Context: an optimization exercise on an open-source flow, tuned for small area and a short achievable clock period. The choices shown serve that exercise and are no tape-out recipe. RTL that was checked went through simulation tests only; none was proved equivalent to the original. Some runs may be left out. An edit can pass the tests and still lose a function that they never use. Function not checked in runs 1, 2 and 6: the RTL went through the layout flow alone.

$ cat design/flow/flow/run.sh
#!/bin/bash
set -euo pipefail
export BUFFER_PORTS_ARGS="-buffer_cell sky130_fd_sc_hd__buf_1"
export SETUP_SLACK_MARGIN=6.7
export TNS_END_PERCENT=0
bash standard.sh > standard_flow.log 2>&1
$ cat design/flow/config.mk
export PLATFORM = sky130hd
export DESIGN_NAME = residual_block
export DESIGN_NICKNAME = residual_block
export VERILOG_FILES = /design/flow/design.v
export SDC_FILE = /design/flow/constraint.sdc
export NUM_CORES = 4
export LEC_CHECK = 0
export CAP_MARGIN = 20
export CORE_MARGIN = 2
export CORE_UTILIZATION = 65
export CTS_CLUSTER_DIAMETER = 150
export CTS_CLUSTER_SIZE = 24
export SLEW_MARGIN = 20
export SYNTH_HIERARCHICAL = 1
$ cat design/flow/design.v
`timescale 1ns / 1ps
module residual_block (
    input clk,
    input rst,
    input start,
    output reg done,
    input  signed [127:0] input_tensor,
    input  [7:0]  conv1_weights_flat,
    input  [7:0]  conv1_bias_flat,
    input  [31:0] conv2_weights_flat,
    input  [7:0]  conv2_bias_flat,
    input  [7:0]  conv3_weights_flat,
    input  [7:0]  conv3_bias_flat,
    input  [7:0]  conv_shortcut_weights_flat,
    input  [7:0]  conv_shortcut_bias_flat,
    output reg signed [71:0] output_tensor
);
    reg [3:0] cnt;
    always @(posedge clk or posedge rst) begin
        if (rst) begin
            cnt  <= 4'd0;
            done <= 1'b0;
        end else if (!start) begin
            cnt  <= 4'd0;
            done <= 1'b0;
        end else begin
            if (cnt != 4'd11) cnt <= cnt + 4'd1;
            if (cnt == 4'd11) done <= 1'b1;
        end
    end
    wire [3:0] cnt_inc = (cnt != 4'd11) ? cnt + 4'd1 : cnt;
    reg [1:0] ohn, own;
    always @(*) begin
        case (cnt_inc)
            4'd0: begin ohn = 2'd0; own = 2'd0; end
            4'd1: begin ohn = 2'd0; own = 2'd1; end
            4'd2: begin ohn = 2'd0; own = 2'd2; end
            4'd3: begin ohn = 2'd1; own = 2'd0; end
            4'd4: begin ohn = 2'd1; own = 2'd1; end
            4'd5: begin ohn = 2'd1; own = 2'd2; end
            4'd6: begin ohn = 2'd2; own = 2'd0; end
            4'd7: begin ohn = 2'd2; own = 2'd1; end
            default: begin ohn = 2'd2; own = 2'd2; end
        endcase
    end
    reg hr0, hr1, hc0, hc1, ohp, owp;
    always @(posedge clk) begin
        hr0 <= start & (ohn != 2'd0);
        hr1 <= start & (ohn == 2'd2);
        hc0 <= start & (own != 2'd0);
        hc1 <= start & (own == 2'd2);
        ohp <= start & ohn[0];
        owp <= start & own[0];
    end
    function [11:0] booth(input [7:0] v);
        integer r;
        reg hi, mid, lo;
        begin
            for (r = 0; r < 4; r = r + 1) begin
                hi  = v[2*r+1];
                mid = v[2*r];
                lo  = (r == 0) ? 1'b0 : v[2*r-1];
                booth[r]     = mid ^ lo;
                booth[4 + r] = (hi & ~mid & ~lo) | (~hi & mid & lo);
                booth[8 + r] = ~hi;
            end
        end
    endfunction
    reg [7:0] X0, X1, X2, X3, WR0, WR1, WR2, WR3;
    always @(posedge clk) begin
        X0  <= input_tensor[{hr0, 1'b0, hc0, 1'b0}*8 +: 8];
        X1  <= input_tensor[{hr0, 1'b0, hc1, 1'b1}*8 +: 8];
        X2  <= input_tensor[{hr1, 1'b1, hc0, 1'b0}*8 +: 8];
        X3  <= input_tensor[{hr1, 1'b1, hc1, 1'b1}*8 +: 8];
        WR0 <= conv2_weights_flat[{ohp, owp}*8 +: 8];
        WR1 <= conv2_weights_flat[{ohp, ~owp}*8 +: 8];
        WR2 <= conv2_weights_flat[{~ohp, owp}*8 +: 8];
        WR3 <= conv2_weights_flat[{~ohp, ~owp}*8 +: 8];
    end
    reg first;
    reg [3:0] xs_i;
    always @(posedge clk) begin
        first <= !start;
        xs_i  <= (cnt_inc >= 4'd9) ? 4'd8 : cnt_inc - 4'd1;
    end
    reg [7:0] wsr;
    always @(posedge clk) begin
        wsr <= first ? conv3_weights_flat : conv_shortcut_weights_flat;
    end
    reg [7:0] Zr, swr;
    wire p1 = ~(conv1_weights_flat[0] & conv3_weights_flat[0]);
    wire p2 = ~(conv1_weights_flat[0] & conv3_weights_flat[1]);
    wire p3 = ~(conv1_weights_flat[0] & conv3_weights_flat[2]);
    wire p4 = ~(conv1_weights_flat[0] & conv3_weights_flat[3]);
    wire p5 = ~(conv1_weights_flat[0] & conv3_weights_flat[4]);
    wire p6 = ~(conv1_weights_flat[0] & conv3_weights_flat[5]);
    wire p7 = ~(conv1_weights_flat[0] & conv3_weights_flat[6]);
    wire p8 = ~(conv1_weights_flat[0] & conv3_weights_flat[7]);
    wire p9 = ~(conv1_weights_flat[1] & conv3_weights_flat[0]);
    wire p10 = ~(conv1_weights_flat[1] & conv3_weights_flat[1]);
    wire p11 = ~(conv1_weights_flat[1] & conv3_weights_flat[2]);
    wire p12 = ~(conv1_weights_flat[1] & conv3_weights_flat[3]);
    wire p13 = ~(conv1_weights_flat[1] & conv3_weights_flat[4]);
    wire p14 = ~(conv1_weights_flat[1] & conv3_weights_flat[5]);
    wire p15 = ~(conv1_weights_flat[1] & conv3_weights_flat[6]);
    wire p16 = ~(conv1_weights_flat[2] & conv3_weights_flat[0]);
    wire p17 = ~(conv1_weights_flat[2] & conv3_weights_flat[1]);
    wire p18 = ~(conv1_weights_flat[2] & conv3_weights_flat[2]);
    wire p19 = ~(conv1_weights_flat[2] & conv3_weights_flat[3]);
    wire p20 = ~(conv1_weights_flat[2] & conv3_weights_flat[4]);
    wire p21 = ~(conv1_weights_flat[2] & conv3_weights_flat[5]);
    wire p22 = ~(conv1_weights_flat[3] & conv3_weights_flat[0]);
    wire p23 = ~(conv1_weights_flat[3] & conv3_weights_flat[1]);
    wire p24 = ~(conv1_weights_flat[3] & conv3_weights_flat[2]);
    wire p25 = ~(conv1_weights_flat[3] & conv3_weights_flat[3]);
    wire p26 = ~(conv1_weights_flat[3] & conv3_weights_flat[4]);
    wire p27 = ~(conv1_weights_flat[4] & conv3_weights_flat[0]);
    wire p28 = ~(conv1_weights_flat[4] & conv3_weights_flat[1]);
    wire p29 = ~(conv1_weights_flat[4] & conv3_weights_flat[2]);
    wire p30 = ~(conv1_weights_flat[4] & conv3_weights_flat[3]);
    wire p31 = ~(conv1_weights_flat[5] & conv3_weights_flat[0]);
    wire p32 = ~(conv1_weights_flat[5] & conv3_weights_flat[1]);
    wire p33 = ~(conv1_weights_flat[5] & conv3_weights_flat[2]);
    wire p34 = ~(conv1_weights_flat[6] & conv3_weights_flat[0]);
    wire p35 = ~(conv1_weights_flat[6] & conv3_weights_flat[1]);
    wire p36 = ~(conv1_weights_flat[7] & conv3_weights_flat[0]);
    wire s37, c37;
    fa3 u37 (.a(p3), .b(p10), .c(p16), .s(s37), .co(c37));
    wire s38, c38;
    fa3 u38 (.a(p4), .b(p11), .c(p17), .s(s38), .co(c38));
    wire s39, c39;
    ha2 u39 (.a(p22), .b(c37), .s(s39), .co(c39));
    wire s40, c40;
    fa3 u40 (.a(p5), .b(p12), .c(p18), .s(s40), .co(c40));
    wire s41, c41;
    fa3 u41 (.a(p6), .b(p13), .c(p19), .s(s41), .co(c41));
    wire s42, c42;
    fa3 u42 (.a(p24), .b(p28), .c(p31), .s(s42), .co(c42));
    wire s43, c43;
    ha2 u43 (.a(c40), .b(s41), .s(s43), .co(c43));
    wire s44, c44;
    fa3 u44 (.a(p7), .b(p14), .c(p20), .s(s44), .co(c44));
    wire s45, c45;
    fa3 u45 (.a(p25), .b(p29), .c(p32), .s(s45), .co(c45));
    wire s46;
    xor2 u46 (.a(p8), .b(p15), .y(s46));
    wire s47;
    xor2 u47 (.a(p21), .b(p26), .y(s47));
    wire s48;
    xor2 u48 (.a(p30), .b(p33), .y(s48));
    wire s49;
    xor2 u49 (.a(p35), .b(p36), .y(s49));
    wire s50;
    xor2 u50 (.a(s46), .b(s47), .y(s50));
    wire s51;
    xor2 u51 (.a(s48), .b(s49), .y(s51));
    wire s52;
    xor2 u52 (.a(c44), .b(c45), .y(s52));
    wire s53;
    xor2 u53 (.a(s50), .b(s51), .y(s53));
    reg [20:0] W1;
    always @(posedge clk) W1 <= {s53, s52, c43, s45, s44, c42, c41, p34, s43, s42, c39, s40, c38, p27, p23, s39, s38, s37, p9, p2, p1};
    wire s54, c54;
    fa3 u54 (.a(W1[6]), .b(W1[7]), .c(W1[8]), .s(s54), .co(c54));
    wire s55, c55;
    fa3 u55 (.a(W1[9]), .b(W1[10]), .c(s54), .s(s55), .co(c55));
    wire s56, c56;
    fa3 u56 (.a(W1[11]), .b(W1[12]), .c(c54), .s(s56), .co(c56));
    wire s57, c57;
    fa3 u57 (.a(W1[13]), .b(W1[14]), .c(W1[15]), .s(s57), .co(c57));
    wire s58, c58;
    fa3 u58 (.a(W1[16]), .b(W1[17]), .c(W1[18]), .s(s58), .co(c58));
    wire s59, c59;
    fa3 u59 (.a(s57), .b(s58), .c(c56), .s(s59), .co(c59));
    wire s60;
    xor2 u60 (.a(W1[19]), .b(W1[20]), .y(s60));
    wire s61;
    xor2 u61 (.a(s60), .b(c57), .y(s61));
    wire s62;
    xor2 u62 (.a(c58), .b(s61), .y(s62));
    wire [7:0] W_n_a = {s62, s59, c55, s55, W1[4], W1[3], W1[1], W1[0]};
    wire [7:0] W_n_b = {c59, 1'b0, s56, 1'b0, W1[5], 1'b0, W1[2], 1'b0};
    wire [7:0] W_n = 8'd1 - W_n_a - W_n_b;
    reg [7:0] Wv;
    always @(posedge clk) Wv <= W_n;
    wire p63 = ~(conv3_weights_flat[0] & conv1_bias_flat[0]);
    wire p64 = ~(conv3_weights_flat[0] & conv1_bias_flat[1]);
    wire p65 = ~(conv3_weights_flat[0] & conv1_bias_flat[2]);
    wire p66 = ~(conv3_weights_flat[0] & conv1_bias_flat[3]);
    wire p67 = ~(conv3_weights_flat[0] & conv1_bias_flat[4]);
    wire p68 = ~(conv3_weights_flat[0] & conv1_bias_flat[5]);
    wire p69 = ~(conv3_weights_flat[0] & conv1_bias_flat[6]);
    wire p70 = ~(conv3_weights_flat[0] & conv1_bias_flat[7]);
    wire p71 = ~(conv3_weights_flat[1] & conv1_bias_flat[0]);
    wire p72 = ~(conv3_weights_flat[1] & conv1_bias_flat[1]);
    wire p73 = ~(conv3_weights_flat[1] & conv1_bias_flat[2]);
    wire p74 = ~(conv3_weights_flat[1] & conv1_bias_flat[3]);
    wire p75 = ~(conv3_weights_flat[1] & conv1_bias_flat[4]);
    wire p76 = ~(conv3_weights_flat[1] & conv1_bias_flat[5]);
    wire p77 = ~(conv3_weights_flat[1] & conv1_bias_flat[6]);
    wire p78 = ~(conv3_weights_flat[2] & conv1_bias_flat[0]);
    wire p79 = ~(conv3_weights_flat[2] & conv1_bias_flat[1]);
    wire p80 = ~(conv3_weights_flat[2] & conv1_bias_flat[2]);
    wire p81 = ~(conv3_weights_flat[2] & conv1_bias_flat[3]);
    wire p82 = ~(conv3_weights_flat[2] & conv1_bias_flat[4]);
    wire p83 = ~(conv3_weights_flat[2] & conv1_bias_flat[5]);
    wire p84 = ~(conv3_weights_flat[3] & conv1_bias_flat[0]);
    wire p85 = ~(conv3_weights_flat[3] & conv1_bias_flat[1]);
    wire p86 = ~(conv3_weights_flat[3] & conv1_bias_flat[2]);
    wire p87 = ~(conv3_weights_flat[3] & conv1_bias_flat[3]);
    wire p88 = ~(conv3_weights_flat[3] & conv1_bias_flat[4]);
    wire p89 = ~(conv3_weights_flat[4] & conv1_bias_flat[0]);
    wire p90 = ~(conv3_weights_flat[4] & conv1_bias_flat[1]);
    wire p91 = ~(conv3_weights_flat[4] & conv1_bias_flat[2]);
    wire p92 = ~(conv3_weights_flat[4] & conv1_bias_flat[3]);
    wire p93 = ~(conv3_weights_flat[5] & conv1_bias_flat[0]);
    wire p94 = ~(conv3_weights_flat[5] & conv1_bias_flat[1]);
    wire p95 = ~(conv3_weights_flat[5] & conv1_bias_flat[2]);
    wire p96 = ~(conv3_weights_flat[6] & conv1_bias_flat[0]);
    wire p97 = ~(conv3_weights_flat[6] & conv1_bias_flat[1]);
    wire p98 = ~(conv3_weights_flat[7] & conv1_bias_flat[0]);
    wire s99, c99;
    fa3 u99 (.a(p65), .b(p72), .c(p78), .s(s99), .co(c99));
    wire s100, c100;
    fa3 u100 (.a(p66), .b(p73), .c(p79), .s(s100), .co(c100));
    wire s101, c101;
    ha2 u101 (.a(p84), .b(c99), .s(s101), .co(c101));
    wire s102, c102;
    fa3 u102 (.a(p67), .b(p74), .c(p80), .s(s102), .co(c102));
    wire s103, c103;
    fa3 u103 (.a(p68), .b(p75), .c(p81), .s(s103), .co(c103));
    wire s104, c104;
    fa3 u104 (.a(p86), .b(p90), .c(p93), .s(s104), .co(c104));
    wire s105, c105;
    ha2 u105 (.a(c102), .b(s103), .s(s105), .co(c105));
    wire s106, c106;
    fa3 u106 (.a(p69), .b(p76), .c(p82), .s(s106), .co(c106));
    wire s107, c107;
    fa3 u107 (.a(p87), .b(p91), .c(p94), .s(s107), .co(c107));
    wire s108;
    xor2 u108 (.a(p70), .b(p77), .y(s108));
    wire s109;
    xor2 u109 (.a(p83), .b(p88), .y(s109));
    wire s110;
    xor2 u110 (.a(p92), .b(p95), .y(s110));
    wire s111;
    xor2 u111 (.a(p97), .b(p98), .y(s111));
    wire s112;
    xor2 u112 (.a(s108), .b(s109), .y(s112));
    wire s113;
    xor2 u113 (.a(s110), .b(s111), .y(s113));
    wire s114;
    xor2 u114 (.a(c106), .b(c107), .y(s114));
    wire s115;
    xor2 u115 (.a(s112), .b(s113), .y(s115));
    reg [20:0] Z1;
    always @(posedge clk) Z1 <= {s115, s114, c105, s107, s106, c104, c103, p96, s105, s104, c101, s102, c100, p89, p85, s101, s100, s99, p71, p64, p63};
    wire s116, c116;
    fa3 u116 (.a(Z1[6]), .b(Z1[7]), .c(Z1[8]), .s(s116), .co(c116));
    wire s117, c117;
    fa3 u117 (.a(Z1[9]), .b(Z1[10]), .c(s116), .s(s117), .co(c117));
    wire s118, c118;
    fa3 u118 (.a(Z1[11]), .b(Z1[12]), .c(c116), .s(s118), .co(c118));
    wire s119, c119;
    fa3 u119 (.a(Z1[13]), .b(Z1[14]), .c(Z1[15]), .s(s119), .co(c119));
    wire s120, c120;
    fa3 u120 (.a(Z1[16]), .b(Z1[17]), .c(Z1[18]), .s(s120), .co(c120));
    wire s121, c121;
    fa3 u121 (.a(s119), .b(s120), .c(c118), .s(s121), .co(c121));
    wire s122;
    xor2 u122 (.a(Z1[19]), .b(Z1[20]), .y(s122));
    wire s123;
    xor2 u123 (.a(s122), .b(c119), .y(s123));
    wire s124;
    xor2 u124 (.a(c120), .b(s123), .y(s124));
    wire [7:0] Z_n_a = {s124, s121, c117, s117, Z1[4], Z1[3], Z1[1], Z1[0]};
    wire [7:0] Z_n_b = {c121, 1'b0, s118, 1'b0, Z1[5], 1'b0, Z1[2], 1'b0};
    wire [7:0] Z_n = 8'd1 - Z_n_a - Z_n_b;
    wire [7:0] sw_n = WR0 + WR1 + WR2 + WR3;
    always @(posedge clk) begin Zr <= Z_n; swr <= sw_n; end
    wire p125 = ~(X0[0] & WR0[0]);
    wire p126 = ~(X0[0] & WR0[1]);
    wire p127 = ~(X0[0] & WR0[2]);
    wire p128 = ~(X0[0] & WR0[3]);
    wire p129 = ~(X0[0] & WR0[4]);
    wire p130 = ~(X0[0] & WR0[5]);
    wire p131 = ~(X0[0] & WR0[6]);
    wire p132 = ~(X0[0] & WR0[7]);
    wire p133 = ~(X0[1] & WR0[0]);
    wire p134 = ~(X0[1] & WR0[1]);
    wire p135 = ~(X0[1] & WR0[2]);
    wire p136 = ~(X0[1] & WR0[3]);
    wire p137 = ~(X0[1] & WR0[4]);
    wire p138 = ~(X0[1] & WR0[5]);
    wire p139 = ~(X0[1] & WR0[6]);
    wire p140 = ~(X0[2] & WR0[0]);
    wire p141 = ~(X0[2] & WR0[1]);
    wire p142 = ~(X0[2] & WR0[2]);
    wire p143 = ~(X0[2] & WR0[3]);
    wire p144 = ~(X0[2] & WR0[4]);
    wire p145 = ~(X0[2] & WR0[5]);
    wire p146 = ~(X0[3] & WR0[0]);
    wire p147 = ~(X0[3] & WR0[1]);
    wire p148 = ~(X0[3] & WR0[2]);
    wire p149 = ~(X0[3] & WR0[3]);
    wire p150 = ~(X0[3] & WR0[4]);
    wire p151 = ~(X0[4] & WR0[0]);
    wire p152 = ~(X0[4] & WR0[1]);
    wire p153 = ~(X0[4] & WR0[2]);
    wire p154 = ~(X0[4] & WR0[3]);
    wire p155 = ~(X0[5] & WR0[0]);
    wire p156 = ~(X0[5] & WR0[1]);
    wire p157 = ~(X0[5] & WR0[2]);
    wire p158 = ~(X0[6] & WR0[0]);
    wire p159 = ~(X0[6] & WR0[1]);
    wire p160 = ~(X0[7] & WR0[0]);
    wire p161 = ~(X1[0] & WR1[0]);
    wire p162 = ~(X1[0] & WR1[1]);
    wire p163 = ~(X1[0] & WR1[2]);
    wire p164 = ~(X1[0] & WR1[3]);
    wire p165 = ~(X1[0] & WR1[4]);
    wire p166 = ~(X1[0] & WR1[5]);
    wire p167 = ~(X1[0] & WR1[6]);
    wire p168 = ~(X1[0] & WR1[7]);
    wire p169 = ~(X1[1] & WR1[0]);
    wire p170 = ~(X1[1] & WR1[1]);
    wire p171 = ~(X1[1] & WR1[2]);
    wire p172 = ~(X1[1] & WR1[3]);
    wire p173 = ~(X1[1] & WR1[4]);
    wire p174 = ~(X1[1] & WR1[5]);
    wire p175 = ~(X1[1] & WR1[6]);
    wire p176 = ~(X1[2] & WR1[0]);
    wire p177 = ~(X1[2] & WR1[1]);
    wire p178 = ~(X1[2] & WR1[2]);
    wire p179 = ~(X1[2] & WR1[3]);
    wire p180 = ~(X1[2] & WR1[4]);
    wire p181 = ~(X1[2] & WR1[5]);
    wire p182 = ~(X1[3] & WR1[0]);
    wire p183 = ~(X1[3] & WR1[1]);
    wire p184 = ~(X1[3] & WR1[2]);
    wire p185 = ~(X1[3] & WR1[3]);
    wire p186 = ~(X1[3] & WR1[4]);
    wire p187 = ~(X1[4] & WR1[0]);
    wire p188 = ~(X1[4] & WR1[1]);
    wire p189 = ~(X1[4] & WR1[2]);
    wire p190 = ~(X1[4] & WR1[3]);
    wire p191 = ~(X1[5] & WR1[0]);
    wire p192 = ~(X1[5] & WR1[1]);
    wire p193 = ~(X1[5] & WR1[2]);
    wire p194 = ~(X1[6] & WR1[0]);
    wire p195 = ~(X1[6] & WR1[1]);
    wire p196 = ~(X1[7] & WR1[0]);
    wire p197 = ~(X2[0] & WR2[0]);
    wire p198 = ~(X2[0] & WR2[1]);
    wire p199 = ~(X2[0] & WR2[2]);
    wire p200 = ~(X2[0] & WR2[3]);
    wire p201 = ~(X2[0] & WR2[4]);
    wire p202 = ~(X2[0] & WR2[5]);
    wire p203 = ~(X2[0] & WR2[6]);
    wire p204 = ~(X2[0] & WR2[7]);
    wire p205 = ~(X2[1] & WR2[0]);
    wire p206 = ~(X2[1] & WR2[1]);
    wire p207 = ~(X2[1] & WR2[2]);
    wire p208 = ~(X2[1] & WR2[3]);
    wire p209 = ~(X2[1] & WR2[4]);
    wire p210 = ~(X2[1] & WR2[5]);
    wire p211 = ~(X2[1] & WR2[6]);
    wire p212 = ~(X2[2] & WR2[0]);
    wire p213 = ~(X2[2] & WR2[1]);
    wire p214 = ~(X2[2] & WR2[2]);
    wire p215 = ~(X2[2] & WR2[3]);
    wire p216 = ~(X2[2] & WR2[4]);
    wire p217 = ~(X2[2] & WR2[5]);
    wire p218 = ~(X2[3] & WR2[0]);
    wire p219 = ~(X2[3] & WR2[1]);
    wire p220 = ~(X2[3] & WR2[2]);
    wire p221 = ~(X2[3] & WR2[3]);
    wire p222 = ~(X2[3] & WR2[4]);
    wire p223 = ~(X2[4] & WR2[0]);
    wire p224 = ~(X2[4] & WR2[1]);
    wire p225 = ~(X2[4] & WR2[2]);
    wire p226 = ~(X2[4] & WR2[3]);
    wire p227 = ~(X2[5] & WR2[0]);
    wire p228 = ~(X2[5] & WR2[1]);
    wire p229 = ~(X2[5] & WR2[2]);
    wire p230 = ~(X2[6] & WR2[0]);
    wire p231 = ~(X2[6] & WR2[1]);
    wire p232 = ~(X2[7] & WR2[0]);
    wire p233 = ~(X3[0] & WR3[0]);
    wire p234 = ~(X3[0] & WR3[1]);
    wire p235 = ~(X3[0] & WR3[2]);
    wire p236 = ~(X3[0] & WR3[3]);
    wire p237 = ~(X3[0] & WR3[4]);
    wire p238 = ~(X3[0] & WR3[5]);
    wire p239 = ~(X3[0] & WR3[6]);
    wire p240 = ~(X3[0] & WR3[7]);
    wire p241 = ~(X3[1] & WR3[0]);
    wire p242 = ~(X3[1] & WR3[1]);
    wire p243 = ~(X3[1] & WR3[2]);
    wire p244 = ~(X3[1] & WR3[3]);
    wire p245 = ~(X3[1] & WR3[4]);
    wire p246 = ~(X3[1] & WR3[5]);
    wire p247 = ~(X3[1] & WR3[6]);
    wire p248 = ~(X3[2] & WR3[0]);
    wire p249 = ~(X3[2] & WR3[1]);
    wire p250 = ~(X3[2] & WR3[2]);
    wire p251 = ~(X3[2] & WR3[3]);
    wire p252 = ~(X3[2] & WR3[4]);
    wire p253 = ~(X3[2] & WR3[5]);
    wire p254 = ~(X3[3] & WR3[0]);
    wire p255 = ~(X3[3] & WR3[1]);
    wire p256 = ~(X3[3] & WR3[2]);
    wire p257 = ~(X3[3] & WR3[3]);
    wire p258 = ~(X3[3] & WR3[4]);
    wire p259 = ~(X3[4] & WR3[0]);
    wire p260 = ~(X3[4] & WR3[1]);
    wire p261 = ~(X3[4] & WR3[2]);
    wire p262 = ~(X3[4] & WR3[3]);
    wire p263 = ~(X3[5] & WR3[0]);
    wire p264 = ~(X3[5] & WR3[1]);
    wire p265 = ~(X3[5] & WR3[2]);
    wire p266 = ~(X3[6] & WR3[0]);
    wire p267 = ~(X3[6] & WR3[1]);
    wire p268 = ~(X3[7] & WR3[0]);
    wire s269, c269;
    fa3 u269 (.a(p125), .b(p161), .c(p197), .s(s269), .co(c269));
    wire s270, c270;
    fa3 u270 (.a(p126), .b(p133), .c(p162), .s(s270), .co(c270));
    wire s271, c271;
    fa3 u271 (.a(p169), .b(p198), .c(p205), .s(s271), .co(c271));
    wire s272, c272;
    fa3 u272 (.a(p234), .b(p241), .c(c269), .s(s272), .co(c272));
    wire s273, c273;
    fa3 u273 (.a(s270), .b(s271), .c(s272), .s(s273), .co(c273));
    wire s274, c274;
    fa3 u274 (.a(p127), .b(p134), .c(p140), .s(s274), .co(c274));
    wire s275, c275;
    fa3 u275 (.a(p163), .b(p170), .c(p176), .s(s275), .co(c275));
    wire s276, c276;
    fa3 u276 (.a(p199), .b(p206), .c(p212), .s(s276), .co(c276));
    wire s277, c277;
    fa3 u277 (.a(p235), .b(p242), .c(p248), .s(s277), .co(c277));
    wire s278, c278;
    fa3 u278 (.a(c270), .b(c271), .c(s274), .s(s278), .co(c278));
    wire s279, c279;
    fa3 u279 (.a(s275), .b(s276), .c(s277), .s(s279), .co(c279));
    wire s280, c280;
    fa3 u280 (.a(c272), .b(s278), .c(s279), .s(s280), .co(c280));
    wire s281, c281;
    fa3 u281 (.a(p128), .b(p135), .c(p141), .s(s281), .co(c281));
    wire s282, c282;
    fa3 u282 (.a(p146), .b(p164), .c(p171), .s(s282), .co(c282));
    wire s283, c283;
    fa3 u283 (.a(p177), .b(p182), .c(p200), .s(s283), .co(c283));
    wire s284, c284;
    fa3 u284 (.a(p207), .b(p213), .c(p218), .s(s284), .co(c284));
    wire s285, c285;
    fa3 u285 (.a(p236), .b(p243), .c(p249), .s(s285), .co(c285));
    wire s286, c286;
    fa3 u286 (.a(p254), .b(c274), .c(c275), .s(s286), .co(c286));
    wire s287, c287;
    fa3 u287 (.a(c276), .b(c277), .c(s281), .s(s287), .co(c287));
    wire s288, c288;
    fa3 u288 (.a(s282), .b(s283), .c(s284), .s(s288), .co(c288));
    wire s289, c289;
    fa3 u289 (.a(s285), .b(c278), .c(c279), .s(s289), .co(c289));
    wire s290, c290;
    fa3 u290 (.a(s286), .b(s287), .c(s288), .s(s290), .co(c290));
    wire s291, c291;
    fa3 u291 (.a(c280), .b(s289), .c(s290), .s(s291), .co(c291));
    wire s292, c292;
    fa3 u292 (.a(p129), .b(p136), .c(p142), .s(s292), .co(c292));
    wire s293, c293;
    fa3 u293 (.a(p147), .b(p151), .c(p165), .s(s293), .co(c293));
    wire s294, c294;
    fa3 u294 (.a(p172), .b(p178), .c(p183), .s(s294), .co(c294));
    wire s295, c295;
    fa3 u295 (.a(p187), .b(p201), .c(p208), .s(s295), .co(c295));
    wire s296, c296;
    fa3 u296 (.a(p214), .b(p219), .c(p223), .s(s296), .co(c296));
    wire s297, c297;
    fa3 u297 (.a(p237), .b(p244), .c(p250), .s(s297), .co(c297));
    wire s298, c298;
    fa3 u298 (.a(p255), .b(p259), .c(c281), .s(s298), .co(c298));
    wire s299, c299;
    fa3 u299 (.a(c282), .b(c283), .c(c284), .s(s299), .co(c299));
    wire s300, c300;
    fa3 u300 (.a(c285), .b(s292), .c(s293), .s(s300), .co(c300));
    wire s301, c301;
    fa3 u301 (.a(s294), .b(s295), .c(s296), .s(s301), .co(c301));
    wire s302, c302;
    fa3 u302 (.a(s297), .b(c286), .c(c287), .s(s302), .co(c302));
    wire s303, c303;
    fa3 u303 (.a(c288), .b(s298), .c(s299), .s(s303), .co(c303));
    wire s304, c304;
    fa3 u304 (.a(s300), .b(s301), .c(c289), .s(s304), .co(c304));
    wire s305, c305;
    fa3 u305 (.a(c290), .b(s302), .c(s303), .s(s305), .co(c305));
    wire s306, c306;
    fa3 u306 (.a(s304), .b(c291), .c(s305), .s(s306), .co(c306));
    wire s307, c307;
    fa3 u307 (.a(p130), .b(p137), .c(p143), .s(s307), .co(c307));
    wire s308, c308;
    fa3 u308 (.a(p148), .b(p152), .c(p155), .s(s308), .co(c308));
    wire s309, c309;
    fa3 u309 (.a(p166), .b(p173), .c(p179), .s(s309), .co(c309));
    wire s310, c310;
    fa3 u310 (.a(p184), .b(p188), .c(p191), .s(s310), .co(c310));
    wire s311, c311;
    fa3 u311 (.a(p202), .b(p209), .c(p215), .s(s311), .co(c311));
    wire s312, c312;
    fa3 u312 (.a(p220), .b(p224), .c(p227), .s(s312), .co(c312));
    wire s313, c313;
    fa3 u313 (.a(p238), .b(p245), .c(p251), .s(s313), .co(c313));
    wire s314, c314;
    fa3 u314 (.a(p256), .b(p260), .c(p263), .s(s314), .co(c314));
    wire s315, c315;
    fa3 u315 (.a(c292), .b(c293), .c(c294), .s(s315), .co(c315));
    wire s316, c316;
    fa3 u316 (.a(c295), .b(c296), .c(c297), .s(s316), .co(c316));
    wire s317, c317;
    fa3 u317 (.a(s307), .b(s308), .c(s309), .s(s317), .co(c317));
    wire s318, c318;
    fa3 u318 (.a(s310), .b(s311), .c(s312), .s(s318), .co(c318));
    wire s319, c319;
    fa3 u319 (.a(s313), .b(s314), .c(c298), .s(s319), .co(c319));
    wire s320, c320;
    fa3 u320 (.a(c299), .b(c300), .c(c301), .s(s320), .co(c320));
    wire s321, c321;
    fa3 u321 (.a(s315), .b(s316), .c(s317), .s(s321), .co(c321));
    wire s322, c322;
    fa3 u322 (.a(s318), .b(c302), .c(c303), .s(s322), .co(c322));
    wire s323, c323;
    fa3 u323 (.a(s319), .b(s320), .c(s321), .s(s323), .co(c323));
    wire s324, c324;
    fa3 u324 (.a(c304), .b(c305), .c(s322), .s(s324), .co(c324));
    wire s325, c325;
    fa3 u325 (.a(p131), .b(p138), .c(p144), .s(s325), .co(c325));
    wire s326, c326;
    fa3 u326 (.a(p149), .b(p153), .c(p156), .s(s326), .co(c326));
    wire s327, c327;
    fa3 u327 (.a(p158), .b(p167), .c(p174), .s(s327), .co(c327));
    wire s328, c328;
    fa3 u328 (.a(p180), .b(p185), .c(p189), .s(s328), .co(c328));
    wire s329, c329;
    fa3 u329 (.a(p192), .b(p194), .c(p203), .s(s329), .co(c329));
    wire s330, c330;
    fa3 u330 (.a(p210), .b(p216), .c(p221), .s(s330), .co(c330));
    wire s331, c331;
    fa3 u331 (.a(p225), .b(p228), .c(p230), .s(s331), .co(c331));
    wire s332, c332;
    fa3 u332 (.a(p239), .b(p246), .c(p252), .s(s332), .co(c332));
    wire s333, c333;
    fa3 u333 (.a(p257), .b(p261), .c(p264), .s(s333), .co(c333));
    wire s334, c334;
    fa3 u334 (.a(p266), .b(c307), .c(c308), .s(s334), .co(c334));
    wire s335, c335;
    fa3 u335 (.a(c309), .b(c310), .c(c311), .s(s335), .co(c335));
    wire s336, c336;
    fa3 u336 (.a(c312), .b(c313), .c(c314), .s(s336), .co(c336));
    wire s337, c337;
    fa3 u337 (.a(s325), .b(s326), .c(s327), .s(s337), .co(c337));
    wire s338, c338;
    fa3 u338 (.a(s328), .b(s329), .c(s330), .s(s338), .co(c338));
    wire s339, c339;
    fa3 u339 (.a(s331), .b(s332), .c(s333), .s(s339), .co(c339));
    wire s340, c340;
    fa3 u340 (.a(c315), .b(c316), .c(c317), .s(s340), .co(c340));
    wire s341, c341;
    fa3 u341 (.a(c318), .b(s334), .c(s335), .s(s341), .co(c341));
    wire s342, c342;
    fa3 u342 (.a(s336), .b(s337), .c(s338), .s(s342), .co(c342));
    wire s343, c343;
    fa3 u343 (.a(s339), .b(c319), .c(c320), .s(s343), .co(c343));
    wire s344, c344;
    fa3 u344 (.a(c321), .b(s340), .c(s341), .s(s344), .co(c344));
    wire s345, c345;
    fa3 u345 (.a(s342), .b(c322), .c(s343), .s(s345), .co(c345));
    wire s346;
    xor2 u346 (.a(p132), .b(p139), .y(s346));
    wire s347;
    xor2 u347 (.a(p145), .b(p150), .y(s347));
    wire s348;
    xor2 u348 (.a(p154), .b(p157), .y(s348));
    wire s349;
    xor2 u349 (.a(p159), .b(p160), .y(s349));
    wire s350;
    xor2 u350 (.a(p168), .b(p175), .y(s350));
    wire s351;
    xor2 u351 (.a(p181), .b(p186), .y(s351));
    wire s352;
    xor2 u352 (.a(p190), .b(p193), .y(s352));
    wire s353;
    xor2 u353 (.a(p195), .b(p196), .y(s353));
    wire s354;
    xor2 u354 (.a(p204), .b(p211), .y(s354));
    wire s355;
    xor2 u355 (.a(p217), .b(p222), .y(s355));
    wire s356;
    xor2 u356 (.a(p226), .b(p229), .y(s356));
    wire s357;
    xor2 u357 (.a(p231), .b(p232), .y(s357));
    wire s358;
    xor2 u358 (.a(p240), .b(p247), .y(s358));
    wire s359;
    xor2 u359 (.a(p253), .b(p258), .y(s359));
    wire s360;
    xor2 u360 (.a(p262), .b(p265), .y(s360));
    wire s361;
    xor2 u361 (.a(p267), .b(p268), .y(s361));
    wire s362;
    xor2 u362 (.a(s346), .b(s347), .y(s362));
    wire s363;
    xor2 u363 (.a(s348), .b(s349), .y(s363));
    wire s364;
    xor2 u364 (.a(s350), .b(s351), .y(s364));
    wire s365;
    xor2 u365 (.a(s352), .b(s353), .y(s365));
    wire s366;
    xor2 u366 (.a(s354), .b(s355), .y(s366));
    wire s367;
    xor2 u367 (.a(s356), .b(s357), .y(s367));
    wire s368;
    xor2 u368 (.a(s358), .b(s359), .y(s368));
    wire s369;
    xor2 u369 (.a(s360), .b(s361), .y(s369));
    wire s370;
    xor2 u370 (.a(c325), .b(c326), .y(s370));
    wire s371;
    xor2 u371 (.a(c327), .b(c328), .y(s371));
    wire s372;
    xor2 u372 (.a(c329), .b(c330), .y(s372));
    wire s373;
    xor2 u373 (.a(c331), .b(c332), .y(s373));
    wire s374;
    xor2 u374 (.a(c333), .b(s362), .y(s374));
    wire s375;
    xor2 u375 (.a(s363), .b(s364), .y(s375));
    wire s376;
    xor2 u376 (.a(s365), .b(s366), .y(s376));
    wire s377;
    xor2 u377 (.a(s367), .b(s368), .y(s377));
    wire s378;
    xor2 u378 (.a(s369), .b(s370), .y(s378));
    wire s379;
    xor2 u379 (.a(s371), .b(s372), .y(s379));
    wire s380;
    xor2 u380 (.a(s373), .b(s374), .y(s380));
    wire s381;
    xor2 u381 (.a(s375), .b(s376), .y(s381));
    wire s382;
    xor2 u382 (.a(s377), .b(c334), .y(s382));
    wire s383;
    xor2 u383 (.a(c335), .b(c336), .y(s383));
    wire s384;
    xor2 u384 (.a(s378), .b(s379), .y(s384));
    wire s385;
    xor2 u385 (.a(s380), .b(s381), .y(s385));
    wire s386;
    xor2 u386 (.a(c337), .b(c338), .y(s386));
    wire s387;
    xor2 u387 (.a(c339), .b(s382), .y(s387));
    wire s388;
    xor2 u388 (.a(s383), .b(s384), .y(s388));
    wire s389;
    xor2 u389 (.a(s385), .b(s386), .y(s389));
    wire s390;
    xor2 u390 (.a(s387), .b(s388), .y(s390));
    wire s391;
    xor2 u391 (.a(c340), .b(c341), .y(s391));
    wire s392;
    xor2 u392 (.a(s389), .b(c342), .y(s392));
    wire s393;
    xor2 u393 (.a(s390), .b(s391), .y(s393));
    wire s394;
    xor2 u394 (.a(s392), .b(c343), .y(s394));
    wire s395;
    xor2 u395 (.a(s393), .b(c344), .y(s395));
    wire s396;
    xor2 u396 (.a(s394), .b(s395), .y(s396));
    reg [15:0] S2;
    always @(posedge clk) S2 <= {s396, c345, s345, c324, s344, c323, s324, c306, s323, s306, s291, s280, c273, s273, s269, p233};
    reg [7:0] XS;
    always @(posedge clk) XS <= first ? conv2_bias_flat : input_tensor[xs_i*8 +: 8];
    wire s397, c397;
    ha2 u397 (.a(S2[10]), .b(S2[11]), .s(s397), .co(c397));
    wire s398, c398;
    ha2 u398 (.a(S2[7]), .b(S2[8]), .s(s398), .co(c398));
    wire s399, c399;
    fa3 u399 (.a(S2[12]), .b(S2[13]), .c(s397), .s(s399), .co(c399));
    wire s400;
    xor2 u400 (.a(S2[14]), .b(S2[15]), .y(s400));
    wire s401;
    xor2 u401 (.a(c397), .b(s400), .y(s401));
    wire [7:0] S_a = {s401, c398, S2[9], S2[6], S2[5], S2[3], S2[2], S2[0]};
    wire [7:0] S_b = {c399, s399, s398, 1'b0, 1'b0, S2[4], 1'b0, S2[1]};
    wire [7:0] S = 8'd4 - S_a - S_b;
    wire [11:0] Wb = booth(Wv);    
    wire q402 = ((Wb[0] & S[0])) ^ Wb[8];
    wire q403 = ((Wb[0] & S[1]) | (Wb[4] & S[0])) ^ Wb[8];
    wire q404 = ((Wb[0] & S[2]) | (Wb[4] & S[1])) ^ Wb[8];
    wire q405 = ((Wb[0] & S[3]) | (Wb[4] & S[2])) ^ Wb[8];
    wire q406 = ((Wb[0] & S[4]) | (Wb[4] & S[3])) ^ Wb[8];
    wire q407 = ((Wb[0] & S[5]) | (Wb[4] & S[4])) ^ Wb[8];
    wire q408 = ((Wb[0] & S[6]) | (Wb[4] & S[5])) ^ Wb[8];
    wire q409 = ((Wb[0] & S[7]) | (Wb[4] & S[6])) ^ Wb[8];
    wire q410 = ((Wb[1] & S[0])) ^ Wb[9];
    wire q411 = ((Wb[1] & S[1]) | (Wb[5] & S[0])) ^ Wb[9];
    wire q412 = ((Wb[1] & S[2]) | (Wb[5] & S[1])) ^ Wb[9];
    wire q413 = ((Wb[1] & S[3]) | (Wb[5] & S[2])) ^ Wb[9];
    wire q414 = ((Wb[1] & S[4]) | (Wb[5] & S[3])) ^ Wb[9];
    wire q415 = ((Wb[1] & S[5]) | (Wb[5] & S[4])) ^ Wb[9];
    wire q416 = ((Wb[2] & S[0])) ^ Wb[10];
    wire q417 = ((Wb[2] & S[1]) | (Wb[6] & S[0])) ^ Wb[10];
    wire q418 = ((Wb[2] & S[2]) | (Wb[6] & S[1])) ^ Wb[10];
    wire q419 = ((Wb[2] & S[3]) | (Wb[6] & S[2])) ^ Wb[10];
    wire q420 = ((Wb[3] & S[0])) ^ Wb[11];
    wire q421 = ((Wb[3] & S[1]) | (Wb[7] & S[0])) ^ Wb[11];
    wire s422, c422;
    fa3 u422 (.a(Wb[9]), .b(q404), .c(q410), .s(s422), .co(c422));
    wire s423, c423;
    fa3 u423 (.a(q405), .b(q411), .c(c422), .s(s423), .co(c423));
    wire s424, c424;
    fa3 u424 (.a(Wb[10]), .b(q406), .c(q412), .s(s424), .co(c424));
    wire s425, c425;
    fa3 u425 (.a(q416), .b(s424), .c(c423), .s(s425), .co(c425));
    wire s426, c426;
    fa3 u426 (.a(q407), .b(q413), .c(q417), .s(s426), .co(c426));
    wire s427, c427;
    ha2 u427 (.a(c424), .b(s426), .s(s427), .co(c427));
    wire s428, c428;
    fa3 u428 (.a(Wb[11]), .b(q408), .c(q414), .s(s428), .co(c428));
    wire s429, c429;
    fa3 u429 (.a(q418), .b(q420), .c(c426), .s(s429), .co(c429));
    wire s430, c430;
    fa3 u430 (.a(s428), .b(c427), .c(s429), .s(s430), .co(c430));
    wire s431;
    xor2 u431 (.a(q409), .b(q415), .y(s431));
    wire s432;
    xor2 u432 (.a(q419), .b(q421), .y(s432));
    wire s433;
    xor2 u433 (.a(s431), .b(s432), .y(s433));
    wire s434;
    xor2 u434 (.a(c428), .b(s433), .y(s434));
    wire s435;
    xor2 u435 (.a(s434), .b(c429), .y(s435));
    reg [10:0] T3;
    always @(posedge clk) T3 <= {c430, s435, s430, c425, s427, s425, s423, s422, q403, q402, Wb[8]};
    wire [7:0] uadd = (cnt == 4'd1) ? conv3_bias_flat : conv_shortcut_bias_flat;
    wire p436 = ~(wsr[0] & XS[0]);
    wire p437 = ~(wsr[0] & XS[1]);
    wire p438 = ~(wsr[0] & XS[2]);
    wire p439 = ~(wsr[0] & XS[3]);
    wire p440 = ~(wsr[0] & XS[4]);
    wire p441 = ~(wsr[0] & XS[5]);
    wire p442 = ~(wsr[0] & XS[6]);
    wire p443 = ~(wsr[0] & XS[7]);
    wire p444 = ~(wsr[1] & XS[0]);
    wire p445 = ~(wsr[1] & XS[1]);
    wire p446 = ~(wsr[1] & XS[2]);
    wire p447 = ~(wsr[1] & XS[3]);
    wire p448 = ~(wsr[1] & XS[4]);
    wire p449 = ~(wsr[1] & XS[5]);
    wire p450 = ~(wsr[1] & XS[6]);
    wire p451 = ~(wsr[2] & XS[0]);
    wire p452 = ~(wsr[2] & XS[1]);
    wire p453 = ~(wsr[2] & XS[2]);
    wire p454 = ~(wsr[2] & XS[3]);
    wire p455 = ~(wsr[2] & XS[4]);
    wire p456 = ~(wsr[2] & XS[5]);
    wire p457 = ~(wsr[3] & XS[0]);
    wire p458 = ~(wsr[3] & XS[1]);
    wire p459 = ~(wsr[3] & XS[2]);
    wire p460 = ~(wsr[3] & XS[3]);
    wire p461 = ~(wsr[3] & XS[4]);
    wire p462 = ~(wsr[4] & XS[0]);
    wire p463 = ~(wsr[4] & XS[1]);
    wire p464 = ~(wsr[4] & XS[2]);
    wire p465 = ~(wsr[4] & XS[3]);
    wire p466 = ~(wsr[5] & XS[0]);
    wire p467 = ~(wsr[5] & XS[1]);
    wire p468 = ~(wsr[5] & XS[2]);
    wire p469 = ~(wsr[6] & XS[0]);
    wire p470 = ~(wsr[6] & XS[1]);
    wire p471 = ~(wsr[7] & XS[0]);
    wire n472 = ~uadd[0];
    wire n473 = ~uadd[1];
    wire n474 = ~uadd[2];
    wire n475 = ~uadd[3];
    wire n476 = ~uadd[4];
    wire n477 = ~uadd[5];
    wire n478 = ~uadd[6];
    wire n479 = ~uadd[7];
    wire s480, c480;
    fa3 u480 (.a(p437), .b(p444), .c(n473), .s(s480), .co(c480));
    wire s481, c481;
    fa3 u481 (.a(p438), .b(p445), .c(p451), .s(s481), .co(c481));
    wire s482, c482;
    ha2 u482 (.a(s481), .b(n474), .s(s482), .co(c482));
    wire s483, c483;
    fa3 u483 (.a(p439), .b(p446), .c(p452), .s(s483), .co(c483));
    wire s484, c484;
    fa3 u484 (.a(p457), .b(c481), .c(s483), .s(s484), .co(c484));
    wire s485, c485;
    fa3 u485 (.a(s484), .b(n475), .c(c482), .s(s485), .co(c485));
    wire s486, c486;
    fa3 u486 (.a(p440), .b(p447), .c(p453), .s(s486), .co(c486));
    wire s487, c487;
    fa3 u487 (.a(p458), .b(p462), .c(c483), .s(s487), .co(c487));
    wire s488, c488;
    fa3 u488 (.a(s486), .b(c484), .c(s487), .s(s488), .co(c488));
    wire s489, c489;
    ha2 u489 (.a(s488), .b(n476), .s(s489), .co(c489));
    wire s490, c490;
    fa3 u490 (.a(p441), .b(p448), .c(p454), .s(s490), .co(c490));
    wire s491, c491;
    fa3 u491 (.a(p459), .b(p463), .c(p466), .s(s491), .co(c491));
    wire s492, c492;
    fa3 u492 (.a(c486), .b(s490), .c(s491), .s(s492), .co(c492));
    wire s493, c493;
    fa3 u493 (.a(c487), .b(s492), .c(c488), .s(s493), .co(c493));
    wire s494, c494;
    fa3 u494 (.a(s493), .b(n477), .c(c489), .s(s494), .co(c494));
    wire s495, c495;
    fa3 u495 (.a(p442), .b(p449), .c(p455), .s(s495), .co(c495));
    wire s496, c496;
    fa3 u496 (.a(p460), .b(p464), .c(p467), .s(s496), .co(c496));
    wire s497, c497;
    fa3 u497 (.a(p469), .b(c490), .c(c491), .s(s497), .co(c497));
    wire s498, c498;
    fa3 u498 (.a(s495), .b(s496), .c(c492), .s(s498), .co(c498));
    wire s499, c499;
    fa3 u499 (.a(s497), .b(s498), .c(c493), .s(s499), .co(c499));
    wire s500, c500;
    ha2 u500 (.a(n478), .b(s499), .s(s500), .co(c500));
    wire s501;
    xor2 u501 (.a(p443), .b(p450), .y(s501));
    wire s502;
    xor2 u502 (.a(p456), .b(p461), .y(s502));
    wire s503;
    xor2 u503 (.a(p465), .b(p468), .y(s503));
    wire s504;
    xor2 u504 (.a(p470), .b(p471), .y(s504));
    wire s505;
    xor2 u505 (.a(s501), .b(s502), .y(s505));
    wire s506;
    xor2 u506 (.a(s503), .b(s504), .y(s506));
    wire s507;
    xor2 u507 (.a(c495), .b(c496), .y(s507));
    wire s508;
    xor2 u508 (.a(s505), .b(s506), .y(s508));
    wire s509;
    xor2 u509 (.a(s507), .b(s508), .y(s509));
    wire s510;
    xor2 u510 (.a(c497), .b(s509), .y(s510));
    wire s511;
    xor2 u511 (.a(s510), .b(c498), .y(s511));
    wire s512;
    xor2 u512 (.a(s511), .b(n479), .y(s512));
    wire s513;
    xor2 u513 (.a(c499), .b(s512), .y(s513));
    reg [12:0] U3;
    always @(posedge clk) U3 <= {s513, c500, c494, s500, s494, c485, s489, s485, c480, s482, s480, n472, p436};
    wire p514 = ~(Zr[0] & swr[0]);
    wire p515 = ~(Zr[0] & swr[1]);
    wire p516 = ~(Zr[0] & swr[2]);
    wire p517 = ~(Zr[0] & swr[3]);
    wire p518 = ~(Zr[0] & swr[4]);
    wire p519 = ~(Zr[0] & swr[5]);
    wire p520 = ~(Zr[0] & swr[6]);
    wire p521 = ~(Zr[0] & swr[7]);
    wire p522 = ~(Zr[1] & swr[0]);
    wire p523 = ~(Zr[1] & swr[1]);
    wire p524 = ~(Zr[1] & swr[2]);
    wire p525 = ~(Zr[1] & swr[3]);
    wire p526 = ~(Zr[1] & swr[4]);
    wire p527 = ~(Zr[1] & swr[5]);
    wire p528 = ~(Zr[1] & swr[6]);
    wire p529 = ~(Zr[2] & swr[0]);
    wire p530 = ~(Zr[2] & swr[1]);
    wire p531 = ~(Zr[2] & swr[2]);
    wire p532 = ~(Zr[2] & swr[3]);
    wire p533 = ~(Zr[2] & swr[4]);
    wire p534 = ~(Zr[2] & swr[5]);
    wire p535 = ~(Zr[3] & swr[0]);
    wire p536 = ~(Zr[3] & swr[1]);
    wire p537 = ~(Zr[3] & swr[2]);
    wire p538 = ~(Zr[3] & swr[3]);
    wire p539 = ~(Zr[3] & swr[4]);
    wire p540 = ~(Zr[4] & swr[0]);
    wire p541 = ~(Zr[4] & swr[1]);
    wire p542 = ~(Zr[4] & swr[2]);
    wire p543 = ~(Zr[4] & swr[3]);
    wire p544 = ~(Zr[5] & swr[0]);
    wire p545 = ~(Zr[5] & swr[1]);
    wire p546 = ~(Zr[5] & swr[2]);
    wire p547 = ~(Zr[6] & swr[0]);
    wire p548 = ~(Zr[6] & swr[1]);
    wire p549 = ~(Zr[7] & swr[0]);
    wire s550, c550;
    fa3 u550 (.a(U3[0]), .b(U3[1]), .c(p514), .s(s550), .co(c550));
    wire s551, c551;
    fa3 u551 (.a(U3[2]), .b(p515), .c(p522), .s(s551), .co(c551));
    wire s552, c552;
    fa3 u552 (.a(U3[3]), .b(U3[4]), .c(p516), .s(s552), .co(c552));
    wire s553, c553;
    fa3 u553 (.a(p523), .b(p529), .c(c551), .s(s553), .co(c553));
    wire s554, c554;
    fa3 u554 (.a(U3[5]), .b(p517), .c(p524), .s(s554), .co(c554));
    wire s555, c555;
    fa3 u555 (.a(p530), .b(p535), .c(c552), .s(s555), .co(c555));
    wire s556, c556;
    fa3 u556 (.a(s554), .b(c553), .c(s555), .s(s556), .co(c556));
    wire s557, c557;
    fa3 u557 (.a(U3[6]), .b(U3[7]), .c(p518), .s(s557), .co(c557));
    wire s558, c558;
    fa3 u558 (.a(p525), .b(p531), .c(p536), .s(s558), .co(c558));
    wire s559, c559;
    fa3 u559 (.a(p540), .b(c554), .c(s557), .s(s559), .co(c559));
    wire s560, c560;
    fa3 u560 (.a(s558), .b(c555), .c(s559), .s(s560), .co(c560));
    wire s561, c561;
    fa3 u561 (.a(U3[8]), .b(p519), .c(p526), .s(s561), .co(c561));
    wire s562, c562;
    fa3 u562 (.a(p532), .b(p537), .c(p541), .s(s562), .co(c562));
    wire s563, c563;
    fa3 u563 (.a(p544), .b(c557), .c(c558), .s(s563), .co(c563));
    wire s564, c564;
    fa3 u564 (.a(s561), .b(s562), .c(c559), .s(s564), .co(c564));
    wire s565, c565;
    fa3 u565 (.a(s563), .b(c560), .c(s564), .s(s565), .co(c565));
    wire s566, c566;
    fa3 u566 (.a(U3[9]), .b(U3[10]), .c(p520), .s(s566), .co(c566));
    wire s567, c567;
    fa3 u567 (.a(p527), .b(p533), .c(p538), .s(s567), .co(c567));
    wire s568, c568;
    fa3 u568 (.a(p542), .b(p545), .c(p547), .s(s568), .co(c568));
    wire s569, c569;
    fa3 u569 (.a(c561), .b(c562), .c(s566), .s(s569), .co(c569));
    wire s570, c570;
    fa3 u570 (.a(s567), .b(s568), .c(c563), .s(s570), .co(c570));
    wire s571, c571;
    fa3 u571 (.a(s569), .b(c564), .c(s570), .s(s571), .co(c571));
    wire s572;
    xor2 u572 (.a(U3[11]), .b(U3[12]), .y(s572));
    wire s573;
    xor2 u573 (.a(p521), .b(p528), .y(s573));
    wire s574;
    xor2 u574 (.a(p534), .b(p539), .y(s574));
    wire s575;
    xor2 u575 (.a(p543), .b(p546), .y(s575));
    wire s576;
    xor2 u576 (.a(p548), .b(p549), .y(s576));
    wire s577;
    xor2 u577 (.a(s572), .b(s573), .y(s577));
    wire s578;
    xor2 u578 (.a(s574), .b(s575), .y(s578));
    wire s579;
    xor2 u579 (.a(s576), .b(c566), .y(s579));
    wire s580;
    xor2 u580 (.a(c567), .b(c568), .y(s580));
    wire s581;
    xor2 u581 (.a(s577), .b(s578), .y(s581));
    wire s582;
    xor2 u582 (.a(s579), .b(s580), .y(s582));
    wire s583;
    xor2 u583 (.a(s581), .b(s582), .y(s583));
    wire s584;
    xor2 u584 (.a(c569), .b(s583), .y(s584));
    wire s585;
    xor2 u585 (.a(c570), .b(s584), .y(s585));
    reg [12:0] Cp;
    always @(posedge clk) if (cnt == 4'd2) Cp <= {c571, s585, s571, c565, s565, s560, c556, s556, s553, s552, s551, c550, s550};
    wire s586;
    xor2 u586 (.a(T3[9]), .b(T3[10]), .y(s586));
    wire s587, c587;
    ha2 u587 (.a(T3[0]), .b(T3[1]), .s(s587), .co(c587));
    wire s588, c588;
    fa3 u588 (.a(T3[2]), .b(Cp[1]), .c(Cp[2]), .s(s588), .co(c588));
    wire s589, c589;
    fa3 u589 (.a(T3[3]), .b(Cp[3]), .c(Cp[4]), .s(s589), .co(c589));
    wire s590, c590;
    ha2 u590 (.a(T3[4]), .b(Cp[5]), .s(s590), .co(c590));
    wire s591, c591;
    fa3 u591 (.a(T3[5]), .b(Cp[6]), .c(Cp[7]), .s(s591), .co(c591));
    wire s592, c592;
    fa3 u592 (.a(T3[6]), .b(T3[7]), .c(Cp[8]), .s(s592), .co(c592));
    wire s593, c593;
    fa3 u593 (.a(T3[8]), .b(Cp[9]), .c(Cp[10]), .s(s593), .co(c593));
    wire s594;
    xor2 u594 (.a(Cp[11]), .b(Cp[12]), .y(s594));
    wire s595;
    xor2 u595 (.a(s594), .b(s586), .y(s595));
    wire s596, c596;
    ha2 u596 (.a(Cp[0]), .b(U3[0]), .s(s596), .co(c596));
    wire s597, c597;
    ha2 u597 (.a(U3[2]), .b(c587), .s(s597), .co(c597));
    wire s598, c598;
    fa3 u598 (.a(U3[3]), .b(U3[4]), .c(c588), .s(s598), .co(c598));
    wire s599, c599;
    ha2 u599 (.a(U3[5]), .b(s590), .s(s599), .co(c599));
    wire s600, c600;
    fa3 u600 (.a(U3[6]), .b(U3[7]), .c(c590), .s(s600), .co(c600));
    wire s601, c601;
    ha2 u601 (.a(U3[8]), .b(c591), .s(s601), .co(c601));
    wire s602, c602;
    fa3 u602 (.a(U3[9]), .b(U3[10]), .c(c592), .s(s602), .co(c602));
    wire s603;
    xor2 u603 (.a(U3[11]), .b(U3[12]), .y(s603));
    wire s604;
    xor2 u604 (.a(c593), .b(s595), .y(s604));
    wire s605, c605;
    ha2 u605 (.a(U3[1]), .b(s596), .s(s605), .co(c605));
    wire s606, c606;
    fa3 u606 (.a(c596), .b(s588), .c(s597), .s(s606), .co(c606));
    wire s607, c607;
    fa3 u607 (.a(c597), .b(s589), .c(s598), .s(s607), .co(c607));
    wire s608, c608;
    fa3 u608 (.a(c589), .b(s599), .c(c598), .s(s608), .co(c608));
    wire s609, c609;
    fa3 u609 (.a(c599), .b(s591), .c(s600), .s(s609), .co(c609));
    wire s610, c610;
    fa3 u610 (.a(s592), .b(c600), .c(s601), .s(s610), .co(c610));
    wire s611, c611;
    fa3 u611 (.a(s593), .b(c601), .c(s602), .s(s611), .co(c611));
    wire s612;
    xor2 u612 (.a(s603), .b(s604), .y(s612));
    wire s613;
    xor2 u613 (.a(c602), .b(s612), .y(s613));
    wire [7:0] T_a = {s595, c592, c591, c590, s590, c588, c587, Cp[0]};
    wire [7:0] T_b = {c593, s593, s592, s591, c589, s589, s588, s587};
    wire [7:0] T = 8'd1 - T_a - T_b;
    wire [7:0] TU_a = {s613, c610, c609, s609, c607, c606, c605, s587};
    wire [7:0] TU_b = {c611, s611, s610, c608, s608, s607, s606, s605};
    wire [7:0] TU = 8'd1 - TU_a - TU_b;
    wire [7:0] Um1_a = {U3[11], U3[9], U3[8], U3[6], U3[5], U3[3], U3[2], U3[0]};
    wire [7:0] Um1_b = {U3[12], U3[10], 1'b0, U3[7], 1'b0, U3[4], 1'b0, U3[1]};
    wire [7:0] Um1 = 8'd255 - Um1_a - Um1_b;
    wire [7:0] O = T[7] ? Um1 : TU;
    reg shift;
    always @(posedge clk) shift <= start & !done & (cnt != 4'd11) & (cnt_inc >= 4'd4);
    always @(posedge clk) output_tensor[71:64] <= O;
    always @(posedge clk)
        if (shift) output_tensor[63:0] <= output_tensor[71:8];
endmodule
module fa3 (input a, input b, input c, output s, output co);
    assign s  = a ^ b ^ c;
    assign co = (a & b) | (a & c) | (b & c);
endmodule
module ha2 (input a, input b, output s, output co);
    assign s  = a ^ b;
    assign co = a & b;
endmodule
module xor2 (input a, input b, output y);
    assign y = a ^ b;
endmodule
$ cat design/flow/constraint.sdc
create_clock -name core_clock -period 10.0 [get_ports {clk}]
set_input_delay 2.0000 -clock core_clock [delete_from_list [all_inputs] [get_ports {clk}]]
set_output_delay 2.0000 -clock core_clock [all_outputs]
set_load 0.01 [all_outputs]
$ cat design/flow/standard.sh
#!/bin/bash
# synth_recipe.tcl (not shown) runs the flow's synth.tcl, then flattens the netlist and writes it again
# the make line also repeats each setting of config.mk as NAME=value (left out here)
make -C /OpenROAD-flow-scripts/flow DESIGN_CONFIG=/design/flow/config.mk WORK_HOME=/design/flow/orfs CLKGATE_MAP_FILE= SYNTH_SCRIPT=/design/flow/synth_recipe.tcl "${@:-finish}"
==> summary.txt, run 1 <==
Status: finished clean
DRC errors left: 0
Biggest area consumer among synthesized cells: dfxtp_1
ANT nets after route: 0
Gp weighted congestion: 0.9978
Worst-Margin Slew: 1.051 ns
# IOs: 292
Hpwl dp: 38.50 mm
Synth Cell Area: 0.01845 mm^2
Asr flop ratio synth: 1.736%
Final max-slew violation count: 0
Initial antenna violation count: 2
Syn_area_per_cell: 11.80 um^2
Synth Flop Type: dfxtp_1
DIE AREA: 0.02975 mm^2
Worst hold start: Z1[0]
Post-Synthesis Cells: 1563
Final setup fails: 0
CTS clk-pin slew, worst paths: 0.10 ns
Post-synthesis simple-gate area fraction: 8.748%
Main area contributors after synthesis: dfxtp_1 (22%), fa_1 (20%), edfxtp_1 (13%)
M1 WL: 18.60 mm
First drt pass iteration count: 5
Met2 Routed Length: 22.96 mm
Total gr overflow: 0
Seq cells post-synth: 288
Root Driver: clkbuf_16
Maximum number of pins on one net before global-route repair: 65
Clock Latency Late Sink: 0.50 ns
Fin area: 0.02028 mm^2
Final hold vios: 0
Layout cells sized above 1: 8.255%
Top cells by instance count after synthesis: nand2_1 (311), dfxtp_1 (206), fa_1 (183)
RSZ-0062 raised after global routing: yes
Yosys cell types: 52
CTS tree: done
Seq/Total Area, Yosys: 35.56%
Worst min-delay path category: flip-flop to flip-flop
Worst Skew: 0.02524 ns
Number of global-route vias before repair: 12780
Number of synthesized flops with an enable pin: 77
Compound-Gate Fraction of Synth Area: 4.049%
Dpl cell area: 0.01977 mm^2
Kind of end point of the critical path: flip-flop
Met1 GRT Util: 42.94%
Post-Syn Nets: 2050
Tot GR Track Use: 32.23%
Synth warnings: 7
CP required: 10.38 ns
Max Clock Freq: 0.2988 GHz
Clock tree buffer depth: 3
CP startpoint: X0[0]
WS Path Type: flip-flop to flip-flop
[run 1: timing repair]
item,CTS,global route
pin swaps,5,0
hold buffers,0,0
setup buffers,2,0
hold endpoints to repair,0,0
resized for setup,14,6
endpoints found under the setup margin,10,12
[run 1: placed cells by master (no fill, tap or decap), types with 9 or more instances in the layout]
cell type    n
a211oi_1     9
a21oi_1     28
a31oi_1      9
buf_1      291
clkbuf_16   15
dfxtp_1    199
edfxtp_1    77
fa_1       180
ha_1        82
inv_1      123
mux2i_1     30
mux4_2      96
nand2_1    311
nor2_1      34
nor2b_1     17
o21ai_0     26
xnor2_1     31
xor2_1     132
[run 1: per-stage QoR]
stage | util [%] | hold slack, ns | cells
after CTS | 72.72 | 0.3656 | 2195
after detailed placement | 70.95 | 0.3446 | 2172
final | 72.81 | 0.3617 | 2197
after floorplan | - | 0.3379 | 1563
after global placement | 70.95 | 0.3433 | 2172
after global routing | 72.81 | 0.3762 | 2197
[run 1: registers in the layout (all words and copies together), names as in the netlist, 11 cells and up]
register / flops
Cp: 13
S2: 16
T3: 11
U3: 13
W1: 21
Z1: 21
output_tensor: 72
[run 1: cell type report]
class	instances	area [um^2]	share of cell area [%]
Multi-Input combinational cell	1085	11220	55.31
Sequential cell	288	6570	32.39
Timing Repair Buffer	299	1152	5.681
Tap cell	378	473.0	2.332
Inverter	124	465.4	2.295
Clock buffer	21	397.9	1.962
Antenna cell	2	5.005	0.02467
[run 1: modules after synthesis, one instance, submodules excluded]
module          area (um^2)  flip-flops and latches  copies in the design  cells
fa3                   20.02                       0                   166      1
xor2                  8.758                       0                   114      1
residual_block        13920                     288                     1   1266
ha2                   12.51                       0                    17      1
[run 1: final timing paths]
path,slack [ns],end,cells past startpoint
max,6.65,S2[6],6
min,0.36,Zr[0],1
max reg2reg,6.65,S2[6],6
min reg2reg,0.36,Zr[0],1
max in group asynchronous,8.40,cnt[2],2
min in group asynchronous,1.43,cnt[1],2
[run 1: critical path, stage by stage (launching register included)]
cell	delay, ns
dfxtp_1	0.63
nand2_1	0.15
fa_1	0.58
fa_1	0.46
fa_1	0.44
fa_1	0.57
fa_1	0.41
run_1/congestion_map.png
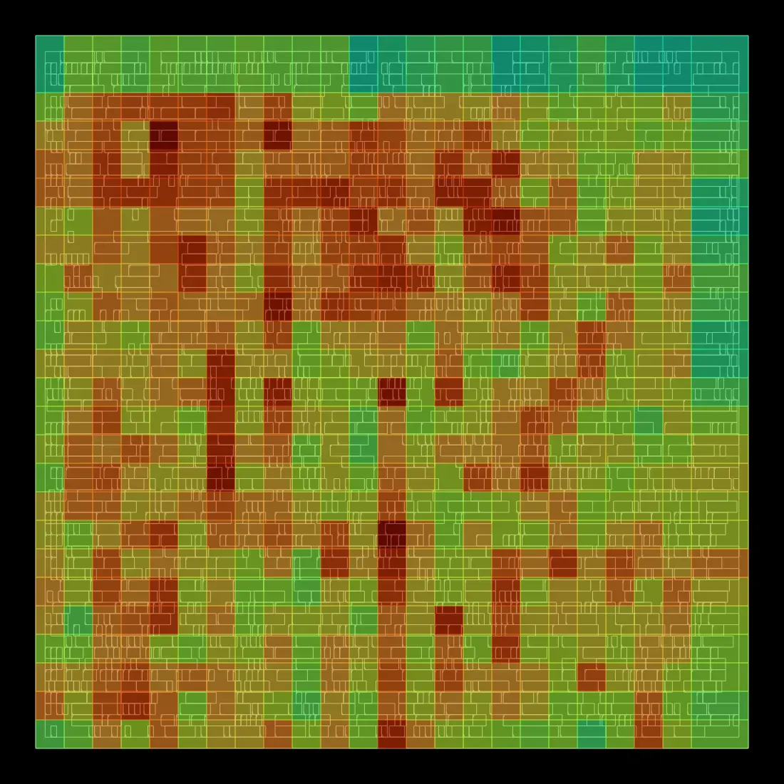
met2 usage: 54.03%
Core Util, Final: 72.81%
drt wl/cell: 21.52 um

run_1/m3.png
Scale: 2 px per um.
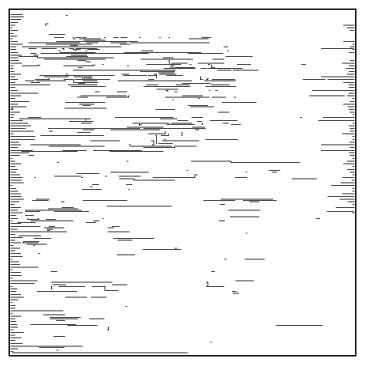
main direction: horizontal
share of all routed wire: 8.4%
M3 GR Usage: 5.516%
routed wire length: 47.27 mm
Vias: 12870

run_1/gates.png
Scale: 3 px per um.
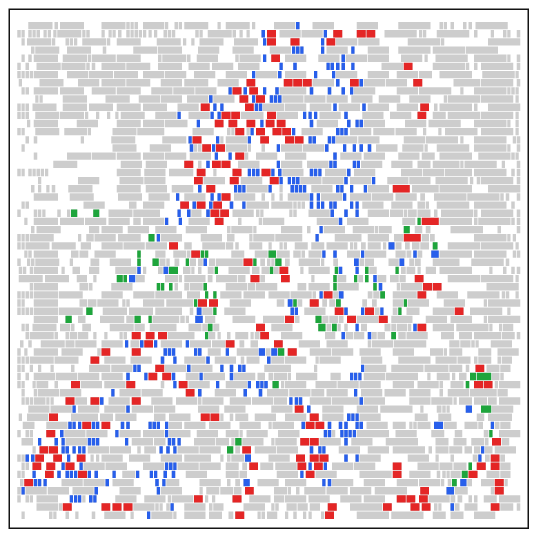
| family | color | cells | most used |
|---|---|---|---|
| nor cells | green | 63 | nor2_1 |
| xor and xnor cells | red | 166 | xor2_1 |
| nand cells | blue | 329 | nand2_1 |
fraction of area in multi-input gates: 55.31%
Final Non-Filler Cells: 2197
commonest non-fill, non-tap cell in the layout: nand2_1

run_1/floorplan.png
Scale: 3 px per um. Pins as bars on the die edge.
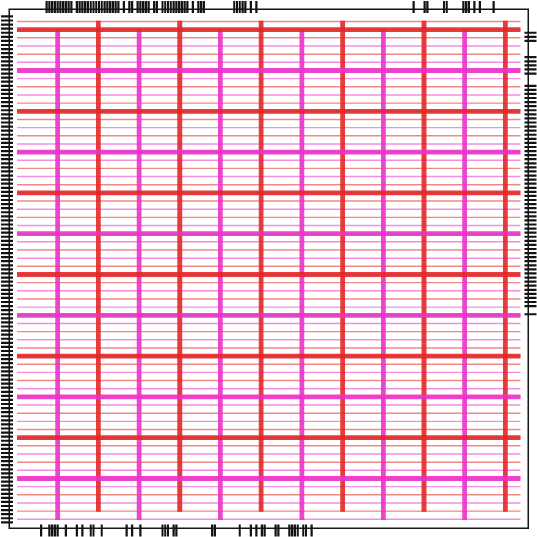
| net | color |
|---|---|
| VDD | red |
| VSS | magenta |
met4 straps: 12
met1 rails: 62
die height: 172.5 um
width of the die: 172.5 um
core footprint: 0.02786 mm^2

==> run 2: a larger rewrite; changed files in full <==
==> design/flow/design.v <==
`timescale 1ns / 1ps
module residual_block (
    input clk,
    input rst,
    input start,
    output reg done,
    input  signed [127:0] input_tensor,
    input  [7:0]  conv1_weights_flat,
    input  [7:0]  conv1_bias_flat,
    input  [31:0] conv2_weights_flat,
    input  [7:0]  conv2_bias_flat,
    input  [7:0]  conv3_weights_flat,
    input  [7:0]  conv3_bias_flat,
    input  [7:0]  conv_shortcut_weights_flat,
    input  [7:0]  conv_shortcut_bias_flat,
    output reg signed [71:0] output_tensor
);
    reg [3:0] cnt;
    always @(posedge clk or posedge rst) begin
        if (rst) begin
            cnt  <= 4'd0;
            done <= 1'b0;
        end else if (!start) begin
            cnt  <= 4'd0;
            done <= 1'b0;
        end else begin
            if (cnt != 4'd11) cnt <= cnt + 4'd1;
            if (cnt == 4'd11) done <= 1'b1;
        end
    end
    wire [3:0] cnt_inc = (cnt != 4'd11) ? cnt + 4'd1 : cnt;
    reg [1:0] ohn, own;
    always @(*) begin
        case (cnt_inc)
            4'd0: begin ohn = 2'd0; own = 2'd0; end
            4'd1: begin ohn = 2'd0; own = 2'd1; end
            4'd2: begin ohn = 2'd0; own = 2'd2; end
            4'd3: begin ohn = 2'd1; own = 2'd0; end
            4'd4: begin ohn = 2'd1; own = 2'd1; end
            4'd5: begin ohn = 2'd1; own = 2'd2; end
            4'd6: begin ohn = 2'd2; own = 2'd0; end
            4'd7: begin ohn = 2'd2; own = 2'd1; end
            default: begin ohn = 2'd2; own = 2'd2; end
        endcase
    end
    reg hr0, hr1, hc0, hc1, ohp, owp;
    always @(posedge clk) begin
        hr0 <= start & (ohn != 2'd0);
        hr1 <= start & (ohn == 2'd2);
        hc0 <= start & (own != 2'd0);
        hc1 <= start & (own == 2'd2);
        ohp <= start & ohn[0];
        owp <= start & own[0];
    end
    reg [7:0] X0, X1, X2, X3, WR0, WR1, WR2, WR3;
    always @(posedge clk) begin
        X0  <= input_tensor[{hr0, 1'b0, hc0, 1'b0}*8 +: 8];
        X1  <= input_tensor[{hr0, 1'b0, hc1, 1'b1}*8 +: 8];
        X2  <= input_tensor[{hr1, 1'b1, hc0, 1'b0}*8 +: 8];
        X3  <= input_tensor[{hr1, 1'b1, hc1, 1'b1}*8 +: 8];
        WR0 <= conv2_weights_flat[{ohp, owp}*8 +: 8];
        WR1 <= conv2_weights_flat[{ohp, ~owp}*8 +: 8];
        WR2 <= conv2_weights_flat[{~ohp, owp}*8 +: 8];
        WR3 <= conv2_weights_flat[{~ohp, ~owp}*8 +: 8];
    end
    reg first;
    reg [3:0] xs_i;
    always @(posedge clk) begin
        first <= !start;
        xs_i  <= (cnt_inc >= 4'd9) ? 4'd8 : cnt_inc - 4'd1;
    end
    reg [7:0] w1r, w3r, wsr;
    always @(posedge clk) begin
        w1r <= conv1_weights_flat;
        w3r <= conv3_weights_flat;
        wsr <= first ? conv3_weights_flat : conv_shortcut_weights_flat;
    end
    reg [7:0] Zr, swr;
    wire p1 = ~(w1r[0] & w3r[0]);
    wire p2 = ~(w1r[0] & w3r[1]);
    wire p3 = ~(w1r[0] & w3r[2]);
    wire p4 = ~(w1r[0] & w3r[3]);
    wire p5 = ~(w1r[0] & w3r[4]);
    wire p6 = ~(w1r[0] & w3r[5]);
    wire p7 = ~(w1r[0] & w3r[6]);
    wire p8 = ~(w1r[0] & w3r[7]);
    wire p9 = ~(w1r[1] & w3r[0]);
    wire p10 = ~(w1r[1] & w3r[1]);
    wire p11 = ~(w1r[1] & w3r[2]);
    wire p12 = ~(w1r[1] & w3r[3]);
    wire p13 = ~(w1r[1] & w3r[4]);
    wire p14 = ~(w1r[1] & w3r[5]);
    wire p15 = ~(w1r[1] & w3r[6]);
    wire p16 = ~(w1r[2] & w3r[0]);
    wire p17 = ~(w1r[2] & w3r[1]);
    wire p18 = ~(w1r[2] & w3r[2]);
    wire p19 = ~(w1r[2] & w3r[3]);
    wire p20 = ~(w1r[2] & w3r[4]);
    wire p21 = ~(w1r[2] & w3r[5]);
    wire p22 = ~(w1r[3] & w3r[0]);
    wire p23 = ~(w1r[3] & w3r[1]);
    wire p24 = ~(w1r[3] & w3r[2]);
    wire p25 = ~(w1r[3] & w3r[3]);
    wire p26 = ~(w1r[3] & w3r[4]);
    wire p27 = ~(w1r[4] & w3r[0]);
    wire p28 = ~(w1r[4] & w3r[1]);
    wire p29 = ~(w1r[4] & w3r[2]);
    wire p30 = ~(w1r[4] & w3r[3]);
    wire p31 = ~(w1r[5] & w3r[0]);
    wire p32 = ~(w1r[5] & w3r[1]);
    wire p33 = ~(w1r[5] & w3r[2]);
    wire p34 = ~(w1r[6] & w3r[0]);
    wire p35 = ~(w1r[6] & w3r[1]);
    wire p36 = ~(w1r[7] & w3r[0]);
    wire s37, c37;
    fa3 u37 (.a(p3), .b(p10), .c(p16), .s(s37), .co(c37));
    wire s38, c38;
    fa3 u38 (.a(p4), .b(p11), .c(p17), .s(s38), .co(c38));
    wire s39, c39;
    fa3 u39 (.a(p22), .b(c37), .c(s38), .s(s39), .co(c39));
    wire s40, c40;
    fa3 u40 (.a(p5), .b(p12), .c(p18), .s(s40), .co(c40));
    wire s41, c41;
    fa3 u41 (.a(p23), .b(p27), .c(c38), .s(s41), .co(c41));
    wire s42, c42;
    fa3 u42 (.a(s40), .b(c39), .c(s41), .s(s42), .co(c42));
    wire s43, c43;
    fa3 u43 (.a(p6), .b(p13), .c(p19), .s(s43), .co(c43));
    wire s44, c44;
    fa3 u44 (.a(p24), .b(p28), .c(p31), .s(s44), .co(c44));
    wire s45, c45;
    fa3 u45 (.a(c40), .b(s43), .c(s44), .s(s45), .co(c45));
    wire s46, c46;
    fa3 u46 (.a(c41), .b(s45), .c(c42), .s(s46), .co(c46));
    wire s47, c47;
    fa3 u47 (.a(p7), .b(p14), .c(p20), .s(s47), .co(c47));
    wire s48, c48;
    fa3 u48 (.a(p25), .b(p29), .c(p32), .s(s48), .co(c48));
    wire s49, c49;
    fa3 u49 (.a(p34), .b(c43), .c(c44), .s(s49), .co(c49));
    wire s50, c50;
    fa3 u50 (.a(s47), .b(s48), .c(c45), .s(s50), .co(c50));
    wire s51, c51;
    fa3 u51 (.a(s49), .b(s50), .c(c46), .s(s51), .co(c51));
    wire s52;
    xor2 u52 (.a(p8), .b(p15), .y(s52));
    wire s53;
    xor2 u53 (.a(p21), .b(p26), .y(s53));
    wire s54;
    xor2 u54 (.a(p30), .b(p33), .y(s54));
    wire s55;
    xor2 u55 (.a(p35), .b(p36), .y(s55));
    wire s56;
    xor2 u56 (.a(s52), .b(s53), .y(s56));
    wire s57;
    xor2 u57 (.a(s54), .b(s55), .y(s57));
    wire s58;
    xor2 u58 (.a(c47), .b(c48), .y(s58));
    wire s59;
    xor2 u59 (.a(s56), .b(s57), .y(s59));
    wire s60;
    xor2 u60 (.a(s58), .b(s59), .y(s60));
    wire s61;
    xor2 u61 (.a(c49), .b(s60), .y(s61));
    wire s62;
    xor2 u62 (.a(s61), .b(c50), .y(s62));
    reg [9:0] Wr;
    always @(posedge clk) Wr <= {c51, s62, s51, s46, s42, s39, s37, p9, p2, p1};
    wire p63 = ~(conv3_weights_flat[0] & conv1_bias_flat[0]);
    wire p64 = ~(conv3_weights_flat[0] & conv1_bias_flat[1]);
    wire p65 = ~(conv3_weights_flat[0] & conv1_bias_flat[2]);
    wire p66 = ~(conv3_weights_flat[0] & conv1_bias_flat[3]);
    wire p67 = ~(conv3_weights_flat[0] & conv1_bias_flat[4]);
    wire p68 = ~(conv3_weights_flat[0] & conv1_bias_flat[5]);
    wire p69 = ~(conv3_weights_flat[0] & conv1_bias_flat[6]);
    wire p70 = ~(conv3_weights_flat[0] & conv1_bias_flat[7]);
    wire p71 = ~(conv3_weights_flat[1] & conv1_bias_flat[0]);
    wire p72 = ~(conv3_weights_flat[1] & conv1_bias_flat[1]);
    wire p73 = ~(conv3_weights_flat[1] & conv1_bias_flat[2]);
    wire p74 = ~(conv3_weights_flat[1] & conv1_bias_flat[3]);
    wire p75 = ~(conv3_weights_flat[1] & conv1_bias_flat[4]);
    wire p76 = ~(conv3_weights_flat[1] & conv1_bias_flat[5]);
    wire p77 = ~(conv3_weights_flat[1] & conv1_bias_flat[6]);
    wire p78 = ~(conv3_weights_flat[2] & conv1_bias_flat[0]);
    wire p79 = ~(conv3_weights_flat[2] & conv1_bias_flat[1]);
    wire p80 = ~(conv3_weights_flat[2] & conv1_bias_flat[2]);
    wire p81 = ~(conv3_weights_flat[2] & conv1_bias_flat[3]);
    wire p82 = ~(conv3_weights_flat[2] & conv1_bias_flat[4]);
    wire p83 = ~(conv3_weights_flat[2] & conv1_bias_flat[5]);
    wire p84 = ~(conv3_weights_flat[3] & conv1_bias_flat[0]);
    wire p85 = ~(conv3_weights_flat[3] & conv1_bias_flat[1]);
    wire p86 = ~(conv3_weights_flat[3] & conv1_bias_flat[2]);
    wire p87 = ~(conv3_weights_flat[3] & conv1_bias_flat[3]);
    wire p88 = ~(conv3_weights_flat[3] & conv1_bias_flat[4]);
    wire p89 = ~(conv3_weights_flat[4] & conv1_bias_flat[0]);
    wire p90 = ~(conv3_weights_flat[4] & conv1_bias_flat[1]);
    wire p91 = ~(conv3_weights_flat[4] & conv1_bias_flat[2]);
    wire p92 = ~(conv3_weights_flat[4] & conv1_bias_flat[3]);
    wire p93 = ~(conv3_weights_flat[5] & conv1_bias_flat[0]);
    wire p94 = ~(conv3_weights_flat[5] & conv1_bias_flat[1]);
    wire p95 = ~(conv3_weights_flat[5] & conv1_bias_flat[2]);
    wire p96 = ~(conv3_weights_flat[6] & conv1_bias_flat[0]);
    wire p97 = ~(conv3_weights_flat[6] & conv1_bias_flat[1]);
    wire p98 = ~(conv3_weights_flat[7] & conv1_bias_flat[0]);
    wire s99, c99;
    fa3 u99 (.a(p65), .b(p72), .c(p78), .s(s99), .co(c99));
    wire s100, c100;
    fa3 u100 (.a(p66), .b(p73), .c(p79), .s(s100), .co(c100));
    wire s101, c101;
    fa3 u101 (.a(p84), .b(c99), .c(s100), .s(s101), .co(c101));
    wire s102, c102;
    fa3 u102 (.a(p67), .b(p74), .c(p80), .s(s102), .co(c102));
    wire s103, c103;
    fa3 u103 (.a(p85), .b(p89), .c(c100), .s(s103), .co(c103));
    wire s104, c104;
    fa3 u104 (.a(p68), .b(p75), .c(p81), .s(s104), .co(c104));
    wire s105, c105;
    fa3 u105 (.a(p86), .b(p90), .c(p93), .s(s105), .co(c105));
    wire s106, c106;
    fa3 u106 (.a(c102), .b(s104), .c(s105), .s(s106), .co(c106));
    wire s107, c107;
    fa3 u107 (.a(p69), .b(p76), .c(p82), .s(s107), .co(c107));
    wire s108, c108;
    fa3 u108 (.a(p87), .b(p91), .c(p94), .s(s108), .co(c108));
    wire s109, c109;
    fa3 u109 (.a(p96), .b(c104), .c(c105), .s(s109), .co(c109));
    wire s110;
    xor2 u110 (.a(p70), .b(p77), .y(s110));
    wire s111;
    xor2 u111 (.a(p83), .b(p88), .y(s111));
    wire s112;
    xor2 u112 (.a(p92), .b(p95), .y(s112));
    wire s113;
    xor2 u113 (.a(p97), .b(p98), .y(s113));
    wire s114;
    xor2 u114 (.a(s110), .b(s111), .y(s114));
    wire s115;
    xor2 u115 (.a(s112), .b(s113), .y(s115));
    wire s116;
    xor2 u116 (.a(c107), .b(c108), .y(s116));
    wire s117;
    xor2 u117 (.a(s114), .b(s115), .y(s117));
    wire s118;
    xor2 u118 (.a(s116), .b(s117), .y(s118));
    reg [15:0] Z1;
    always @(posedge clk) Z1 <= {s118, c109, s109, c106, s108, s107, s106, c103, s103, c101, s102, s101, s99, p71, p64, p63};
    wire n119 = ~Z1[10];
    wire n120 = ~Z1[5];
    wire n121 = ~Z1[8];
    wire s122, c122;
    fa3 u122 (.a(Z1[11]), .b(Z1[12]), .c(Z1[13]), .s(s122), .co(c122));
    wire n123 = ~Z1[10];
    wire s124;
    xor2 u124 (.a(Z1[14]), .b(Z1[15]), .y(s124));
    wire n125 = ~Z1[1];
    wire n126 = ~Z1[3];
    wire n127 = ~Z1[4];
    wire s128, c128;
    fa3 u128 (.a(Z1[6]), .b(Z1[7]), .c(n120), .s(s128), .co(c128));
    wire s129, c129;
    fa3 u129 (.a(Z1[5]), .b(Z1[9]), .c(n121), .s(s129), .co(c129));
    wire s130, c130;
    fa3 u130 (.a(Z1[8]), .b(n119), .c(s122), .s(s130), .co(c130));
    wire s131;
    xor2 u131 (.a(n123), .b(s124), .y(s131));
    wire s132;
    xor2 u132 (.a(c122), .b(s131), .y(s132));
    wire [7:0] Z_n_a = {s132, c129, c128, Z1[4], Z1[3], Z1[1], Z1[2], Z1[0]};
    wire [7:0] Z_n_b = {c130, s130, s129, s128, n127, n126, n125, 1'b0};
    wire [7:0] Z_n = ~(Z_n_a + Z_n_b);
    wire [7:0] sw_n = WR0 + WR1 + WR2 + WR3;
    always @(posedge clk) begin Zr <= Z_n; swr <= sw_n; end
    wire p133 = ~(X0[0] & WR0[0]);
    wire p134 = ~(X0[0] & WR0[1]);
    wire p135 = ~(X0[0] & WR0[2]);
    wire p136 = ~(X0[0] & WR0[3]);
    wire p137 = ~(X0[0] & WR0[4]);
    wire p138 = ~(X0[0] & WR0[5]);
    wire p139 = ~(X0[0] & WR0[6]);
    wire p140 = ~(X0[0] & WR0[7]);
    wire p141 = ~(X0[1] & WR0[0]);
    wire p142 = ~(X0[1] & WR0[1]);
    wire p143 = ~(X0[1] & WR0[2]);
    wire p144 = ~(X0[1] & WR0[3]);
    wire p145 = ~(X0[1] & WR0[4]);
    wire p146 = ~(X0[1] & WR0[5]);
    wire p147 = ~(X0[1] & WR0[6]);
    wire p148 = ~(X0[2] & WR0[0]);
    wire p149 = ~(X0[2] & WR0[1]);
    wire p150 = ~(X0[2] & WR0[2]);
    wire p151 = ~(X0[2] & WR0[3]);
    wire p152 = ~(X0[2] & WR0[4]);
    wire p153 = ~(X0[2] & WR0[5]);
    wire p154 = ~(X0[3] & WR0[0]);
    wire p155 = ~(X0[3] & WR0[1]);
    wire p156 = ~(X0[3] & WR0[2]);
    wire p157 = ~(X0[3] & WR0[3]);
    wire p158 = ~(X0[3] & WR0[4]);
    wire p159 = ~(X0[4] & WR0[0]);
    wire p160 = ~(X0[4] & WR0[1]);
    wire p161 = ~(X0[4] & WR0[2]);
    wire p162 = ~(X0[4] & WR0[3]);
    wire p163 = ~(X0[5] & WR0[0]);
    wire p164 = ~(X0[5] & WR0[1]);
    wire p165 = ~(X0[5] & WR0[2]);
    wire p166 = ~(X0[6] & WR0[0]);
    wire p167 = ~(X0[6] & WR0[1]);
    wire p168 = ~(X0[7] & WR0[0]);
    wire p169 = ~(X1[0] & WR1[0]);
    wire p170 = ~(X1[0] & WR1[1]);
    wire p171 = ~(X1[0] & WR1[2]);
    wire p172 = ~(X1[0] & WR1[3]);
    wire p173 = ~(X1[0] & WR1[4]);
    wire p174 = ~(X1[0] & WR1[5]);
    wire p175 = ~(X1[0] & WR1[6]);
    wire p176 = ~(X1[0] & WR1[7]);
    wire p177 = ~(X1[1] & WR1[0]);
    wire p178 = ~(X1[1] & WR1[1]);
    wire p179 = ~(X1[1] & WR1[2]);
    wire p180 = ~(X1[1] & WR1[3]);
    wire p181 = ~(X1[1] & WR1[4]);
    wire p182 = ~(X1[1] & WR1[5]);
    wire p183 = ~(X1[1] & WR1[6]);
    wire p184 = ~(X1[2] & WR1[0]);
    wire p185 = ~(X1[2] & WR1[1]);
    wire p186 = ~(X1[2] & WR1[2]);
    wire p187 = ~(X1[2] & WR1[3]);
    wire p188 = ~(X1[2] & WR1[4]);
    wire p189 = ~(X1[2] & WR1[5]);
    wire p190 = ~(X1[3] & WR1[0]);
    wire p191 = ~(X1[3] & WR1[1]);
    wire p192 = ~(X1[3] & WR1[2]);
    wire p193 = ~(X1[3] & WR1[3]);
    wire p194 = ~(X1[3] & WR1[4]);
    wire p195 = ~(X1[4] & WR1[0]);
    wire p196 = ~(X1[4] & WR1[1]);
    wire p197 = ~(X1[4] & WR1[2]);
    wire p198 = ~(X1[4] & WR1[3]);
    wire p199 = ~(X1[5] & WR1[0]);
    wire p200 = ~(X1[5] & WR1[1]);
    wire p201 = ~(X1[5] & WR1[2]);
    wire p202 = ~(X1[6] & WR1[0]);
    wire p203 = ~(X1[6] & WR1[1]);
    wire p204 = ~(X1[7] & WR1[0]);
    wire p205 = ~(X2[0] & WR2[0]);
    wire p206 = ~(X2[0] & WR2[1]);
    wire p207 = ~(X2[0] & WR2[2]);
    wire p208 = ~(X2[0] & WR2[3]);
    wire p209 = ~(X2[0] & WR2[4]);
    wire p210 = ~(X2[0] & WR2[5]);
    wire p211 = ~(X2[0] & WR2[6]);
    wire p212 = ~(X2[0] & WR2[7]);
    wire p213 = ~(X2[1] & WR2[0]);
    wire p214 = ~(X2[1] & WR2[1]);
    wire p215 = ~(X2[1] & WR2[2]);
    wire p216 = ~(X2[1] & WR2[3]);
    wire p217 = ~(X2[1] & WR2[4]);
    wire p218 = ~(X2[1] & WR2[5]);
    wire p219 = ~(X2[1] & WR2[6]);
    wire p220 = ~(X2[2] & WR2[0]);
    wire p221 = ~(X2[2] & WR2[1]);
    wire p222 = ~(X2[2] & WR2[2]);
    wire p223 = ~(X2[2] & WR2[3]);
    wire p224 = ~(X2[2] & WR2[4]);
    wire p225 = ~(X2[2] & WR2[5]);
    wire p226 = ~(X2[3] & WR2[0]);
    wire p227 = ~(X2[3] & WR2[1]);
    wire p228 = ~(X2[3] & WR2[2]);
    wire p229 = ~(X2[3] & WR2[3]);
    wire p230 = ~(X2[3] & WR2[4]);
    wire p231 = ~(X2[4] & WR2[0]);
    wire p232 = ~(X2[4] & WR2[1]);
    wire p233 = ~(X2[4] & WR2[2]);
    wire p234 = ~(X2[4] & WR2[3]);
    wire p235 = ~(X2[5] & WR2[0]);
    wire p236 = ~(X2[5] & WR2[1]);
    wire p237 = ~(X2[5] & WR2[2]);
    wire p238 = ~(X2[6] & WR2[0]);
    wire p239 = ~(X2[6] & WR2[1]);
    wire p240 = ~(X2[7] & WR2[0]);
    wire p241 = ~(X3[0] & WR3[0]);
    wire p242 = ~(X3[0] & WR3[1]);
    wire p243 = ~(X3[0] & WR3[2]);
    wire p244 = ~(X3[0] & WR3[3]);
    wire p245 = ~(X3[0] & WR3[4]);
    wire p246 = ~(X3[0] & WR3[5]);
    wire p247 = ~(X3[0] & WR3[6]);
    wire p248 = ~(X3[0] & WR3[7]);
    wire p249 = ~(X3[1] & WR3[0]);
    wire p250 = ~(X3[1] & WR3[1]);
    wire p251 = ~(X3[1] & WR3[2]);
    wire p252 = ~(X3[1] & WR3[3]);
    wire p253 = ~(X3[1] & WR3[4]);
    wire p254 = ~(X3[1] & WR3[5]);
    wire p255 = ~(X3[1] & WR3[6]);
    wire p256 = ~(X3[2] & WR3[0]);
    wire p257 = ~(X3[2] & WR3[1]);
    wire p258 = ~(X3[2] & WR3[2]);
    wire p259 = ~(X3[2] & WR3[3]);
    wire p260 = ~(X3[2] & WR3[4]);
    wire p261 = ~(X3[2] & WR3[5]);
    wire p262 = ~(X3[3] & WR3[0]);
    wire p263 = ~(X3[3] & WR3[1]);
    wire p264 = ~(X3[3] & WR3[2]);
    wire p265 = ~(X3[3] & WR3[3]);
    wire p266 = ~(X3[3] & WR3[4]);
    wire p267 = ~(X3[4] & WR3[0]);
    wire p268 = ~(X3[4] & WR3[1]);
    wire p269 = ~(X3[4] & WR3[2]);
    wire p270 = ~(X3[4] & WR3[3]);
    wire p271 = ~(X3[5] & WR3[0]);
    wire p272 = ~(X3[5] & WR3[1]);
    wire p273 = ~(X3[5] & WR3[2]);
    wire p274 = ~(X3[6] & WR3[0]);
    wire p275 = ~(X3[6] & WR3[1]);
    wire p276 = ~(X3[7] & WR3[0]);
    wire s277, c277;
    fa3 u277 (.a(p133), .b(p169), .c(p205), .s(s277), .co(c277));
    wire s278, c278;
    fa3 u278 (.a(p134), .b(p141), .c(p170), .s(s278), .co(c278));
    wire s279, c279;
    fa3 u279 (.a(p177), .b(p206), .c(p213), .s(s279), .co(c279));
    wire s280, c280;
    fa3 u280 (.a(p242), .b(p249), .c(c277), .s(s280), .co(c280));
    wire s281, c281;
    fa3 u281 (.a(s278), .b(s279), .c(s280), .s(s281), .co(c281));
    wire s282, c282;
    fa3 u282 (.a(p135), .b(p142), .c(p148), .s(s282), .co(c282));
    wire s283, c283;
    fa3 u283 (.a(p171), .b(p178), .c(p184), .s(s283), .co(c283));
    wire s284, c284;
    fa3 u284 (.a(p207), .b(p214), .c(p220), .s(s284), .co(c284));
    wire s285, c285;
    fa3 u285 (.a(p243), .b(p250), .c(p256), .s(s285), .co(c285));
    wire s286, c286;
    fa3 u286 (.a(c278), .b(c279), .c(s282), .s(s286), .co(c286));
    wire s287, c287;
    fa3 u287 (.a(s283), .b(s284), .c(s285), .s(s287), .co(c287));
    wire s288, c288;
    fa3 u288 (.a(c280), .b(s286), .c(s287), .s(s288), .co(c288));
    wire s289, c289;
    fa3 u289 (.a(p136), .b(p143), .c(p149), .s(s289), .co(c289));
    wire s290, c290;
    fa3 u290 (.a(p154), .b(p172), .c(p179), .s(s290), .co(c290));
    wire s291, c291;
    fa3 u291 (.a(p185), .b(p190), .c(p208), .s(s291), .co(c291));
    wire s292, c292;
    fa3 u292 (.a(p215), .b(p221), .c(p226), .s(s292), .co(c292));
    wire s293, c293;
    fa3 u293 (.a(p244), .b(p251), .c(p257), .s(s293), .co(c293));
    wire s294, c294;
    fa3 u294 (.a(p262), .b(c282), .c(c283), .s(s294), .co(c294));
    wire s295, c295;
    fa3 u295 (.a(c284), .b(c285), .c(s289), .s(s295), .co(c295));
    wire s296, c296;
    fa3 u296 (.a(s290), .b(s291), .c(s292), .s(s296), .co(c296));
    wire s297, c297;
    fa3 u297 (.a(s293), .b(c286), .c(c287), .s(s297), .co(c297));
    wire s298, c298;
    fa3 u298 (.a(s294), .b(s295), .c(s296), .s(s298), .co(c298));
    wire s299, c299;
    fa3 u299 (.a(c288), .b(s297), .c(s298), .s(s299), .co(c299));
    wire s300, c300;
    fa3 u300 (.a(p137), .b(p144), .c(p150), .s(s300), .co(c300));
    wire s301, c301;
    fa3 u301 (.a(p155), .b(p159), .c(p173), .s(s301), .co(c301));
    wire s302, c302;
    fa3 u302 (.a(p180), .b(p186), .c(p191), .s(s302), .co(c302));
    wire s303, c303;
    fa3 u303 (.a(p195), .b(p209), .c(p216), .s(s303), .co(c303));
    wire s304, c304;
    fa3 u304 (.a(p222), .b(p227), .c(p231), .s(s304), .co(c304));
    wire s305, c305;
    fa3 u305 (.a(p245), .b(p252), .c(p258), .s(s305), .co(c305));
    wire s306, c306;
    fa3 u306 (.a(p263), .b(p267), .c(c289), .s(s306), .co(c306));
    wire s307, c307;
    fa3 u307 (.a(c290), .b(c291), .c(c292), .s(s307), .co(c307));
    wire s308, c308;
    fa3 u308 (.a(c293), .b(s300), .c(s301), .s(s308), .co(c308));
    wire s309, c309;
    fa3 u309 (.a(s302), .b(s303), .c(s304), .s(s309), .co(c309));
    wire s310, c310;
    fa3 u310 (.a(s305), .b(c294), .c(c295), .s(s310), .co(c310));
    wire s311, c311;
    fa3 u311 (.a(c296), .b(s306), .c(s307), .s(s311), .co(c311));
    wire s312, c312;
    fa3 u312 (.a(s308), .b(s309), .c(c297), .s(s312), .co(c312));
    wire s313, c313;
    fa3 u313 (.a(c298), .b(s310), .c(s311), .s(s313), .co(c313));
    wire s314, c314;
    fa3 u314 (.a(s312), .b(c299), .c(s313), .s(s314), .co(c314));
    wire s315, c315;
    fa3 u315 (.a(p138), .b(p145), .c(p151), .s(s315), .co(c315));
    wire s316, c316;
    fa3 u316 (.a(p156), .b(p160), .c(p163), .s(s316), .co(c316));
    wire s317, c317;
    fa3 u317 (.a(p174), .b(p181), .c(p187), .s(s317), .co(c317));
    wire s318, c318;
    fa3 u318 (.a(p192), .b(p196), .c(p199), .s(s318), .co(c318));
    wire s319, c319;
    fa3 u319 (.a(p210), .b(p217), .c(p223), .s(s319), .co(c319));
    wire s320, c320;
    fa3 u320 (.a(p228), .b(p232), .c(p235), .s(s320), .co(c320));
    wire s321, c321;
    fa3 u321 (.a(p246), .b(p253), .c(p259), .s(s321), .co(c321));
    wire s322, c322;
    fa3 u322 (.a(p264), .b(p268), .c(p271), .s(s322), .co(c322));
    wire s323, c323;
    fa3 u323 (.a(c300), .b(c301), .c(c302), .s(s323), .co(c323));
    wire s324, c324;
    fa3 u324 (.a(c303), .b(c304), .c(c305), .s(s324), .co(c324));
    wire s325, c325;
    fa3 u325 (.a(s315), .b(s316), .c(s317), .s(s325), .co(c325));
    wire s326, c326;
    fa3 u326 (.a(s318), .b(s319), .c(s320), .s(s326), .co(c326));
    wire s327, c327;
    fa3 u327 (.a(s321), .b(s322), .c(c306), .s(s327), .co(c327));
    wire s328, c328;
    fa3 u328 (.a(c307), .b(c308), .c(c309), .s(s328), .co(c328));
    wire s329, c329;
    fa3 u329 (.a(s323), .b(s324), .c(s325), .s(s329), .co(c329));
    wire s330, c330;
    fa3 u330 (.a(s326), .b(c310), .c(c311), .s(s330), .co(c330));
    wire s331, c331;
    fa3 u331 (.a(s327), .b(s328), .c(s329), .s(s331), .co(c331));
    wire s332, c332;
    fa3 u332 (.a(c312), .b(c313), .c(s330), .s(s332), .co(c332));
    wire s333, c333;
    fa3 u333 (.a(p139), .b(p146), .c(p152), .s(s333), .co(c333));
    wire s334, c334;
    fa3 u334 (.a(p157), .b(p161), .c(p164), .s(s334), .co(c334));
    wire s335, c335;
    fa3 u335 (.a(p166), .b(p175), .c(p182), .s(s335), .co(c335));
    wire s336, c336;
    fa3 u336 (.a(p188), .b(p193), .c(p197), .s(s336), .co(c336));
    wire s337, c337;
    fa3 u337 (.a(p200), .b(p202), .c(p211), .s(s337), .co(c337));
    wire s338, c338;
    fa3 u338 (.a(p218), .b(p224), .c(p229), .s(s338), .co(c338));
    wire s339, c339;
    fa3 u339 (.a(p233), .b(p236), .c(p238), .s(s339), .co(c339));
    wire s340, c340;
    fa3 u340 (.a(p247), .b(p254), .c(p260), .s(s340), .co(c340));
    wire s341, c341;
    fa3 u341 (.a(p265), .b(p269), .c(p272), .s(s341), .co(c341));
    wire s342, c342;
    fa3 u342 (.a(p274), .b(c315), .c(c316), .s(s342), .co(c342));
    wire s343, c343;
    fa3 u343 (.a(c317), .b(c318), .c(c319), .s(s343), .co(c343));
    wire s344, c344;
    fa3 u344 (.a(c320), .b(c321), .c(c322), .s(s344), .co(c344));
    wire s345, c345;
    fa3 u345 (.a(s333), .b(s334), .c(s335), .s(s345), .co(c345));
    wire s346, c346;
    fa3 u346 (.a(s336), .b(s337), .c(s338), .s(s346), .co(c346));
    wire s347, c347;
    fa3 u347 (.a(s339), .b(s340), .c(s341), .s(s347), .co(c347));
    wire s348, c348;
    fa3 u348 (.a(c323), .b(c324), .c(c325), .s(s348), .co(c348));
    wire s349, c349;
    fa3 u349 (.a(c326), .b(s342), .c(s343), .s(s349), .co(c349));
    wire s350, c350;
    fa3 u350 (.a(s344), .b(s345), .c(s346), .s(s350), .co(c350));
    wire s351, c351;
    fa3 u351 (.a(s347), .b(c327), .c(c328), .s(s351), .co(c351));
    wire s352, c352;
    fa3 u352 (.a(c329), .b(s348), .c(s349), .s(s352), .co(c352));
    wire s353, c353;
    fa3 u353 (.a(s350), .b(c330), .c(s351), .s(s353), .co(c353));
    wire s354;
    xor2 u354 (.a(p140), .b(p147), .y(s354));
    wire s355;
    xor2 u355 (.a(p153), .b(p158), .y(s355));
    wire s356;
    xor2 u356 (.a(p162), .b(p165), .y(s356));
    wire s357;
    xor2 u357 (.a(p167), .b(p168), .y(s357));
    wire s358;
    xor2 u358 (.a(p176), .b(p183), .y(s358));
    wire s359;
    xor2 u359 (.a(p189), .b(p194), .y(s359));
    wire s360;
    xor2 u360 (.a(p198), .b(p201), .y(s360));
    wire s361;
    xor2 u361 (.a(p203), .b(p204), .y(s361));
    wire s362;
    xor2 u362 (.a(p212), .b(p219), .y(s362));
    wire s363;
    xor2 u363 (.a(p225), .b(p230), .y(s363));
    wire s364;
    xor2 u364 (.a(p234), .b(p237), .y(s364));
    wire s365;
    xor2 u365 (.a(p239), .b(p240), .y(s365));
    wire s366;
    xor2 u366 (.a(p248), .b(p255), .y(s366));
    wire s367;
    xor2 u367 (.a(p261), .b(p266), .y(s367));
    wire s368;
    xor2 u368 (.a(p270), .b(p273), .y(s368));
    wire s369;
    xor2 u369 (.a(p275), .b(p276), .y(s369));
    wire s370;
    xor2 u370 (.a(s354), .b(s355), .y(s370));
    wire s371;
    xor2 u371 (.a(s356), .b(s357), .y(s371));
    wire s372;
    xor2 u372 (.a(s358), .b(s359), .y(s372));
    wire s373;
    xor2 u373 (.a(s360), .b(s361), .y(s373));
    wire s374;
    xor2 u374 (.a(s362), .b(s363), .y(s374));
    wire s375;
    xor2 u375 (.a(s364), .b(s365), .y(s375));
    wire s376;
    xor2 u376 (.a(s366), .b(s367), .y(s376));
    wire s377;
    xor2 u377 (.a(s368), .b(s369), .y(s377));
    wire s378;
    xor2 u378 (.a(c333), .b(c334), .y(s378));
    wire s379;
    xor2 u379 (.a(c335), .b(c336), .y(s379));
    wire s380;
    xor2 u380 (.a(c337), .b(c338), .y(s380));
    wire s381;
    xor2 u381 (.a(c339), .b(c340), .y(s381));
    wire s382;
    xor2 u382 (.a(c341), .b(s370), .y(s382));
    wire s383;
    xor2 u383 (.a(s371), .b(s372), .y(s383));
    wire s384;
    xor2 u384 (.a(s373), .b(s374), .y(s384));
    wire s385;
    xor2 u385 (.a(s375), .b(s376), .y(s385));
    wire s386;
    xor2 u386 (.a(s377), .b(s378), .y(s386));
    wire s387;
    xor2 u387 (.a(s379), .b(s380), .y(s387));
    wire s388;
    xor2 u388 (.a(s381), .b(s382), .y(s388));
    wire s389;
    xor2 u389 (.a(s383), .b(s384), .y(s389));
    wire s390;
    xor2 u390 (.a(s385), .b(c342), .y(s390));
    wire s391;
    xor2 u391 (.a(c343), .b(c344), .y(s391));
    wire s392;
    xor2 u392 (.a(s386), .b(s387), .y(s392));
    wire s393;
    xor2 u393 (.a(s388), .b(s389), .y(s393));
    wire s394;
    xor2 u394 (.a(c345), .b(c346), .y(s394));
    wire s395;
    xor2 u395 (.a(c347), .b(s390), .y(s395));
    wire s396;
    xor2 u396 (.a(s391), .b(s392), .y(s396));
    wire s397;
    xor2 u397 (.a(s393), .b(s394), .y(s397));
    wire s398;
    xor2 u398 (.a(s395), .b(s396), .y(s398));
    wire s399;
    xor2 u399 (.a(c348), .b(c349), .y(s399));
    wire s400;
    xor2 u400 (.a(s397), .b(c350), .y(s400));
    wire s401;
    xor2 u401 (.a(s398), .b(s399), .y(s401));
    wire s402;
    xor2 u402 (.a(s400), .b(c351), .y(s402));
    wire s403;
    xor2 u403 (.a(s401), .b(c352), .y(s403));
    wire s404;
    xor2 u404 (.a(s402), .b(s403), .y(s404));
    reg [15:0] S2;
    always @(posedge clk) S2 <= {s404, c353, s353, c332, s352, c331, s332, c314, s331, s314, s299, s288, c281, s281, s277, p241};
    reg [7:0] XS;
    always @(posedge clk) XS <= first ? conv2_bias_flat : input_tensor[xs_i*8 +: 8];
    wire n405 = ~S2[10];
    wire n406 = ~S2[7];
    wire s407, c407;
    fa3 u407 (.a(S2[11]), .b(S2[12]), .c(S2[13]), .s(s407), .co(c407));
    wire n408 = ~S2[10];
    wire s409;
    xor2 u409 (.a(S2[14]), .b(S2[15]), .y(s409));
    wire n410 = ~S2[0];
    wire n411 = ~S2[2];
    wire s412, c412;
    ha2 u412 (.a(S2[3]), .b(S2[4]), .s(s412), .co(c412));
    wire n413 = ~S2[5];
    wire n414 = ~S2[6];
    wire s415, c415;
    fa3 u415 (.a(S2[8]), .b(S2[9]), .c(n406), .s(s415), .co(c415));
    wire s416, c416;
    fa3 u416 (.a(S2[7]), .b(n405), .c(s407), .s(s416), .co(c416));
    wire s417;
    xor2 u417 (.a(n408), .b(s409), .y(s417));
    wire s418;
    xor2 u418 (.a(c407), .b(s417), .y(s418));
    wire [7:0] S_a = {s418, c415, S2[6], S2[5], n413, S2[2], S2[0], S2[1]};
    wire [7:0] S_b = {c416, s416, s415, n414, c412, s412, n411, n410};
    wire [7:0] S = ~(S_a + S_b);
    wire n419 = ~Wr[1];
    wire n420 = ~Wr[3];
    wire n421 = ~Wr[4];
    wire n422 = ~Wr[5];
    wire n423 = ~Wr[6];
    wire n424 = ~Wr[7];
    wire n425 = ~Wr[8];
    wire s426;
    xor2 u426 (.a(Wr[7]), .b(Wr[9]), .y(s426));
    wire [7:0] Wv_a = {s426, Wr[6], Wr[5], Wr[4], Wr[3], Wr[1], Wr[2], Wr[0]};
    wire [7:0] Wv_b = {n425, n424, n423, n422, n421, n420, n419, 1'b0};
    wire [7:0] Wv = ~(Wv_a + Wv_b);
    wire p427 = ~(Wv[0] & S[0]);
    wire p428 = ~(Wv[0] & S[1]);
    wire p429 = ~(Wv[0] & S[2]);
    wire p430 = ~(Wv[0] & S[3]);
    wire p431 = ~(Wv[0] & S[4]);
    wire p432 = ~(Wv[0] & S[5]);
    wire p433 = ~(Wv[0] & S[6]);
    wire p434 = ~(Wv[0] & S[7]);
    wire p435 = ~(Wv[1] & S[0]);
    wire p436 = ~(Wv[1] & S[1]);
    wire p437 = ~(Wv[1] & S[2]);
    wire p438 = ~(Wv[1] & S[3]);
    wire p439 = ~(Wv[1] & S[4]);
    wire p440 = ~(Wv[1] & S[5]);
    wire p441 = ~(Wv[1] & S[6]);
    wire p442 = ~(Wv[2] & S[0]);
    wire p443 = ~(Wv[2] & S[1]);
    wire p444 = ~(Wv[2] & S[2]);
    wire p445 = ~(Wv[2] & S[3]);
    wire p446 = ~(Wv[2] & S[4]);
    wire p447 = ~(Wv[2] & S[5]);
    wire p448 = ~(Wv[3] & S[0]);
    wire p449 = ~(Wv[3] & S[1]);
    wire p450 = ~(Wv[3] & S[2]);
    wire p451 = ~(Wv[3] & S[3]);
    wire p452 = ~(Wv[3] & S[4]);
    wire p453 = ~(Wv[4] & S[0]);
    wire p454 = ~(Wv[4] & S[1]);
    wire p455 = ~(Wv[4] & S[2]);
    wire p456 = ~(Wv[4] & S[3]);
    wire p457 = ~(Wv[5] & S[0]);
    wire p458 = ~(Wv[5] & S[1]);
    wire p459 = ~(Wv[5] & S[2]);
    wire p460 = ~(Wv[6] & S[0]);
    wire p461 = ~(Wv[6] & S[1]);
    wire p462 = ~(Wv[7] & S[0]);
    wire s463, c463;
    fa3 u463 (.a(p429), .b(p436), .c(p442), .s(s463), .co(c463));
    wire s464, c464;
    fa3 u464 (.a(p430), .b(p437), .c(p443), .s(s464), .co(c464));
    wire s465, c465;
    fa3 u465 (.a(p448), .b(c463), .c(s464), .s(s465), .co(c465));
    wire s466, c466;
    fa3 u466 (.a(p431), .b(p438), .c(p444), .s(s466), .co(c466));
    wire s467, c467;
    fa3 u467 (.a(p449), .b(p453), .c(c464), .s(s467), .co(c467));
    wire s468, c468;
    fa3 u468 (.a(s466), .b(c465), .c(s467), .s(s468), .co(c468));
    wire s469, c469;
    fa3 u469 (.a(p432), .b(p439), .c(p445), .s(s469), .co(c469));
    wire s470, c470;
    fa3 u470 (.a(p450), .b(p454), .c(p457), .s(s470), .co(c470));
    wire s471, c471;
    fa3 u471 (.a(c466), .b(s469), .c(s470), .s(s471), .co(c471));
    wire s472, c472;
    ha2 u472 (.a(c467), .b(s471), .s(s472), .co(c472));
    wire s473, c473;
    fa3 u473 (.a(p433), .b(p440), .c(p446), .s(s473), .co(c473));
    wire s474, c474;
    fa3 u474 (.a(p451), .b(p455), .c(p458), .s(s474), .co(c474));
    wire s475, c475;
    fa3 u475 (.a(p460), .b(c469), .c(c470), .s(s475), .co(c475));
    wire s476, c476;
    fa3 u476 (.a(s473), .b(s474), .c(c471), .s(s476), .co(c476));
    wire s477, c477;
    ha2 u477 (.a(s475), .b(c472), .s(s477), .co(c477));
    wire s478;
    xor2 u478 (.a(p434), .b(p441), .y(s478));
    wire s479;
    xor2 u479 (.a(p447), .b(p452), .y(s479));
    wire s480;
    xor2 u480 (.a(p456), .b(p459), .y(s480));
    wire s481;
    xor2 u481 (.a(p461), .b(p462), .y(s481));
    wire s482;
    xor2 u482 (.a(s478), .b(s479), .y(s482));
    wire s483;
    xor2 u483 (.a(s480), .b(s481), .y(s483));
    wire s484;
    xor2 u484 (.a(c473), .b(c474), .y(s484));
    wire s485;
    xor2 u485 (.a(s482), .b(s483), .y(s485));
    wire s486;
    xor2 u486 (.a(s484), .b(s485), .y(s486));
    wire s487;
    xor2 u487 (.a(c475), .b(s486), .y(s487));
    wire s488;
    xor2 u488 (.a(s487), .b(c476), .y(s488));
    reg [11:0] T3;
    always @(posedge clk) T3 <= {s488, c477, s477, s476, c468, s472, s468, s465, s463, p435, p428, p427};
    wire [7:0] uadd = (cnt == 4'd1) ? conv3_bias_flat : conv_shortcut_bias_flat;
    wire p489 = ~(wsr[0] & XS[0]);
    wire p490 = ~(wsr[0] & XS[1]);
    wire p491 = ~(wsr[0] & XS[2]);
    wire p492 = ~(wsr[0] & XS[3]);
    wire p493 = ~(wsr[0] & XS[4]);
    wire p494 = ~(wsr[0] & XS[5]);
    wire p495 = ~(wsr[0] & XS[6]);
    wire p496 = ~(wsr[0] & XS[7]);
    wire p497 = ~(wsr[1] & XS[0]);
    wire p498 = ~(wsr[1] & XS[1]);
    wire p499 = ~(wsr[1] & XS[2]);
    wire p500 = ~(wsr[1] & XS[3]);
    wire p501 = ~(wsr[1] & XS[4]);
    wire p502 = ~(wsr[1] & XS[5]);
    wire p503 = ~(wsr[1] & XS[6]);
    wire p504 = ~(wsr[2] & XS[0]);
    wire p505 = ~(wsr[2] & XS[1]);
    wire p506 = ~(wsr[2] & XS[2]);
    wire p507 = ~(wsr[2] & XS[3]);
    wire p508 = ~(wsr[2] & XS[4]);
    wire p509 = ~(wsr[2] & XS[5]);
    wire p510 = ~(wsr[3] & XS[0]);
    wire p511 = ~(wsr[3] & XS[1]);
    wire p512 = ~(wsr[3] & XS[2]);
    wire p513 = ~(wsr[3] & XS[3]);
    wire p514 = ~(wsr[3] & XS[4]);
    wire p515 = ~(wsr[4] & XS[0]);
    wire p516 = ~(wsr[4] & XS[1]);
    wire p517 = ~(wsr[4] & XS[2]);
    wire p518 = ~(wsr[4] & XS[3]);
    wire p519 = ~(wsr[5] & XS[0]);
    wire p520 = ~(wsr[5] & XS[1]);
    wire p521 = ~(wsr[5] & XS[2]);
    wire p522 = ~(wsr[6] & XS[0]);
    wire p523 = ~(wsr[6] & XS[1]);
    wire p524 = ~(wsr[7] & XS[0]);
    wire n525 = ~uadd[0];
    wire n526 = ~uadd[1];
    wire n527 = ~uadd[2];
    wire n528 = ~uadd[3];
    wire n529 = ~uadd[4];
    wire n530 = ~uadd[5];
    wire n531 = ~uadd[6];
    wire n532 = ~uadd[7];
    wire s533, c533;
    fa3 u533 (.a(p490), .b(p497), .c(n526), .s(s533), .co(c533));
    wire s534, c534;
    fa3 u534 (.a(p491), .b(p498), .c(p504), .s(s534), .co(c534));
    wire s535, c535;
    ha2 u535 (.a(s534), .b(n527), .s(s535), .co(c535));
    wire s536, c536;
    fa3 u536 (.a(p492), .b(p499), .c(p505), .s(s536), .co(c536));
    wire s537, c537;
    fa3 u537 (.a(p510), .b(c534), .c(s536), .s(s537), .co(c537));
    wire s538, c538;
    fa3 u538 (.a(s537), .b(n528), .c(c535), .s(s538), .co(c538));
    wire s539, c539;
    fa3 u539 (.a(p493), .b(p500), .c(p506), .s(s539), .co(c539));
    wire s540, c540;
    fa3 u540 (.a(p511), .b(p515), .c(c536), .s(s540), .co(c540));
    wire s541, c541;
    fa3 u541 (.a(s539), .b(c537), .c(s540), .s(s541), .co(c541));
    wire s542, c542;
    ha2 u542 (.a(s541), .b(n529), .s(s542), .co(c542));
    wire s543, c543;
    fa3 u543 (.a(p494), .b(p501), .c(p507), .s(s543), .co(c543));
    wire s544, c544;
    fa3 u544 (.a(p512), .b(p516), .c(p519), .s(s544), .co(c544));
    wire s545, c545;
    fa3 u545 (.a(c539), .b(s543), .c(s544), .s(s545), .co(c545));
    wire s546, c546;
    fa3 u546 (.a(c540), .b(s545), .c(c541), .s(s546), .co(c546));
    wire s547, c547;
    fa3 u547 (.a(s546), .b(n530), .c(c542), .s(s547), .co(c547));
    wire s548, c548;
    fa3 u548 (.a(p495), .b(p502), .c(p508), .s(s548), .co(c548));
    wire s549, c549;
    fa3 u549 (.a(p513), .b(p517), .c(p520), .s(s549), .co(c549));
    wire s550, c550;
    fa3 u550 (.a(p522), .b(c543), .c(c544), .s(s550), .co(c550));
    wire s551, c551;
    fa3 u551 (.a(s548), .b(s549), .c(c545), .s(s551), .co(c551));
    wire s552, c552;
    fa3 u552 (.a(s550), .b(s551), .c(c546), .s(s552), .co(c552));
    wire s553, c553;
    ha2 u553 (.a(n531), .b(s552), .s(s553), .co(c553));
    wire s554;
    xor2 u554 (.a(p496), .b(p503), .y(s554));
    wire s555;
    xor2 u555 (.a(p509), .b(p514), .y(s555));
    wire s556;
    xor2 u556 (.a(p518), .b(p521), .y(s556));
    wire s557;
    xor2 u557 (.a(p523), .b(p524), .y(s557));
    wire s558;
    xor2 u558 (.a(s554), .b(s555), .y(s558));
    wire s559;
    xor2 u559 (.a(s556), .b(s557), .y(s559));
    wire s560;
    xor2 u560 (.a(c548), .b(c549), .y(s560));
    wire s561;
    xor2 u561 (.a(s558), .b(s559), .y(s561));
    wire s562;
    xor2 u562 (.a(s560), .b(s561), .y(s562));
    wire s563;
    xor2 u563 (.a(c550), .b(s562), .y(s563));
    wire s564;
    xor2 u564 (.a(s563), .b(c551), .y(s564));
    wire s565;
    xor2 u565 (.a(s564), .b(n532), .y(s565));
    wire s566;
    xor2 u566 (.a(c552), .b(s565), .y(s566));
    reg [12:0] U3;
    always @(posedge clk) U3 <= {s566, c553, c547, s553, s547, c538, s542, s538, c533, s535, s533, n525, p489};
    wire p567 = ~(Zr[0] & swr[0]);
    wire p568 = ~(Zr[0] & swr[1]);
    wire p569 = ~(Zr[0] & swr[2]);
    wire p570 = ~(Zr[0] & swr[3]);
    wire p571 = ~(Zr[0] & swr[4]);
    wire p572 = ~(Zr[0] & swr[5]);
    wire p573 = ~(Zr[0] & swr[6]);
    wire p574 = ~(Zr[0] & swr[7]);
    wire p575 = ~(Zr[1] & swr[0]);
    wire p576 = ~(Zr[1] & swr[1]);
    wire p577 = ~(Zr[1] & swr[2]);
    wire p578 = ~(Zr[1] & swr[3]);
    wire p579 = ~(Zr[1] & swr[4]);
    wire p580 = ~(Zr[1] & swr[5]);
    wire p581 = ~(Zr[1] & swr[6]);
    wire p582 = ~(Zr[2] & swr[0]);
    wire p583 = ~(Zr[2] & swr[1]);
    wire p584 = ~(Zr[2] & swr[2]);
    wire p585 = ~(Zr[2] & swr[3]);
    wire p586 = ~(Zr[2] & swr[4]);
    wire p587 = ~(Zr[2] & swr[5]);
    wire p588 = ~(Zr[3] & swr[0]);
    wire p589 = ~(Zr[3] & swr[1]);
    wire p590 = ~(Zr[3] & swr[2]);
    wire p591 = ~(Zr[3] & swr[3]);
    wire p592 = ~(Zr[3] & swr[4]);
    wire p593 = ~(Zr[4] & swr[0]);
    wire p594 = ~(Zr[4] & swr[1]);
    wire p595 = ~(Zr[4] & swr[2]);
    wire p596 = ~(Zr[4] & swr[3]);
    wire p597 = ~(Zr[5] & swr[0]);
    wire p598 = ~(Zr[5] & swr[1]);
    wire p599 = ~(Zr[5] & swr[2]);
    wire p600 = ~(Zr[6] & swr[0]);
    wire p601 = ~(Zr[6] & swr[1]);
    wire p602 = ~(Zr[7] & swr[0]);
    wire s603, c603;
    fa3 u603 (.a(U3[0]), .b(U3[1]), .c(p567), .s(s603), .co(c603));
    wire s604, c604;
    fa3 u604 (.a(U3[2]), .b(p568), .c(p575), .s(s604), .co(c604));
    wire s605, c605;
    fa3 u605 (.a(U3[3]), .b(U3[4]), .c(p569), .s(s605), .co(c605));
    wire s606, c606;
    fa3 u606 (.a(p576), .b(p582), .c(c604), .s(s606), .co(c606));
    wire s607, c607;
    fa3 u607 (.a(U3[5]), .b(p570), .c(p577), .s(s607), .co(c607));
    wire s608, c608;
    fa3 u608 (.a(p583), .b(p588), .c(c605), .s(s608), .co(c608));
    wire s609, c609;
    fa3 u609 (.a(s607), .b(c606), .c(s608), .s(s609), .co(c609));
    wire s610, c610;
    fa3 u610 (.a(U3[6]), .b(U3[7]), .c(p571), .s(s610), .co(c610));
    wire s611, c611;
    fa3 u611 (.a(p578), .b(p584), .c(p589), .s(s611), .co(c611));
    wire s612, c612;
    fa3 u612 (.a(p593), .b(c607), .c(s610), .s(s612), .co(c612));
    wire s613, c613;
    fa3 u613 (.a(s611), .b(c608), .c(s612), .s(s613), .co(c613));
    wire s614, c614;
    fa3 u614 (.a(U3[8]), .b(p572), .c(p579), .s(s614), .co(c614));
    wire s615, c615;
    fa3 u615 (.a(p585), .b(p590), .c(p594), .s(s615), .co(c615));
    wire s616, c616;
    fa3 u616 (.a(p597), .b(c610), .c(c611), .s(s616), .co(c616));
    wire s617, c617;
    fa3 u617 (.a(s614), .b(s615), .c(c612), .s(s617), .co(c617));
    wire s618, c618;
    fa3 u618 (.a(s616), .b(c613), .c(s617), .s(s618), .co(c618));
    wire s619, c619;
    fa3 u619 (.a(U3[9]), .b(U3[10]), .c(p573), .s(s619), .co(c619));
    wire s620, c620;
    fa3 u620 (.a(p580), .b(p586), .c(p591), .s(s620), .co(c620));
    wire s621, c621;
    fa3 u621 (.a(p595), .b(p598), .c(p600), .s(s621), .co(c621));
    wire s622, c622;
    fa3 u622 (.a(c614), .b(c615), .c(s619), .s(s622), .co(c622));
    wire s623, c623;
    fa3 u623 (.a(s620), .b(s621), .c(c616), .s(s623), .co(c623));
    wire s624, c624;
    fa3 u624 (.a(s622), .b(c617), .c(s623), .s(s624), .co(c624));
    wire s625;
    xor2 u625 (.a(U3[11]), .b(U3[12]), .y(s625));
    wire s626;
    xor2 u626 (.a(p574), .b(p581), .y(s626));
    wire s627;
    xor2 u627 (.a(p587), .b(p592), .y(s627));
    wire s628;
    xor2 u628 (.a(p596), .b(p599), .y(s628));
    wire s629;
    xor2 u629 (.a(p601), .b(p602), .y(s629));
    wire s630;
    xor2 u630 (.a(s625), .b(s626), .y(s630));
    wire s631;
    xor2 u631 (.a(s627), .b(s628), .y(s631));
    wire s632;
    xor2 u632 (.a(s629), .b(c619), .y(s632));
    wire s633;
    xor2 u633 (.a(c620), .b(c621), .y(s633));
    wire s634;
    xor2 u634 (.a(s630), .b(s631), .y(s634));
    wire s635;
    xor2 u635 (.a(s632), .b(s633), .y(s635));
    wire s636;
    xor2 u636 (.a(s634), .b(s635), .y(s636));
    wire s637;
    xor2 u637 (.a(c622), .b(s636), .y(s637));
    wire s638;
    xor2 u638 (.a(c623), .b(s637), .y(s638));
    reg [12:0] Cp;
    always @(posedge clk) if (cnt == 4'd2) Cp <= {c624, s638, s624, c618, s618, s613, c609, s609, s606, s605, s604, c603, s603};
    wire n639 = ~T3[8];
    wire n640 = ~T3[10];
    wire s641;
    xor2 u641 (.a(T3[11]), .b(Cp[11]), .y(s641));
    wire s642, c642;
    ha2 u642 (.a(T3[1]), .b(T3[2]), .s(s642), .co(c642));
    wire n643 = ~(T3[3] ^ Cp[3]);
    wire n644 = T3[3] | Cp[3];
    wire n645 = ~T3[4];
    wire n646 = ~(T3[5] ^ Cp[6]);
    wire n647 = T3[5] | Cp[6];
    wire n648 = ~(T3[6] ^ T3[7]);
    wire n649 = T3[6] | T3[7];
    wire s650, c650;
    fa3 u650 (.a(T3[9]), .b(Cp[9]), .c(Cp[10]), .s(s650), .co(c650));
    wire s651;
    xor2 u651 (.a(T3[8]), .b(Cp[12]), .y(s651));
    wire s652;
    xor2 u652 (.a(n640), .b(s641), .y(s652));
    wire n653 = ~T3[0];
    wire s654, c654;
    fa3 u654 (.a(Cp[1]), .b(Cp[2]), .c(s642), .s(s654), .co(c654));
    wire s655, c655;
    fa3 u655 (.a(Cp[4]), .b(c642), .c(n643), .s(s655), .co(c655));
    wire s656, c656;
    fa3 u656 (.a(Cp[5]), .b(n645), .c(n644), .s(s656), .co(c656));
    wire s657, c657;
    fa3 u657 (.a(T3[4]), .b(Cp[7]), .c(n646), .s(s657), .co(c657));
    wire s658, c658;
    fa3 u658 (.a(Cp[8]), .b(n647), .c(n648), .s(s658), .co(c658));
    wire s659, c659;
    fa3 u659 (.a(n639), .b(n649), .c(s650), .s(s659), .co(c659));
    wire s660;
    xor2 u660 (.a(s651), .b(c650), .y(s660));
    wire s661;
    xor2 u661 (.a(s652), .b(s660), .y(s661));
    wire [7:0] T_a = {s661, c658, c657, c656, c655, s655, T3[0], Cp[0]};
    wire [7:0] T_b = {c659, s659, s658, s657, s656, c654, s654, n653};
    wire [7:0] T = ~(T_a + T_b);
    wire n662 = ~T3[8];
    wire n663 = ~T3[10];
    wire s664;
    xor2 u664 (.a(T3[11]), .b(Cp[11]), .y(s664));
    wire n665 = ~T3[0];
    wire s666, c666;
    fa3 u666 (.a(T3[1]), .b(T3[2]), .c(Cp[1]), .s(s666), .co(c666));
    wire n667 = ~(T3[3] ^ Cp[3]);
    wire n668 = T3[3] | Cp[3];
    wire s669, c669;
    ha2 u669 (.a(Cp[4]), .b(U3[3]), .s(s669), .co(c669));
    wire n670 = ~(T3[4] ^ Cp[5]);
    wire n671 = T3[4] | Cp[5];
    wire n672 = ~(T3[5] ^ Cp[6]);
    wire n673 = T3[5] | Cp[6];
    wire s674, c674;
    ha2 u674 (.a(Cp[7]), .b(U3[6]), .s(s674), .co(c674));
    wire n675 = ~(T3[6] ^ T3[7]);
    wire n676 = T3[6] | T3[7];
    wire s677, c677;
    ha2 u677 (.a(Cp[8]), .b(U3[8]), .s(s677), .co(c677));
    wire s678, c678;
    fa3 u678 (.a(T3[9]), .b(Cp[9]), .c(Cp[10]), .s(s678), .co(c678));
    wire s679, c679;
    fa3 u679 (.a(U3[9]), .b(U3[10]), .c(n662), .s(s679), .co(c679));
    wire s680;
    xor2 u680 (.a(T3[8]), .b(Cp[12]), .y(s680));
    wire s681;
    xor2 u681 (.a(U3[11]), .b(U3[12]), .y(s681));
    wire s682;
    xor2 u682 (.a(n663), .b(s664), .y(s682));
    wire s683, c683;
    ha2 u683 (.a(Cp[0]), .b(U3[0]), .s(s683), .co(c683));
    wire s684, c684;
    fa3 u684 (.a(T3[0]), .b(Cp[2]), .c(U3[2]), .s(s684), .co(c684));
    wire s685, c685;
    fa3 u685 (.a(U3[4]), .b(n667), .c(s669), .s(s685), .co(c685));
    wire s686, c686;
    fa3 u686 (.a(U3[5]), .b(n668), .c(c669), .s(s686), .co(c686));
    wire s687, c687;
    fa3 u687 (.a(U3[7]), .b(n671), .c(n672), .s(s687), .co(c687));
    wire s688, c688;
    fa3 u688 (.a(n673), .b(c674), .c(n675), .s(s688), .co(c688));
    wire s689, c689;
    fa3 u689 (.a(n676), .b(c677), .c(s678), .s(s689), .co(c689));
    wire s690;
    xor2 u690 (.a(s680), .b(s681), .y(s690));
    wire s691;
    xor2 u691 (.a(c678), .b(s682), .y(s691));
    wire s692, c692;
    ha2 u692 (.a(U3[1]), .b(n665), .s(s692), .co(c692));
    wire s693, c693;
    fa3 u693 (.a(c683), .b(s684), .c(s666), .s(s693), .co(c693));
    wire s694, c694;
    fa3 u694 (.a(c684), .b(c666), .c(s685), .s(s694), .co(c694));
    wire s695, c695;
    fa3 u695 (.a(n670), .b(s686), .c(c685), .s(s695), .co(c695));
    wire s696, c696;
    fa3 u696 (.a(s674), .b(c686), .c(s687), .s(s696), .co(c696));
    wire s697, c697;
    fa3 u697 (.a(s677), .b(c687), .c(s688), .s(s697), .co(c697));
    wire s698, c698;
    fa3 u698 (.a(s679), .b(c688), .c(s689), .s(s698), .co(c698));
    wire s699;
    xor2 u699 (.a(s690), .b(c679), .y(s699));
    wire s700;
    xor2 u700 (.a(s691), .b(c689), .y(s700));
    wire s701;
    xor2 u701 (.a(s699), .b(s700), .y(s701));
    wire [7:0] TU_a = {s701, c697, c696, c695, c694, c693, c692, s683};
    wire [7:0] TU_b = {c698, s698, s697, s696, s695, s694, s693, s692};
    wire [7:0] TU = ~(TU_a + TU_b);
    wire [7:0] Um1_a = {U3[11], U3[9], U3[8], U3[6], U3[5], U3[3], U3[2], U3[0]};
    wire [7:0] Um1_b = {U3[12], U3[10], 1'b0, U3[7], 1'b0, U3[4], 1'b0, U3[1]};
    wire [7:0] Um1 = ~(Um1_a + Um1_b);
    wire [7:0] O = T[7] ? Um1 : TU;
    reg shift;
    always @(posedge clk) shift <= start & !done & (cnt != 4'd11) & (cnt_inc >= 4'd4);
    always @(posedge clk) output_tensor[71:64] <= O;
    always @(posedge clk)
        if (shift) output_tensor[63:0] <= output_tensor[71:8];
endmodule
module fa3 (input a, input b, input c, output s, output co);
    assign s  = a ^ b ^ c;
    assign co = (a & b) | (a & c) | (b & c);
endmodule
module ha2 (input a, input b, output s, output co);
    assign s  = a ^ b;
    assign co = a & b;
endmodule
module xor2 (input a, input b, output y);
    assign y = a ^ b;
endmodule
run_2/m3.png
Scale: 2 px per um.
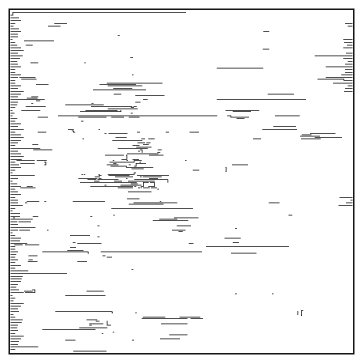
main direction: horizontal
longest straight run: 86.5 um
Vias: 12220
M3 GR Usage: 3.382%

run_2/floorplan.png
Scale: 3 px per um. Pins as bars on the die edge.
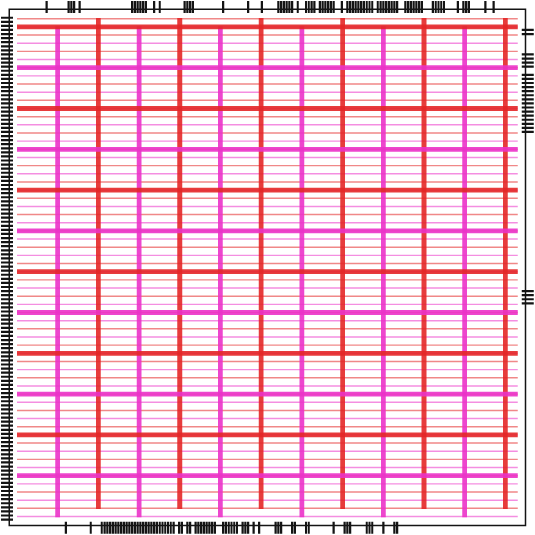
| net | color |
|---|---|
| VSS | magenta |
| VDD | red |
met4 straps: 12
signal pins: 292
rows: 61
met5 straps: 12
die height: 171.6 um
core footprint: 0.02771 mm^2
width of the die: 171.6 um

==> run 2 against run 1 <==
  * Global-route usage down 2.9 points
  * Synthesized cell count down 4.3%
  * Area after synthesis down 1.1%
  * Highest routed layer unchanged
  * Critical path type unchanged
  * Wire length down 11%
  * Clock-buffer cell count up 2
  * Via count down 5.1%
  * Register-to-register slack worse by 0.12 ns
  * Hold slack better by 0.017 ns
  * First-iteration DRC count down 14%
==> summary.txt, run 2 <==
Clock Latency Late Sink: 0.50 ns (about the same)
CP startpoint: S2[11] (was X0[0])
Top cells by instance count after synthesis: nand2_1 (305), fa_1 (203), dfxtp_1 (199) (was nand2_1 (311), dfxtp_1 (206), fa_1 (183))
Worst Skew: 0.01869 ns (was 0.02524 ns)
Initial antenna violation count: 4 (was 2)
Worst min-delay path category: flip-flop to flip-flop (unchanged)
Number of synthesized flops with an enable pin: 77 (unchanged)
Commonest non-fill, non-tap cell in the layout: nand2_1 (unchanged)
Root Driver: clkbuf_16 (unchanged)
Final setup fails: 0 (unchanged)
WP buf/inv: 0 (unchanged)
CTS resizes: 1 (was 14)
Layout cells sized above 1: 8.229% (was 8.255%)
Met1 GRT Util: 35.83% (was 42.94%)
Clock tree buffer depth: 3 (unchanged)
WS Path Type: flip-flop to flip-flop (unchanged)
First drt pass iteration count: 5 (unchanged)
Fin area: 0.02006 mm^2 (was 0.02028 mm^2)
Worst-Margin Slew: 1.110 ns (was 1.051 ns)
Seq/Total Area, Yosys: 35.19% (was 35.56%)
Status: finished clean (unchanged)
Met2 usage: 53.64% (was 54.03%)
Tot GR Track Use: 29.29% (was 32.23%)
Maximum number of pins on one net before global-route repair: 65 (unchanged)
Yosys cell types: 45 (was 52)
Compound-Gate Fraction of Synth Area: 2.989% (was 4.049%)
CTS tree: done (unchanged)
Largest delay share family, worst path: adder cells (unchanged)
run_2/gates.png
Scale: 3 px per um.
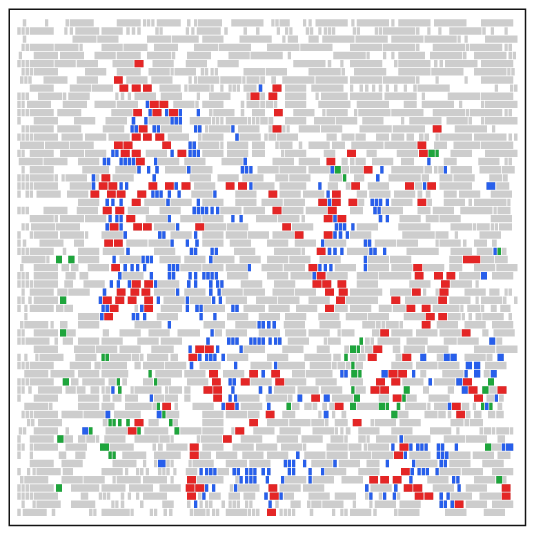
| family | color | cells | most used |
|---|---|---|---|
| xor and xnor cells | red | 171 | xor2_1 |
| nor cells | green | 54 | nor2_1 |
| nand cells | blue | 327 | nand2_1 |
fraction of area in multi-input gates: 55.99%
Final Non-Filler Cells: 2143

run_2/port_trees.png
Scale: 2 px per um.
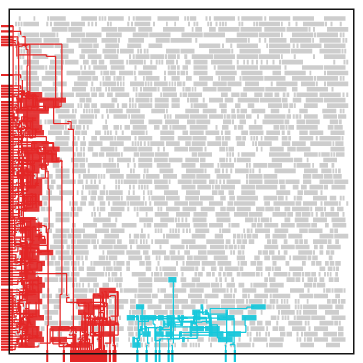
| port | color | direction | edge | end cells | wire |
|---|---|---|---|---|---|
| `input_tensor` | red | input | 103 left, 25 bottom | 64 | 3890 um |
| `conv3_weights_flat` | cyan | input | bottom | 52 | 614 um |
PortBufs: 291
# IOs: 292

-- run 2: cell count changes after synthesis, sizes merged, moves of 8 or more --
cell / previous run / this run
buf: 23 / 15
inv: 123 / 102
fa: 183 / 203
ha: 85 / 66
o21ai: 27 / 10
or2: 0 / 11
-- run 2: per-layer routing --
| metal | up-vias | share of wire (%) |
|---|---|---|
| met3 | 90 | 5.9 |
| met1 | 6074 | 38 |
| met2 | 530 | 53 |
| met4 | 0 | 3.2 |
| met5 | - | 0 |
| li1 | 5522 | - |
-- run 2: path summary, 6_finish.rpt --
check,endpoint,slack [ns],cells past startpoint
worst max-delay path,T3[11],6.53,9
worst min-delay path,Zr[0],0.38,1
worst max register to register,T3[11],6.53,9
worst min register to register,Zr[0],0.38,1
max in group asynchronous,cnt[3],8.43,2
min in group asynchronous,cnt[0],1.38,2
-- run 2: through the flow --
stage / setup slack (ns) / hold WS, ns / util (%)
4_1_cts: 6.514 / 0.3872 / 72.37
2_1_floorplan: 6.695 / 0.3379 / -
6_report: 6.530 / 0.3787 / 72.41
5_1_grt: 6.360 / 0.3946 / 72.41
3_5_place_dp: 6.379 / 0.3677 / 70.85
3_3_place_gp: 6.421 / 0.3547 / 70.85
-- run 2: cell families after synthesis --
logic type	after synthesis
DFF	281
and+or+nand+nor	400
xor gates and xnor gates	171
buffers and inverters	155
muxes	137
AOI/OAI and AO/OA	83
adders and majority gates	269
-- run 2: area by class of cell --
cell class | instances | share of cell area [%]
inverter | 102 | 1.908
sequential | 281 | 32.05
clock buffer | 23 | 2.021
tap | 378 | 2.357
antenna | 3 | 0.03742
multi-input combinational | 1060 | 55.99
clock inverter | 1 | 0.04366
timing repair buffer | 295 | 5.594
-- run 2: modules after synthesis (local to each module, per instance) --
| module | area [um^2] | flops+latches |
|---|---|---|
| residual_block | 13260 | 281 |
| fa3 | 20.02 | 0 |
| ha2 | 12.51 | 0 |
| xor2 | 8.758 | 0 |
==> inputs of run 3 (changes only) <==
--- a/design/flow/design.v
+++ b/design/flow/design.v
@@ -759,3 +759,3 @@
     wire s468, c468;
-    fa3 u468 (.a(s466), .b(c465), .c(s467), .s(s468), .co(c468));
+    ha2 u468 (.a(s466), .b(c465), .s(s468), .co(c468));
     wire s469, c469;
@@ -774,16 +774,16 @@
     fa3 u475 (.a(p460), .b(c469), .c(c470), .s(s475), .co(c475));
-    wire s476, c476;
-    fa3 u476 (.a(s473), .b(s474), .c(c471), .s(s476), .co(c476));
-    wire s477, c477;
-    ha2 u477 (.a(s475), .b(c472), .s(s477), .co(c477));
+    wire s476;
+    xor2 u476 (.a(p434), .b(p441), .y(s476));
+    wire s477;
+    xor2 u477 (.a(p447), .b(p452), .y(s477));
     wire s478;
-    xor2 u478 (.a(p434), .b(p441), .y(s478));
+    xor2 u478 (.a(p456), .b(p459), .y(s478));
     wire s479;
-    xor2 u479 (.a(p447), .b(p452), .y(s479));
+    xor2 u479 (.a(p461), .b(p462), .y(s479));
     wire s480;
-    xor2 u480 (.a(p456), .b(p459), .y(s480));
+    xor2 u480 (.a(s476), .b(s477), .y(s480));
     wire s481;
-    xor2 u481 (.a(p461), .b(p462), .y(s481));
+    xor2 u481 (.a(s478), .b(s479), .y(s481));
     wire s482;
-    xor2 u482 (.a(s478), .b(s479), .y(s482));
+    xor2 u482 (.a(c473), .b(c474), .y(s482));
     wire s483;
@@ -791,348 +791,360 @@
     wire s484;
-    xor2 u484 (.a(c473), .b(c474), .y(s484));
-    wire s485;
-    xor2 u485 (.a(s482), .b(s483), .y(s485));
-    wire s486;
-    xor2 u486 (.a(s484), .b(s485), .y(s486));
-    wire s487;
-    xor2 u487 (.a(c475), .b(s486), .y(s487));
-    wire s488;
-    xor2 u488 (.a(s487), .b(c476), .y(s488));
-    reg [11:0] T3;
-    always @(posedge clk) T3 <= {s488, c477, s477, s476, c468, s472, s468, s465, s463, p435, p428, p427};
+    xor2 u484 (.a(s482), .b(s483), .y(s484));
+    reg [15:0] T3;
+    always @(posedge clk) T3 <= {s484, c475, c472, s475, c471, s474, s473, s472, c468, s468, s467, s465, s463, p435, p428, p427};
     wire [7:0] uadd = (cnt == 4'd1) ? conv3_bias_flat : conv_shortcut_bias_flat;
-    wire p489 = ~(wsr[0] & XS[0]);
-    wire p490 = ~(wsr[0] & XS[1]);
-    wire p491 = ~(wsr[0] & XS[2]);
-    wire p492 = ~(wsr[0] & XS[3]);
-    wire p493 = ~(wsr[0] & XS[4]);
-    wire p494 = ~(wsr[0] & XS[5]);
-    wire p495 = ~(wsr[0] & XS[6]);
-    wire p496 = ~(wsr[0] & XS[7]);
-    wire p497 = ~(wsr[1] & XS[0]);
-    wire p498 = ~(wsr[1] & XS[1]);
-    wire p499 = ~(wsr[1] & XS[2]);
-    wire p500 = ~(wsr[1] & XS[3]);
-    wire p501 = ~(wsr[1] & XS[4]);
-    wire p502 = ~(wsr[1] & XS[5]);
-    wire p503 = ~(wsr[1] & XS[6]);
-    wire p504 = ~(wsr[2] & XS[0]);
-    wire p505 = ~(wsr[2] & XS[1]);
-    wire p506 = ~(wsr[2] & XS[2]);
-    wire p507 = ~(wsr[2] & XS[3]);
-    wire p508 = ~(wsr[2] & XS[4]);
-    wire p509 = ~(wsr[2] & XS[5]);
-    wire p510 = ~(wsr[3] & XS[0]);
-    wire p511 = ~(wsr[3] & XS[1]);
-    wire p512 = ~(wsr[3] & XS[2]);
-    wire p513 = ~(wsr[3] & XS[3]);
-    wire p514 = ~(wsr[3] & XS[4]);
-    wire p515 = ~(wsr[4] & XS[0]);
-    wire p516 = ~(wsr[4] & XS[1]);
-    wire p517 = ~(wsr[4] & XS[2]);
-    wire p518 = ~(wsr[4] & XS[3]);
-    wire p519 = ~(wsr[5] & XS[0]);
-    wire p520 = ~(wsr[5] & XS[1]);
-    wire p521 = ~(wsr[5] & XS[2]);
-    wire p522 = ~(wsr[6] & XS[0]);
-    wire p523 = ~(wsr[6] & XS[1]);
-    wire p524 = ~(wsr[7] & XS[0]);
-    wire n525 = ~uadd[0];
-    wire n526 = ~uadd[1];
-    wire n527 = ~uadd[2];
-    wire n528 = ~uadd[3];
-    wire n529 = ~uadd[4];
-    wire n530 = ~uadd[5];
-    wire n531 = ~uadd[6];
-    wire n532 = ~uadd[7];
+    wire p485 = ~(wsr[0] & XS[0]);
+    wire p486 = ~(wsr[0] & XS[1]);
+    wire p487 = ~(wsr[0] & XS[2]);
+    wire p488 = ~(wsr[0] & XS[3]);
+    wire p489 = ~(wsr[0] & XS[4]);
+    wire p490 = ~(wsr[0] & XS[5]);
+    wire p491 = ~(wsr[0] & XS[6]);
+    wire p492 = ~(wsr[0] & XS[7]);
+    wire p493 = ~(wsr[1] & XS[0]);
+    wire p494 = ~(wsr[1] & XS[1]);
+    wire p495 = ~(wsr[1] & XS[2]);
+    wire p496 = ~(wsr[1] & XS[3]);
+    wire p497 = ~(wsr[1] & XS[4]);
+    wire p498 = ~(wsr[1] & XS[5]);
+    wire p499 = ~(wsr[1] & XS[6]);
+    wire p500 = ~(wsr[2] & XS[0]);
+    wire p501 = ~(wsr[2] & XS[1]);
+    wire p502 = ~(wsr[2] & XS[2]);
+    wire p503 = ~(wsr[2] & XS[3]);
+    wire p504 = ~(wsr[2] & XS[4]);
+    wire p505 = ~(wsr[2] & XS[5]);
+    wire p506 = ~(wsr[3] & XS[0]);
+    wire p507 = ~(wsr[3] & XS[1]);
+    wire p508 = ~(wsr[3] & XS[2]);
+    wire p509 = ~(wsr[3] & XS[3]);
+    wire p510 = ~(wsr[3] & XS[4]);
+    wire p511 = ~(wsr[4] & XS[0]);
+    wire p512 = ~(wsr[4] & XS[1]);
+    wire p513 = ~(wsr[4] & XS[2]);
+    wire p514 = ~(wsr[4] & XS[3]);
+    wire p515 = ~(wsr[5] & XS[0]);
+    wire p516 = ~(wsr[5] & XS[1]);
+    wire p517 = ~(wsr[5] & XS[2]);
+    wire p518 = ~(wsr[6] & XS[0]);
+    wire p519 = ~(wsr[6] & XS[1]);
+    wire p520 = ~(wsr[7] & XS[0]);
+    wire n521 = ~uadd[0];
+    wire n522 = ~uadd[1];
+    wire n523 = ~uadd[2];
+    wire n524 = ~uadd[3];
+    wire n525 = ~uadd[4];
+    wire n526 = ~uadd[5];
+    wire n527 = ~uadd[6];
+    wire n528 = ~uadd[7];
+    wire s529, c529;
+    fa3 u529 (.a(p486), .b(p493), .c(n522), .s(s529), .co(c529));
+    wire s530, c530;
+    fa3 u530 (.a(p487), .b(p494), .c(p500), .s(s530), .co(c530));
+    wire s531, c531;
+    ha2 u531 (.a(s530), .b(n523), .s(s531), .co(c531));
+    wire s532, c532;
+    fa3 u532 (.a(p488), .b(p495), .c(p501), .s(s532), .co(c532));
     wire s533, c533;
-    fa3 u533 (.a(p490), .b(p497), .c(n526), .s(s533), .co(c533));
+    fa3 u533 (.a(p506), .b(c530), .c(s532), .s(s533), .co(c533));
     wire s534, c534;
-    fa3 u534 (.a(p491), .b(p498), .c(p504), .s(s534), .co(c534));
+    fa3 u534 (.a(s533), .b(n524), .c(c531), .s(s534), .co(c534));
     wire s535, c535;
-    ha2 u535 (.a(s534), .b(n527), .s(s535), .co(c535));
+    fa3 u535 (.a(p489), .b(p496), .c(p502), .s(s535), .co(c535));
     wire s536, c536;
-    fa3 u536 (.a(p492), .b(p499), .c(p505), .s(s536), .co(c536));
+    fa3 u536 (.a(p507), .b(p511), .c(c532), .s(s536), .co(c536));
     wire s537, c537;
-    fa3 u537 (.a(p510), .b(c534), .c(s536), .s(s537), .co(c537));
+    fa3 u537 (.a(s535), .b(c533), .c(s536), .s(s537), .co(c537));
     wire s538, c538;
-    fa3 u538 (.a(s537), .b(n528), .c(c535), .s(s538), .co(c538));
+    ha2 u538 (.a(s537), .b(n525), .s(s538), .co(c538));
     wire s539, c539;
-    fa3 u539 (.a(p493), .b(p500), .c(p506), .s(s539), .co(c539));
+    fa3 u539 (.a(p490), .b(p497), .c(p503), .s(s539), .co(c539));
     wire s540, c540;
-    fa3 u540 (.a(p511), .b(p515), .c(c536), .s(s540), .co(c540));
+    fa3 u540 (.a(p508), .b(p512), .c(p515), .s(s540), .co(c540));
     wire s541, c541;
-    fa3 u541 (.a(s539), .b(c537), .c(s540), .s(s541), .co(c541));
+    fa3 u541 (.a(c535), .b(s539), .c(s540), .s(s541), .co(c541));
     wire s542, c542;
-    ha2 u542 (.a(s541), .b(n529), .s(s542), .co(c542));
+    fa3 u542 (.a(c536), .b(s541), .c(c537), .s(s542), .co(c542));
     wire s543, c543;
-    fa3 u543 (.a(p494), .b(p501), .c(p507), .s(s543), .co(c543));
+    fa3 u543 (.a(s542), .b(n526), .c(c538), .s(s543), .co(c543));
     wire s544, c544;
-    fa3 u544 (.a(p512), .b(p516), .c(p519), .s(s544), .co(c544));
+    fa3 u544 (.a(p491), .b(p498), .c(p504), .s(s544), .co(c544));
     wire s545, c545;
-    fa3 u545 (.a(c539), .b(s543), .c(s544), .s(s545), .co(c545));
+    fa3 u545 (.a(p509), .b(p513), .c(p516), .s(s545), .co(c545));
     wire s546, c546;
-    fa3 u546 (.a(c540), .b(s545), .c(c541), .s(s546), .co(c546));
+    fa3 u546 (.a(p518), .b(c539), .c(c540), .s(s546), .co(c546));
     wire s547, c547;
-    fa3 u547 (.a(s546), .b(n530), .c(c542), .s(s547), .co(c547));
+    fa3 u547 (.a(s544), .b(s545), .c(c541), .s(s547), .co(c547));
     wire s548, c548;
-    fa3 u548 (.a(p495), .b(p502), .c(p508), .s(s548), .co(c548));
+    fa3 u548 (.a(s546), .b(s547), .c(c542), .s(s548), .co(c548));
     wire s549, c549;
-    fa3 u549 (.a(p513), .b(p517), .c(p520), .s(s549), .co(c549));
-    wire s550, c550;
-    fa3 u550 (.a(p522), .b(c543), .c(c544), .s(s550), .co(c550));
-    wire s551, c551;
-    fa3 u551 (.a(s548), .b(s549), .c(c545), .s(s551), .co(c551));
-    wire s552, c552;
-    fa3 u552 (.a(s550), .b(s551), .c(c546), .s(s552), .co(c552));
-    wire s553, c553;
-    ha2 u553 (.a(n531), .b(s552), .s(s553), .co(c553));
+    ha2 u549 (.a(n527), .b(s548), .s(s549), .co(c549));
+    wire s550;
+    xor2 u550 (.a(p492), .b(p499), .y(s550));
+    wire s551;
+    xor2 u551 (.a(p505), .b(p510), .y(s551));
+    wire s552;
+    xor2 u552 (.a(p514), .b(p517), .y(s552));
+    wire s553;
+    xor2 u553 (.a(p519), .b(p520), .y(s553));
     wire s554;
-    xor2 u554 (.a(p496), .b(p503), .y(s554));
+    xor2 u554 (.a(s550), .b(s551), .y(s554));
     wire s555;
-    xor2 u555 (.a(p509), .b(p514), .y(s555));
+    xor2 u555 (.a(s552), .b(s553), .y(s555));
     wire s556;
-    xor2 u556 (.a(p518), .b(p521), .y(s556));
+    xor2 u556 (.a(c544), .b(c545), .y(s556));
     wire s557;
-    xor2 u557 (.a(p523), .b(p524), .y(s557));
+    xor2 u557 (.a(s554), .b(s555), .y(s557));
     wire s558;
-    xor2 u558 (.a(s554), .b(s555), .y(s558));
+    xor2 u558 (.a(s556), .b(s557), .y(s558));
     wire s559;
-    xor2 u559 (.a(s556), .b(s557), .y(s559));
+    xor2 u559 (.a(c546), .b(s558), .y(s559));
     wire s560;
-    xor2 u560 (.a(c548), .b(c549), .y(s560));
+    xor2 u560 (.a(s559), .b(c547), .y(s560));
     wire s561;
-    xor2 u561 (.a(s558), .b(s559), .y(s561));
+    xor2 u561 (.a(s560), .b(n528), .y(s561));
     wire s562;
-    xor2 u562 (.a(s560), .b(s561), .y(s562));
-    wire s563;
-    xor2 u563 (.a(c550), .b(s562), .y(s563));
-    wire s564;
-    xor2 u564 (.a(s563), .b(c551), .y(s564));
-    wire s565;
-    xor2 u565 (.a(s564), .b(n532), .y(s565));
-    wire s566;
-    xor2 u566 (.a(c552), .b(s565), .y(s566));
+    xor2 u562 (.a(c548), .b(s561), .y(s562));
     reg [12:0] U3;
-    always @(posedge clk) U3 <= {s566, c553, c547, s553, s547, c538, s542, s538, c533, s535, s533, n525, p489};
-    wire p567 = ~(Zr[0] & swr[0]);
-    wire p568 = ~(Zr[0] & swr[1]);
-    wire p569 = ~(Zr[0] & swr[2]);
-    wire p570 = ~(Zr[0] & swr[3]);
-    wire p571 = ~(Zr[0] & swr[4]);
-    wire p572 = ~(Zr[0] & swr[5]);
-    wire p573 = ~(Zr[0] & swr[6]);
-    wire p574 = ~(Zr[0] & swr[7]);
-    wire p575 = ~(Zr[1] & swr[0]);
-    wire p576 = ~(Zr[1] & swr[1]);
-    wire p577 = ~(Zr[1] & swr[2]);
-    wire p578 = ~(Zr[1] & swr[3]);
-    wire p579 = ~(Zr[1] & swr[4]);
-    wire p580 = ~(Zr[1] & swr[5]);
-    wire p581 = ~(Zr[1] & swr[6]);
-    wire p582 = ~(Zr[2] & swr[0]);
-    wire p583 = ~(Zr[2] & swr[1]);
-    wire p584 = ~(Zr[2] & swr[2]);
-    wire p585 = ~(Zr[2] & swr[3]);
-    wire p586 = ~(Zr[2] & swr[4]);
-    wire p587 = ~(Zr[2] & swr[5]);
-    wire p588 = ~(Zr[3] & swr[0]);
-    wire p589 = ~(Zr[3] & swr[1]);
-    wire p590 = ~(Zr[3] & swr[2]);
-    wire p591 = ~(Zr[3] & swr[3]);
-    wire p592 = ~(Zr[3] & swr[4]);
-    wire p593 = ~(Zr[4] & swr[0]);
-    wire p594 = ~(Zr[4] & swr[1]);
-    wire p595 = ~(Zr[4] & swr[2]);
-    wire p596 = ~(Zr[4] & swr[3]);
-    wire p597 = ~(Zr[5] & swr[0]);
-    wire p598 = ~(Zr[5] & swr[1]);
-    wire p599 = ~(Zr[5] & swr[2]);
-    wire p600 = ~(Zr[6] & swr[0]);
-    wire p601 = ~(Zr[6] & swr[1]);
-    wire p602 = ~(Zr[7] & swr[0]);
+    always @(posedge clk) U3 <= {s562, c549, c543, s549, s543, c534, s538, s534, c529, s531, s529, n521, p485};
+    wire p563 = ~(Zr[0] & swr[0]);
+    wire p564 = ~(Zr[0] & swr[1]);
+    wire p565 = ~(Zr[0] & swr[2]);
+    wire p566 = ~(Zr[0] & swr[3]);
+    wire p567 = ~(Zr[0] & swr[4]);
+    wire p568 = ~(Zr[0] & swr[5]);
+    wire p569 = ~(Zr[0] & swr[6]);
+    wire p570 = ~(Zr[0] & swr[7]);
+    wire p571 = ~(Zr[1] & swr[0]);
+    wire p572 = ~(Zr[1] & swr[1]);
+    wire p573 = ~(Zr[1] & swr[2]);
+    wire p574 = ~(Zr[1] & swr[3]);
+    wire p575 = ~(Zr[1] & swr[4]);
+    wire p576 = ~(Zr[1] & swr[5]);
+    wire p577 = ~(Zr[1] & swr[6]);
+    wire p578 = ~(Zr[2] & swr[0]);
+    wire p579 = ~(Zr[2] & swr[1]);
+    wire p580 = ~(Zr[2] & swr[2]);
+    wire p581 = ~(Zr[2] & swr[3]);
+    wire p582 = ~(Zr[2] & swr[4]);
+    wire p583 = ~(Zr[2] & swr[5]);
+    wire p584 = ~(Zr[3] & swr[0]);
+    wire p585 = ~(Zr[3] & swr[1]);
+    wire p586 = ~(Zr[3] & swr[2]);
+    wire p587 = ~(Zr[3] & swr[3]);
+    wire p588 = ~(Zr[3] & swr[4]);
+    wire p589 = ~(Zr[4] & swr[0]);
+    wire p590 = ~(Zr[4] & swr[1]);
+    wire p591 = ~(Zr[4] & swr[2]);
+    wire p592 = ~(Zr[4] & swr[3]);
+    wire p593 = ~(Zr[5] & swr[0]);
+    wire p594 = ~(Zr[5] & swr[1]);
+    wire p595 = ~(Zr[5] & swr[2]);
+    wire p596 = ~(Zr[6] & swr[0]);
+    wire p597 = ~(Zr[6] & swr[1]);
+    wire p598 = ~(Zr[7] & swr[0]);
+    wire s599, c599;
+    fa3 u599 (.a(U3[0]), .b(U3[1]), .c(p563), .s(s599), .co(c599));
+    wire s600, c600;
+    fa3 u600 (.a(U3[2]), .b(p564), .c(p571), .s(s600), .co(c600));
+    wire s601, c601;
+    fa3 u601 (.a(U3[3]), .b(U3[4]), .c(p565), .s(s601), .co(c601));
+    wire s602, c602;
+    fa3 u602 (.a(p572), .b(p578), .c(c600), .s(s602), .co(c602));
     wire s603, c603;
-    fa3 u603 (.a(U3[0]), .b(U3[1]), .c(p567), .s(s603), .co(c603));
+    fa3 u603 (.a(U3[5]), .b(p566), .c(p573), .s(s603), .co(c603));
     wire s604, c604;
-    fa3 u604 (.a(U3[2]), .b(p568), .c(p575), .s(s604), .co(c604));
+    fa3 u604 (.a(p579), .b(p584), .c(c601), .s(s604), .co(c604));
     wire s605, c605;
-    fa3 u605 (.a(U3[3]), .b(U3[4]), .c(p569), .s(s605), .co(c605));
+    fa3 u605 (.a(s603), .b(c602), .c(s604), .s(s605), .co(c605));
     wire s606, c606;
-    fa3 u606 (.a(p576), .b(p582), .c(c604), .s(s606), .co(c606));
+    fa3 u606 (.a(U3[6]), .b(U3[7]), .c(p567), .s(s606), .co(c606));
     wire s607, c607;
-    fa3 u607 (.a(U3[5]), .b(p570), .c(p577), .s(s607), .co(c607));
+    fa3 u607 (.a(p574), .b(p580), .c(p585), .s(s607), .co(c607));
     wire s608, c608;
-    fa3 u608 (.a(p583), .b(p588), .c(c605), .s(s608), .co(c608));
+    fa3 u608 (.a(p589), .b(c603), .c(s606), .s(s608), .co(c608));
     wire s609, c609;
-    fa3 u609 (.a(s607), .b(c606), .c(s608), .s(s609), .co(c609));
+    fa3 u609 (.a(s607), .b(c604), .c(s608), .s(s609), .co(c609));
     wire s610, c610;
-    fa3 u610 (.a(U3[6]), .b(U3[7]), .c(p571), .s(s610), .co(c610));
+    fa3 u610 (.a(U3[8]), .b(p568), .c(p575), .s(s610), .co(c610));
     wire s611, c611;
-    fa3 u611 (.a(p578), .b(p584), .c(p589), .s(s611), .co(c611));
+    fa3 u611 (.a(p581), .b(p586), .c(p590), .s(s611), .co(c611));
     wire s612, c612;
-    fa3 u612 (.a(p593), .b(c607), .c(s610), .s(s612), .co(c612));
+    fa3 u612 (.a(p593), .b(c606), .c(c607), .s(s612), .co(c612));
     wire s613, c613;
-    fa3 u613 (.a(s611), .b(c608), .c(s612), .s(s613), .co(c613));
+    fa3 u613 (.a(s610), .b(s611), .c(c608), .s(s613), .co(c613));
     wire s614, c614;
-    fa3 u614 (.a(U3[8]), .b(p572), .c(p579), .s(s614), .co(c614));
+    fa3 u614 (.a(s612), .b(c609), .c(s613), .s(s614), .co(c614));
     wire s615, c615;
-    fa3 u615 (.a(p585), .b(p590), .c(p594), .s(s615), .co(c615));
+    fa3 u615 (.a(U3[9]), .b(U3[10]), .c(p569), .s(s615), .co(c615));
     wire s616, c616;
-    fa3 u616 (.a(p597), .b(c610), .c(c611), .s(s616), .co(c616));
+    fa3 u616 (.a(p576), .b(p582), .c(p587), .s(s616), .co(c616));
     wire s617, c617;
-    fa3 u617 (.a(s614), .b(s615), .c(c612), .s(s617), .co(c617));
+    fa3 u617 (.a(p591), .b(p594), .c(p596), .s(s617), .co(c617));
     wire s618, c618;
-    fa3 u618 (.a(s616), .b(c613), .c(s617), .s(s618), .co(c618));
+    fa3 u618 (.a(c610), .b(c611), .c(s615), .s(s618), .co(c618));
     wire s619, c619;
-    fa3 u619 (.a(U3[9]), .b(U3[10]), .c(p573), .s(s619), .co(c619));
+    fa3 u619 (.a(s616), .b(s617), .c(c612), .s(s619), .co(c619));
     wire s620, c620;
-    fa3 u620 (.a(p580), .b(p586), .c(p591), .s(s620), .co(c620));
-    wire s621, c621;
-    fa3 u621 (.a(p595), .b(p598), .c(p600), .s(s621), .co(c621));
-    wire s622, c622;
-    fa3 u622 (.a(c614), .b(c615), .c(s619), .s(s622), .co(c622));
-    wire s623, c623;
-    fa3 u623 (.a(s620), .b(s621), .c(c616), .s(s623), .co(c623));
-    wire s624, c624;
-    fa3 u624 (.a(s622), .b(c617), .c(s623), .s(s624), .co(c624));
+    fa3 u620 (.a(s618), .b(c613), .c(s619), .s(s620), .co(c620));
+    wire s621;
+    xor2 u621 (.a(U3[11]), .b(U3[12]), .y(s621));
+    wire s622;
+    xor2 u622 (.a(p570), .b(p577), .y(s622));
+    wire s623;
+    xor2 u623 (.a(p583), .b(p588), .y(s623));
+    wire s624;
+    xor2 u624 (.a(p592), .b(p595), .y(s624));
     wire s625;
-    xor2 u625 (.a(U3[11]), .b(U3[12]), .y(s625));
+    xor2 u625 (.a(p597), .b(p598), .y(s625));
     wire s626;
-    xor2 u626 (.a(p574), .b(p581), .y(s626));
+    xor2 u626 (.a(s621), .b(s622), .y(s626));
     wire s627;
-    xor2 u627 (.a(p587), .b(p592), .y(s627));
+    xor2 u627 (.a(s623), .b(s624), .y(s627));
     wire s628;
-    xor2 u628 (.a(p596), .b(p599), .y(s628));
+    xor2 u628 (.a(s625), .b(c615), .y(s628));
     wire s629;
-    xor2 u629 (.a(p601), .b(p602), .y(s629));
+    xor2 u629 (.a(c616), .b(c617), .y(s629));
     wire s630;
-    xor2 u630 (.a(s625), .b(s626), .y(s630));
+    xor2 u630 (.a(s626), .b(s627), .y(s630));
     wire s631;
-    xor2 u631 (.a(s627), .b(s628), .y(s631));
+    xor2 u631 (.a(s628), .b(s629), .y(s631));
     wire s632;
-    xor2 u632 (.a(s629), .b(c619), .y(s632));
+    xor2 u632 (.a(s630), .b(s631), .y(s632));
     wire s633;
-    xor2 u633 (.a(c620), .b(c621), .y(s633));
+    xor2 u633 (.a(c618), .b(s632), .y(s633));
     wire s634;
-    xor2 u634 (.a(s630), .b(s631), .y(s634));
-    wire s635;
-    xor2 u635 (.a(s632), .b(s633), .y(s635));
-    wire s636;
-    xor2 u636 (.a(s634), .b(s635), .y(s636));
-    wire s637;
-    xor2 u637 (.a(c622), .b(s636), .y(s637));
-    wire s638;
-    xor2 u638 (.a(c623), .b(s637), .y(s638));
+    xor2 u634 (.a(c619), .b(s633), .y(s634));
     reg [12:0] Cp;
-    always @(posedge clk) if (cnt == 4'd2) Cp <= {c624, s638, s624, c618, s618, s613, c609, s609, s606, s605, s604, c603, s603};
-    wire n639 = ~T3[8];
-    wire n640 = ~T3[10];
-    wire s641;
-    xor2 u641 (.a(T3[11]), .b(Cp[11]), .y(s641));
-    wire s642, c642;
-    ha2 u642 (.a(T3[1]), .b(T3[2]), .s(s642), .co(c642));
-    wire n643 = ~(T3[3] ^ Cp[3]);
-    wire n644 = T3[3] | Cp[3];
-    wire n645 = ~T3[4];
-    wire n646 = ~(T3[5] ^ Cp[6]);
-    wire n647 = T3[5] | Cp[6];
-    wire n648 = ~(T3[6] ^ T3[7]);
-    wire n649 = T3[6] | T3[7];
+    always @(posedge clk) if (cnt == 4'd2) Cp <= {c620, s634, s620, c614, s614, s609, c605, s605, s602, s601, s600, c599, s599};
+    wire n635 = ~(T3[9] ^ T3[10]);
+    wire n636 = T3[9] | T3[10];
+    wire n637 = ~T3[5];
+    wire n638 = ~T3[7];
+    wire s639, c639;
+    fa3 u639 (.a(T3[11]), .b(T3[12]), .c(T3[13]), .s(s639), .co(c639));
+    wire s640, c640;
+    ha2 u640 (.a(Cp[9]), .b(Cp[10]), .s(s640), .co(c640));
+    wire n641 = ~T3[14];
+    wire s642;
+    xor2 u642 (.a(T3[15]), .b(Cp[11]), .y(s642));
+    wire s643;
+    xor2 u643 (.a(Cp[12]), .b(n636), .y(s643));
+    wire s644, c644;
+    ha2 u644 (.a(T3[1]), .b(T3[2]), .s(s644), .co(c644));
+    wire n645 = ~(T3[3] ^ Cp[3]);
+    wire n646 = T3[3] | Cp[3];
+    wire n647 = ~T3[4];
+    wire s648, c648;
+    fa3 u648 (.a(T3[6]), .b(Cp[6]), .c(Cp[7]), .s(s648), .co(c648));
+    wire s649, c649;
+    fa3 u649 (.a(T3[5]), .b(T3[8]), .c(Cp[8]), .s(s649), .co(c649));
     wire s650, c650;
-    fa3 u650 (.a(T3[9]), .b(Cp[9]), .c(Cp[10]), .s(s650), .co(c650));
+    fa3 u650 (.a(T3[7]), .b(n635), .c(s640), .s(s650), .co(c650));
     wire s651;
-    xor2 u651 (.a(T3[8]), .b(Cp[12]), .y(s651));
+    xor2 u651 (.a(n641), .b(c640), .y(s651));
     wire s652;
-    xor2 u652 (.a(n640), .b(s641), .y(s652));
+    xor2 u652 (.a(s642), .b(c639), .y(s652));
     wire n653 = ~T3[0];
     wire s654, c654;
-    fa3 u654 (.a(Cp[1]), .b(Cp[2]), .c(s642), .s(s654), .co(c654));
+    fa3 u654 (.a(Cp[1]), .b(Cp[2]), .c(s644), .s(s654), .co(c654));
     wire s655, c655;
-    fa3 u655 (.a(Cp[4]), .b(c642), .c(n643), .s(s655), .co(c655));
+    fa3 u655 (.a(Cp[4]), .b(c644), .c(n645), .s(s655), .co(c655));
     wire s656, c656;
-    fa3 u656 (.a(Cp[5]), .b(n645), .c(n644), .s(s656), .co(c656));
+    fa3 u656 (.a(Cp[5]), .b(n647), .c(n646), .s(s656), .co(c656));
     wire s657, c657;
-    fa3 u657 (.a(T3[4]), .b(Cp[7]), .c(n646), .s(s657), .co(c657));
+    fa3 u657 (.a(T3[4]), .b(n637), .c(s648), .s(s657), .co(c657));
     wire s658, c658;
-    fa3 u658 (.a(Cp[8]), .b(n647), .c(n648), .s(s658), .co(c658));
+    fa3 u658 (.a(n638), .b(c648), .c(s649), .s(s658), .co(c658));
     wire s659, c659;
-    fa3 u659 (.a(n639), .b(n649), .c(s650), .s(s659), .co(c659));
+    fa3 u659 (.a(c649), .b(s639), .c(s650), .s(s659), .co(c659));
     wire s660;
-    xor2 u660 (.a(s651), .b(c650), .y(s660));
+    xor2 u660 (.a(s651), .b(s643), .y(s660));
     wire s661;
-    xor2 u661 (.a(s652), .b(s660), .y(s661));
-    wire [7:0] T_a = {s661, c658, c657, c656, c655, s655, T3[0], Cp[0]};
+    xor2 u661 (.a(s652), .b(c650), .y(s661));
+    wire s662;
+    xor2 u662 (.a(s660), .b(s661), .y(s662));
+    wire [7:0] T_a = {s662, c658, c657, c656, c655, s655, T3[0], Cp[0]};
     wire [7:0] T_b = {c659, s659, s658, s657, s656, c654, s654, n653};
     wire [7:0] T = ~(T_a + T_b);
-    wire n662 = ~T3[8];
-    wire n663 = ~T3[10];
-    wire s664;
-    xor2 u664 (.a(T3[11]), .b(Cp[11]), .y(s664));
-    wire n665 = ~T3[0];
+    wire n663 = ~T3[9];
+    wire n664 = ~T3[5];
+    wire s665, c665;
+    fa3 u665 (.a(T3[10]), .b(T3[11]), .c(T3[12]), .s(s665), .co(c665));
     wire s666, c666;
-    fa3 u666 (.a(T3[1]), .b(T3[2]), .c(Cp[1]), .s(s666), .co(c666));
-    wire n667 = ~(T3[3] ^ Cp[3]);
-    wire n668 = T3[3] | Cp[3];
-    wire s669, c669;
-    ha2 u669 (.a(Cp[4]), .b(U3[3]), .s(s669), .co(c669));
-    wire n670 = ~(T3[4] ^ Cp[5]);
-    wire n671 = T3[4] | Cp[5];
-    wire n672 = ~(T3[5] ^ Cp[6]);
-    wire n673 = T3[5] | Cp[6];
-    wire s674, c674;
-    ha2 u674 (.a(Cp[7]), .b(U3[6]), .s(s674), .co(c674));
-    wire n675 = ~(T3[6] ^ T3[7]);
-    wire n676 = T3[6] | T3[7];
-    wire s677, c677;
-    ha2 u677 (.a(Cp[8]), .b(U3[8]), .s(s677), .co(c677));
+    ha2 u666 (.a(T3[13]), .b(Cp[9]), .s(s666), .co(c666));
+    wire n667 = ~T3[9];
+    wire s668;
+    xor2 u668 (.a(T3[14]), .b(T3[15]), .y(s668));
+    wire s669;
+    xor2 u669 (.a(Cp[11]), .b(Cp[12]), .y(s669));
+    wire s670;
+    xor2 u670 (.a(U3[11]), .b(U3[12]), .y(s670));
+    wire n671 = ~T3[0];
+    wire s672, c672;
+    fa3 u672 (.a(T3[1]), .b(T3[2]), .c(Cp[1]), .s(s672), .co(c672));
+    wire n673 = ~(T3[3] ^ Cp[3]);
+    wire n674 = T3[3] | Cp[3];
+    wire s675, c675;
+    ha2 u675 (.a(Cp[4]), .b(U3[3]), .s(s675), .co(c675));
+    wire n676 = ~(T3[4] ^ Cp[5]);
+    wire n677 = T3[4] | Cp[5];
     wire s678, c678;
-    fa3 u678 (.a(T3[9]), .b(Cp[9]), .c(Cp[10]), .s(s678), .co(c678));
+    fa3 u678 (.a(T3[6]), .b(Cp[6]), .c(Cp[7]), .s(s678), .co(c678));
     wire s679, c679;
-    fa3 u679 (.a(U3[9]), .b(U3[10]), .c(n662), .s(s679), .co(c679));
-    wire s680;
-    xor2 u680 (.a(T3[8]), .b(Cp[12]), .y(s680));
-    wire s681;
-    xor2 u681 (.a(U3[11]), .b(U3[12]), .y(s681));
-    wire s682;
-    xor2 u682 (.a(n663), .b(s664), .y(s682));
+    ha2 u679 (.a(U3[6]), .b(U3[7]), .s(s679), .co(c679));
+    wire n680 = ~(T3[5] ^ T3[7]);
+    wire n681 = T3[5] | T3[7];
+    wire s682, c682;
+    fa3 u682 (.a(T3[8]), .b(Cp[8]), .c(U3[8]), .s(s682), .co(c682));
     wire s683, c683;
-    ha2 u683 (.a(Cp[0]), .b(U3[0]), .s(s683), .co(c683));
+    fa3 u683 (.a(Cp[10]), .b(U3[9]), .c(U3[10]), .s(s683), .co(c683));
     wire s684, c684;
-    fa3 u684 (.a(T3[0]), .b(Cp[2]), .c(U3[2]), .s(s684), .co(c684));
-    wire s685, c685;
-    fa3 u685 (.a(U3[4]), .b(n667), .c(s669), .s(s685), .co(c685));
-    wire s686, c686;
-    fa3 u686 (.a(U3[5]), .b(n668), .c(c669), .s(s686), .co(c686));
-    wire s687, c687;
-    fa3 u687 (.a(U3[7]), .b(n671), .c(n672), .s(s687), .co(c687));
+    fa3 u684 (.a(n663), .b(s666), .c(s665), .s(s684), .co(c684));
+    wire s685;
+    xor2 u685 (.a(n667), .b(c666), .y(s685));
+    wire s686;
+    xor2 u686 (.a(s668), .b(s669), .y(s686));
+    wire s687;
+    xor2 u687 (.a(s670), .b(c665), .y(s687));
     wire s688, c688;
-    fa3 u688 (.a(n673), .b(c674), .c(n675), .s(s688), .co(c688));
+    ha2 u688 (.a(Cp[0]), .b(U3[0]), .s(s688), .co(c688));
     wire s689, c689;
-    fa3 u689 (.a(n676), .b(c677), .c(s678), .s(s689), .co(c689));
-    wire s690;
-    xor2 u690 (.a(s680), .b(s681), .y(s690));
-    wire s691;
-    xor2 u691 (.a(c678), .b(s682), .y(s691));
+    fa3 u689 (.a(T3[0]), .b(Cp[2]), .c(U3[2]), .s(s689), .co(c689));
+    wire s690, c690;
+    fa3 u690 (.a(U3[4]), .b(n673), .c(s675), .s(s690), .co(c690));
+    wire s691, c691;
+    fa3 u691 (.a(U3[5]), .b(n674), .c(c675), .s(s691), .co(c691));
     wire s692, c692;
-    ha2 u692 (.a(U3[1]), .b(n665), .s(s692), .co(c692));
+    fa3 u692 (.a(n664), .b(n677), .c(s679), .s(s692), .co(c692));
     wire s693, c693;
-    fa3 u693 (.a(c683), .b(s684), .c(s666), .s(s693), .co(c693));
+    fa3 u693 (.a(c679), .b(n680), .c(c678), .s(s693), .co(c693));
     wire s694, c694;
-    fa3 u694 (.a(c684), .b(c666), .c(s685), .s(s694), .co(c694));
-    wire s695, c695;
-    fa3 u695 (.a(n670), .b(s686), .c(c685), .s(s695), .co(c695));
-    wire s696, c696;
-    fa3 u696 (.a(s674), .b(c686), .c(s687), .s(s696), .co(c696));
+    fa3 u694 (.a(n681), .b(c682), .c(s683), .s(s694), .co(c694));
+    wire s695;
+    xor2 u695 (.a(c683), .b(s685), .y(s695));
+    wire s696;
+    xor2 u696 (.a(s686), .b(s687), .y(s696));
     wire s697, c697;
-    fa3 u697 (.a(s677), .b(c687), .c(s688), .s(s697), .co(c697));
+    ha2 u697 (.a(U3[1]), .b(n671), .s(s697), .co(c697));
     wire s698, c698;
-    fa3 u698 (.a(s679), .b(c688), .c(s689), .s(s698), .co(c698));
-    wire s699;
-    xor2 u699 (.a(s690), .b(c679), .y(s699));
-    wire s700;
-    xor2 u700 (.a(s691), .b(c689), .y(s700));
-    wire s701;
-    xor2 u701 (.a(s699), .b(s700), .y(s701));
-    wire [7:0] TU_a = {s701, c697, c696, c695, c694, c693, c692, s683};
-    wire [7:0] TU_b = {c698, s698, s697, s696, s695, s694, s693, s692};
+    fa3 u698 (.a(c688), .b(s689), .c(s672), .s(s698), .co(c698));
+    wire s699, c699;
+    fa3 u699 (.a(c689), .b(c672), .c(s690), .s(s699), .co(c699));
+    wire s700, c700;
+    fa3 u700 (.a(n676), .b(s691), .c(c690), .s(s700), .co(c700));
+    wire s701, c701;
+    fa3 u701 (.a(s678), .b(c691), .c(s692), .s(s701), .co(c701));
+    wire s702, c702;
+    fa3 u702 (.a(s682), .b(c692), .c(s693), .s(s702), .co(c702));
+    wire s703, c703;
+    fa3 u703 (.a(c693), .b(s694), .c(s684), .s(s703), .co(c703));
+    wire s704;
+    xor2 u704 (.a(s695), .b(s696), .y(s704));
+    wire s705;
+    xor2 u705 (.a(c694), .b(c684), .y(s705));
+    wire s706;
+    xor2 u706 (.a(s704), .b(s705), .y(s706));
+    wire [7:0] TU_a = {s706, c702, c701, c700, c699, c698, c697, s688};
+    wire [7:0] TU_b = {c703, s703, s702, s701, s700, s699, s698, s697};
     wire [7:0] TU = ~(TU_a + TU_b);
==> design/flow/flow/run.sh (replaced) <==
#!/bin/bash
set -euo pipefail
export BUFFER_PORTS_ARGS="-buffer_cell sky130_fd_sc_hd__buf_1"
export SETUP_SLACK_MARGIN=6.7
export TNS_END_PERCENT=100
bash standard.sh > standard_flow.log 2>&1
==> run 3 against run 2 <==
  * Sequential share of layout area barely moved
  * Critical endpoint is now S2[6]
  * Largest cell class unchanged
  * Non-clock buffer count rose by 2
==> summary.txt, run 3 <==
Commonest non-fill, non-tap cell in the layout: nand2_1 (unchanged)
WS Path Type: flip-flop to flip-flop (unchanged)
Worst Skew: 0.01920 ns (was 0.01869 ns)
Hold Path Sink: Zr[0] (unchanged)
CP required: 10.38 ns (about the same)
Hpwl dp: 36.39 mm (was 34.46 mm)
Root Driver: clkbuf_16 (unchanged)
CTS tree: done (unchanged)
Top cells by instance count after synthesis: nand2_1 (313), fa_1 (207), dfxtp_1 (203) (was nand2_1 (305), fa_1 (203), dfxtp_1 (199))
DIE AREA: 0.02973 mm^2 (was 0.02943 mm^2)
Synth Flop Type: dfxtp_1 (unchanged)
Asr flop ratio synth: 1.754% (was 1.779%)
Dpl cell area: 0.01981 mm^2 (was 0.01963 mm^2)
Critical R2R Capture: S2[6] (was T3[11])
Worst-Margin Slew: 1.083 ns (was 1.110 ns)
Clock tree buffer depth: 3 (unchanged)
Initial antenna violation count: 5 (was 4)
DRC errors left: 0 (unchanged)
Kind of end point of the critical path: flip-flop (unchanged)
RSZ-0062 raised after global routing: yes (unchanged)
ANT nets after route: 0 (unchanged)
Worst hold start: Z1[0] (unchanged)
First drt pass iteration count: 6 (was 5)
Syn_area_per_cell: 12.07 um^2 (was 12.20 um^2)
Biggest register: output_tensor (unchanged)
Maximum number of pins on one net before global-route repair: 65 (unchanged)
Synth Cell Area: 0.01844 mm^2 (was 0.01825 mm^2)
Max Clock Freq: 0.3062 GHz (was 0.2882 GHz)
Sink Count: 285 (was 281)
Status: finished clean (unchanged)
Number of global-route vias before repair: 12650 (was 12420)
R2R depth: 6 (was 9)
Placed insts: 2146 (was 2116)
Total gr overflow: 0 (unchanged)
Final setup fails: 0 (unchanged)
Max reg flops: 72 (unchanged)
Fin area: 0.02035 mm^2 (was 0.02006 mm^2)
Biggest area consumer among synthesized cells: fa_1 (unchanged)
Post-Syn Nets: 2020 (was 1984)
Gp weighted congestion: 0.9649 (was 0.9640)
Worst hold stages: 1 (unchanged)
Main area contributors after synthesis: fa_1 (22%), dfxtp_1 (22%), edfxtp_1 (13%) (unchanged)
Post-route setup slack: 6.734 ns (was 6.530 ns)
Synth warnings: 7 (unchanged)
Yosys cell types: 47 (was 45)
Post-Synthesis Cells: 1527 (was 1496)
Number of synthesized flops with an enable pin: 77 (unchanged)
Worst min-delay path category: flip-flop to flip-flop (unchanged)
CTS clk-pin slew, worst paths: 0.10 ns (about the same)
# IOs: 292 (unchanged)
Final max-slew violation count: 0 (unchanged)
run 3: what timing repair did:
item / CTS / global route
cloned: 0 / 0
gates resized for setup: 2 / 27
setup buffers: 2 / 0
endpoints found under the setup margin: 9 / 15
pin swaps: 2 / 2
run 3: Yosys stat by module (local to each module, per instance):
| module | copies in the design | area (um^2) | flip-flops and latches | cells |
|---|---|---|---|---|
| fa3 | 189 | 20.02 | 0 | 1 |
| ha2 | 13 | 12.51 | 0 | 1 |
| residual_block | 1 | 13330 | 285 | 1193 |
| xor2 | 132 | 8.758 | 0 | 1 |
run 3: kinds of logic after synthesis:
group,after synthesis,synth area share [%]
buf+inv,149,3.176
fa+ha+maj,274,27.02
xor+xnor,174,8.307
mux,128,13.55
compound gates,85,3.108
flops,285,35.26
simple gates,432,9.576
run 3: final cells by class:
cell class                 count  area (um^2)  share of cell area (%)
timing repair buffer         297         1154                   5.669
inverter                      95        356.6                   1.752
clock buffer                  22        401.6                   1.974
clock inverter                 1        5.005                 0.02459
sequential                   285         6531                   32.09
tap                          378        473.0                   2.324
antenna                        4        10.01                 0.04919
multi-input combinational   1093        11420                   56.11
run 3: per-layer routing:
layer | vias to the layer above | global-route usage (%) | part of all wire, %
met5 | - | 0 | 0.029
met4 | 2 | 12.61 | 4.1
met3 | 104 | 3.983 | 7.0
met2 | 604 | 54.40 | 51
met1 | 6183 | 37.59 | 38
li1 | 5600 | - | -
run 3: how the worst max path moves through the flow:
stage	startpoint	end	slack, ns	cells after the start
global route	Wr[1]	T3[8]	6.68	10
floorplan	conv3_weights_flat[1]	Z1[9]	6.72	4
finish	WR2[0]	S2[6]	6.73	6
detailed placement	conv3_weights_flat[0]	Z1[9]	6.37	4
global placement	conv3_weights_flat[0]	Z1[9]	6.41	4
CTS	WR1[0]	S2[6]	6.71	6
run 3: worst max-delay path, cell delays in order (launching register included):
cell and delay [ns]:
dfxtp_1 0.63, nand2_1 0.14, fa_1 0.53, fa_1 0.45, fa_1 0.43, fa_1 0.58
fa_1 0.41
run_3/m3.png
Scale: 2 px per um.
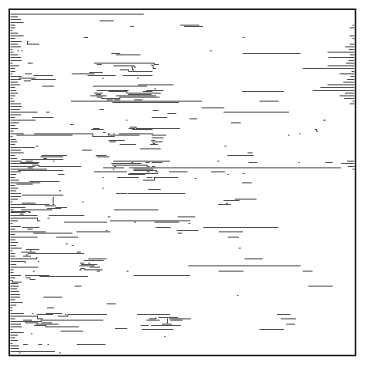
longest straight run: 106 um
share of all routed wire: 7.0%
main direction: horizontal
Vias: 12490
routed wire length: 45.09 mm
M3 GR Usage: 3.983%

run_3/gates.png
Scale: 3 px per um.
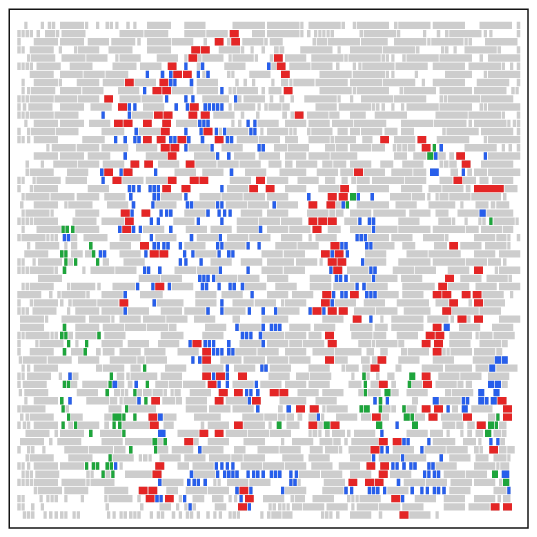
| family | color | cells | most used |
|---|---|---|---|
| nor cells | green | 81 | nor2_1 |
| nand cells | blue | 332 | nand2_1 |
| xor and xnor cells | red | 174 | xor2_1 |
Final Non-Filler Cells: 2175
fraction of area in multi-input gates: 56.11%

run_3/floorplan.png
Scale: 3 px per um. Pins as bars on the die edge.
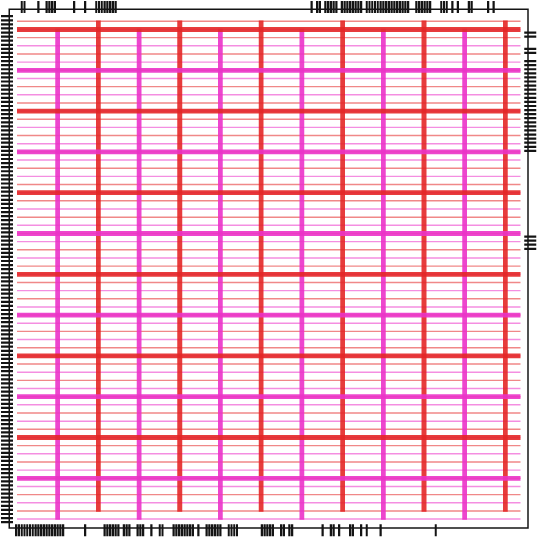
| net | color |
|---|---|
| VDD | red |
| VSS | magenta |
signal pins: 292
met1 rails: 62
width of the die: 172.4 um
core footprint: 0.02786 mm^2
die height: 172.4 um

run_3/congestion_map.png
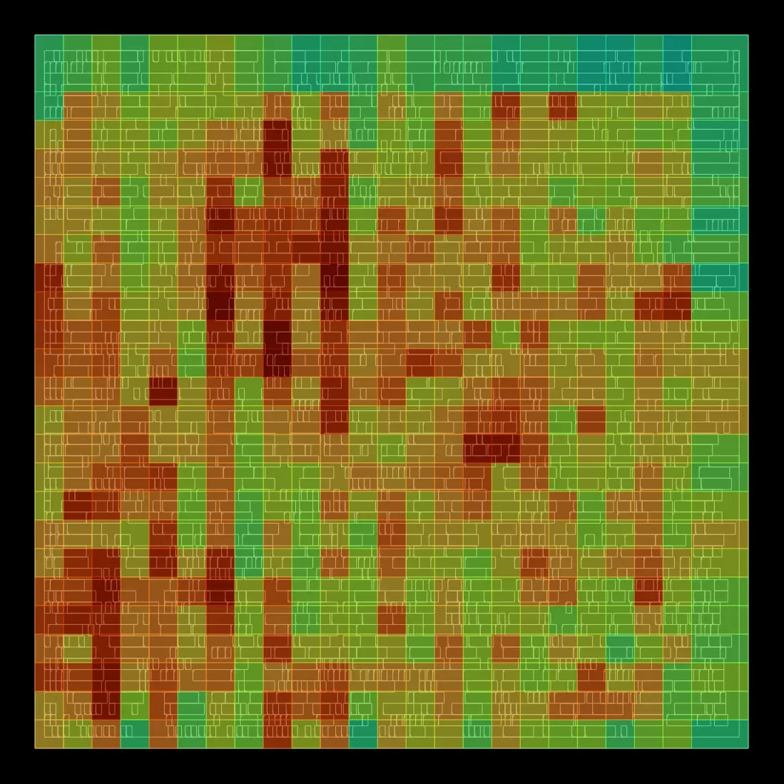
Core Util, Final: 73.05%
gr busiest metal: met2
Tot GR Track Use: 30.50%
met1 GRT Util: 37.59%
drt wl/cell: 20.73 um

==> inputs of run 4 (changes only) <==
==> design/flow/flow/run.sh (replaced) <==
#!/bin/bash
set -euo pipefail
export BUFFER_PORTS_ARGS="-buffer_cell sky130_fd_sc_hd__buf_1"
export SETUP_SLACK_MARGIN=6.7
export TNS_END_PERCENT=0
bash standard.sh > standard_flow.log 2>&1
run_4/gates.png
Scale: 3 px per um.
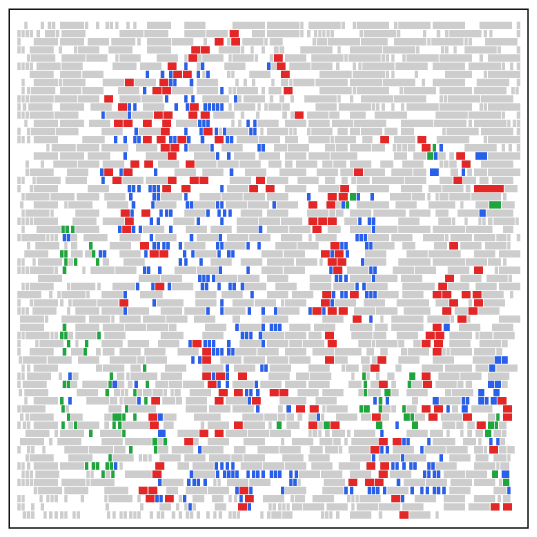
| family | color | cells | most used |
|---|---|---|---|
| nand cells | blue | 332 | nand2_1 |
| nor cells | green | 81 | nor2_1 |
| xor and xnor cells | red | 174 | xor2_1 |
fraction of area in multi-input gates: 56.15%
Final Non-Filler Cells: 2176

run_4/m3.png
Scale: 2 px per um.
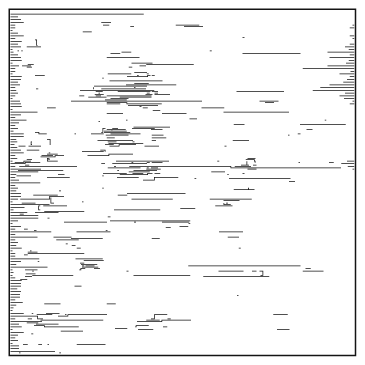
longest straight run: 66.2 um
nets with wire on the layer: 345
Vias: 12560
routed wire length: 45.13 mm

run_4/congestion_map.png
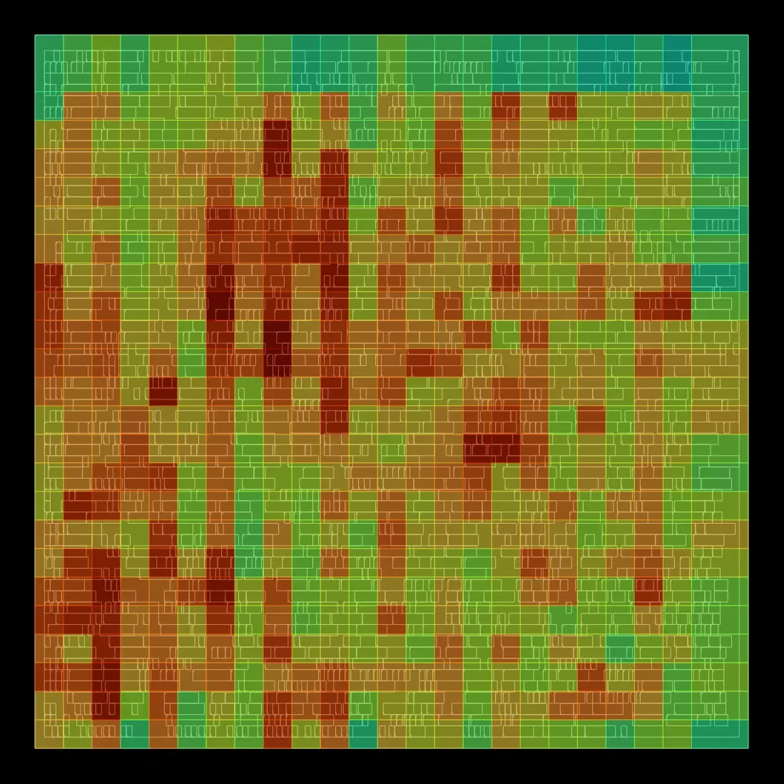
Core Util, Final: 73.12%
drt wl/cell: 20.74 um
met2 usage: 54.40%

run_4/port_trees.png
Scale: 2 px per um.
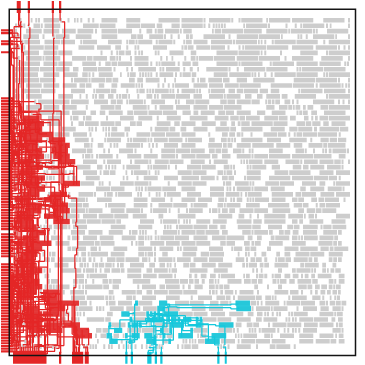
| port | color | direction | edge | end cells | wire |
|---|---|---|---|---|---|
| `input_tensor` | red | input | 96 left, 27 bottom, 5 top | 64 | 5420 um |
| `conv3_weights_flat` | cyan | input | bottom | 52 | 590 um |

==> run 4 against run 3 <==
  * Hold slack worse by 0.0030 ns
  * Area after synthesis is the same
  * Clock-buffer cell count unchanged
  * Sequential share of layout area shrank 0.062 points
  * First-iteration DRC count grew 2.3%
  * Wire length about the same
  * Cell count is essentially flat
  * Final area about the same
  * Synthesized cell count unchanged
  * Non-clock buffer count is 1 higher
  * Critical endpoint unchanged
==> summary.txt, run 4 <==
Core footprint: 0.02786 mm^2 (unchanged)
Hpwl dp: 36.39 mm (unchanged)
Die height: 172.4 um (unchanged)
DIE AREA: 0.02973 mm^2 (unchanged)
Yosys cell types: 47 (unchanged)
Slowest-stage cell, CP: fa_1 (was dfxtp_1)
Root Driver: clkbuf_16 (unchanged)
CP peak stage delay: 0.61 ns (was 0.63 ns)
Hold_buf cts: 0 (unchanged)
Status: finished clean (unchanged)
Maximum number of pins on one net before global-route repair: 65 (unchanged)
Number of synthesized flops with an enable pin: 77 (unchanged)
Leading cell types in the layout, fill and taps excluded: nand2_1 (312), buf_1 (291), fa_1 (207), dfxtp_1 (186), xor2_1 (143) (was nand2_1 (313), buf_1 (291), fa_1 (207), dfxtp_1 (181), xor2_1 (143))
Synth warnings: 7 (unchanged)
CTS clk-pin slew, worst paths: 0.10 ns (about the same)
Compound-Gate Fraction of Synth Area: 3.108% (unchanged)
DRC errors left: 0 (unchanged)
CP required: 10.38 ns (about the same)
Sink Count: 285 (unchanged)
Max Clock Freq: 0.3049 GHz (was 0.3062 GHz)
Worst-Margin Slew: 1.048 ns (was 1.083 ns)
CTS tree: done (unchanged)
Asr flop ratio synth: 1.754% (unchanged)
Final setup fails: 0 (unchanged)
Setup WS pre-CTS: 6.371 ns (unchanged)
Total gr overflow: 0 (unchanged)
Top cells by instance count after synthesis: nand2_1 (313), fa_1 (207), dfxtp_1 (203) (unchanged)
RSZ-0062 raised after global routing: yes (unchanged)
Seq cells post-synth: 285 (unchanged)
Initial antenna violation count: 5 (unchanged)
Main area contributors after synthesis: fa_1 (22%), dfxtp_1 (22%), edfxtp_1 (13%) (unchanged)
Syn_area_per_cell: 12.07 um^2 (unchanged)
Post-synthesis mux area share: 13.55% (unchanged)
-- run 4: cell counts after synthesis --
No cell type changed its count.
-- run 4: logic make-up after synthesis --
group,Yosys count
AND/OR/NAND/NOR,432
buffers and inverters,149
AO/OA/AOI/OAI,85
XOR/XNOR,174
adder cells (fa/ha/maj),274
multiplexers,128
flip-flops,285
-- run 4: worst paths after layout --
path / startpoint / endpoint / slack, ns / cells after the start
setup / recovery: WR1[3] / S2[6] / 6.72 / 6
hold / removal: Z1[0] / Zr[0] / 0.40 / 1
setup reg to reg: WR1[3] / S2[6] / 6.72 / 6
hold reg to reg: Z1[0] / Zr[0] / 0.40 / 1
max in group asynchronous: rst / cnt[1] / 8.45 / 2
min in group asynchronous: rst / done / 1.38 / 2
-- run 4: through the flow --
stage	instances	area, um^2
after floorplan	1527	18450
after global placement	2146	19810
after detailed placement	2146	19810
after CTS	2171	20250
after global routing	2176	20370
final	2176	20370
-- run 4: repair_timing --
| item | 4_1_cts | 5_1_grt |
|---|---|---|
| setup endpoints to repair | 9 | 15 |
| endpoints found under the hold margin | 0 | 0 |
| gates cloned | 0 | 0 |
| gates resized for setup | 2 | 26 |
| pin swaps | 1 | 9 |
| setup buffers | 2 | 1 |
-- run 4: layout make-up --
type / instances / area [um^2] / share of cell area (%)
Tap cell: 378 / 473.0 / 2.322
Multi-Input combinational cell: 1093 / 11440 / 56.15
Timing Repair Buffer: 298 / 1161 / 5.700
Clock inverter: 1 / 5.005 / 0.02457
Sequential cell: 285 / 6525 / 32.03
Clock buffer: 22 / 401.6 / 1.972
Inverter: 95 / 356.6 / 1.751
Antenna cell: 4 / 10.01 / 0.04914
-- run 4: layer usage --
layer / wire (um) / vias to the layer above / GRT usage, %
met3: 3168 / 103 / 3.983
li1: - / 5603 / -
met5: 13 / - / 0
met2: 23180 / 637 / 54.40
met4: 1798 / 2 / 12.61
met1: 16970 / 6211 / 37.59
-- run 4: modules after synthesis, one instance, submodules excluded --
module | cells | flip-flops and latches | area, um^2
fa3 | 1 | 0 | 20.02
ha2 | 1 | 0 | 12.51
xor2 | 1 | 0 | 8.758
residual_block | 1193 | 285 | 13330
==> inputs of run 5 (changes only) <==
==> design/flow/flow/run.sh (replaced) <==
#!/bin/bash
set -euo pipefail
export BUFFER_PORTS_ARGS="-buffer_cell sky130_fd_sc_hd__buf_1"
export SETUP_SLACK_MARGIN=6.9
export TNS_END_PERCENT=0
bash standard.sh > standard_flow.log 2>&1
==> run 5 against run 4 <==
  * Still clean
  * Synthesized cell count unchanged
  * Area after synthesis unchanged
  * Core utilization shrank 0.26 points
  * Cell count fell by 0.28%
  * Hold slack improved by 0.022 ns
  * Clock-buffer cell count fell by 1
  * Largest cell class unchanged
  * Highest routed layer is now met4
==> summary.txt, run 5 <==
Die height: 172.4 um (unchanged)
Top cells by instance count after synthesis: nand2_1 (313), fa_1 (207), dfxtp_1 (203) (unchanged)
Drt wl/cell: 20.77 um (was 20.74 um)
Biggest register: output_tensor (unchanged)
Met2 Routed Length: 23.12 mm (was 23.18 mm)
Number of global-route vias before repair: 12870 (was 12650)
ANT nets after route: 0 (unchanged)
Number of synthesized flops with an enable pin: 77 (unchanged)
Hold slack: 0.4254 ns (was 0.4032 ns)
Syn_area_per_cell: 12.07 um^2 (unchanged)
R2r startpoint: wsr[0] (was WR1[3])
Biggest area consumer among synthesized cells: fa_1 (unchanged)
Initial antenna violation count: 1 (was 5)
Highest routed metal layer: met4 (was met5)
Root Driver: clkbuf_16 (unchanged)
Post-Synthesis Cells: 1527 (unchanged)
Synth warnings: 7 (unchanged)
Fin area: 0.02030 mm^2 (was 0.02037 mm^2)
Sink Count: 285 (unchanged)
Worst Skew: 0.02648 ns (was 0.01785 ns)
Met3 WL: 2.844 mm (was 3.168 mm)
Yosys cell types: 47 (unchanged)
Kind of end point of the critical path: flip-flop (unchanged)
Synth Flop Type: dfxtp_1 (unchanged)
Seq cells post-synth: 285 (unchanged)
Met1 GRT Util: 37.41% (was 37.59%)
Status: finished clean (unchanged)
Final max-slew violation count: 0 (unchanged)
Commonest non-fill, non-tap cell in the layout: nand2_1 (unchanged)
DIE AREA: 0.02973 mm^2 (unchanged)
Gr busiest metal: met2 (unchanged)
First drt pass iteration count: 7 (was 6)
Hold_buf cts: 0 (unchanged)
Worst reg-to-reg setup slack: 6.74 ns (was 6.72 ns)
# IOs: 292 (unchanged)
Final setup fails: 0 (unchanged)
CTS clk-pin slew, worst paths: 0.09 ns (was 0.10 ns)
DRC errors left: 0 (unchanged)
Seq/Total Area, Yosys: 35.26% (unchanged)
Main area contributors after synthesis: fa_1 (22%), dfxtp_1 (22%), edfxtp_1 (13%) (unchanged)
Total gr overflow: 0 (unchanged)
CP required: 10.38 ns (about the same)
CTS tree: done (unchanged)
RSZ-0062 raised after global routing: yes (unchanged)
Width of the die: 172.4 um (unchanged)
Core footprint: 0.02786 mm^2 (unchanged)
R2R depth: 7 (was 6)
Critical R2R Capture: U3[9] (was S2[6])
Gp weighted congestion: 1.004 (was 0.9649)
PortBufs: 291 (unchanged)
Layout cells sized above 1: 9.213% (was 9.755%)
Clock Latency Late Sink: 0.50 ns (about the same)
## run 5: cell counts after synthesis
No cell type changed its count.
## run 5: through the flow
step / setup WS [ns] / utilization [%]
floorplan: 6.793 / -
global placement: 6.487 / 71.10
detailed placement: 6.443 / 71.15
CTS: 6.760 / 72.80
global route: 6.634 / 72.86
finish: 6.740 / 72.86
## run 5: timing repair
action                                  in CTS  in global routing
pin swaps                                    2                  0
buffers inserted                             1                  0
gates resized for setup                     10                  3
endpoints found under the setup margin      22                 43
## run 5: modules after synthesis, one instance, submodules excluded
| module | area [um^2] | flip-flops and latches | cells inside | times used |
|---|---|---|---|---|
| xor2 | 8.758 | 0 | 1 | 132 |
| residual_block | 13330 | 285 | 1193 | 1 |
| fa3 | 20.02 | 0 | 1 | 189 |
| ha2 | 12.51 | 0 | 1 | 13 |
## run 5: area by class of cell
cell class / instances / area, um^2 / area share [%]
timing repair buffer: 296 / 1137 / 5.603
inverter: 95 / 356.6 / 1.757
multi-input combinational: 1093 / 11410 / 56.20
antenna: 1 / 2.502 / 0.01233
sequential: 285 / 6518 / 32.11
clock buffer: 21 / 397.9 / 1.960
tap: 378 / 473.0 / 2.330
clock inverter: 1 / 5.005 / 0.02466
## run 5: kinds of logic (layout without fill, tap and decap cells)
group,count (synthesis),in the layout,synth area share [%]
AND/OR/NAND/NOR,432,432,9.576
AO/OA/AOI/OAI,85,85,3.108
adder cells (fa/ha/maj),274,274,27.02
other,0,1,0
multiplexers,128,128,13.55
flip-flops,285,285,35.26
buffers and inverters,149,413,3.176
XOR/XNOR,174,174,8.307
## run 5: how the worst min path moves through the flow
stage                     slack (ns)  endpoint  cells after the start   from
after CTS                       0.42     Zr[0]                      1  Z1[0]
final                           0.43     Zr[0]                      1  Z1[0]
after global placement          0.38     Zr[0]                      1  Z1[0]
after floorplan                 0.34     Zr[0]                      1  Z1[0]
after detailed placement        0.40     Zr[0]                      1  Z1[0]
after global routing            0.45     Zr[0]                      1  Z1[0]
## run 5: critical path, stage by stage (launching register included)
cell	delay, ns
dfxtp_1	0.49
nand2_1	0.14
fa_1	0.54
fa_1	0.42
fa_1	0.43
fa_1	0.40
fa_1	0.44
ha_1	0.29
run_5/gates.png
Scale: 3 px per um.
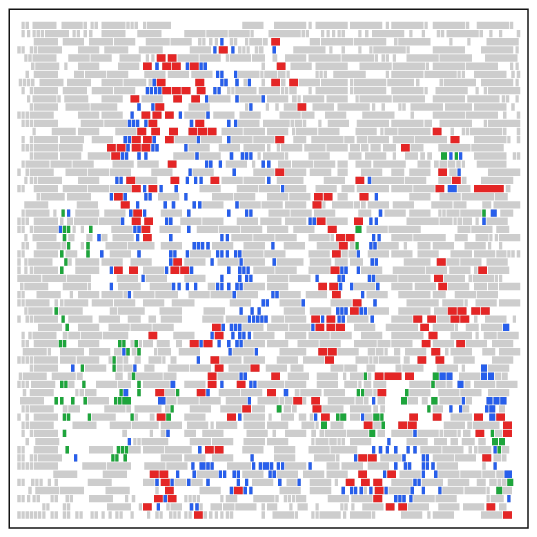
| family | color | cells | most used |
|---|---|---|---|
| nand cells | blue | 332 | nand2_1 |
| xor and xnor cells | red | 174 | xor2_1 |
| nor cells | green | 81 | nor2_1 |
fraction of area in multi-input gates: 56.20%
Final Non-Filler Cells: 2170

run_5/port_trees.png
Scale: 2 px per um.
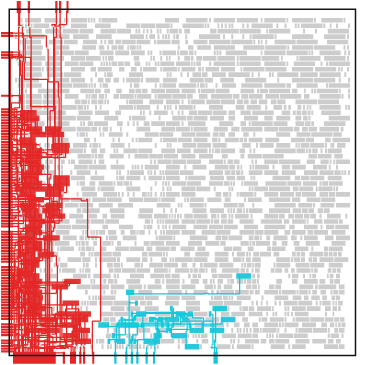
| port | color | direction | edge | end cells | wire |
|---|---|---|---|---|---|
| `input_tensor` | red | input | 92 left, 30 bottom, 6 top | 64 | 5230 um |
| `conv3_weights_flat` | cyan | input | bottom | 52 | 600 um |

run_5/congestion_map.png
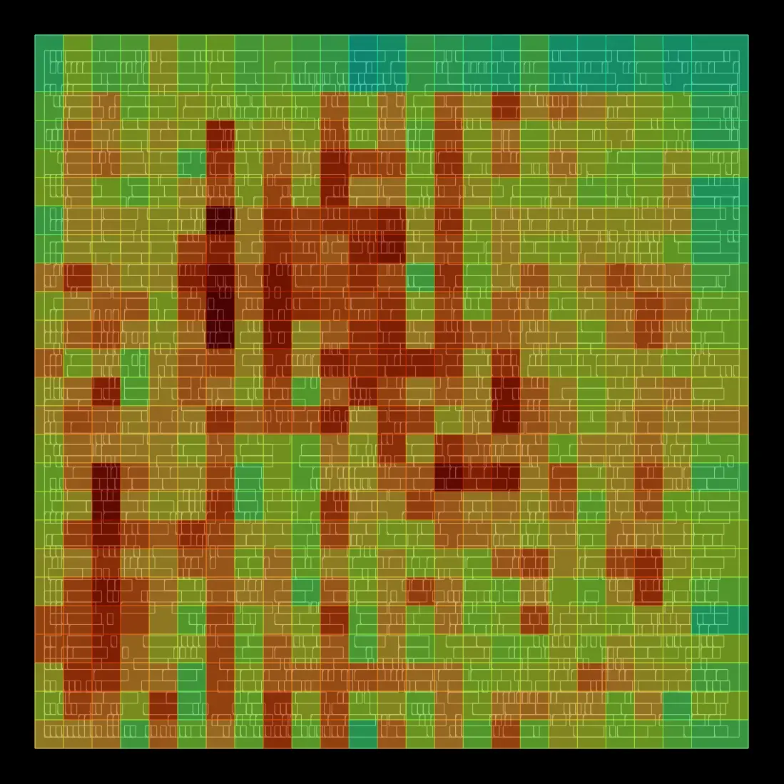
Core Util, Final: 72.86%
M3 GR Usage: 4.074%
Tot GR Track Use: 30.74%

run_5/m3.png
Scale: 2 px per um.
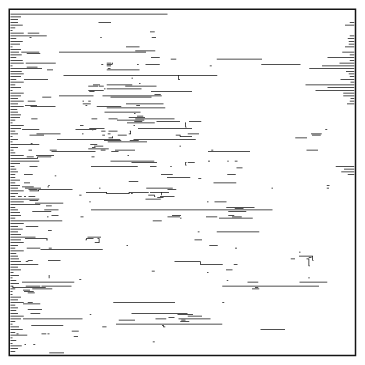
wire length on this layer: 2840 um
share of all routed wire: 6.3%
Vias: 12510
routed wire length: 45.06 mm

## Run 6: large edit since run 5, in outline
design/flow/design.v: 1171 -> 1160 lines; modules unchanged: 3
  residual_block: edited, 1159 -> 1148 lines
==> design/flow/flow/run.sh (replaced) <==
#!/bin/bash
set -euo pipefail
export BUFFER_PORTS_ARGS="-buffer_cell sky130_fd_sc_hd__buf_1"
export SETUP_SLACK_MARGIN=6.7
export TNS_END_PERCENT=0
bash standard.sh > standard_flow.log 2>&1
run_6/gates.png
Scale: 3 px per um.
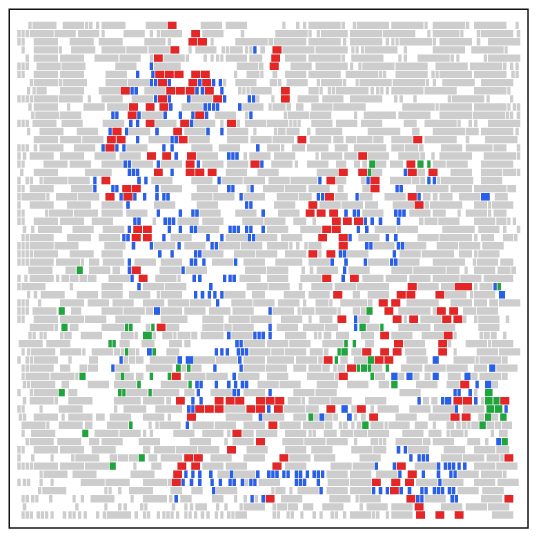
| family | color | cells | most used |
|---|---|---|---|
| xor and xnor cells | red | 170 | xor2_1 |
| nand cells | blue | 325 | nand2_1 |
| nor cells | green | 58 | nor2_1 |
fraction of area in multi-input gates: 55.58%
Final Non-Filler Cells: 2168

run_6/m3.png
Scale: 2 px per um.
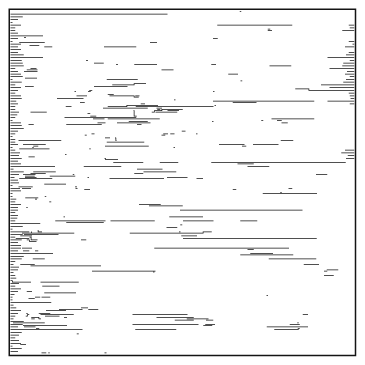
wire length on this layer: 2840 um
nets with wire on the layer: 312
longest straight run: 78.2 um
routed wire length: 44.03 mm
Vias: 12360

==> run 6 against run 5 <==
  * Maximum frequency shrank 9.6%
  * Critical path depth grew 8
  * Via count shrank 1.2%
  * Register-to-register slack lost 0.35 ns
  * Flip-flop and latch count grew 1
  * Wire length shrank 2.3%
  * Worst setup slack lost 0.35 ns
  * Clock skew shrank 0.0057 ns
  * Synthesized cell count shrank 0.26%
  * Critical path type unchanged
==> summary.txt, run 6 <==
Status: finished clean (unchanged)
CP startpoint: S2[13] (was wsr[0])
PortBufs: 291 (unchanged)
Clock tree buffer depth: 3 (unchanged)
Worst reg-to-reg setup slack: 6.40 ns (was 6.74 ns)
Gp weighted congestion: 0.9651 (was 1.004)
Maximum number of pins on one net before global-route repair: 65 (unchanged)
Biggest register: output_tensor (unchanged)
Final hold vios: 0 (unchanged)
CTS resizes: 1 (was 10)
Largest regs: output_tensor: 72 flops, S2: 20 flops, Z1: 16 flops
End point of the critical path: T3[11] (was U3[9])
Layout cells sized above 1: 8.515% (was 9.213%)
CTS tree: done (unchanged)
Number of synthesized flops with an enable pin: 77 (unchanged)
Commonest non-fill, non-tap cell in the layout: nand2_1 (unchanged)
Post-Syn Nets: 2014 (was 2020)
Worst hold start: Z1[0] (unchanged)
Worst min-delay path category: flip-flop to flip-flop (unchanged)
First drt pass iteration count: 5 (was 7)
Postcts setup bufs: 0 (was 1)
CP required: 10.43 ns (was 10.38 ns)
Area occupied by registers: 0.006530 mm^2 (was 0.006518 mm^2)
Number of global-route vias before repair: 12570 (was 12870)
Seq/Total Area, Yosys: 35.37% (was 35.26%)
Critical R2R Capture: T3[11] (was U3[9])
Hpwl dp: 36.09 mm (was 36.77 mm)
DRC errors left: 0 (unchanged)
Worst hold stages: 1 (unchanged)
Max Clock Freq: 0.2774 GHz (was 0.3068 GHz)
Hold slack: 0.4095 ns (was 0.4254 ns)
Sink Count: 286 (was 285)
Multi-input gate area: 0.01126 mm^2 (was 0.01141 mm^2)
CTS clk-pin slew, worst paths: 0.10 ns (was 0.09 ns)
Final max-slew violation count: 0 (unchanged)
Leading cell types in the layout, fill and taps excluded: nand2_1 (307), buf_1 (291), fa_1 (200), dfxtp_1 (199), xor2_1 (140) (was nand2_1 (311), buf_1 (291), fa_1 (206), dfxtp_1 (192), xor2_1 (143))
Seq cells post-synth: 286 (was 285)
Synth Cell Area: 0.01844 mm^2 (about the same)
Asr flop ratio synth: 1.748% (was 1.754%)
Yosys cell types: 48 (was 47)
Kind of end point of the critical path: flip-flop (unchanged)
ANT nets after route: 0 (unchanged)
# IOs: 292 (unchanged)
Top cells by instance count after synthesis: nand2_1 (307), dfxtp_1 (204), fa_1 (200) (was nand2_1 (313), fa_1 (207), dfxtp_1 (203))
run_6/congestion_map.png
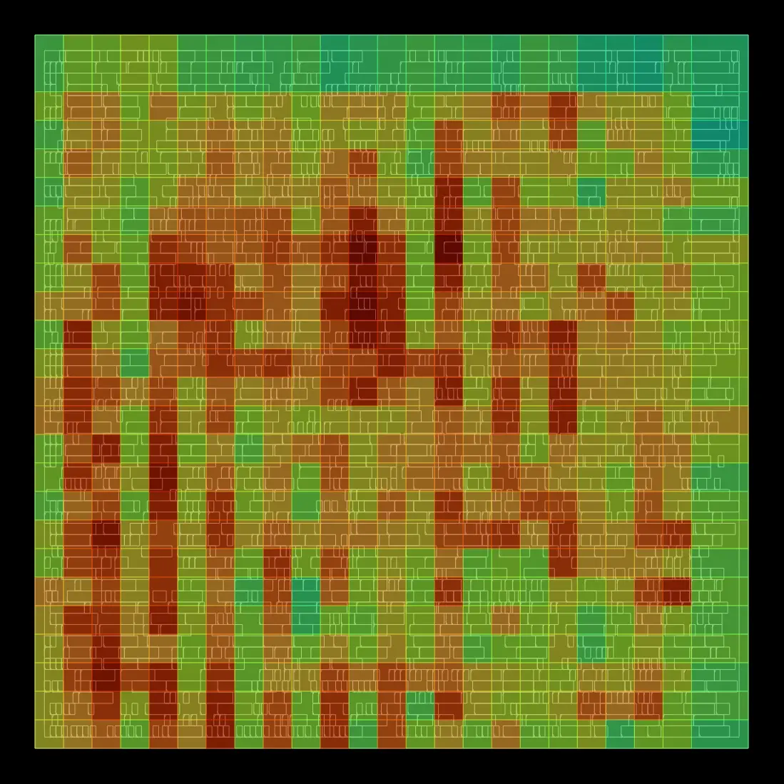
Core Util, Final: 72.73%
Tot GR Track Use: 30.41%
met2 usage: 53.67%
drt wl/cell: 20.31 um

run_6/port_trees.png
Scale: 2 px per um.
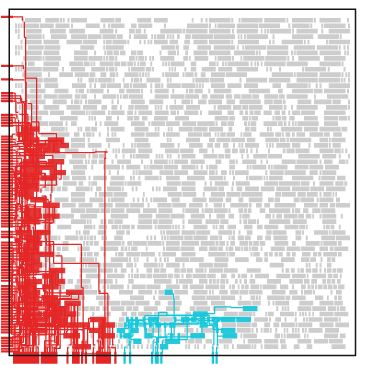
| port | color | direction | edge | end cells | wire |
|---|---|---|---|---|---|
| `input_tensor` | red | input | 88 left, 40 bottom | 64 | 4810 um |
| `conv3_weights_flat` | cyan | input | bottom | 52 | 558 um |

run 6: cell types whose count changed in the layout (fill, tap and decap cells not counted), sizes merged, moves of 8 or more:
cell	previous run	this run
inv	94	118
a221oi	0	8
nor2	65	29
mux2i	23	32
run 6: layout make-up:
class	instances	area share, %
Sequential cell	286	32.23
Timing Repair Buffer	295	5.539
Antenna cell	5	0.06176
Clock buffer	24	2.069
Inverter	118	2.186
Tap cell	378	2.334
Multi-Input combinational cell	1062	55.58
run 6: cell families (layout without fill, tap and decap cells):
logic type                 count (synthesis)  after routing  synth area share, %
xor gates and xnor gates                 170            170                8.116
and+or+nand+nor                          400            400                9.045
AOI/OAI and AO/OA                         83             83                3.088
muxes                                    137            137                14.03
buffers and inverters                    175            437                3.752
DFF                                      286            286                35.37
other                                      0              5                    0
adders and majority gates                272            272                26.60
run 6: critical path: stages, from the launching register on:
cell     delay [ns]
dfxtp_1        0.32
inv_1          0.04
ha_1           0.28
inv_2          0.04
fa_1           0.45
fa_1           0.59
ha_4           0.24
buf_4          0.14
a21oi_1        0.22
o31ai_2        0.11
mux2i_1        0.18
xor2_1         0.19
xor2_1         0.19
xor2_1         0.22
xor2_1         0.20
xor2_1         0.15
run 6: stage by stage:
step	setup WS [ns]	area, um^2	std cells	utilization (%)
floorplan	6.555	18460	1523	-
global placement	6.432	19800	2138	71.07
detailed placement	6.360	19800	2138	71.08
CTS	6.467	20230	2162	72.60
global route	6.264	20260	2168	72.73
finish	6.395	20260	2168	72.73
run 6: per-module statistics from Yosys (local to each module, per instance):
module          times used  cells
residual_block           1   1198
fa3                    182      1
ha2                     14      1
xor2                   129      1
run 6: layer usage:
| layer | share of wire, % | GRT usage [%] | wire length (um) | vias up |
|---|---|---|---|---|
| li1 | - | - | - | 5581 |
| met1 | 39 | 38.12 | 16980 | 6165 |
| met2 | 51 | 53.67 | 22460 | 526 |
| met3 | 6.4 | 4.440 | 2838 | 86 |
| met4 | 4.0 | 11.51 | 1758 | 0 |
| met5 | 0 | 0 | 0 | - |
run_6/floorplan.png
Scale: 3 px per um. Pins as bars on the die edge.
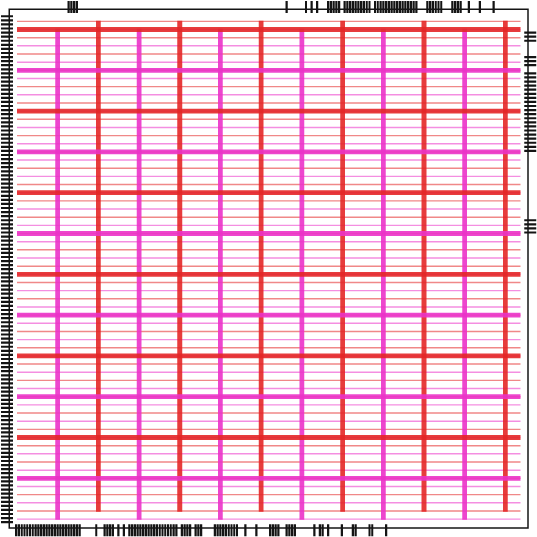

## Run 7: large edit since run 6, in outline
design/flow/design.v: 1160 -> 1174 lines; modules unchanged: 3
  residual_block: edited, 1148 -> 1162 lines
==> design/flow/flow/run.sh (replaced) <==
#!/bin/bash
set -euo pipefail
export BUFFER_PORTS_ARGS="-buffer_cell sky130_fd_sc_hd__buf_1"
export SETUP_SLACK_MARGIN=6.9
export TNS_END_PERCENT=0
bash standard.sh > standard_flow.log 2>&1
--- a/design/flow/config.mk
+++ b/design/flow/config.mk
@@ -8,5 +8,5 @@
 export CAP_MARGIN = 20
 export CORE_MARGIN = 2
-export CORE_UTILIZATION = 65
+export CORE_UTILIZATION = 75
 export CTS_CLUSTER_DIAMETER = 150
 export CTS_CLUSTER_SIZE = 24
run_7/floorplan.png
Scale: 3 px per um. Pins as bars on the die edge.
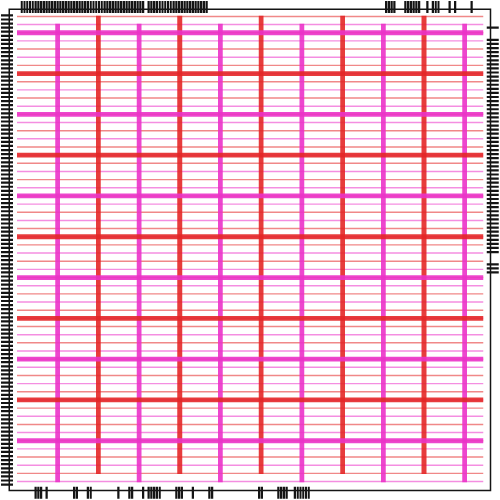
| net | color |
|---|---|
| VDD | red |
| VSS | magenta |
signal pins: 292
met4 straps: 11
rows: 57
die height: 159.9 um
core footprint: 0.02411 mm^2

run_7/gates.png
Scale: 4 px per um.
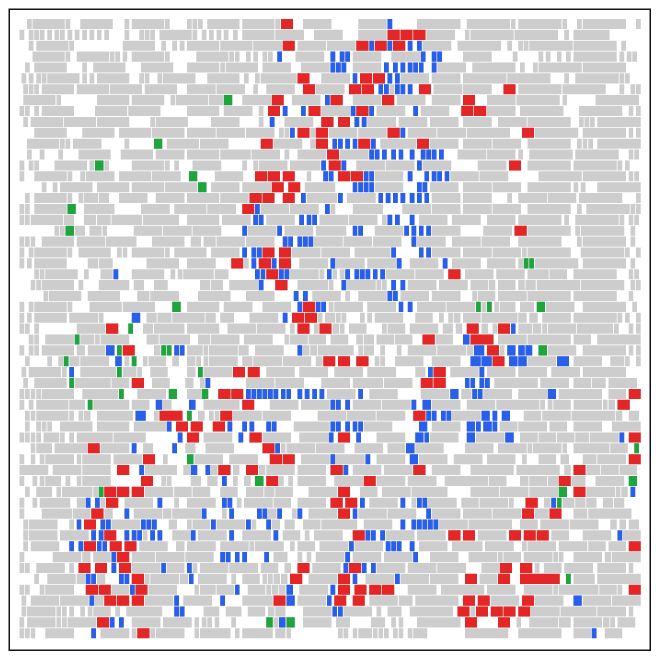
| family | color | cells | most used |
|---|---|---|---|
| xor and xnor cells | red | 176 | xor2_1 |
| nand cells | blue | 336 | nand2_1 |
| nor cells | green | 39 | nor2_1 |
fraction of area in multi-input gates: 56.38%
Final Non-Filler Cells: 2100

==> run 7 against run 6 <==
  * Cell count shrank 3.1%
  * Register-to-register slack gained 0.37 ns
  * Clock-buffer cell count shrank 1
  * Via count grew 6.4%
  * Core utilization grew 11 points
  * Wire length grew 13%
  * Global-route usage grew 9.5 points
  * Hold slack gained 0.044 ns
  * Critical endpoint is now S2[9]
==> summary.txt, run 7 <==
Final setup fails: 0 (unchanged)
Post-route setup slack: 6.764 ns (was 6.395 ns)
Worst min-delay path category: flip-flop to flip-flop (unchanged)
Clock tree buffer depth: 3 (unchanged)
Number of synthesized flops with an enable pin: 77 (unchanged)
CP required: 10.37 ns (was 10.43 ns)
CP peak stage delay: 0.56 ns (was 0.59 ns)
Status: finished clean (unchanged)
XOR/XNOR Fraction of Synth Area: 8.539% (was 8.116%)
Gp weighted congestion: 1.050 (was 0.9651)
Slowest-stage cell, CP: dfxtp_1 (was fa_1)
Layout cells sized above 1: 9.276% (was 8.515%)
Commonest non-fill, non-tap cell in the layout: nand2_1 (unchanged)
Asr flop ratio synth: 1.818% (was 1.748%)
Final hold vios: 0 (unchanged)
Worst-Margin Slew: 1.133 ns (was 1.003 ns)
Dpl cell area: 0.01956 mm^2 (was 0.01980 mm^2)
Post-Syn Nets: 1995 (was 2014)
Max Clock Freq: 0.3091 GHz (was 0.2774 GHz)
Worst path most repeated cell: fa_1 (was xor2_1)
Seq cells post-synth: 275 (was 286)
Maximum number of pins on one net before global-route repair: 65 (unchanged)
Core Util, Final: 83.32% (was 72.73%)
Hold slack: 0.4535 ns (was 0.4095 ns)
Vias: 13150 (was 12360)
Initial antenna violation count: 9 (was 5)
Width of the die: 159.9 um (was 172.4 um)
Largest family of logic cells by synthesized area: adder cells (unchanged)
DIE AREA: 0.02557 mm^2 (was 0.02973 mm^2)
Top cells by instance count after synthesis: nand2_1 (303), fa_1 (203), dfxtp_1 (193) (was nand2_1 (307), dfxtp_1 (204), fa_1 (200))
Worst hold stages: 0 (was 1)
Post-synthesis simple-gate area fraction: 8.978% (was 9.045%)
Number of global-route vias before repair: 13620 (was 12570)
Total gr overflow: 0 (unchanged)
Synth warnings: 7 (unchanged)
Seq/Total Area, Yosys: 34.57% (was 35.37%)
Worst Skew: 0.02347 ns (was 0.02081 ns)
Final max-slew violation count: 0 (unchanged)
Setup WS pre-CTS: 6.703 ns (was 6.360 ns)
Fin area: 0.02008 mm^2 (was 0.02026 mm^2)
RSZ-0062 raised after global routing: yes (unchanged)
Max reg flops: 72 (unchanged)
Synth Flop Type: dfxtp_1 (unchanged)
Drt wl/cell: 23.69 um (was 20.31 um)
Biggest area consumer among synthesized cells: fa_1 (was dfxtp_1)
Sink Count: 275 (was 286)
Leading cell types in the layout, fill and taps excluded: nand2_1 (302), buf_1 (291), fa_1 (203), dfxtp_1 (171), xor2_1 (147) (was nand2_1 (307), buf_1 (291), fa_1 (200), dfxtp_1 (199), xor2_1 (140))
Post-synthesis mux area share: 13.93% (was 14.03%)
PortBufs: 291 (unchanged)
CTS tree: done (unchanged)
Worst reg-to-reg setup slack: 6.76 ns (was 6.40 ns)
Clock Latency Late Sink: 0.51 ns (was 0.50 ns)
Syn_area_per_cell: 12.17 um^2 (was 12.11 um^2)
ANT nets after route: 0 (unchanged)
run_7/congestion_map.png
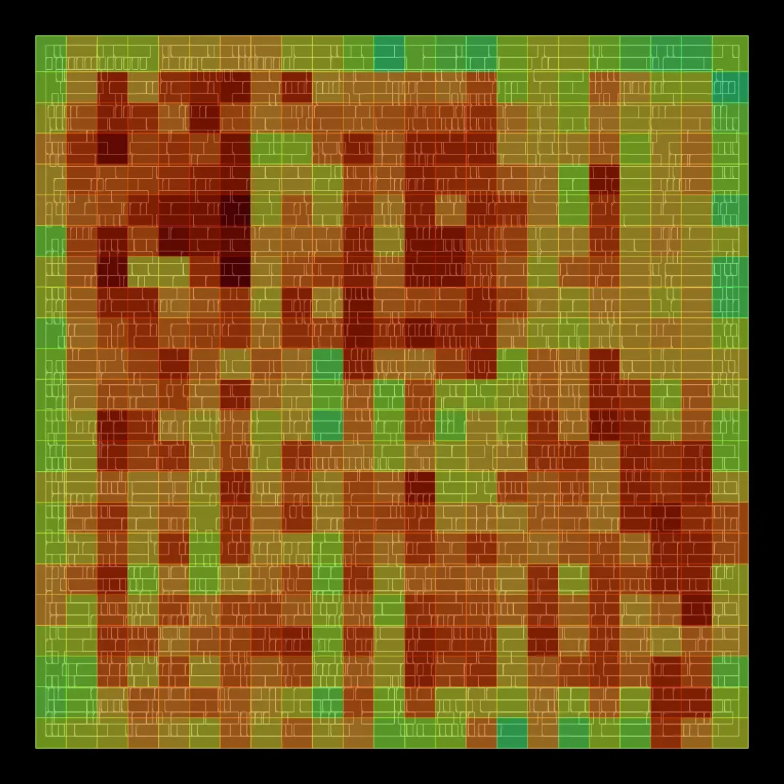
met2 usage: 67.32%
Tot GR Track Use: 39.88%
met1 GRT Util: 50.56%

run_7/m3.png
Scale: 2 px per um.
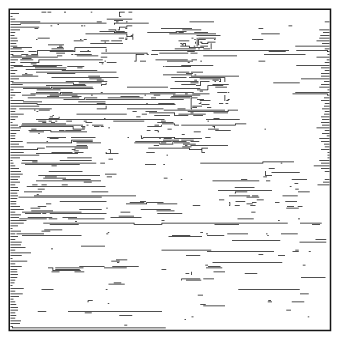
wire length on this layer: 5260 um
share of all routed wire: 11%
nets with wire on the layer: 509
main direction: horizontal
M3 GR Usage: 7.714%
routed wire length: 49.75 mm

==> run 7: changes by cell type after synthesis, moves of 7 or more <==
| cell | before | now |
|---|---|---|
| nor2_1 | 29 | 21 |
| dfxtp_1 | 204 | 193 |
| or2_2 | 11 | 1 |
| nand2b_1 | 10 | 18 |
| and2_1 | 2 | 14 |
| inv_1 | 118 | 110 |
| xor2_1 | 140 | 147 |
==> run 7: area by class of cell <==
class | instances | area [um^2]
multi-input combinational | 1059 | 11320
tap | 324 | 405.4
sequential | 275 | 6329
antenna | 8 | 20.02
clock buffer | 23 | 405.4
inverter | 110 | 412.9
clock inverter | 1 | 16.27
fill | 1395 | 4021
timing repair buffer | 300 | 1172
==> run 7: path summary, 6_finish.rpt <==
check / start / to
setup / recovery: X0[1] / S2[9]
hold reg to reg: output_tensor[52] / output_tensor[44]
max in group asynchronous: rst / cnt[3]
setup reg to reg: X0[1] / S2[9]
hold / removal: output_tensor[52] / output_tensor[44]
min in group asynchronous: rst / done
==> run 7: kinds of logic (layout without fill, tap and decap cells) <==
| group | Yosys count | count (layout) |
|---|---|---|
| buf+inv | 164 | 434 |
| mux | 132 | 132 |
| simple gates | 392 | 392 |
| fa+ha+maj | 278 | 278 |
| xor+xnor | 176 | 176 |
| flops | 275 | 275 |
| compound gates | 81 | 81 |
| other cells | 0 | 8 |
==> run 7: routing by layer <==
metal  track usage (%)  part of all wire [%]  vias up
met5                 0                 0.026        -
met4             18.59                   5.8        2
met3             7.714                    11      190
met2             67.32                    49     1017
met1             50.56                    35     6423
li1                  -                     -     5522
==> run 7: worst max-delay path, delay by kind of cell (launching register included) <==
| family | cells | cell delay, ns |
|---|---|---|
| adders and majority gates | 5 | 2.38 |
| and+or+nand+nor | 1 | 0.15 |
| DFF | 1 | 0.56 |
==> run 7: what timing repair did <==
action	4_1_cts	5_1_grt
pin swaps	3	0
endpoints found under the setup margin	34	51
gates cloned	0	0
buffers inserted	3	0
gates resized for setup	21	3
==> run 7: per-module statistics from Yosys (local to each module, per instance) <==
module	cell area (um^2)	flip-flops and latches	cells
fa3	20.02	0	1
xor2	8.758	0	1
ha2	12.51	0	1
residual_block	13160	275	1164
==> inputs of run 8 (changes only) <==
--- a/design/flow/config.mk
+++ b/design/flow/config.mk
@@ -9,3 +9,3 @@
 export CORE_MARGIN = 2
-export CORE_UTILIZATION = 75
+export CORE_UTILIZATION = 55
 export CTS_CLUSTER_DIAMETER = 150
run_8/floorplan.png
Scale: 2 px per um. Pins as bars on the die edge.
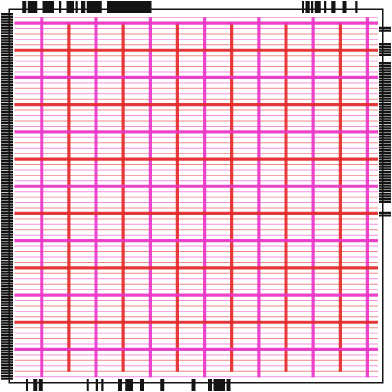
| net | color |
|---|---|
| VDD | red |
| VSS | magenta |
signal pins: 292
met1 rails: 67
rows: 66
met5 straps: 13
met4 straps: 13
core footprint: 0.03262 mm^2

run_8/port_trees.png
Scale: 2 px per um.
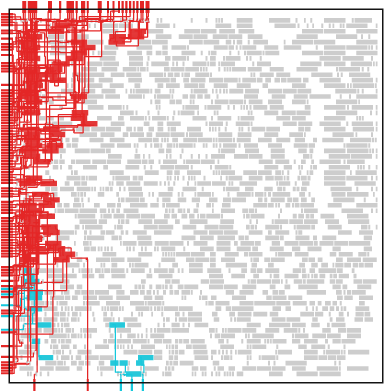
| port | color | direction | edge | end cells | wire |
|---|---|---|---|---|---|
| `input_tensor` | red | input | 94 left, 32 top, 2 bottom | 64 | 5370 um |
| `conv3_weights_flat` | cyan | input | 5 left, 3 bottom | 16 | 209 um |

run_8/congestion_map.png
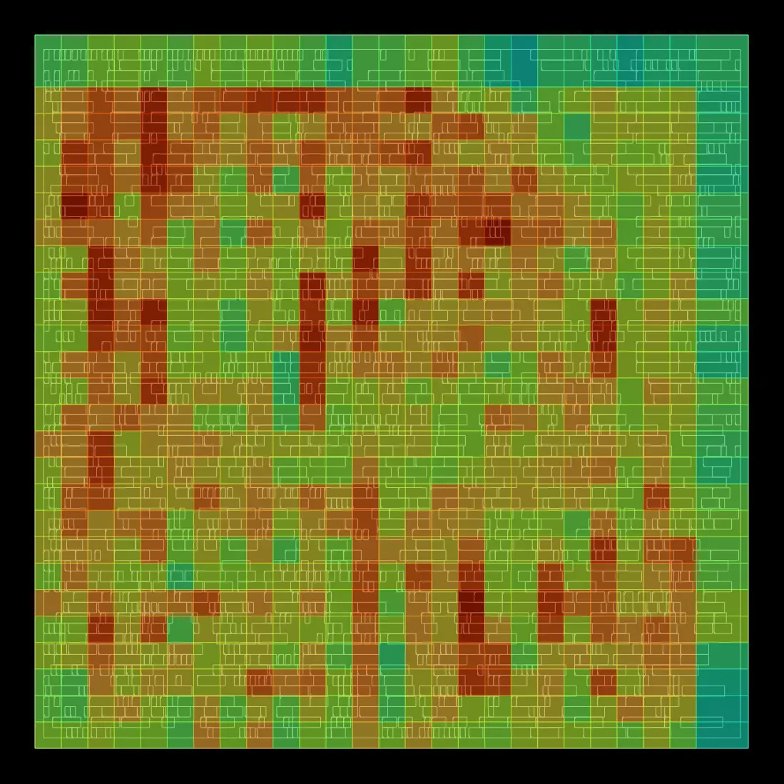
drt wl/cell: 21.34 um
Core Util, Final: 61.88%
Tot GR Track Use: 27.77%
met2 usage: 47.90%

run_8/gates.png
Scale: 3 px per um.
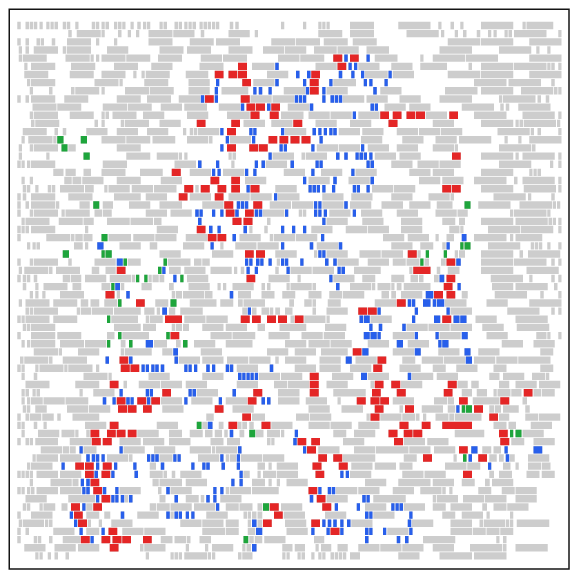
| family | color | cells | most used |
|---|---|---|---|
| nor cells | green | 39 | nor2_1 |
| nand cells | blue | 336 | nand2_1 |
| xor and xnor cells | red | 176 | xor2_1 |
fraction of area in multi-input gates: 56.08%
Final Non-Filler Cells: 2207

==> run 8 against run 7 <==
  * Sequential share of layout area is 0.14 points lower
  * Critical path depth stayed put
  * Global-route usage is 12 points lower
  * First-iteration DRC count is 48% lower
  * Still clean
  * Wire length is 5.4% lower
  * Via count is 7.6% lower
  * Final area is 0.50% higher
  * Critical path type unchanged
  * Register-to-register slack hardly changed
  * Critical endpoint is now S2[6]
==> summary.txt, run 8 <==
Status: finished clean (unchanged)
Die height: 186.1 um (was 159.9 um)
Clock tree buffer depth: 3 (unchanged)
CTS tree: done (unchanged)
Synth Flop Type: dfxtp_1 (unchanged)
Maximum number of pins on one net before global-route repair: 65 (unchanged)
Filler Cell Count: 2744 (was 1395)
RSZ-0062 raised after global routing: yes (unchanged)
Biggest register: output_tensor (unchanged)
Worst-Margin Slew: 1.002 ns (was 1.133 ns)
Number of global-route vias before repair: 12630 (was 13620)
ANT nets after route: 0 (unchanged)
Ant. Diodes: 0 (was 8)
Top cells by instance count after synthesis: nand2_1 (303), fa_1 (203), dfxtp_1 (193) (unchanged)
R2r startpoint: X1[1] (was X0[1])
Seq/Total Area, Yosys: 34.57% (unchanged)
Asr flop ratio synth: 1.818% (unchanged)
DIE AREA: 0.03461 mm^2 (was 0.02557 mm^2)
Hpwl dp: 39.20 mm (was 39.79 mm)
Worst Skew: 0.01591 ns (was 0.02347 ns)
Number of synthesized flops with an enable pin: 77 (unchanged)
Final max-slew violation count: 0 (unchanged)
Largest regs: output_tensor: 72 flops, S2: 16 flops, T3: 16 flops (unchanged)
Biggest area consumer among synthesized cells: fa_1 (unchanged)
Leading cell types in the layout, fill and taps excluded: nand2_1 (303), buf_1 (291), fa_1 (203), dfxtp_1 (168), xor2_1 (147) (was nand2_1 (302), buf_1 (291), fa_1 (203), dfxtp_1 (171), xor2_1 (147))
Clock Latency Late Sink: 0.50 ns (was 0.51 ns)
Gp weighted congestion: 0.9700 (was 1.050)
Area occupied by registers: 0.006332 mm^2 (was 0.006329 mm^2)
Root Driver: clkbuf_16 (unchanged)
Synth warnings: 7 (unchanged)
CP required: 10.38 ns (was 10.37 ns)
Width of the die: 186.1 um (was 159.9 um)
Kind of end point of the critical path: flip-flop (unchanged)
==> run 8: worst min-delay path by stage <==
stage / endpoint / cells past startpoint / startpoint
after CTS: output_tensor[10] / 0 / output_tensor[18]
after floorplan: swr[0] / 1 / WR3[0]
after detailed placement: output_tensor[35] / 0 / output_tensor[43]
final: output_tensor[20] / 0 / output_tensor[28]
after global routing: output_tensor[7] / 0 / output_tensor[15]
after global placement: output_tensor[39] / 0 / output_tensor[47]
==> run 8: modules after synthesis (local to each module, per instance) <==
module / cells / times used / flip-flops and latches
fa3: 1 / 185 / 0
ha2: 1 / 17 / 0
residual_block: 1164 / 1 / 275
xor2: 1 / 132 / 0
==> run 8: cells by family (layout without fill, tap and decap cells) <==
logic type	Yosys count	in the layout	synth area share [%]
AND/OR/NAND/NOR	392	392	8.978
AO/OA/AOI/OAI	81	81	3.034
XOR/XNOR	176	176	8.539
buffers and inverters	164	431	3.514
multiplexers	132	132	13.93
flip-flops	275	275	34.57
adder cells (fa/ha/maj)	278	278	27.44
==> run 8: final cells by class <==
cell class,count,share of cell area [%]
flip-flops and latches,275,31.37
inverters,110,2.045
well taps,442,2.740
repair buffers,299,5.709
clock buffers,21,1.971
clock inverters,1,0.08058
multi-input cells,1059,56.08
==> run 8: stage by stage <==
stage                     area, um^2  setup WS (ns)  instances
after global placement         19710          6.571       2183
after global routing           20190          6.643       2207
after detailed placement       19710          6.590       2183
after floorplan                18240          6.862       1498
final                          20190          6.773       2207
after CTS                      20190          6.803       2207
==> run 8: what timing repair did <==
| action | CTS | global route |
|---|---|---|
| endpoints found under the setup margin | 30 | 42 |
| gates resized for setup | 25 | 0 |
| endpoints found under the hold margin | 0 | 0 |
| pin swaps | 2 | 0 |
| buffers inserted | 2 | 0 |
==> run 8: layer usage <==
metal  vias to the layer above  share of wire (%)  track usage [%]
li1                       5506                  -                -
met1                      6070                 41            37.16
met2                       506                 50            47.90
met3                        66                6.6            4.226
met4                         0                2.2            6.551
met5                         -                  0                0
==> run 8: worst max-delay path, stage by stage (launching register included) <==
cell and delay [ns]:
dfxtp_1 0.56, nand2_1 0.14, fa_1 0.48, fa_1 0.46
fa_1 0.58, fa_1 0.43, fa_1 0.45
==> inputs of run 9 (changes only) <==
--- a/design/flow/config.mk
+++ b/design/flow/config.mk
@@ -9,3 +9,3 @@
 export CORE_MARGIN = 2
-export CORE_UTILIZATION = 55
+export CORE_UTILIZATION = 65
 export CTS_CLUSTER_DIAMETER = 150
==> run 9 against run 8 <==
  * Critical path depth rose by 4
  * First-iteration DRC count rose by 25%
  * Critical endpoint is now T3[15]
  * Worst setup slack improved by 0.036 ns
==> summary.txt, run 9 <==
Synth Flop Type: dfxtp_1 (unchanged)
Leading cell types in the layout, fill and taps excluded: nand2_1 (303), buf_1 (291), fa_1 (203), dfxtp_1 (168), xor2_1 (147) (unchanged)
Clock tree buffer depth: 3 (unchanged)
DRC errors left: 0 (unchanged)
Post-synthesis simple-gate area fraction: 8.978% (unchanged)
Seq cells post-synth: 275 (unchanged)
Worst-Margin Slew: 1.095 ns (was 1.002 ns)
Hpwl dp: 38.63 mm (was 39.20 mm)
Number of global-route vias before repair: 12940 (was 12630)
Vias: 12480 (was 12150)
Sink Count: 275 (unchanged)
Initial antenna violation count: 4 (was 0)
XOR/XNOR Fraction of Synth Area: 8.539% (unchanged)
Layout cells sized above 1: 9.287% (was 9.348%)
Commonest non-fill, non-tap cell in the layout: nand2_1 (unchanged)
CTS clk-pin slew, worst paths: 0.11 ns (was 0.10 ns)
Post-Synth Adder-Cell Area: 27.44% (unchanged)
Biggest register: output_tensor (unchanged)
ANT nets after route: 0 (unchanged)
Synth Cell Area: 0.01823 mm^2 (unchanged)
M1 WL: 17.75 mm (was 19.46 mm)
Biggest area consumer among synthesized cells: fa_1 (unchanged)
Met2 Routed Length: 22.71 mm (was 23.47 mm)
Final max-slew violation count: 0 (unchanged)
Worst min-delay path category: flip-flop to flip-flop (unchanged)
Post-route setup slack: 6.810 ns (was 6.773 ns)
Status: finished clean (unchanged)
First drt pass iteration count: 6 (unchanged)
Synth warnings: 7 (unchanged)
Post-synthesis mux area share: 13.93% (unchanged)
Max Clock Freq: 0.3134 GHz (was 0.3099 GHz)
Kind of end point of the critical path: flip-flop (unchanged)
Final setup fails: 0 (unchanged)
PortBufs: 291 (unchanged)
Compound-Gate Fraction of Synth Area: 3.034% (unchanged)
Filler Cell Count: 2071 (was 2744)
Root Driver: clkbuf_16 (unchanged)
Area occupied by registers: 0.006335 mm^2 (was 0.006332 mm^2)
Routed wire length: 46.23 mm (was 47.09 mm)
RSZ-0062 raised after global routing: yes (unchanged)
Max reg flops: 72 (unchanged)
[run 9: path summary, 6_finish.rpt]
check                           cells after the start           endpoint  slack [ns]              start
worst max-delay path                               10             T3[15]        6.81             S2[11]
worst min-delay path                                0  output_tensor[45]        0.45  output_tensor[53]
worst max register to register                     10             T3[15]        6.81             S2[11]
worst min register to register                      0  output_tensor[45]        0.45  output_tensor[53]
max in group asynchronous                           2               done        8.39                rst
min in group asynchronous                           2             cnt[2]        1.43                rst
[run 9: repair_timing]
| item | CTS | global route |
|---|---|---|
| pin swaps | 3 | 0 |
| buffers inserted | 2 | 0 |
| endpoints found under the setup margin | 27 | 43 |
| resized for setup | 25 | 0 |
| gates cloned | 0 | 0 |
| hold buffers | 0 | 0 |
[run 9: final cells by class]
cell class	instances	share of cell area [%]
repair buffers	298	5.691
inverters	110	2.052
clock buffers	23	2.015
clock inverters	1	0.08085
well taps	378	2.351
diodes	4	0.04975
multi-input cells	1059	56.27
flip-flops and latches	275	31.49
[run 9: Yosys stat by module (local to each module, per instance)]
module	flops+latches	area (um^2)	cells inside
xor2	0	8.758	1
ha2	0	12.51	1
residual_block	275	13160	1164
fa3	0	20.02	1
[run 9: routing by layer]
layer / global-route usage [%] / vias to the layer above
met2: 54.18 / 698
met5: 0 / -
met4: 11.97 / 0
met1: 42.11 / 6167
met3: 5.660 / 98
li1: - / 5519
[run 9: metrics by stage]
step	cell area, um^2	util (%)	cells
final	20120	72.61	2148
after CTS	20110	72.58	2144
after floorplan	18240	-	1498
after global routing	20120	72.61	2148
after detailed placement	19620	70.82	2118
after global placement	19620	70.81	2118
[run 9: cells by family after synthesis]
| family | after synthesis |
|---|---|
| and+or+nand+nor | 392 |
| xor gates and xnor gates | 176 |
| buffers and inverters | 164 |
| DFF | 275 |
| adders and majority gates | 278 |
| muxes | 132 |
| AOI/OAI and AO/OA | 81 |
[run 9: worst max-delay path, stage by stage, from the launching register on]
cell	delay, ns
dfxtp_1	0.34
fa_1	0.49
fa_1	0.51
ha_2	0.31
a21o_1	0.20
a21oi_1	0.15
mux2_2	0.36
xor2_1	0.17
xor2_1	0.24
xor2_1	0.20
xor2_1	0.15
run_9/gates.png
Scale: 3 px per um.
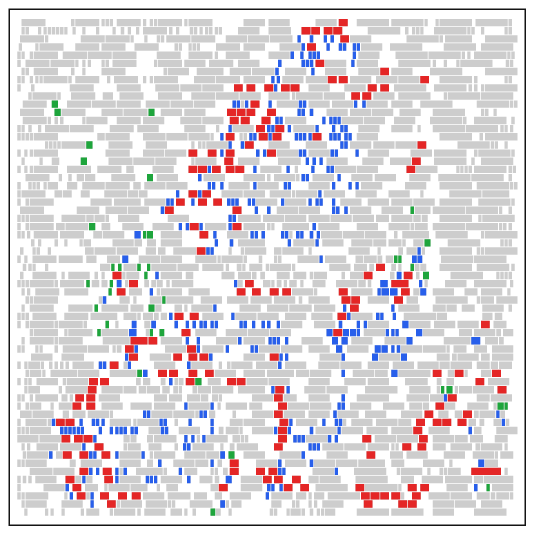
| family | color | cells | most used |
|---|---|---|---|
| xor and xnor cells | red | 176 | xor2_1 |
| nor cells | green | 39 | nor2_1 |
| nand cells | blue | 336 | nand2_1 |
Final Non-Filler Cells: 2148
fraction of area in multi-input gates: 56.27%

run_9/port_trees.png
Scale: 2 px per um.
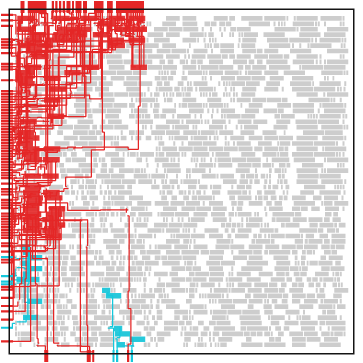
| port | color | direction | edge | end cells | wire |
|---|---|---|---|---|---|
| `conv3_weights_flat` | cyan | input | 5 left, 3 bottom | 16 | 184 um |
| `input_tensor` | red | input | 75 left, 47 top, 6 bottom | 64 | 5780 um |

run_9/congestion_map.png
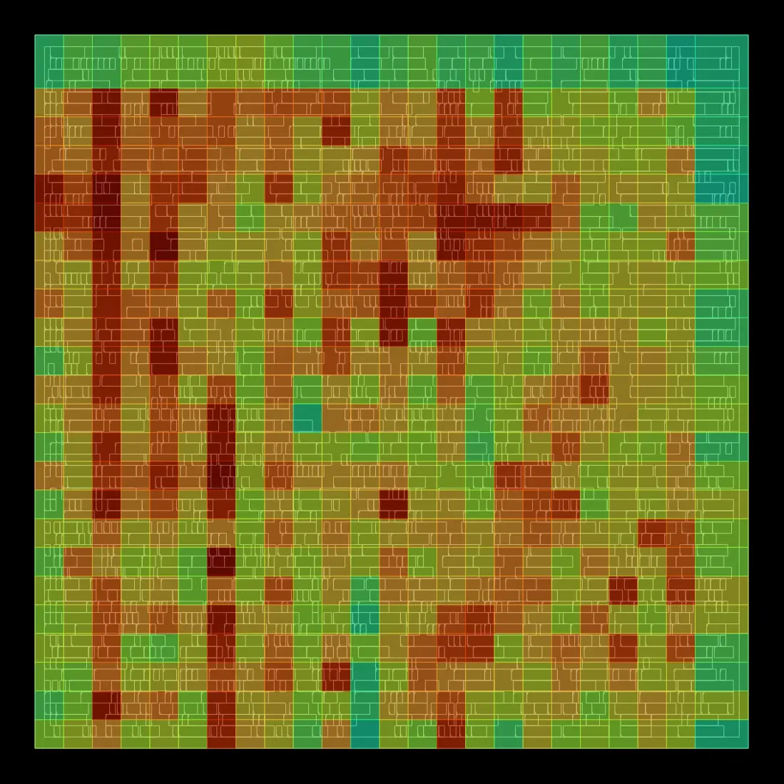
Tot GR Track Use: 32.17%
met2 usage: 54.18%
drt wl/cell: 21.52 um
M3 GR Usage: 5.660%

run_9/floorplan.png
Scale: 3 px per um. Pins as bars on the die edge.
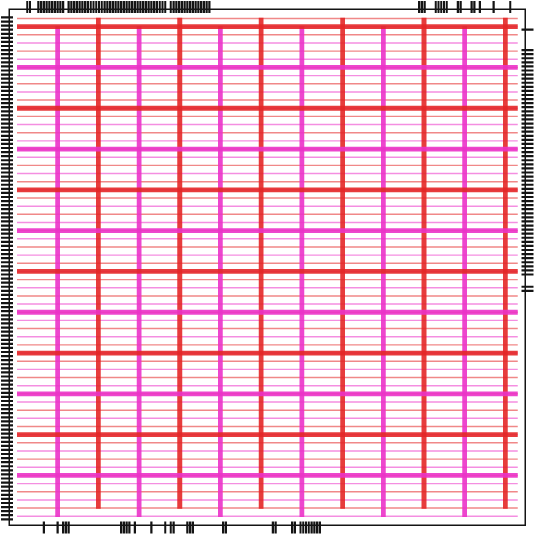
| net | color |
|---|---|
| VSS | magenta |
| VDD | red |
met4 straps: 12
signal pins: 292
met5 straps: 12
rows: 61
die height: 171.5 um
core footprint: 0.02771 mm^2
width of the die: 171.5 um

==> inputs of run 10 (changes only) <==
==> design/flow/flow/run.sh (replaced) <==
#!/bin/bash
set -euo pipefail
export BUFFER_PORTS_ARGS="-buffer_cell sky130_fd_sc_hd__buf_1"
export SETUP_SLACK_MARGIN=7.05
export TNS_END_PERCENT=0
bash standard.sh > standard_flow.log 2>&1
run_10/congestion_map.png
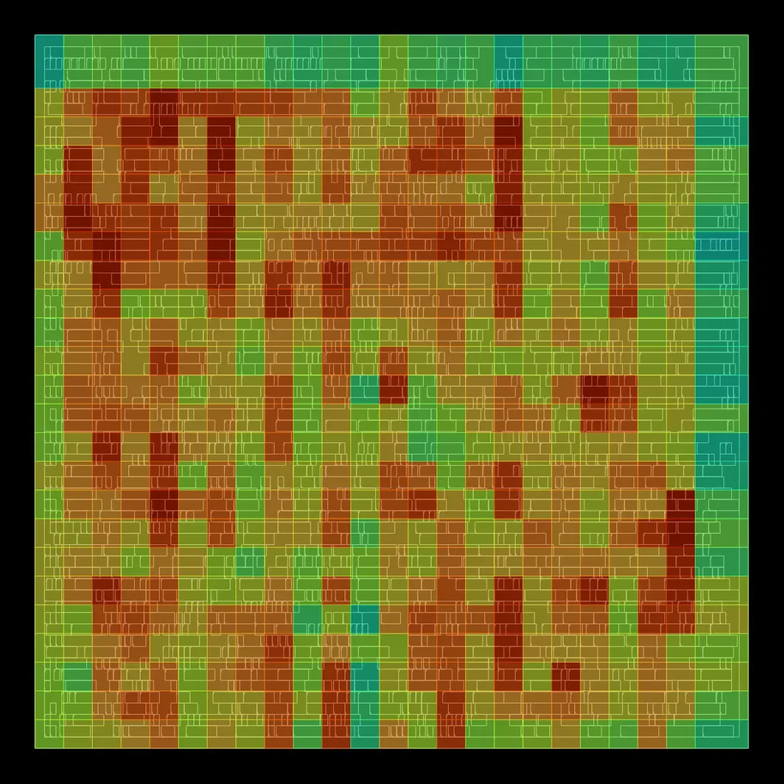
M3 GR Usage: 6.604%
met2 usage: 52.30%
Core Util, Final: 72.79%
Tot GR Track Use: 32.19%

run_10/port_trees.png
Scale: 2 px per um.
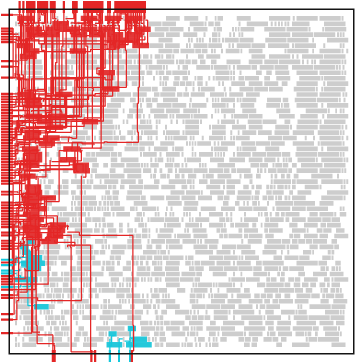
| port | color | direction | edge | end cells | wire |
|---|---|---|---|---|---|
| `conv3_weights_flat` | cyan | input | 5 left, 3 bottom | 16 | 171 um |
| `input_tensor` | red | input | 73 left, 50 top, 5 bottom | 64 | 5930 um |

run_10/m3.png
Scale: 2 px per um.
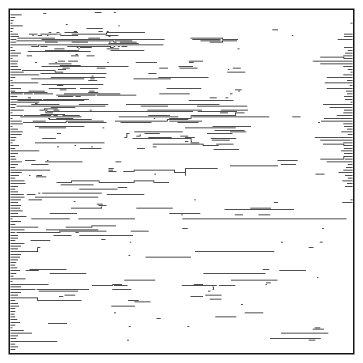
share of all routed wire: 9.3%
main direction: horizontal
wire length on this layer: 4340 um
Vias: 12370
routed wire length: 46.47 mm

run_10/floorplan.png
Scale: 3 px per um. Pins as bars on the die edge.
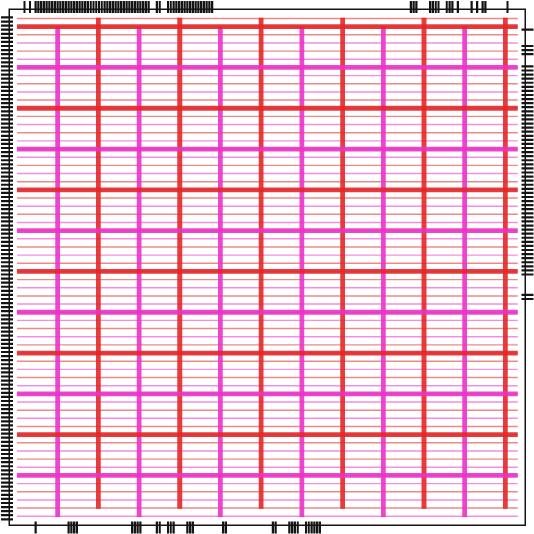
| net | color |
|---|---|
| VDD | red |
| VSS | magenta |
met1 rails: 62
met4 straps: 12
met5 straps: 12
signal pins: 292
rows: 61

==> run 10 against run 9 <==
  * Die area stayed put
  * Clock skew is 0.0032 ns lower
  * Final area is 0.24% higher
  * Wire length is 0.53% higher
  * Via count is 0.89% lower
  * Maximum frequency is 0.39% lower
  * First-iteration DRC count is 3.9% lower
  * Global-route usage hardly changed
  * Area after synthesis stayed put
  * Synthesized cell count stayed put
  * Hold slack better by 0.0023 ns
  * Highest routed layer unchanged
==> summary.txt, run 10 <==
Status: finished clean (unchanged)
Gp weighted congestion: 0.9814 (was 0.9849)
Post-Synthesis Cells: 1498 (unchanged)
Biggest register: output_tensor (unchanged)
Max reg flops: 72 (unchanged)
Asr flop ratio synth: 1.818% (unchanged)
Syn_area_per_cell: 12.17 um^2 (unchanged)
Synth Cell Area: 0.01823 mm^2 (unchanged)
Met3 WL: 4.336 mm (was 4.033 mm)
Seq/Total Area, Yosys: 34.57% (unchanged)
Worst Skew: 0.02273 ns (was 0.02594 ns)
Main area contributors after synthesis: fa_1 (22%), dfxtp_1 (21%), edfxtp_1 (13%) (unchanged)
Core footprint: 0.02771 mm^2 (unchanged)
Seq cells post-synth: 275 (unchanged)
First drt pass iteration count: 5 (was 6)
# IOs: 292 (unchanged)
Kind of end point of the critical path: flip-flop (unchanged)
Layout cells sized above 1: 10.20% (was 9.287%)
Filler Cell Count: 2017 (was 2071)
DRC errors left: 0 (unchanged)
Clock Latency Late Sink: 0.50 ns (was 0.51 ns)
Final hold vios: 0 (unchanged)
Initial antenna violation count: 5 (was 4)
Max Clock Freq: 0.3122 GHz (was 0.3134 GHz)
Final max-slew violation count: 0 (unchanged)
Met2 Routed Length: 22.26 mm (was 22.71 mm)
[run 10: path summary, 6_finish.rpt]
check                                  startpoint  slack [ns]  depth (start not counted)                end
worst min register to register  output_tensor[34]        0.45                          0  output_tensor[26]
worst max register to register             WR1[3]        6.80                          6              S2[6]
min in group asynchronous                     rst        1.37                          2               done
max in group asynchronous                     rst        8.44                          2             cnt[2]
worst max-delay path                       WR1[3]        6.80                          6              S2[6]
worst min-delay path            output_tensor[34]        0.45                          0  output_tensor[26]
[run 10: final cells by class]
class / instances / area share [%]
diodes: 5 / 0.06204
clock buffers: 21 / 1.973
clock inverters: 1 / 0.08066
inverters: 110 / 2.047
multi-input cells: 1059 / 56.31
flip-flops and latches: 275 / 31.47
well taps: 378 / 2.345
repair buffers: 299 / 5.714
[run 10: worst max-delay path: stages, from the launching register on]
cell	delay, ns
dfxtp_1	0.54
nand2_1	0.14
fa_1	0.51
fa_1	0.46
fa_1	0.57
fa_1	0.43
fa_1	0.43
[run 10: kinds of logic (layout without fill, tap and decap cells)]
kind of cell	after synthesis	after routing	synth area share, %
buffers and inverters	164	431	3.514
flip-flops	275	275	34.57
other	0	5	0
multiplexers	132	132	13.93
AO/OA/AOI/OAI	81	81	3.034
AND/OR/NAND/NOR	392	392	8.978
XOR/XNOR	176	176	8.539
adder cells (fa/ha/maj)	278	278	27.44
[run 10: per-module statistics from Yosys (local to each module, per instance)]
module / flip-flops and latches / area [um^2]
fa3: 0 / 20.02
residual_block: 275 / 13160
xor2: 0 / 8.758
ha2: 0 / 12.51
[run 10: timing repair]
item                       4_1_cts  5_1_grt
setup endpoints to repair      104      106
buffers inserted                 0        2
resized for setup               26       17
pin swaps                        3        9
[run 10: through the flow]
stage | util, % | setup WS, ns | hold WS [ns] | cells | cell area (um^2)
2_1_floorplan | - | 6.957 | 0.4532 | 1498 | 18280
3_3_place_gp | 70.88 | 6.676 | 0.4170 | 2119 | 19640
3_5_place_dp | 70.88 | 6.665 | 0.4331 | 2119 | 19640
4_1_cts | 72.56 | 6.817 | 0.4553 | 2141 | 20100
5_1_grt | 72.79 | 6.696 | 0.4654 | 2148 | 20170
6_report | 72.79 | 6.797 | 0.4518 | 2148 | 20170

re-timing with driven ports:
How much do the figures lean on ideal ports? The routed layouts below were timed once more, with nothing changed but the port constraints.
Step 1: set_driving_cell puts a clkbuf_16 on clk and a buf_2 on each other input, an assumption about the parent block.
Step 2 adds t to the input delays and takes it off the output delays; t is the mean of the earliest and latest rising clock arrival at the registers after step 1. Input paths then give back, and output paths get back, about the clock's delay inside the block.
Slacks: ideal / step 1 / step 2; pairs: ideal / step 1.
run | shift t [ns] | setup WS [ns] | worst setup path after step 2 | latest minus earliest clock arrival (ns) | cell pins on the clock port's net
run 1 | 0.541 | 6.653 / 6.653 / 6.370 | input to register | 0.026 / 0.026 | 1
run 2 | 0.535 | 6.530 / 6.530 / 6.368 | input to register | 0.020 / 0.020 | 1
run 3 | 0.536 | 6.734 / 6.734 / 6.329 | input to register | 0.021 / 0.021 | 1
run 4 | 0.535 | 6.720 / 6.720 / 6.339 | input to register | 0.020 / 0.020 | 1
run 5 | 0.539 | 6.740 / 6.740 / 6.427 | input to register | 0.027 / 0.028 | 1
run 6 | 0.539 | 6.395 / 6.395 / 6.368 | input to register | 0.026 / 0.026 | 1
run 7 | 0.542 | 6.764 / 6.764 / 6.713 | input to register | 0.033 / 0.033 | 1
run 8 | 0.537 | 6.773 / 6.773 / 6.611 | input to register | 0.018 / 0.018 | 1
run 9 | 0.544 | 6.810 / 6.810 / 6.628 | input to register | 0.034 / 0.034 | 1
run 10 | 0.536 | 6.797 / 6.797 / 6.665 | input to register | 0.024 / 0.025 | 1
After both steps every run listed still meets setup and hold. For run 3, which loses most, drivers alone change the setup slack by 0.000 ns; drivers and shift together by -0.405 ns.
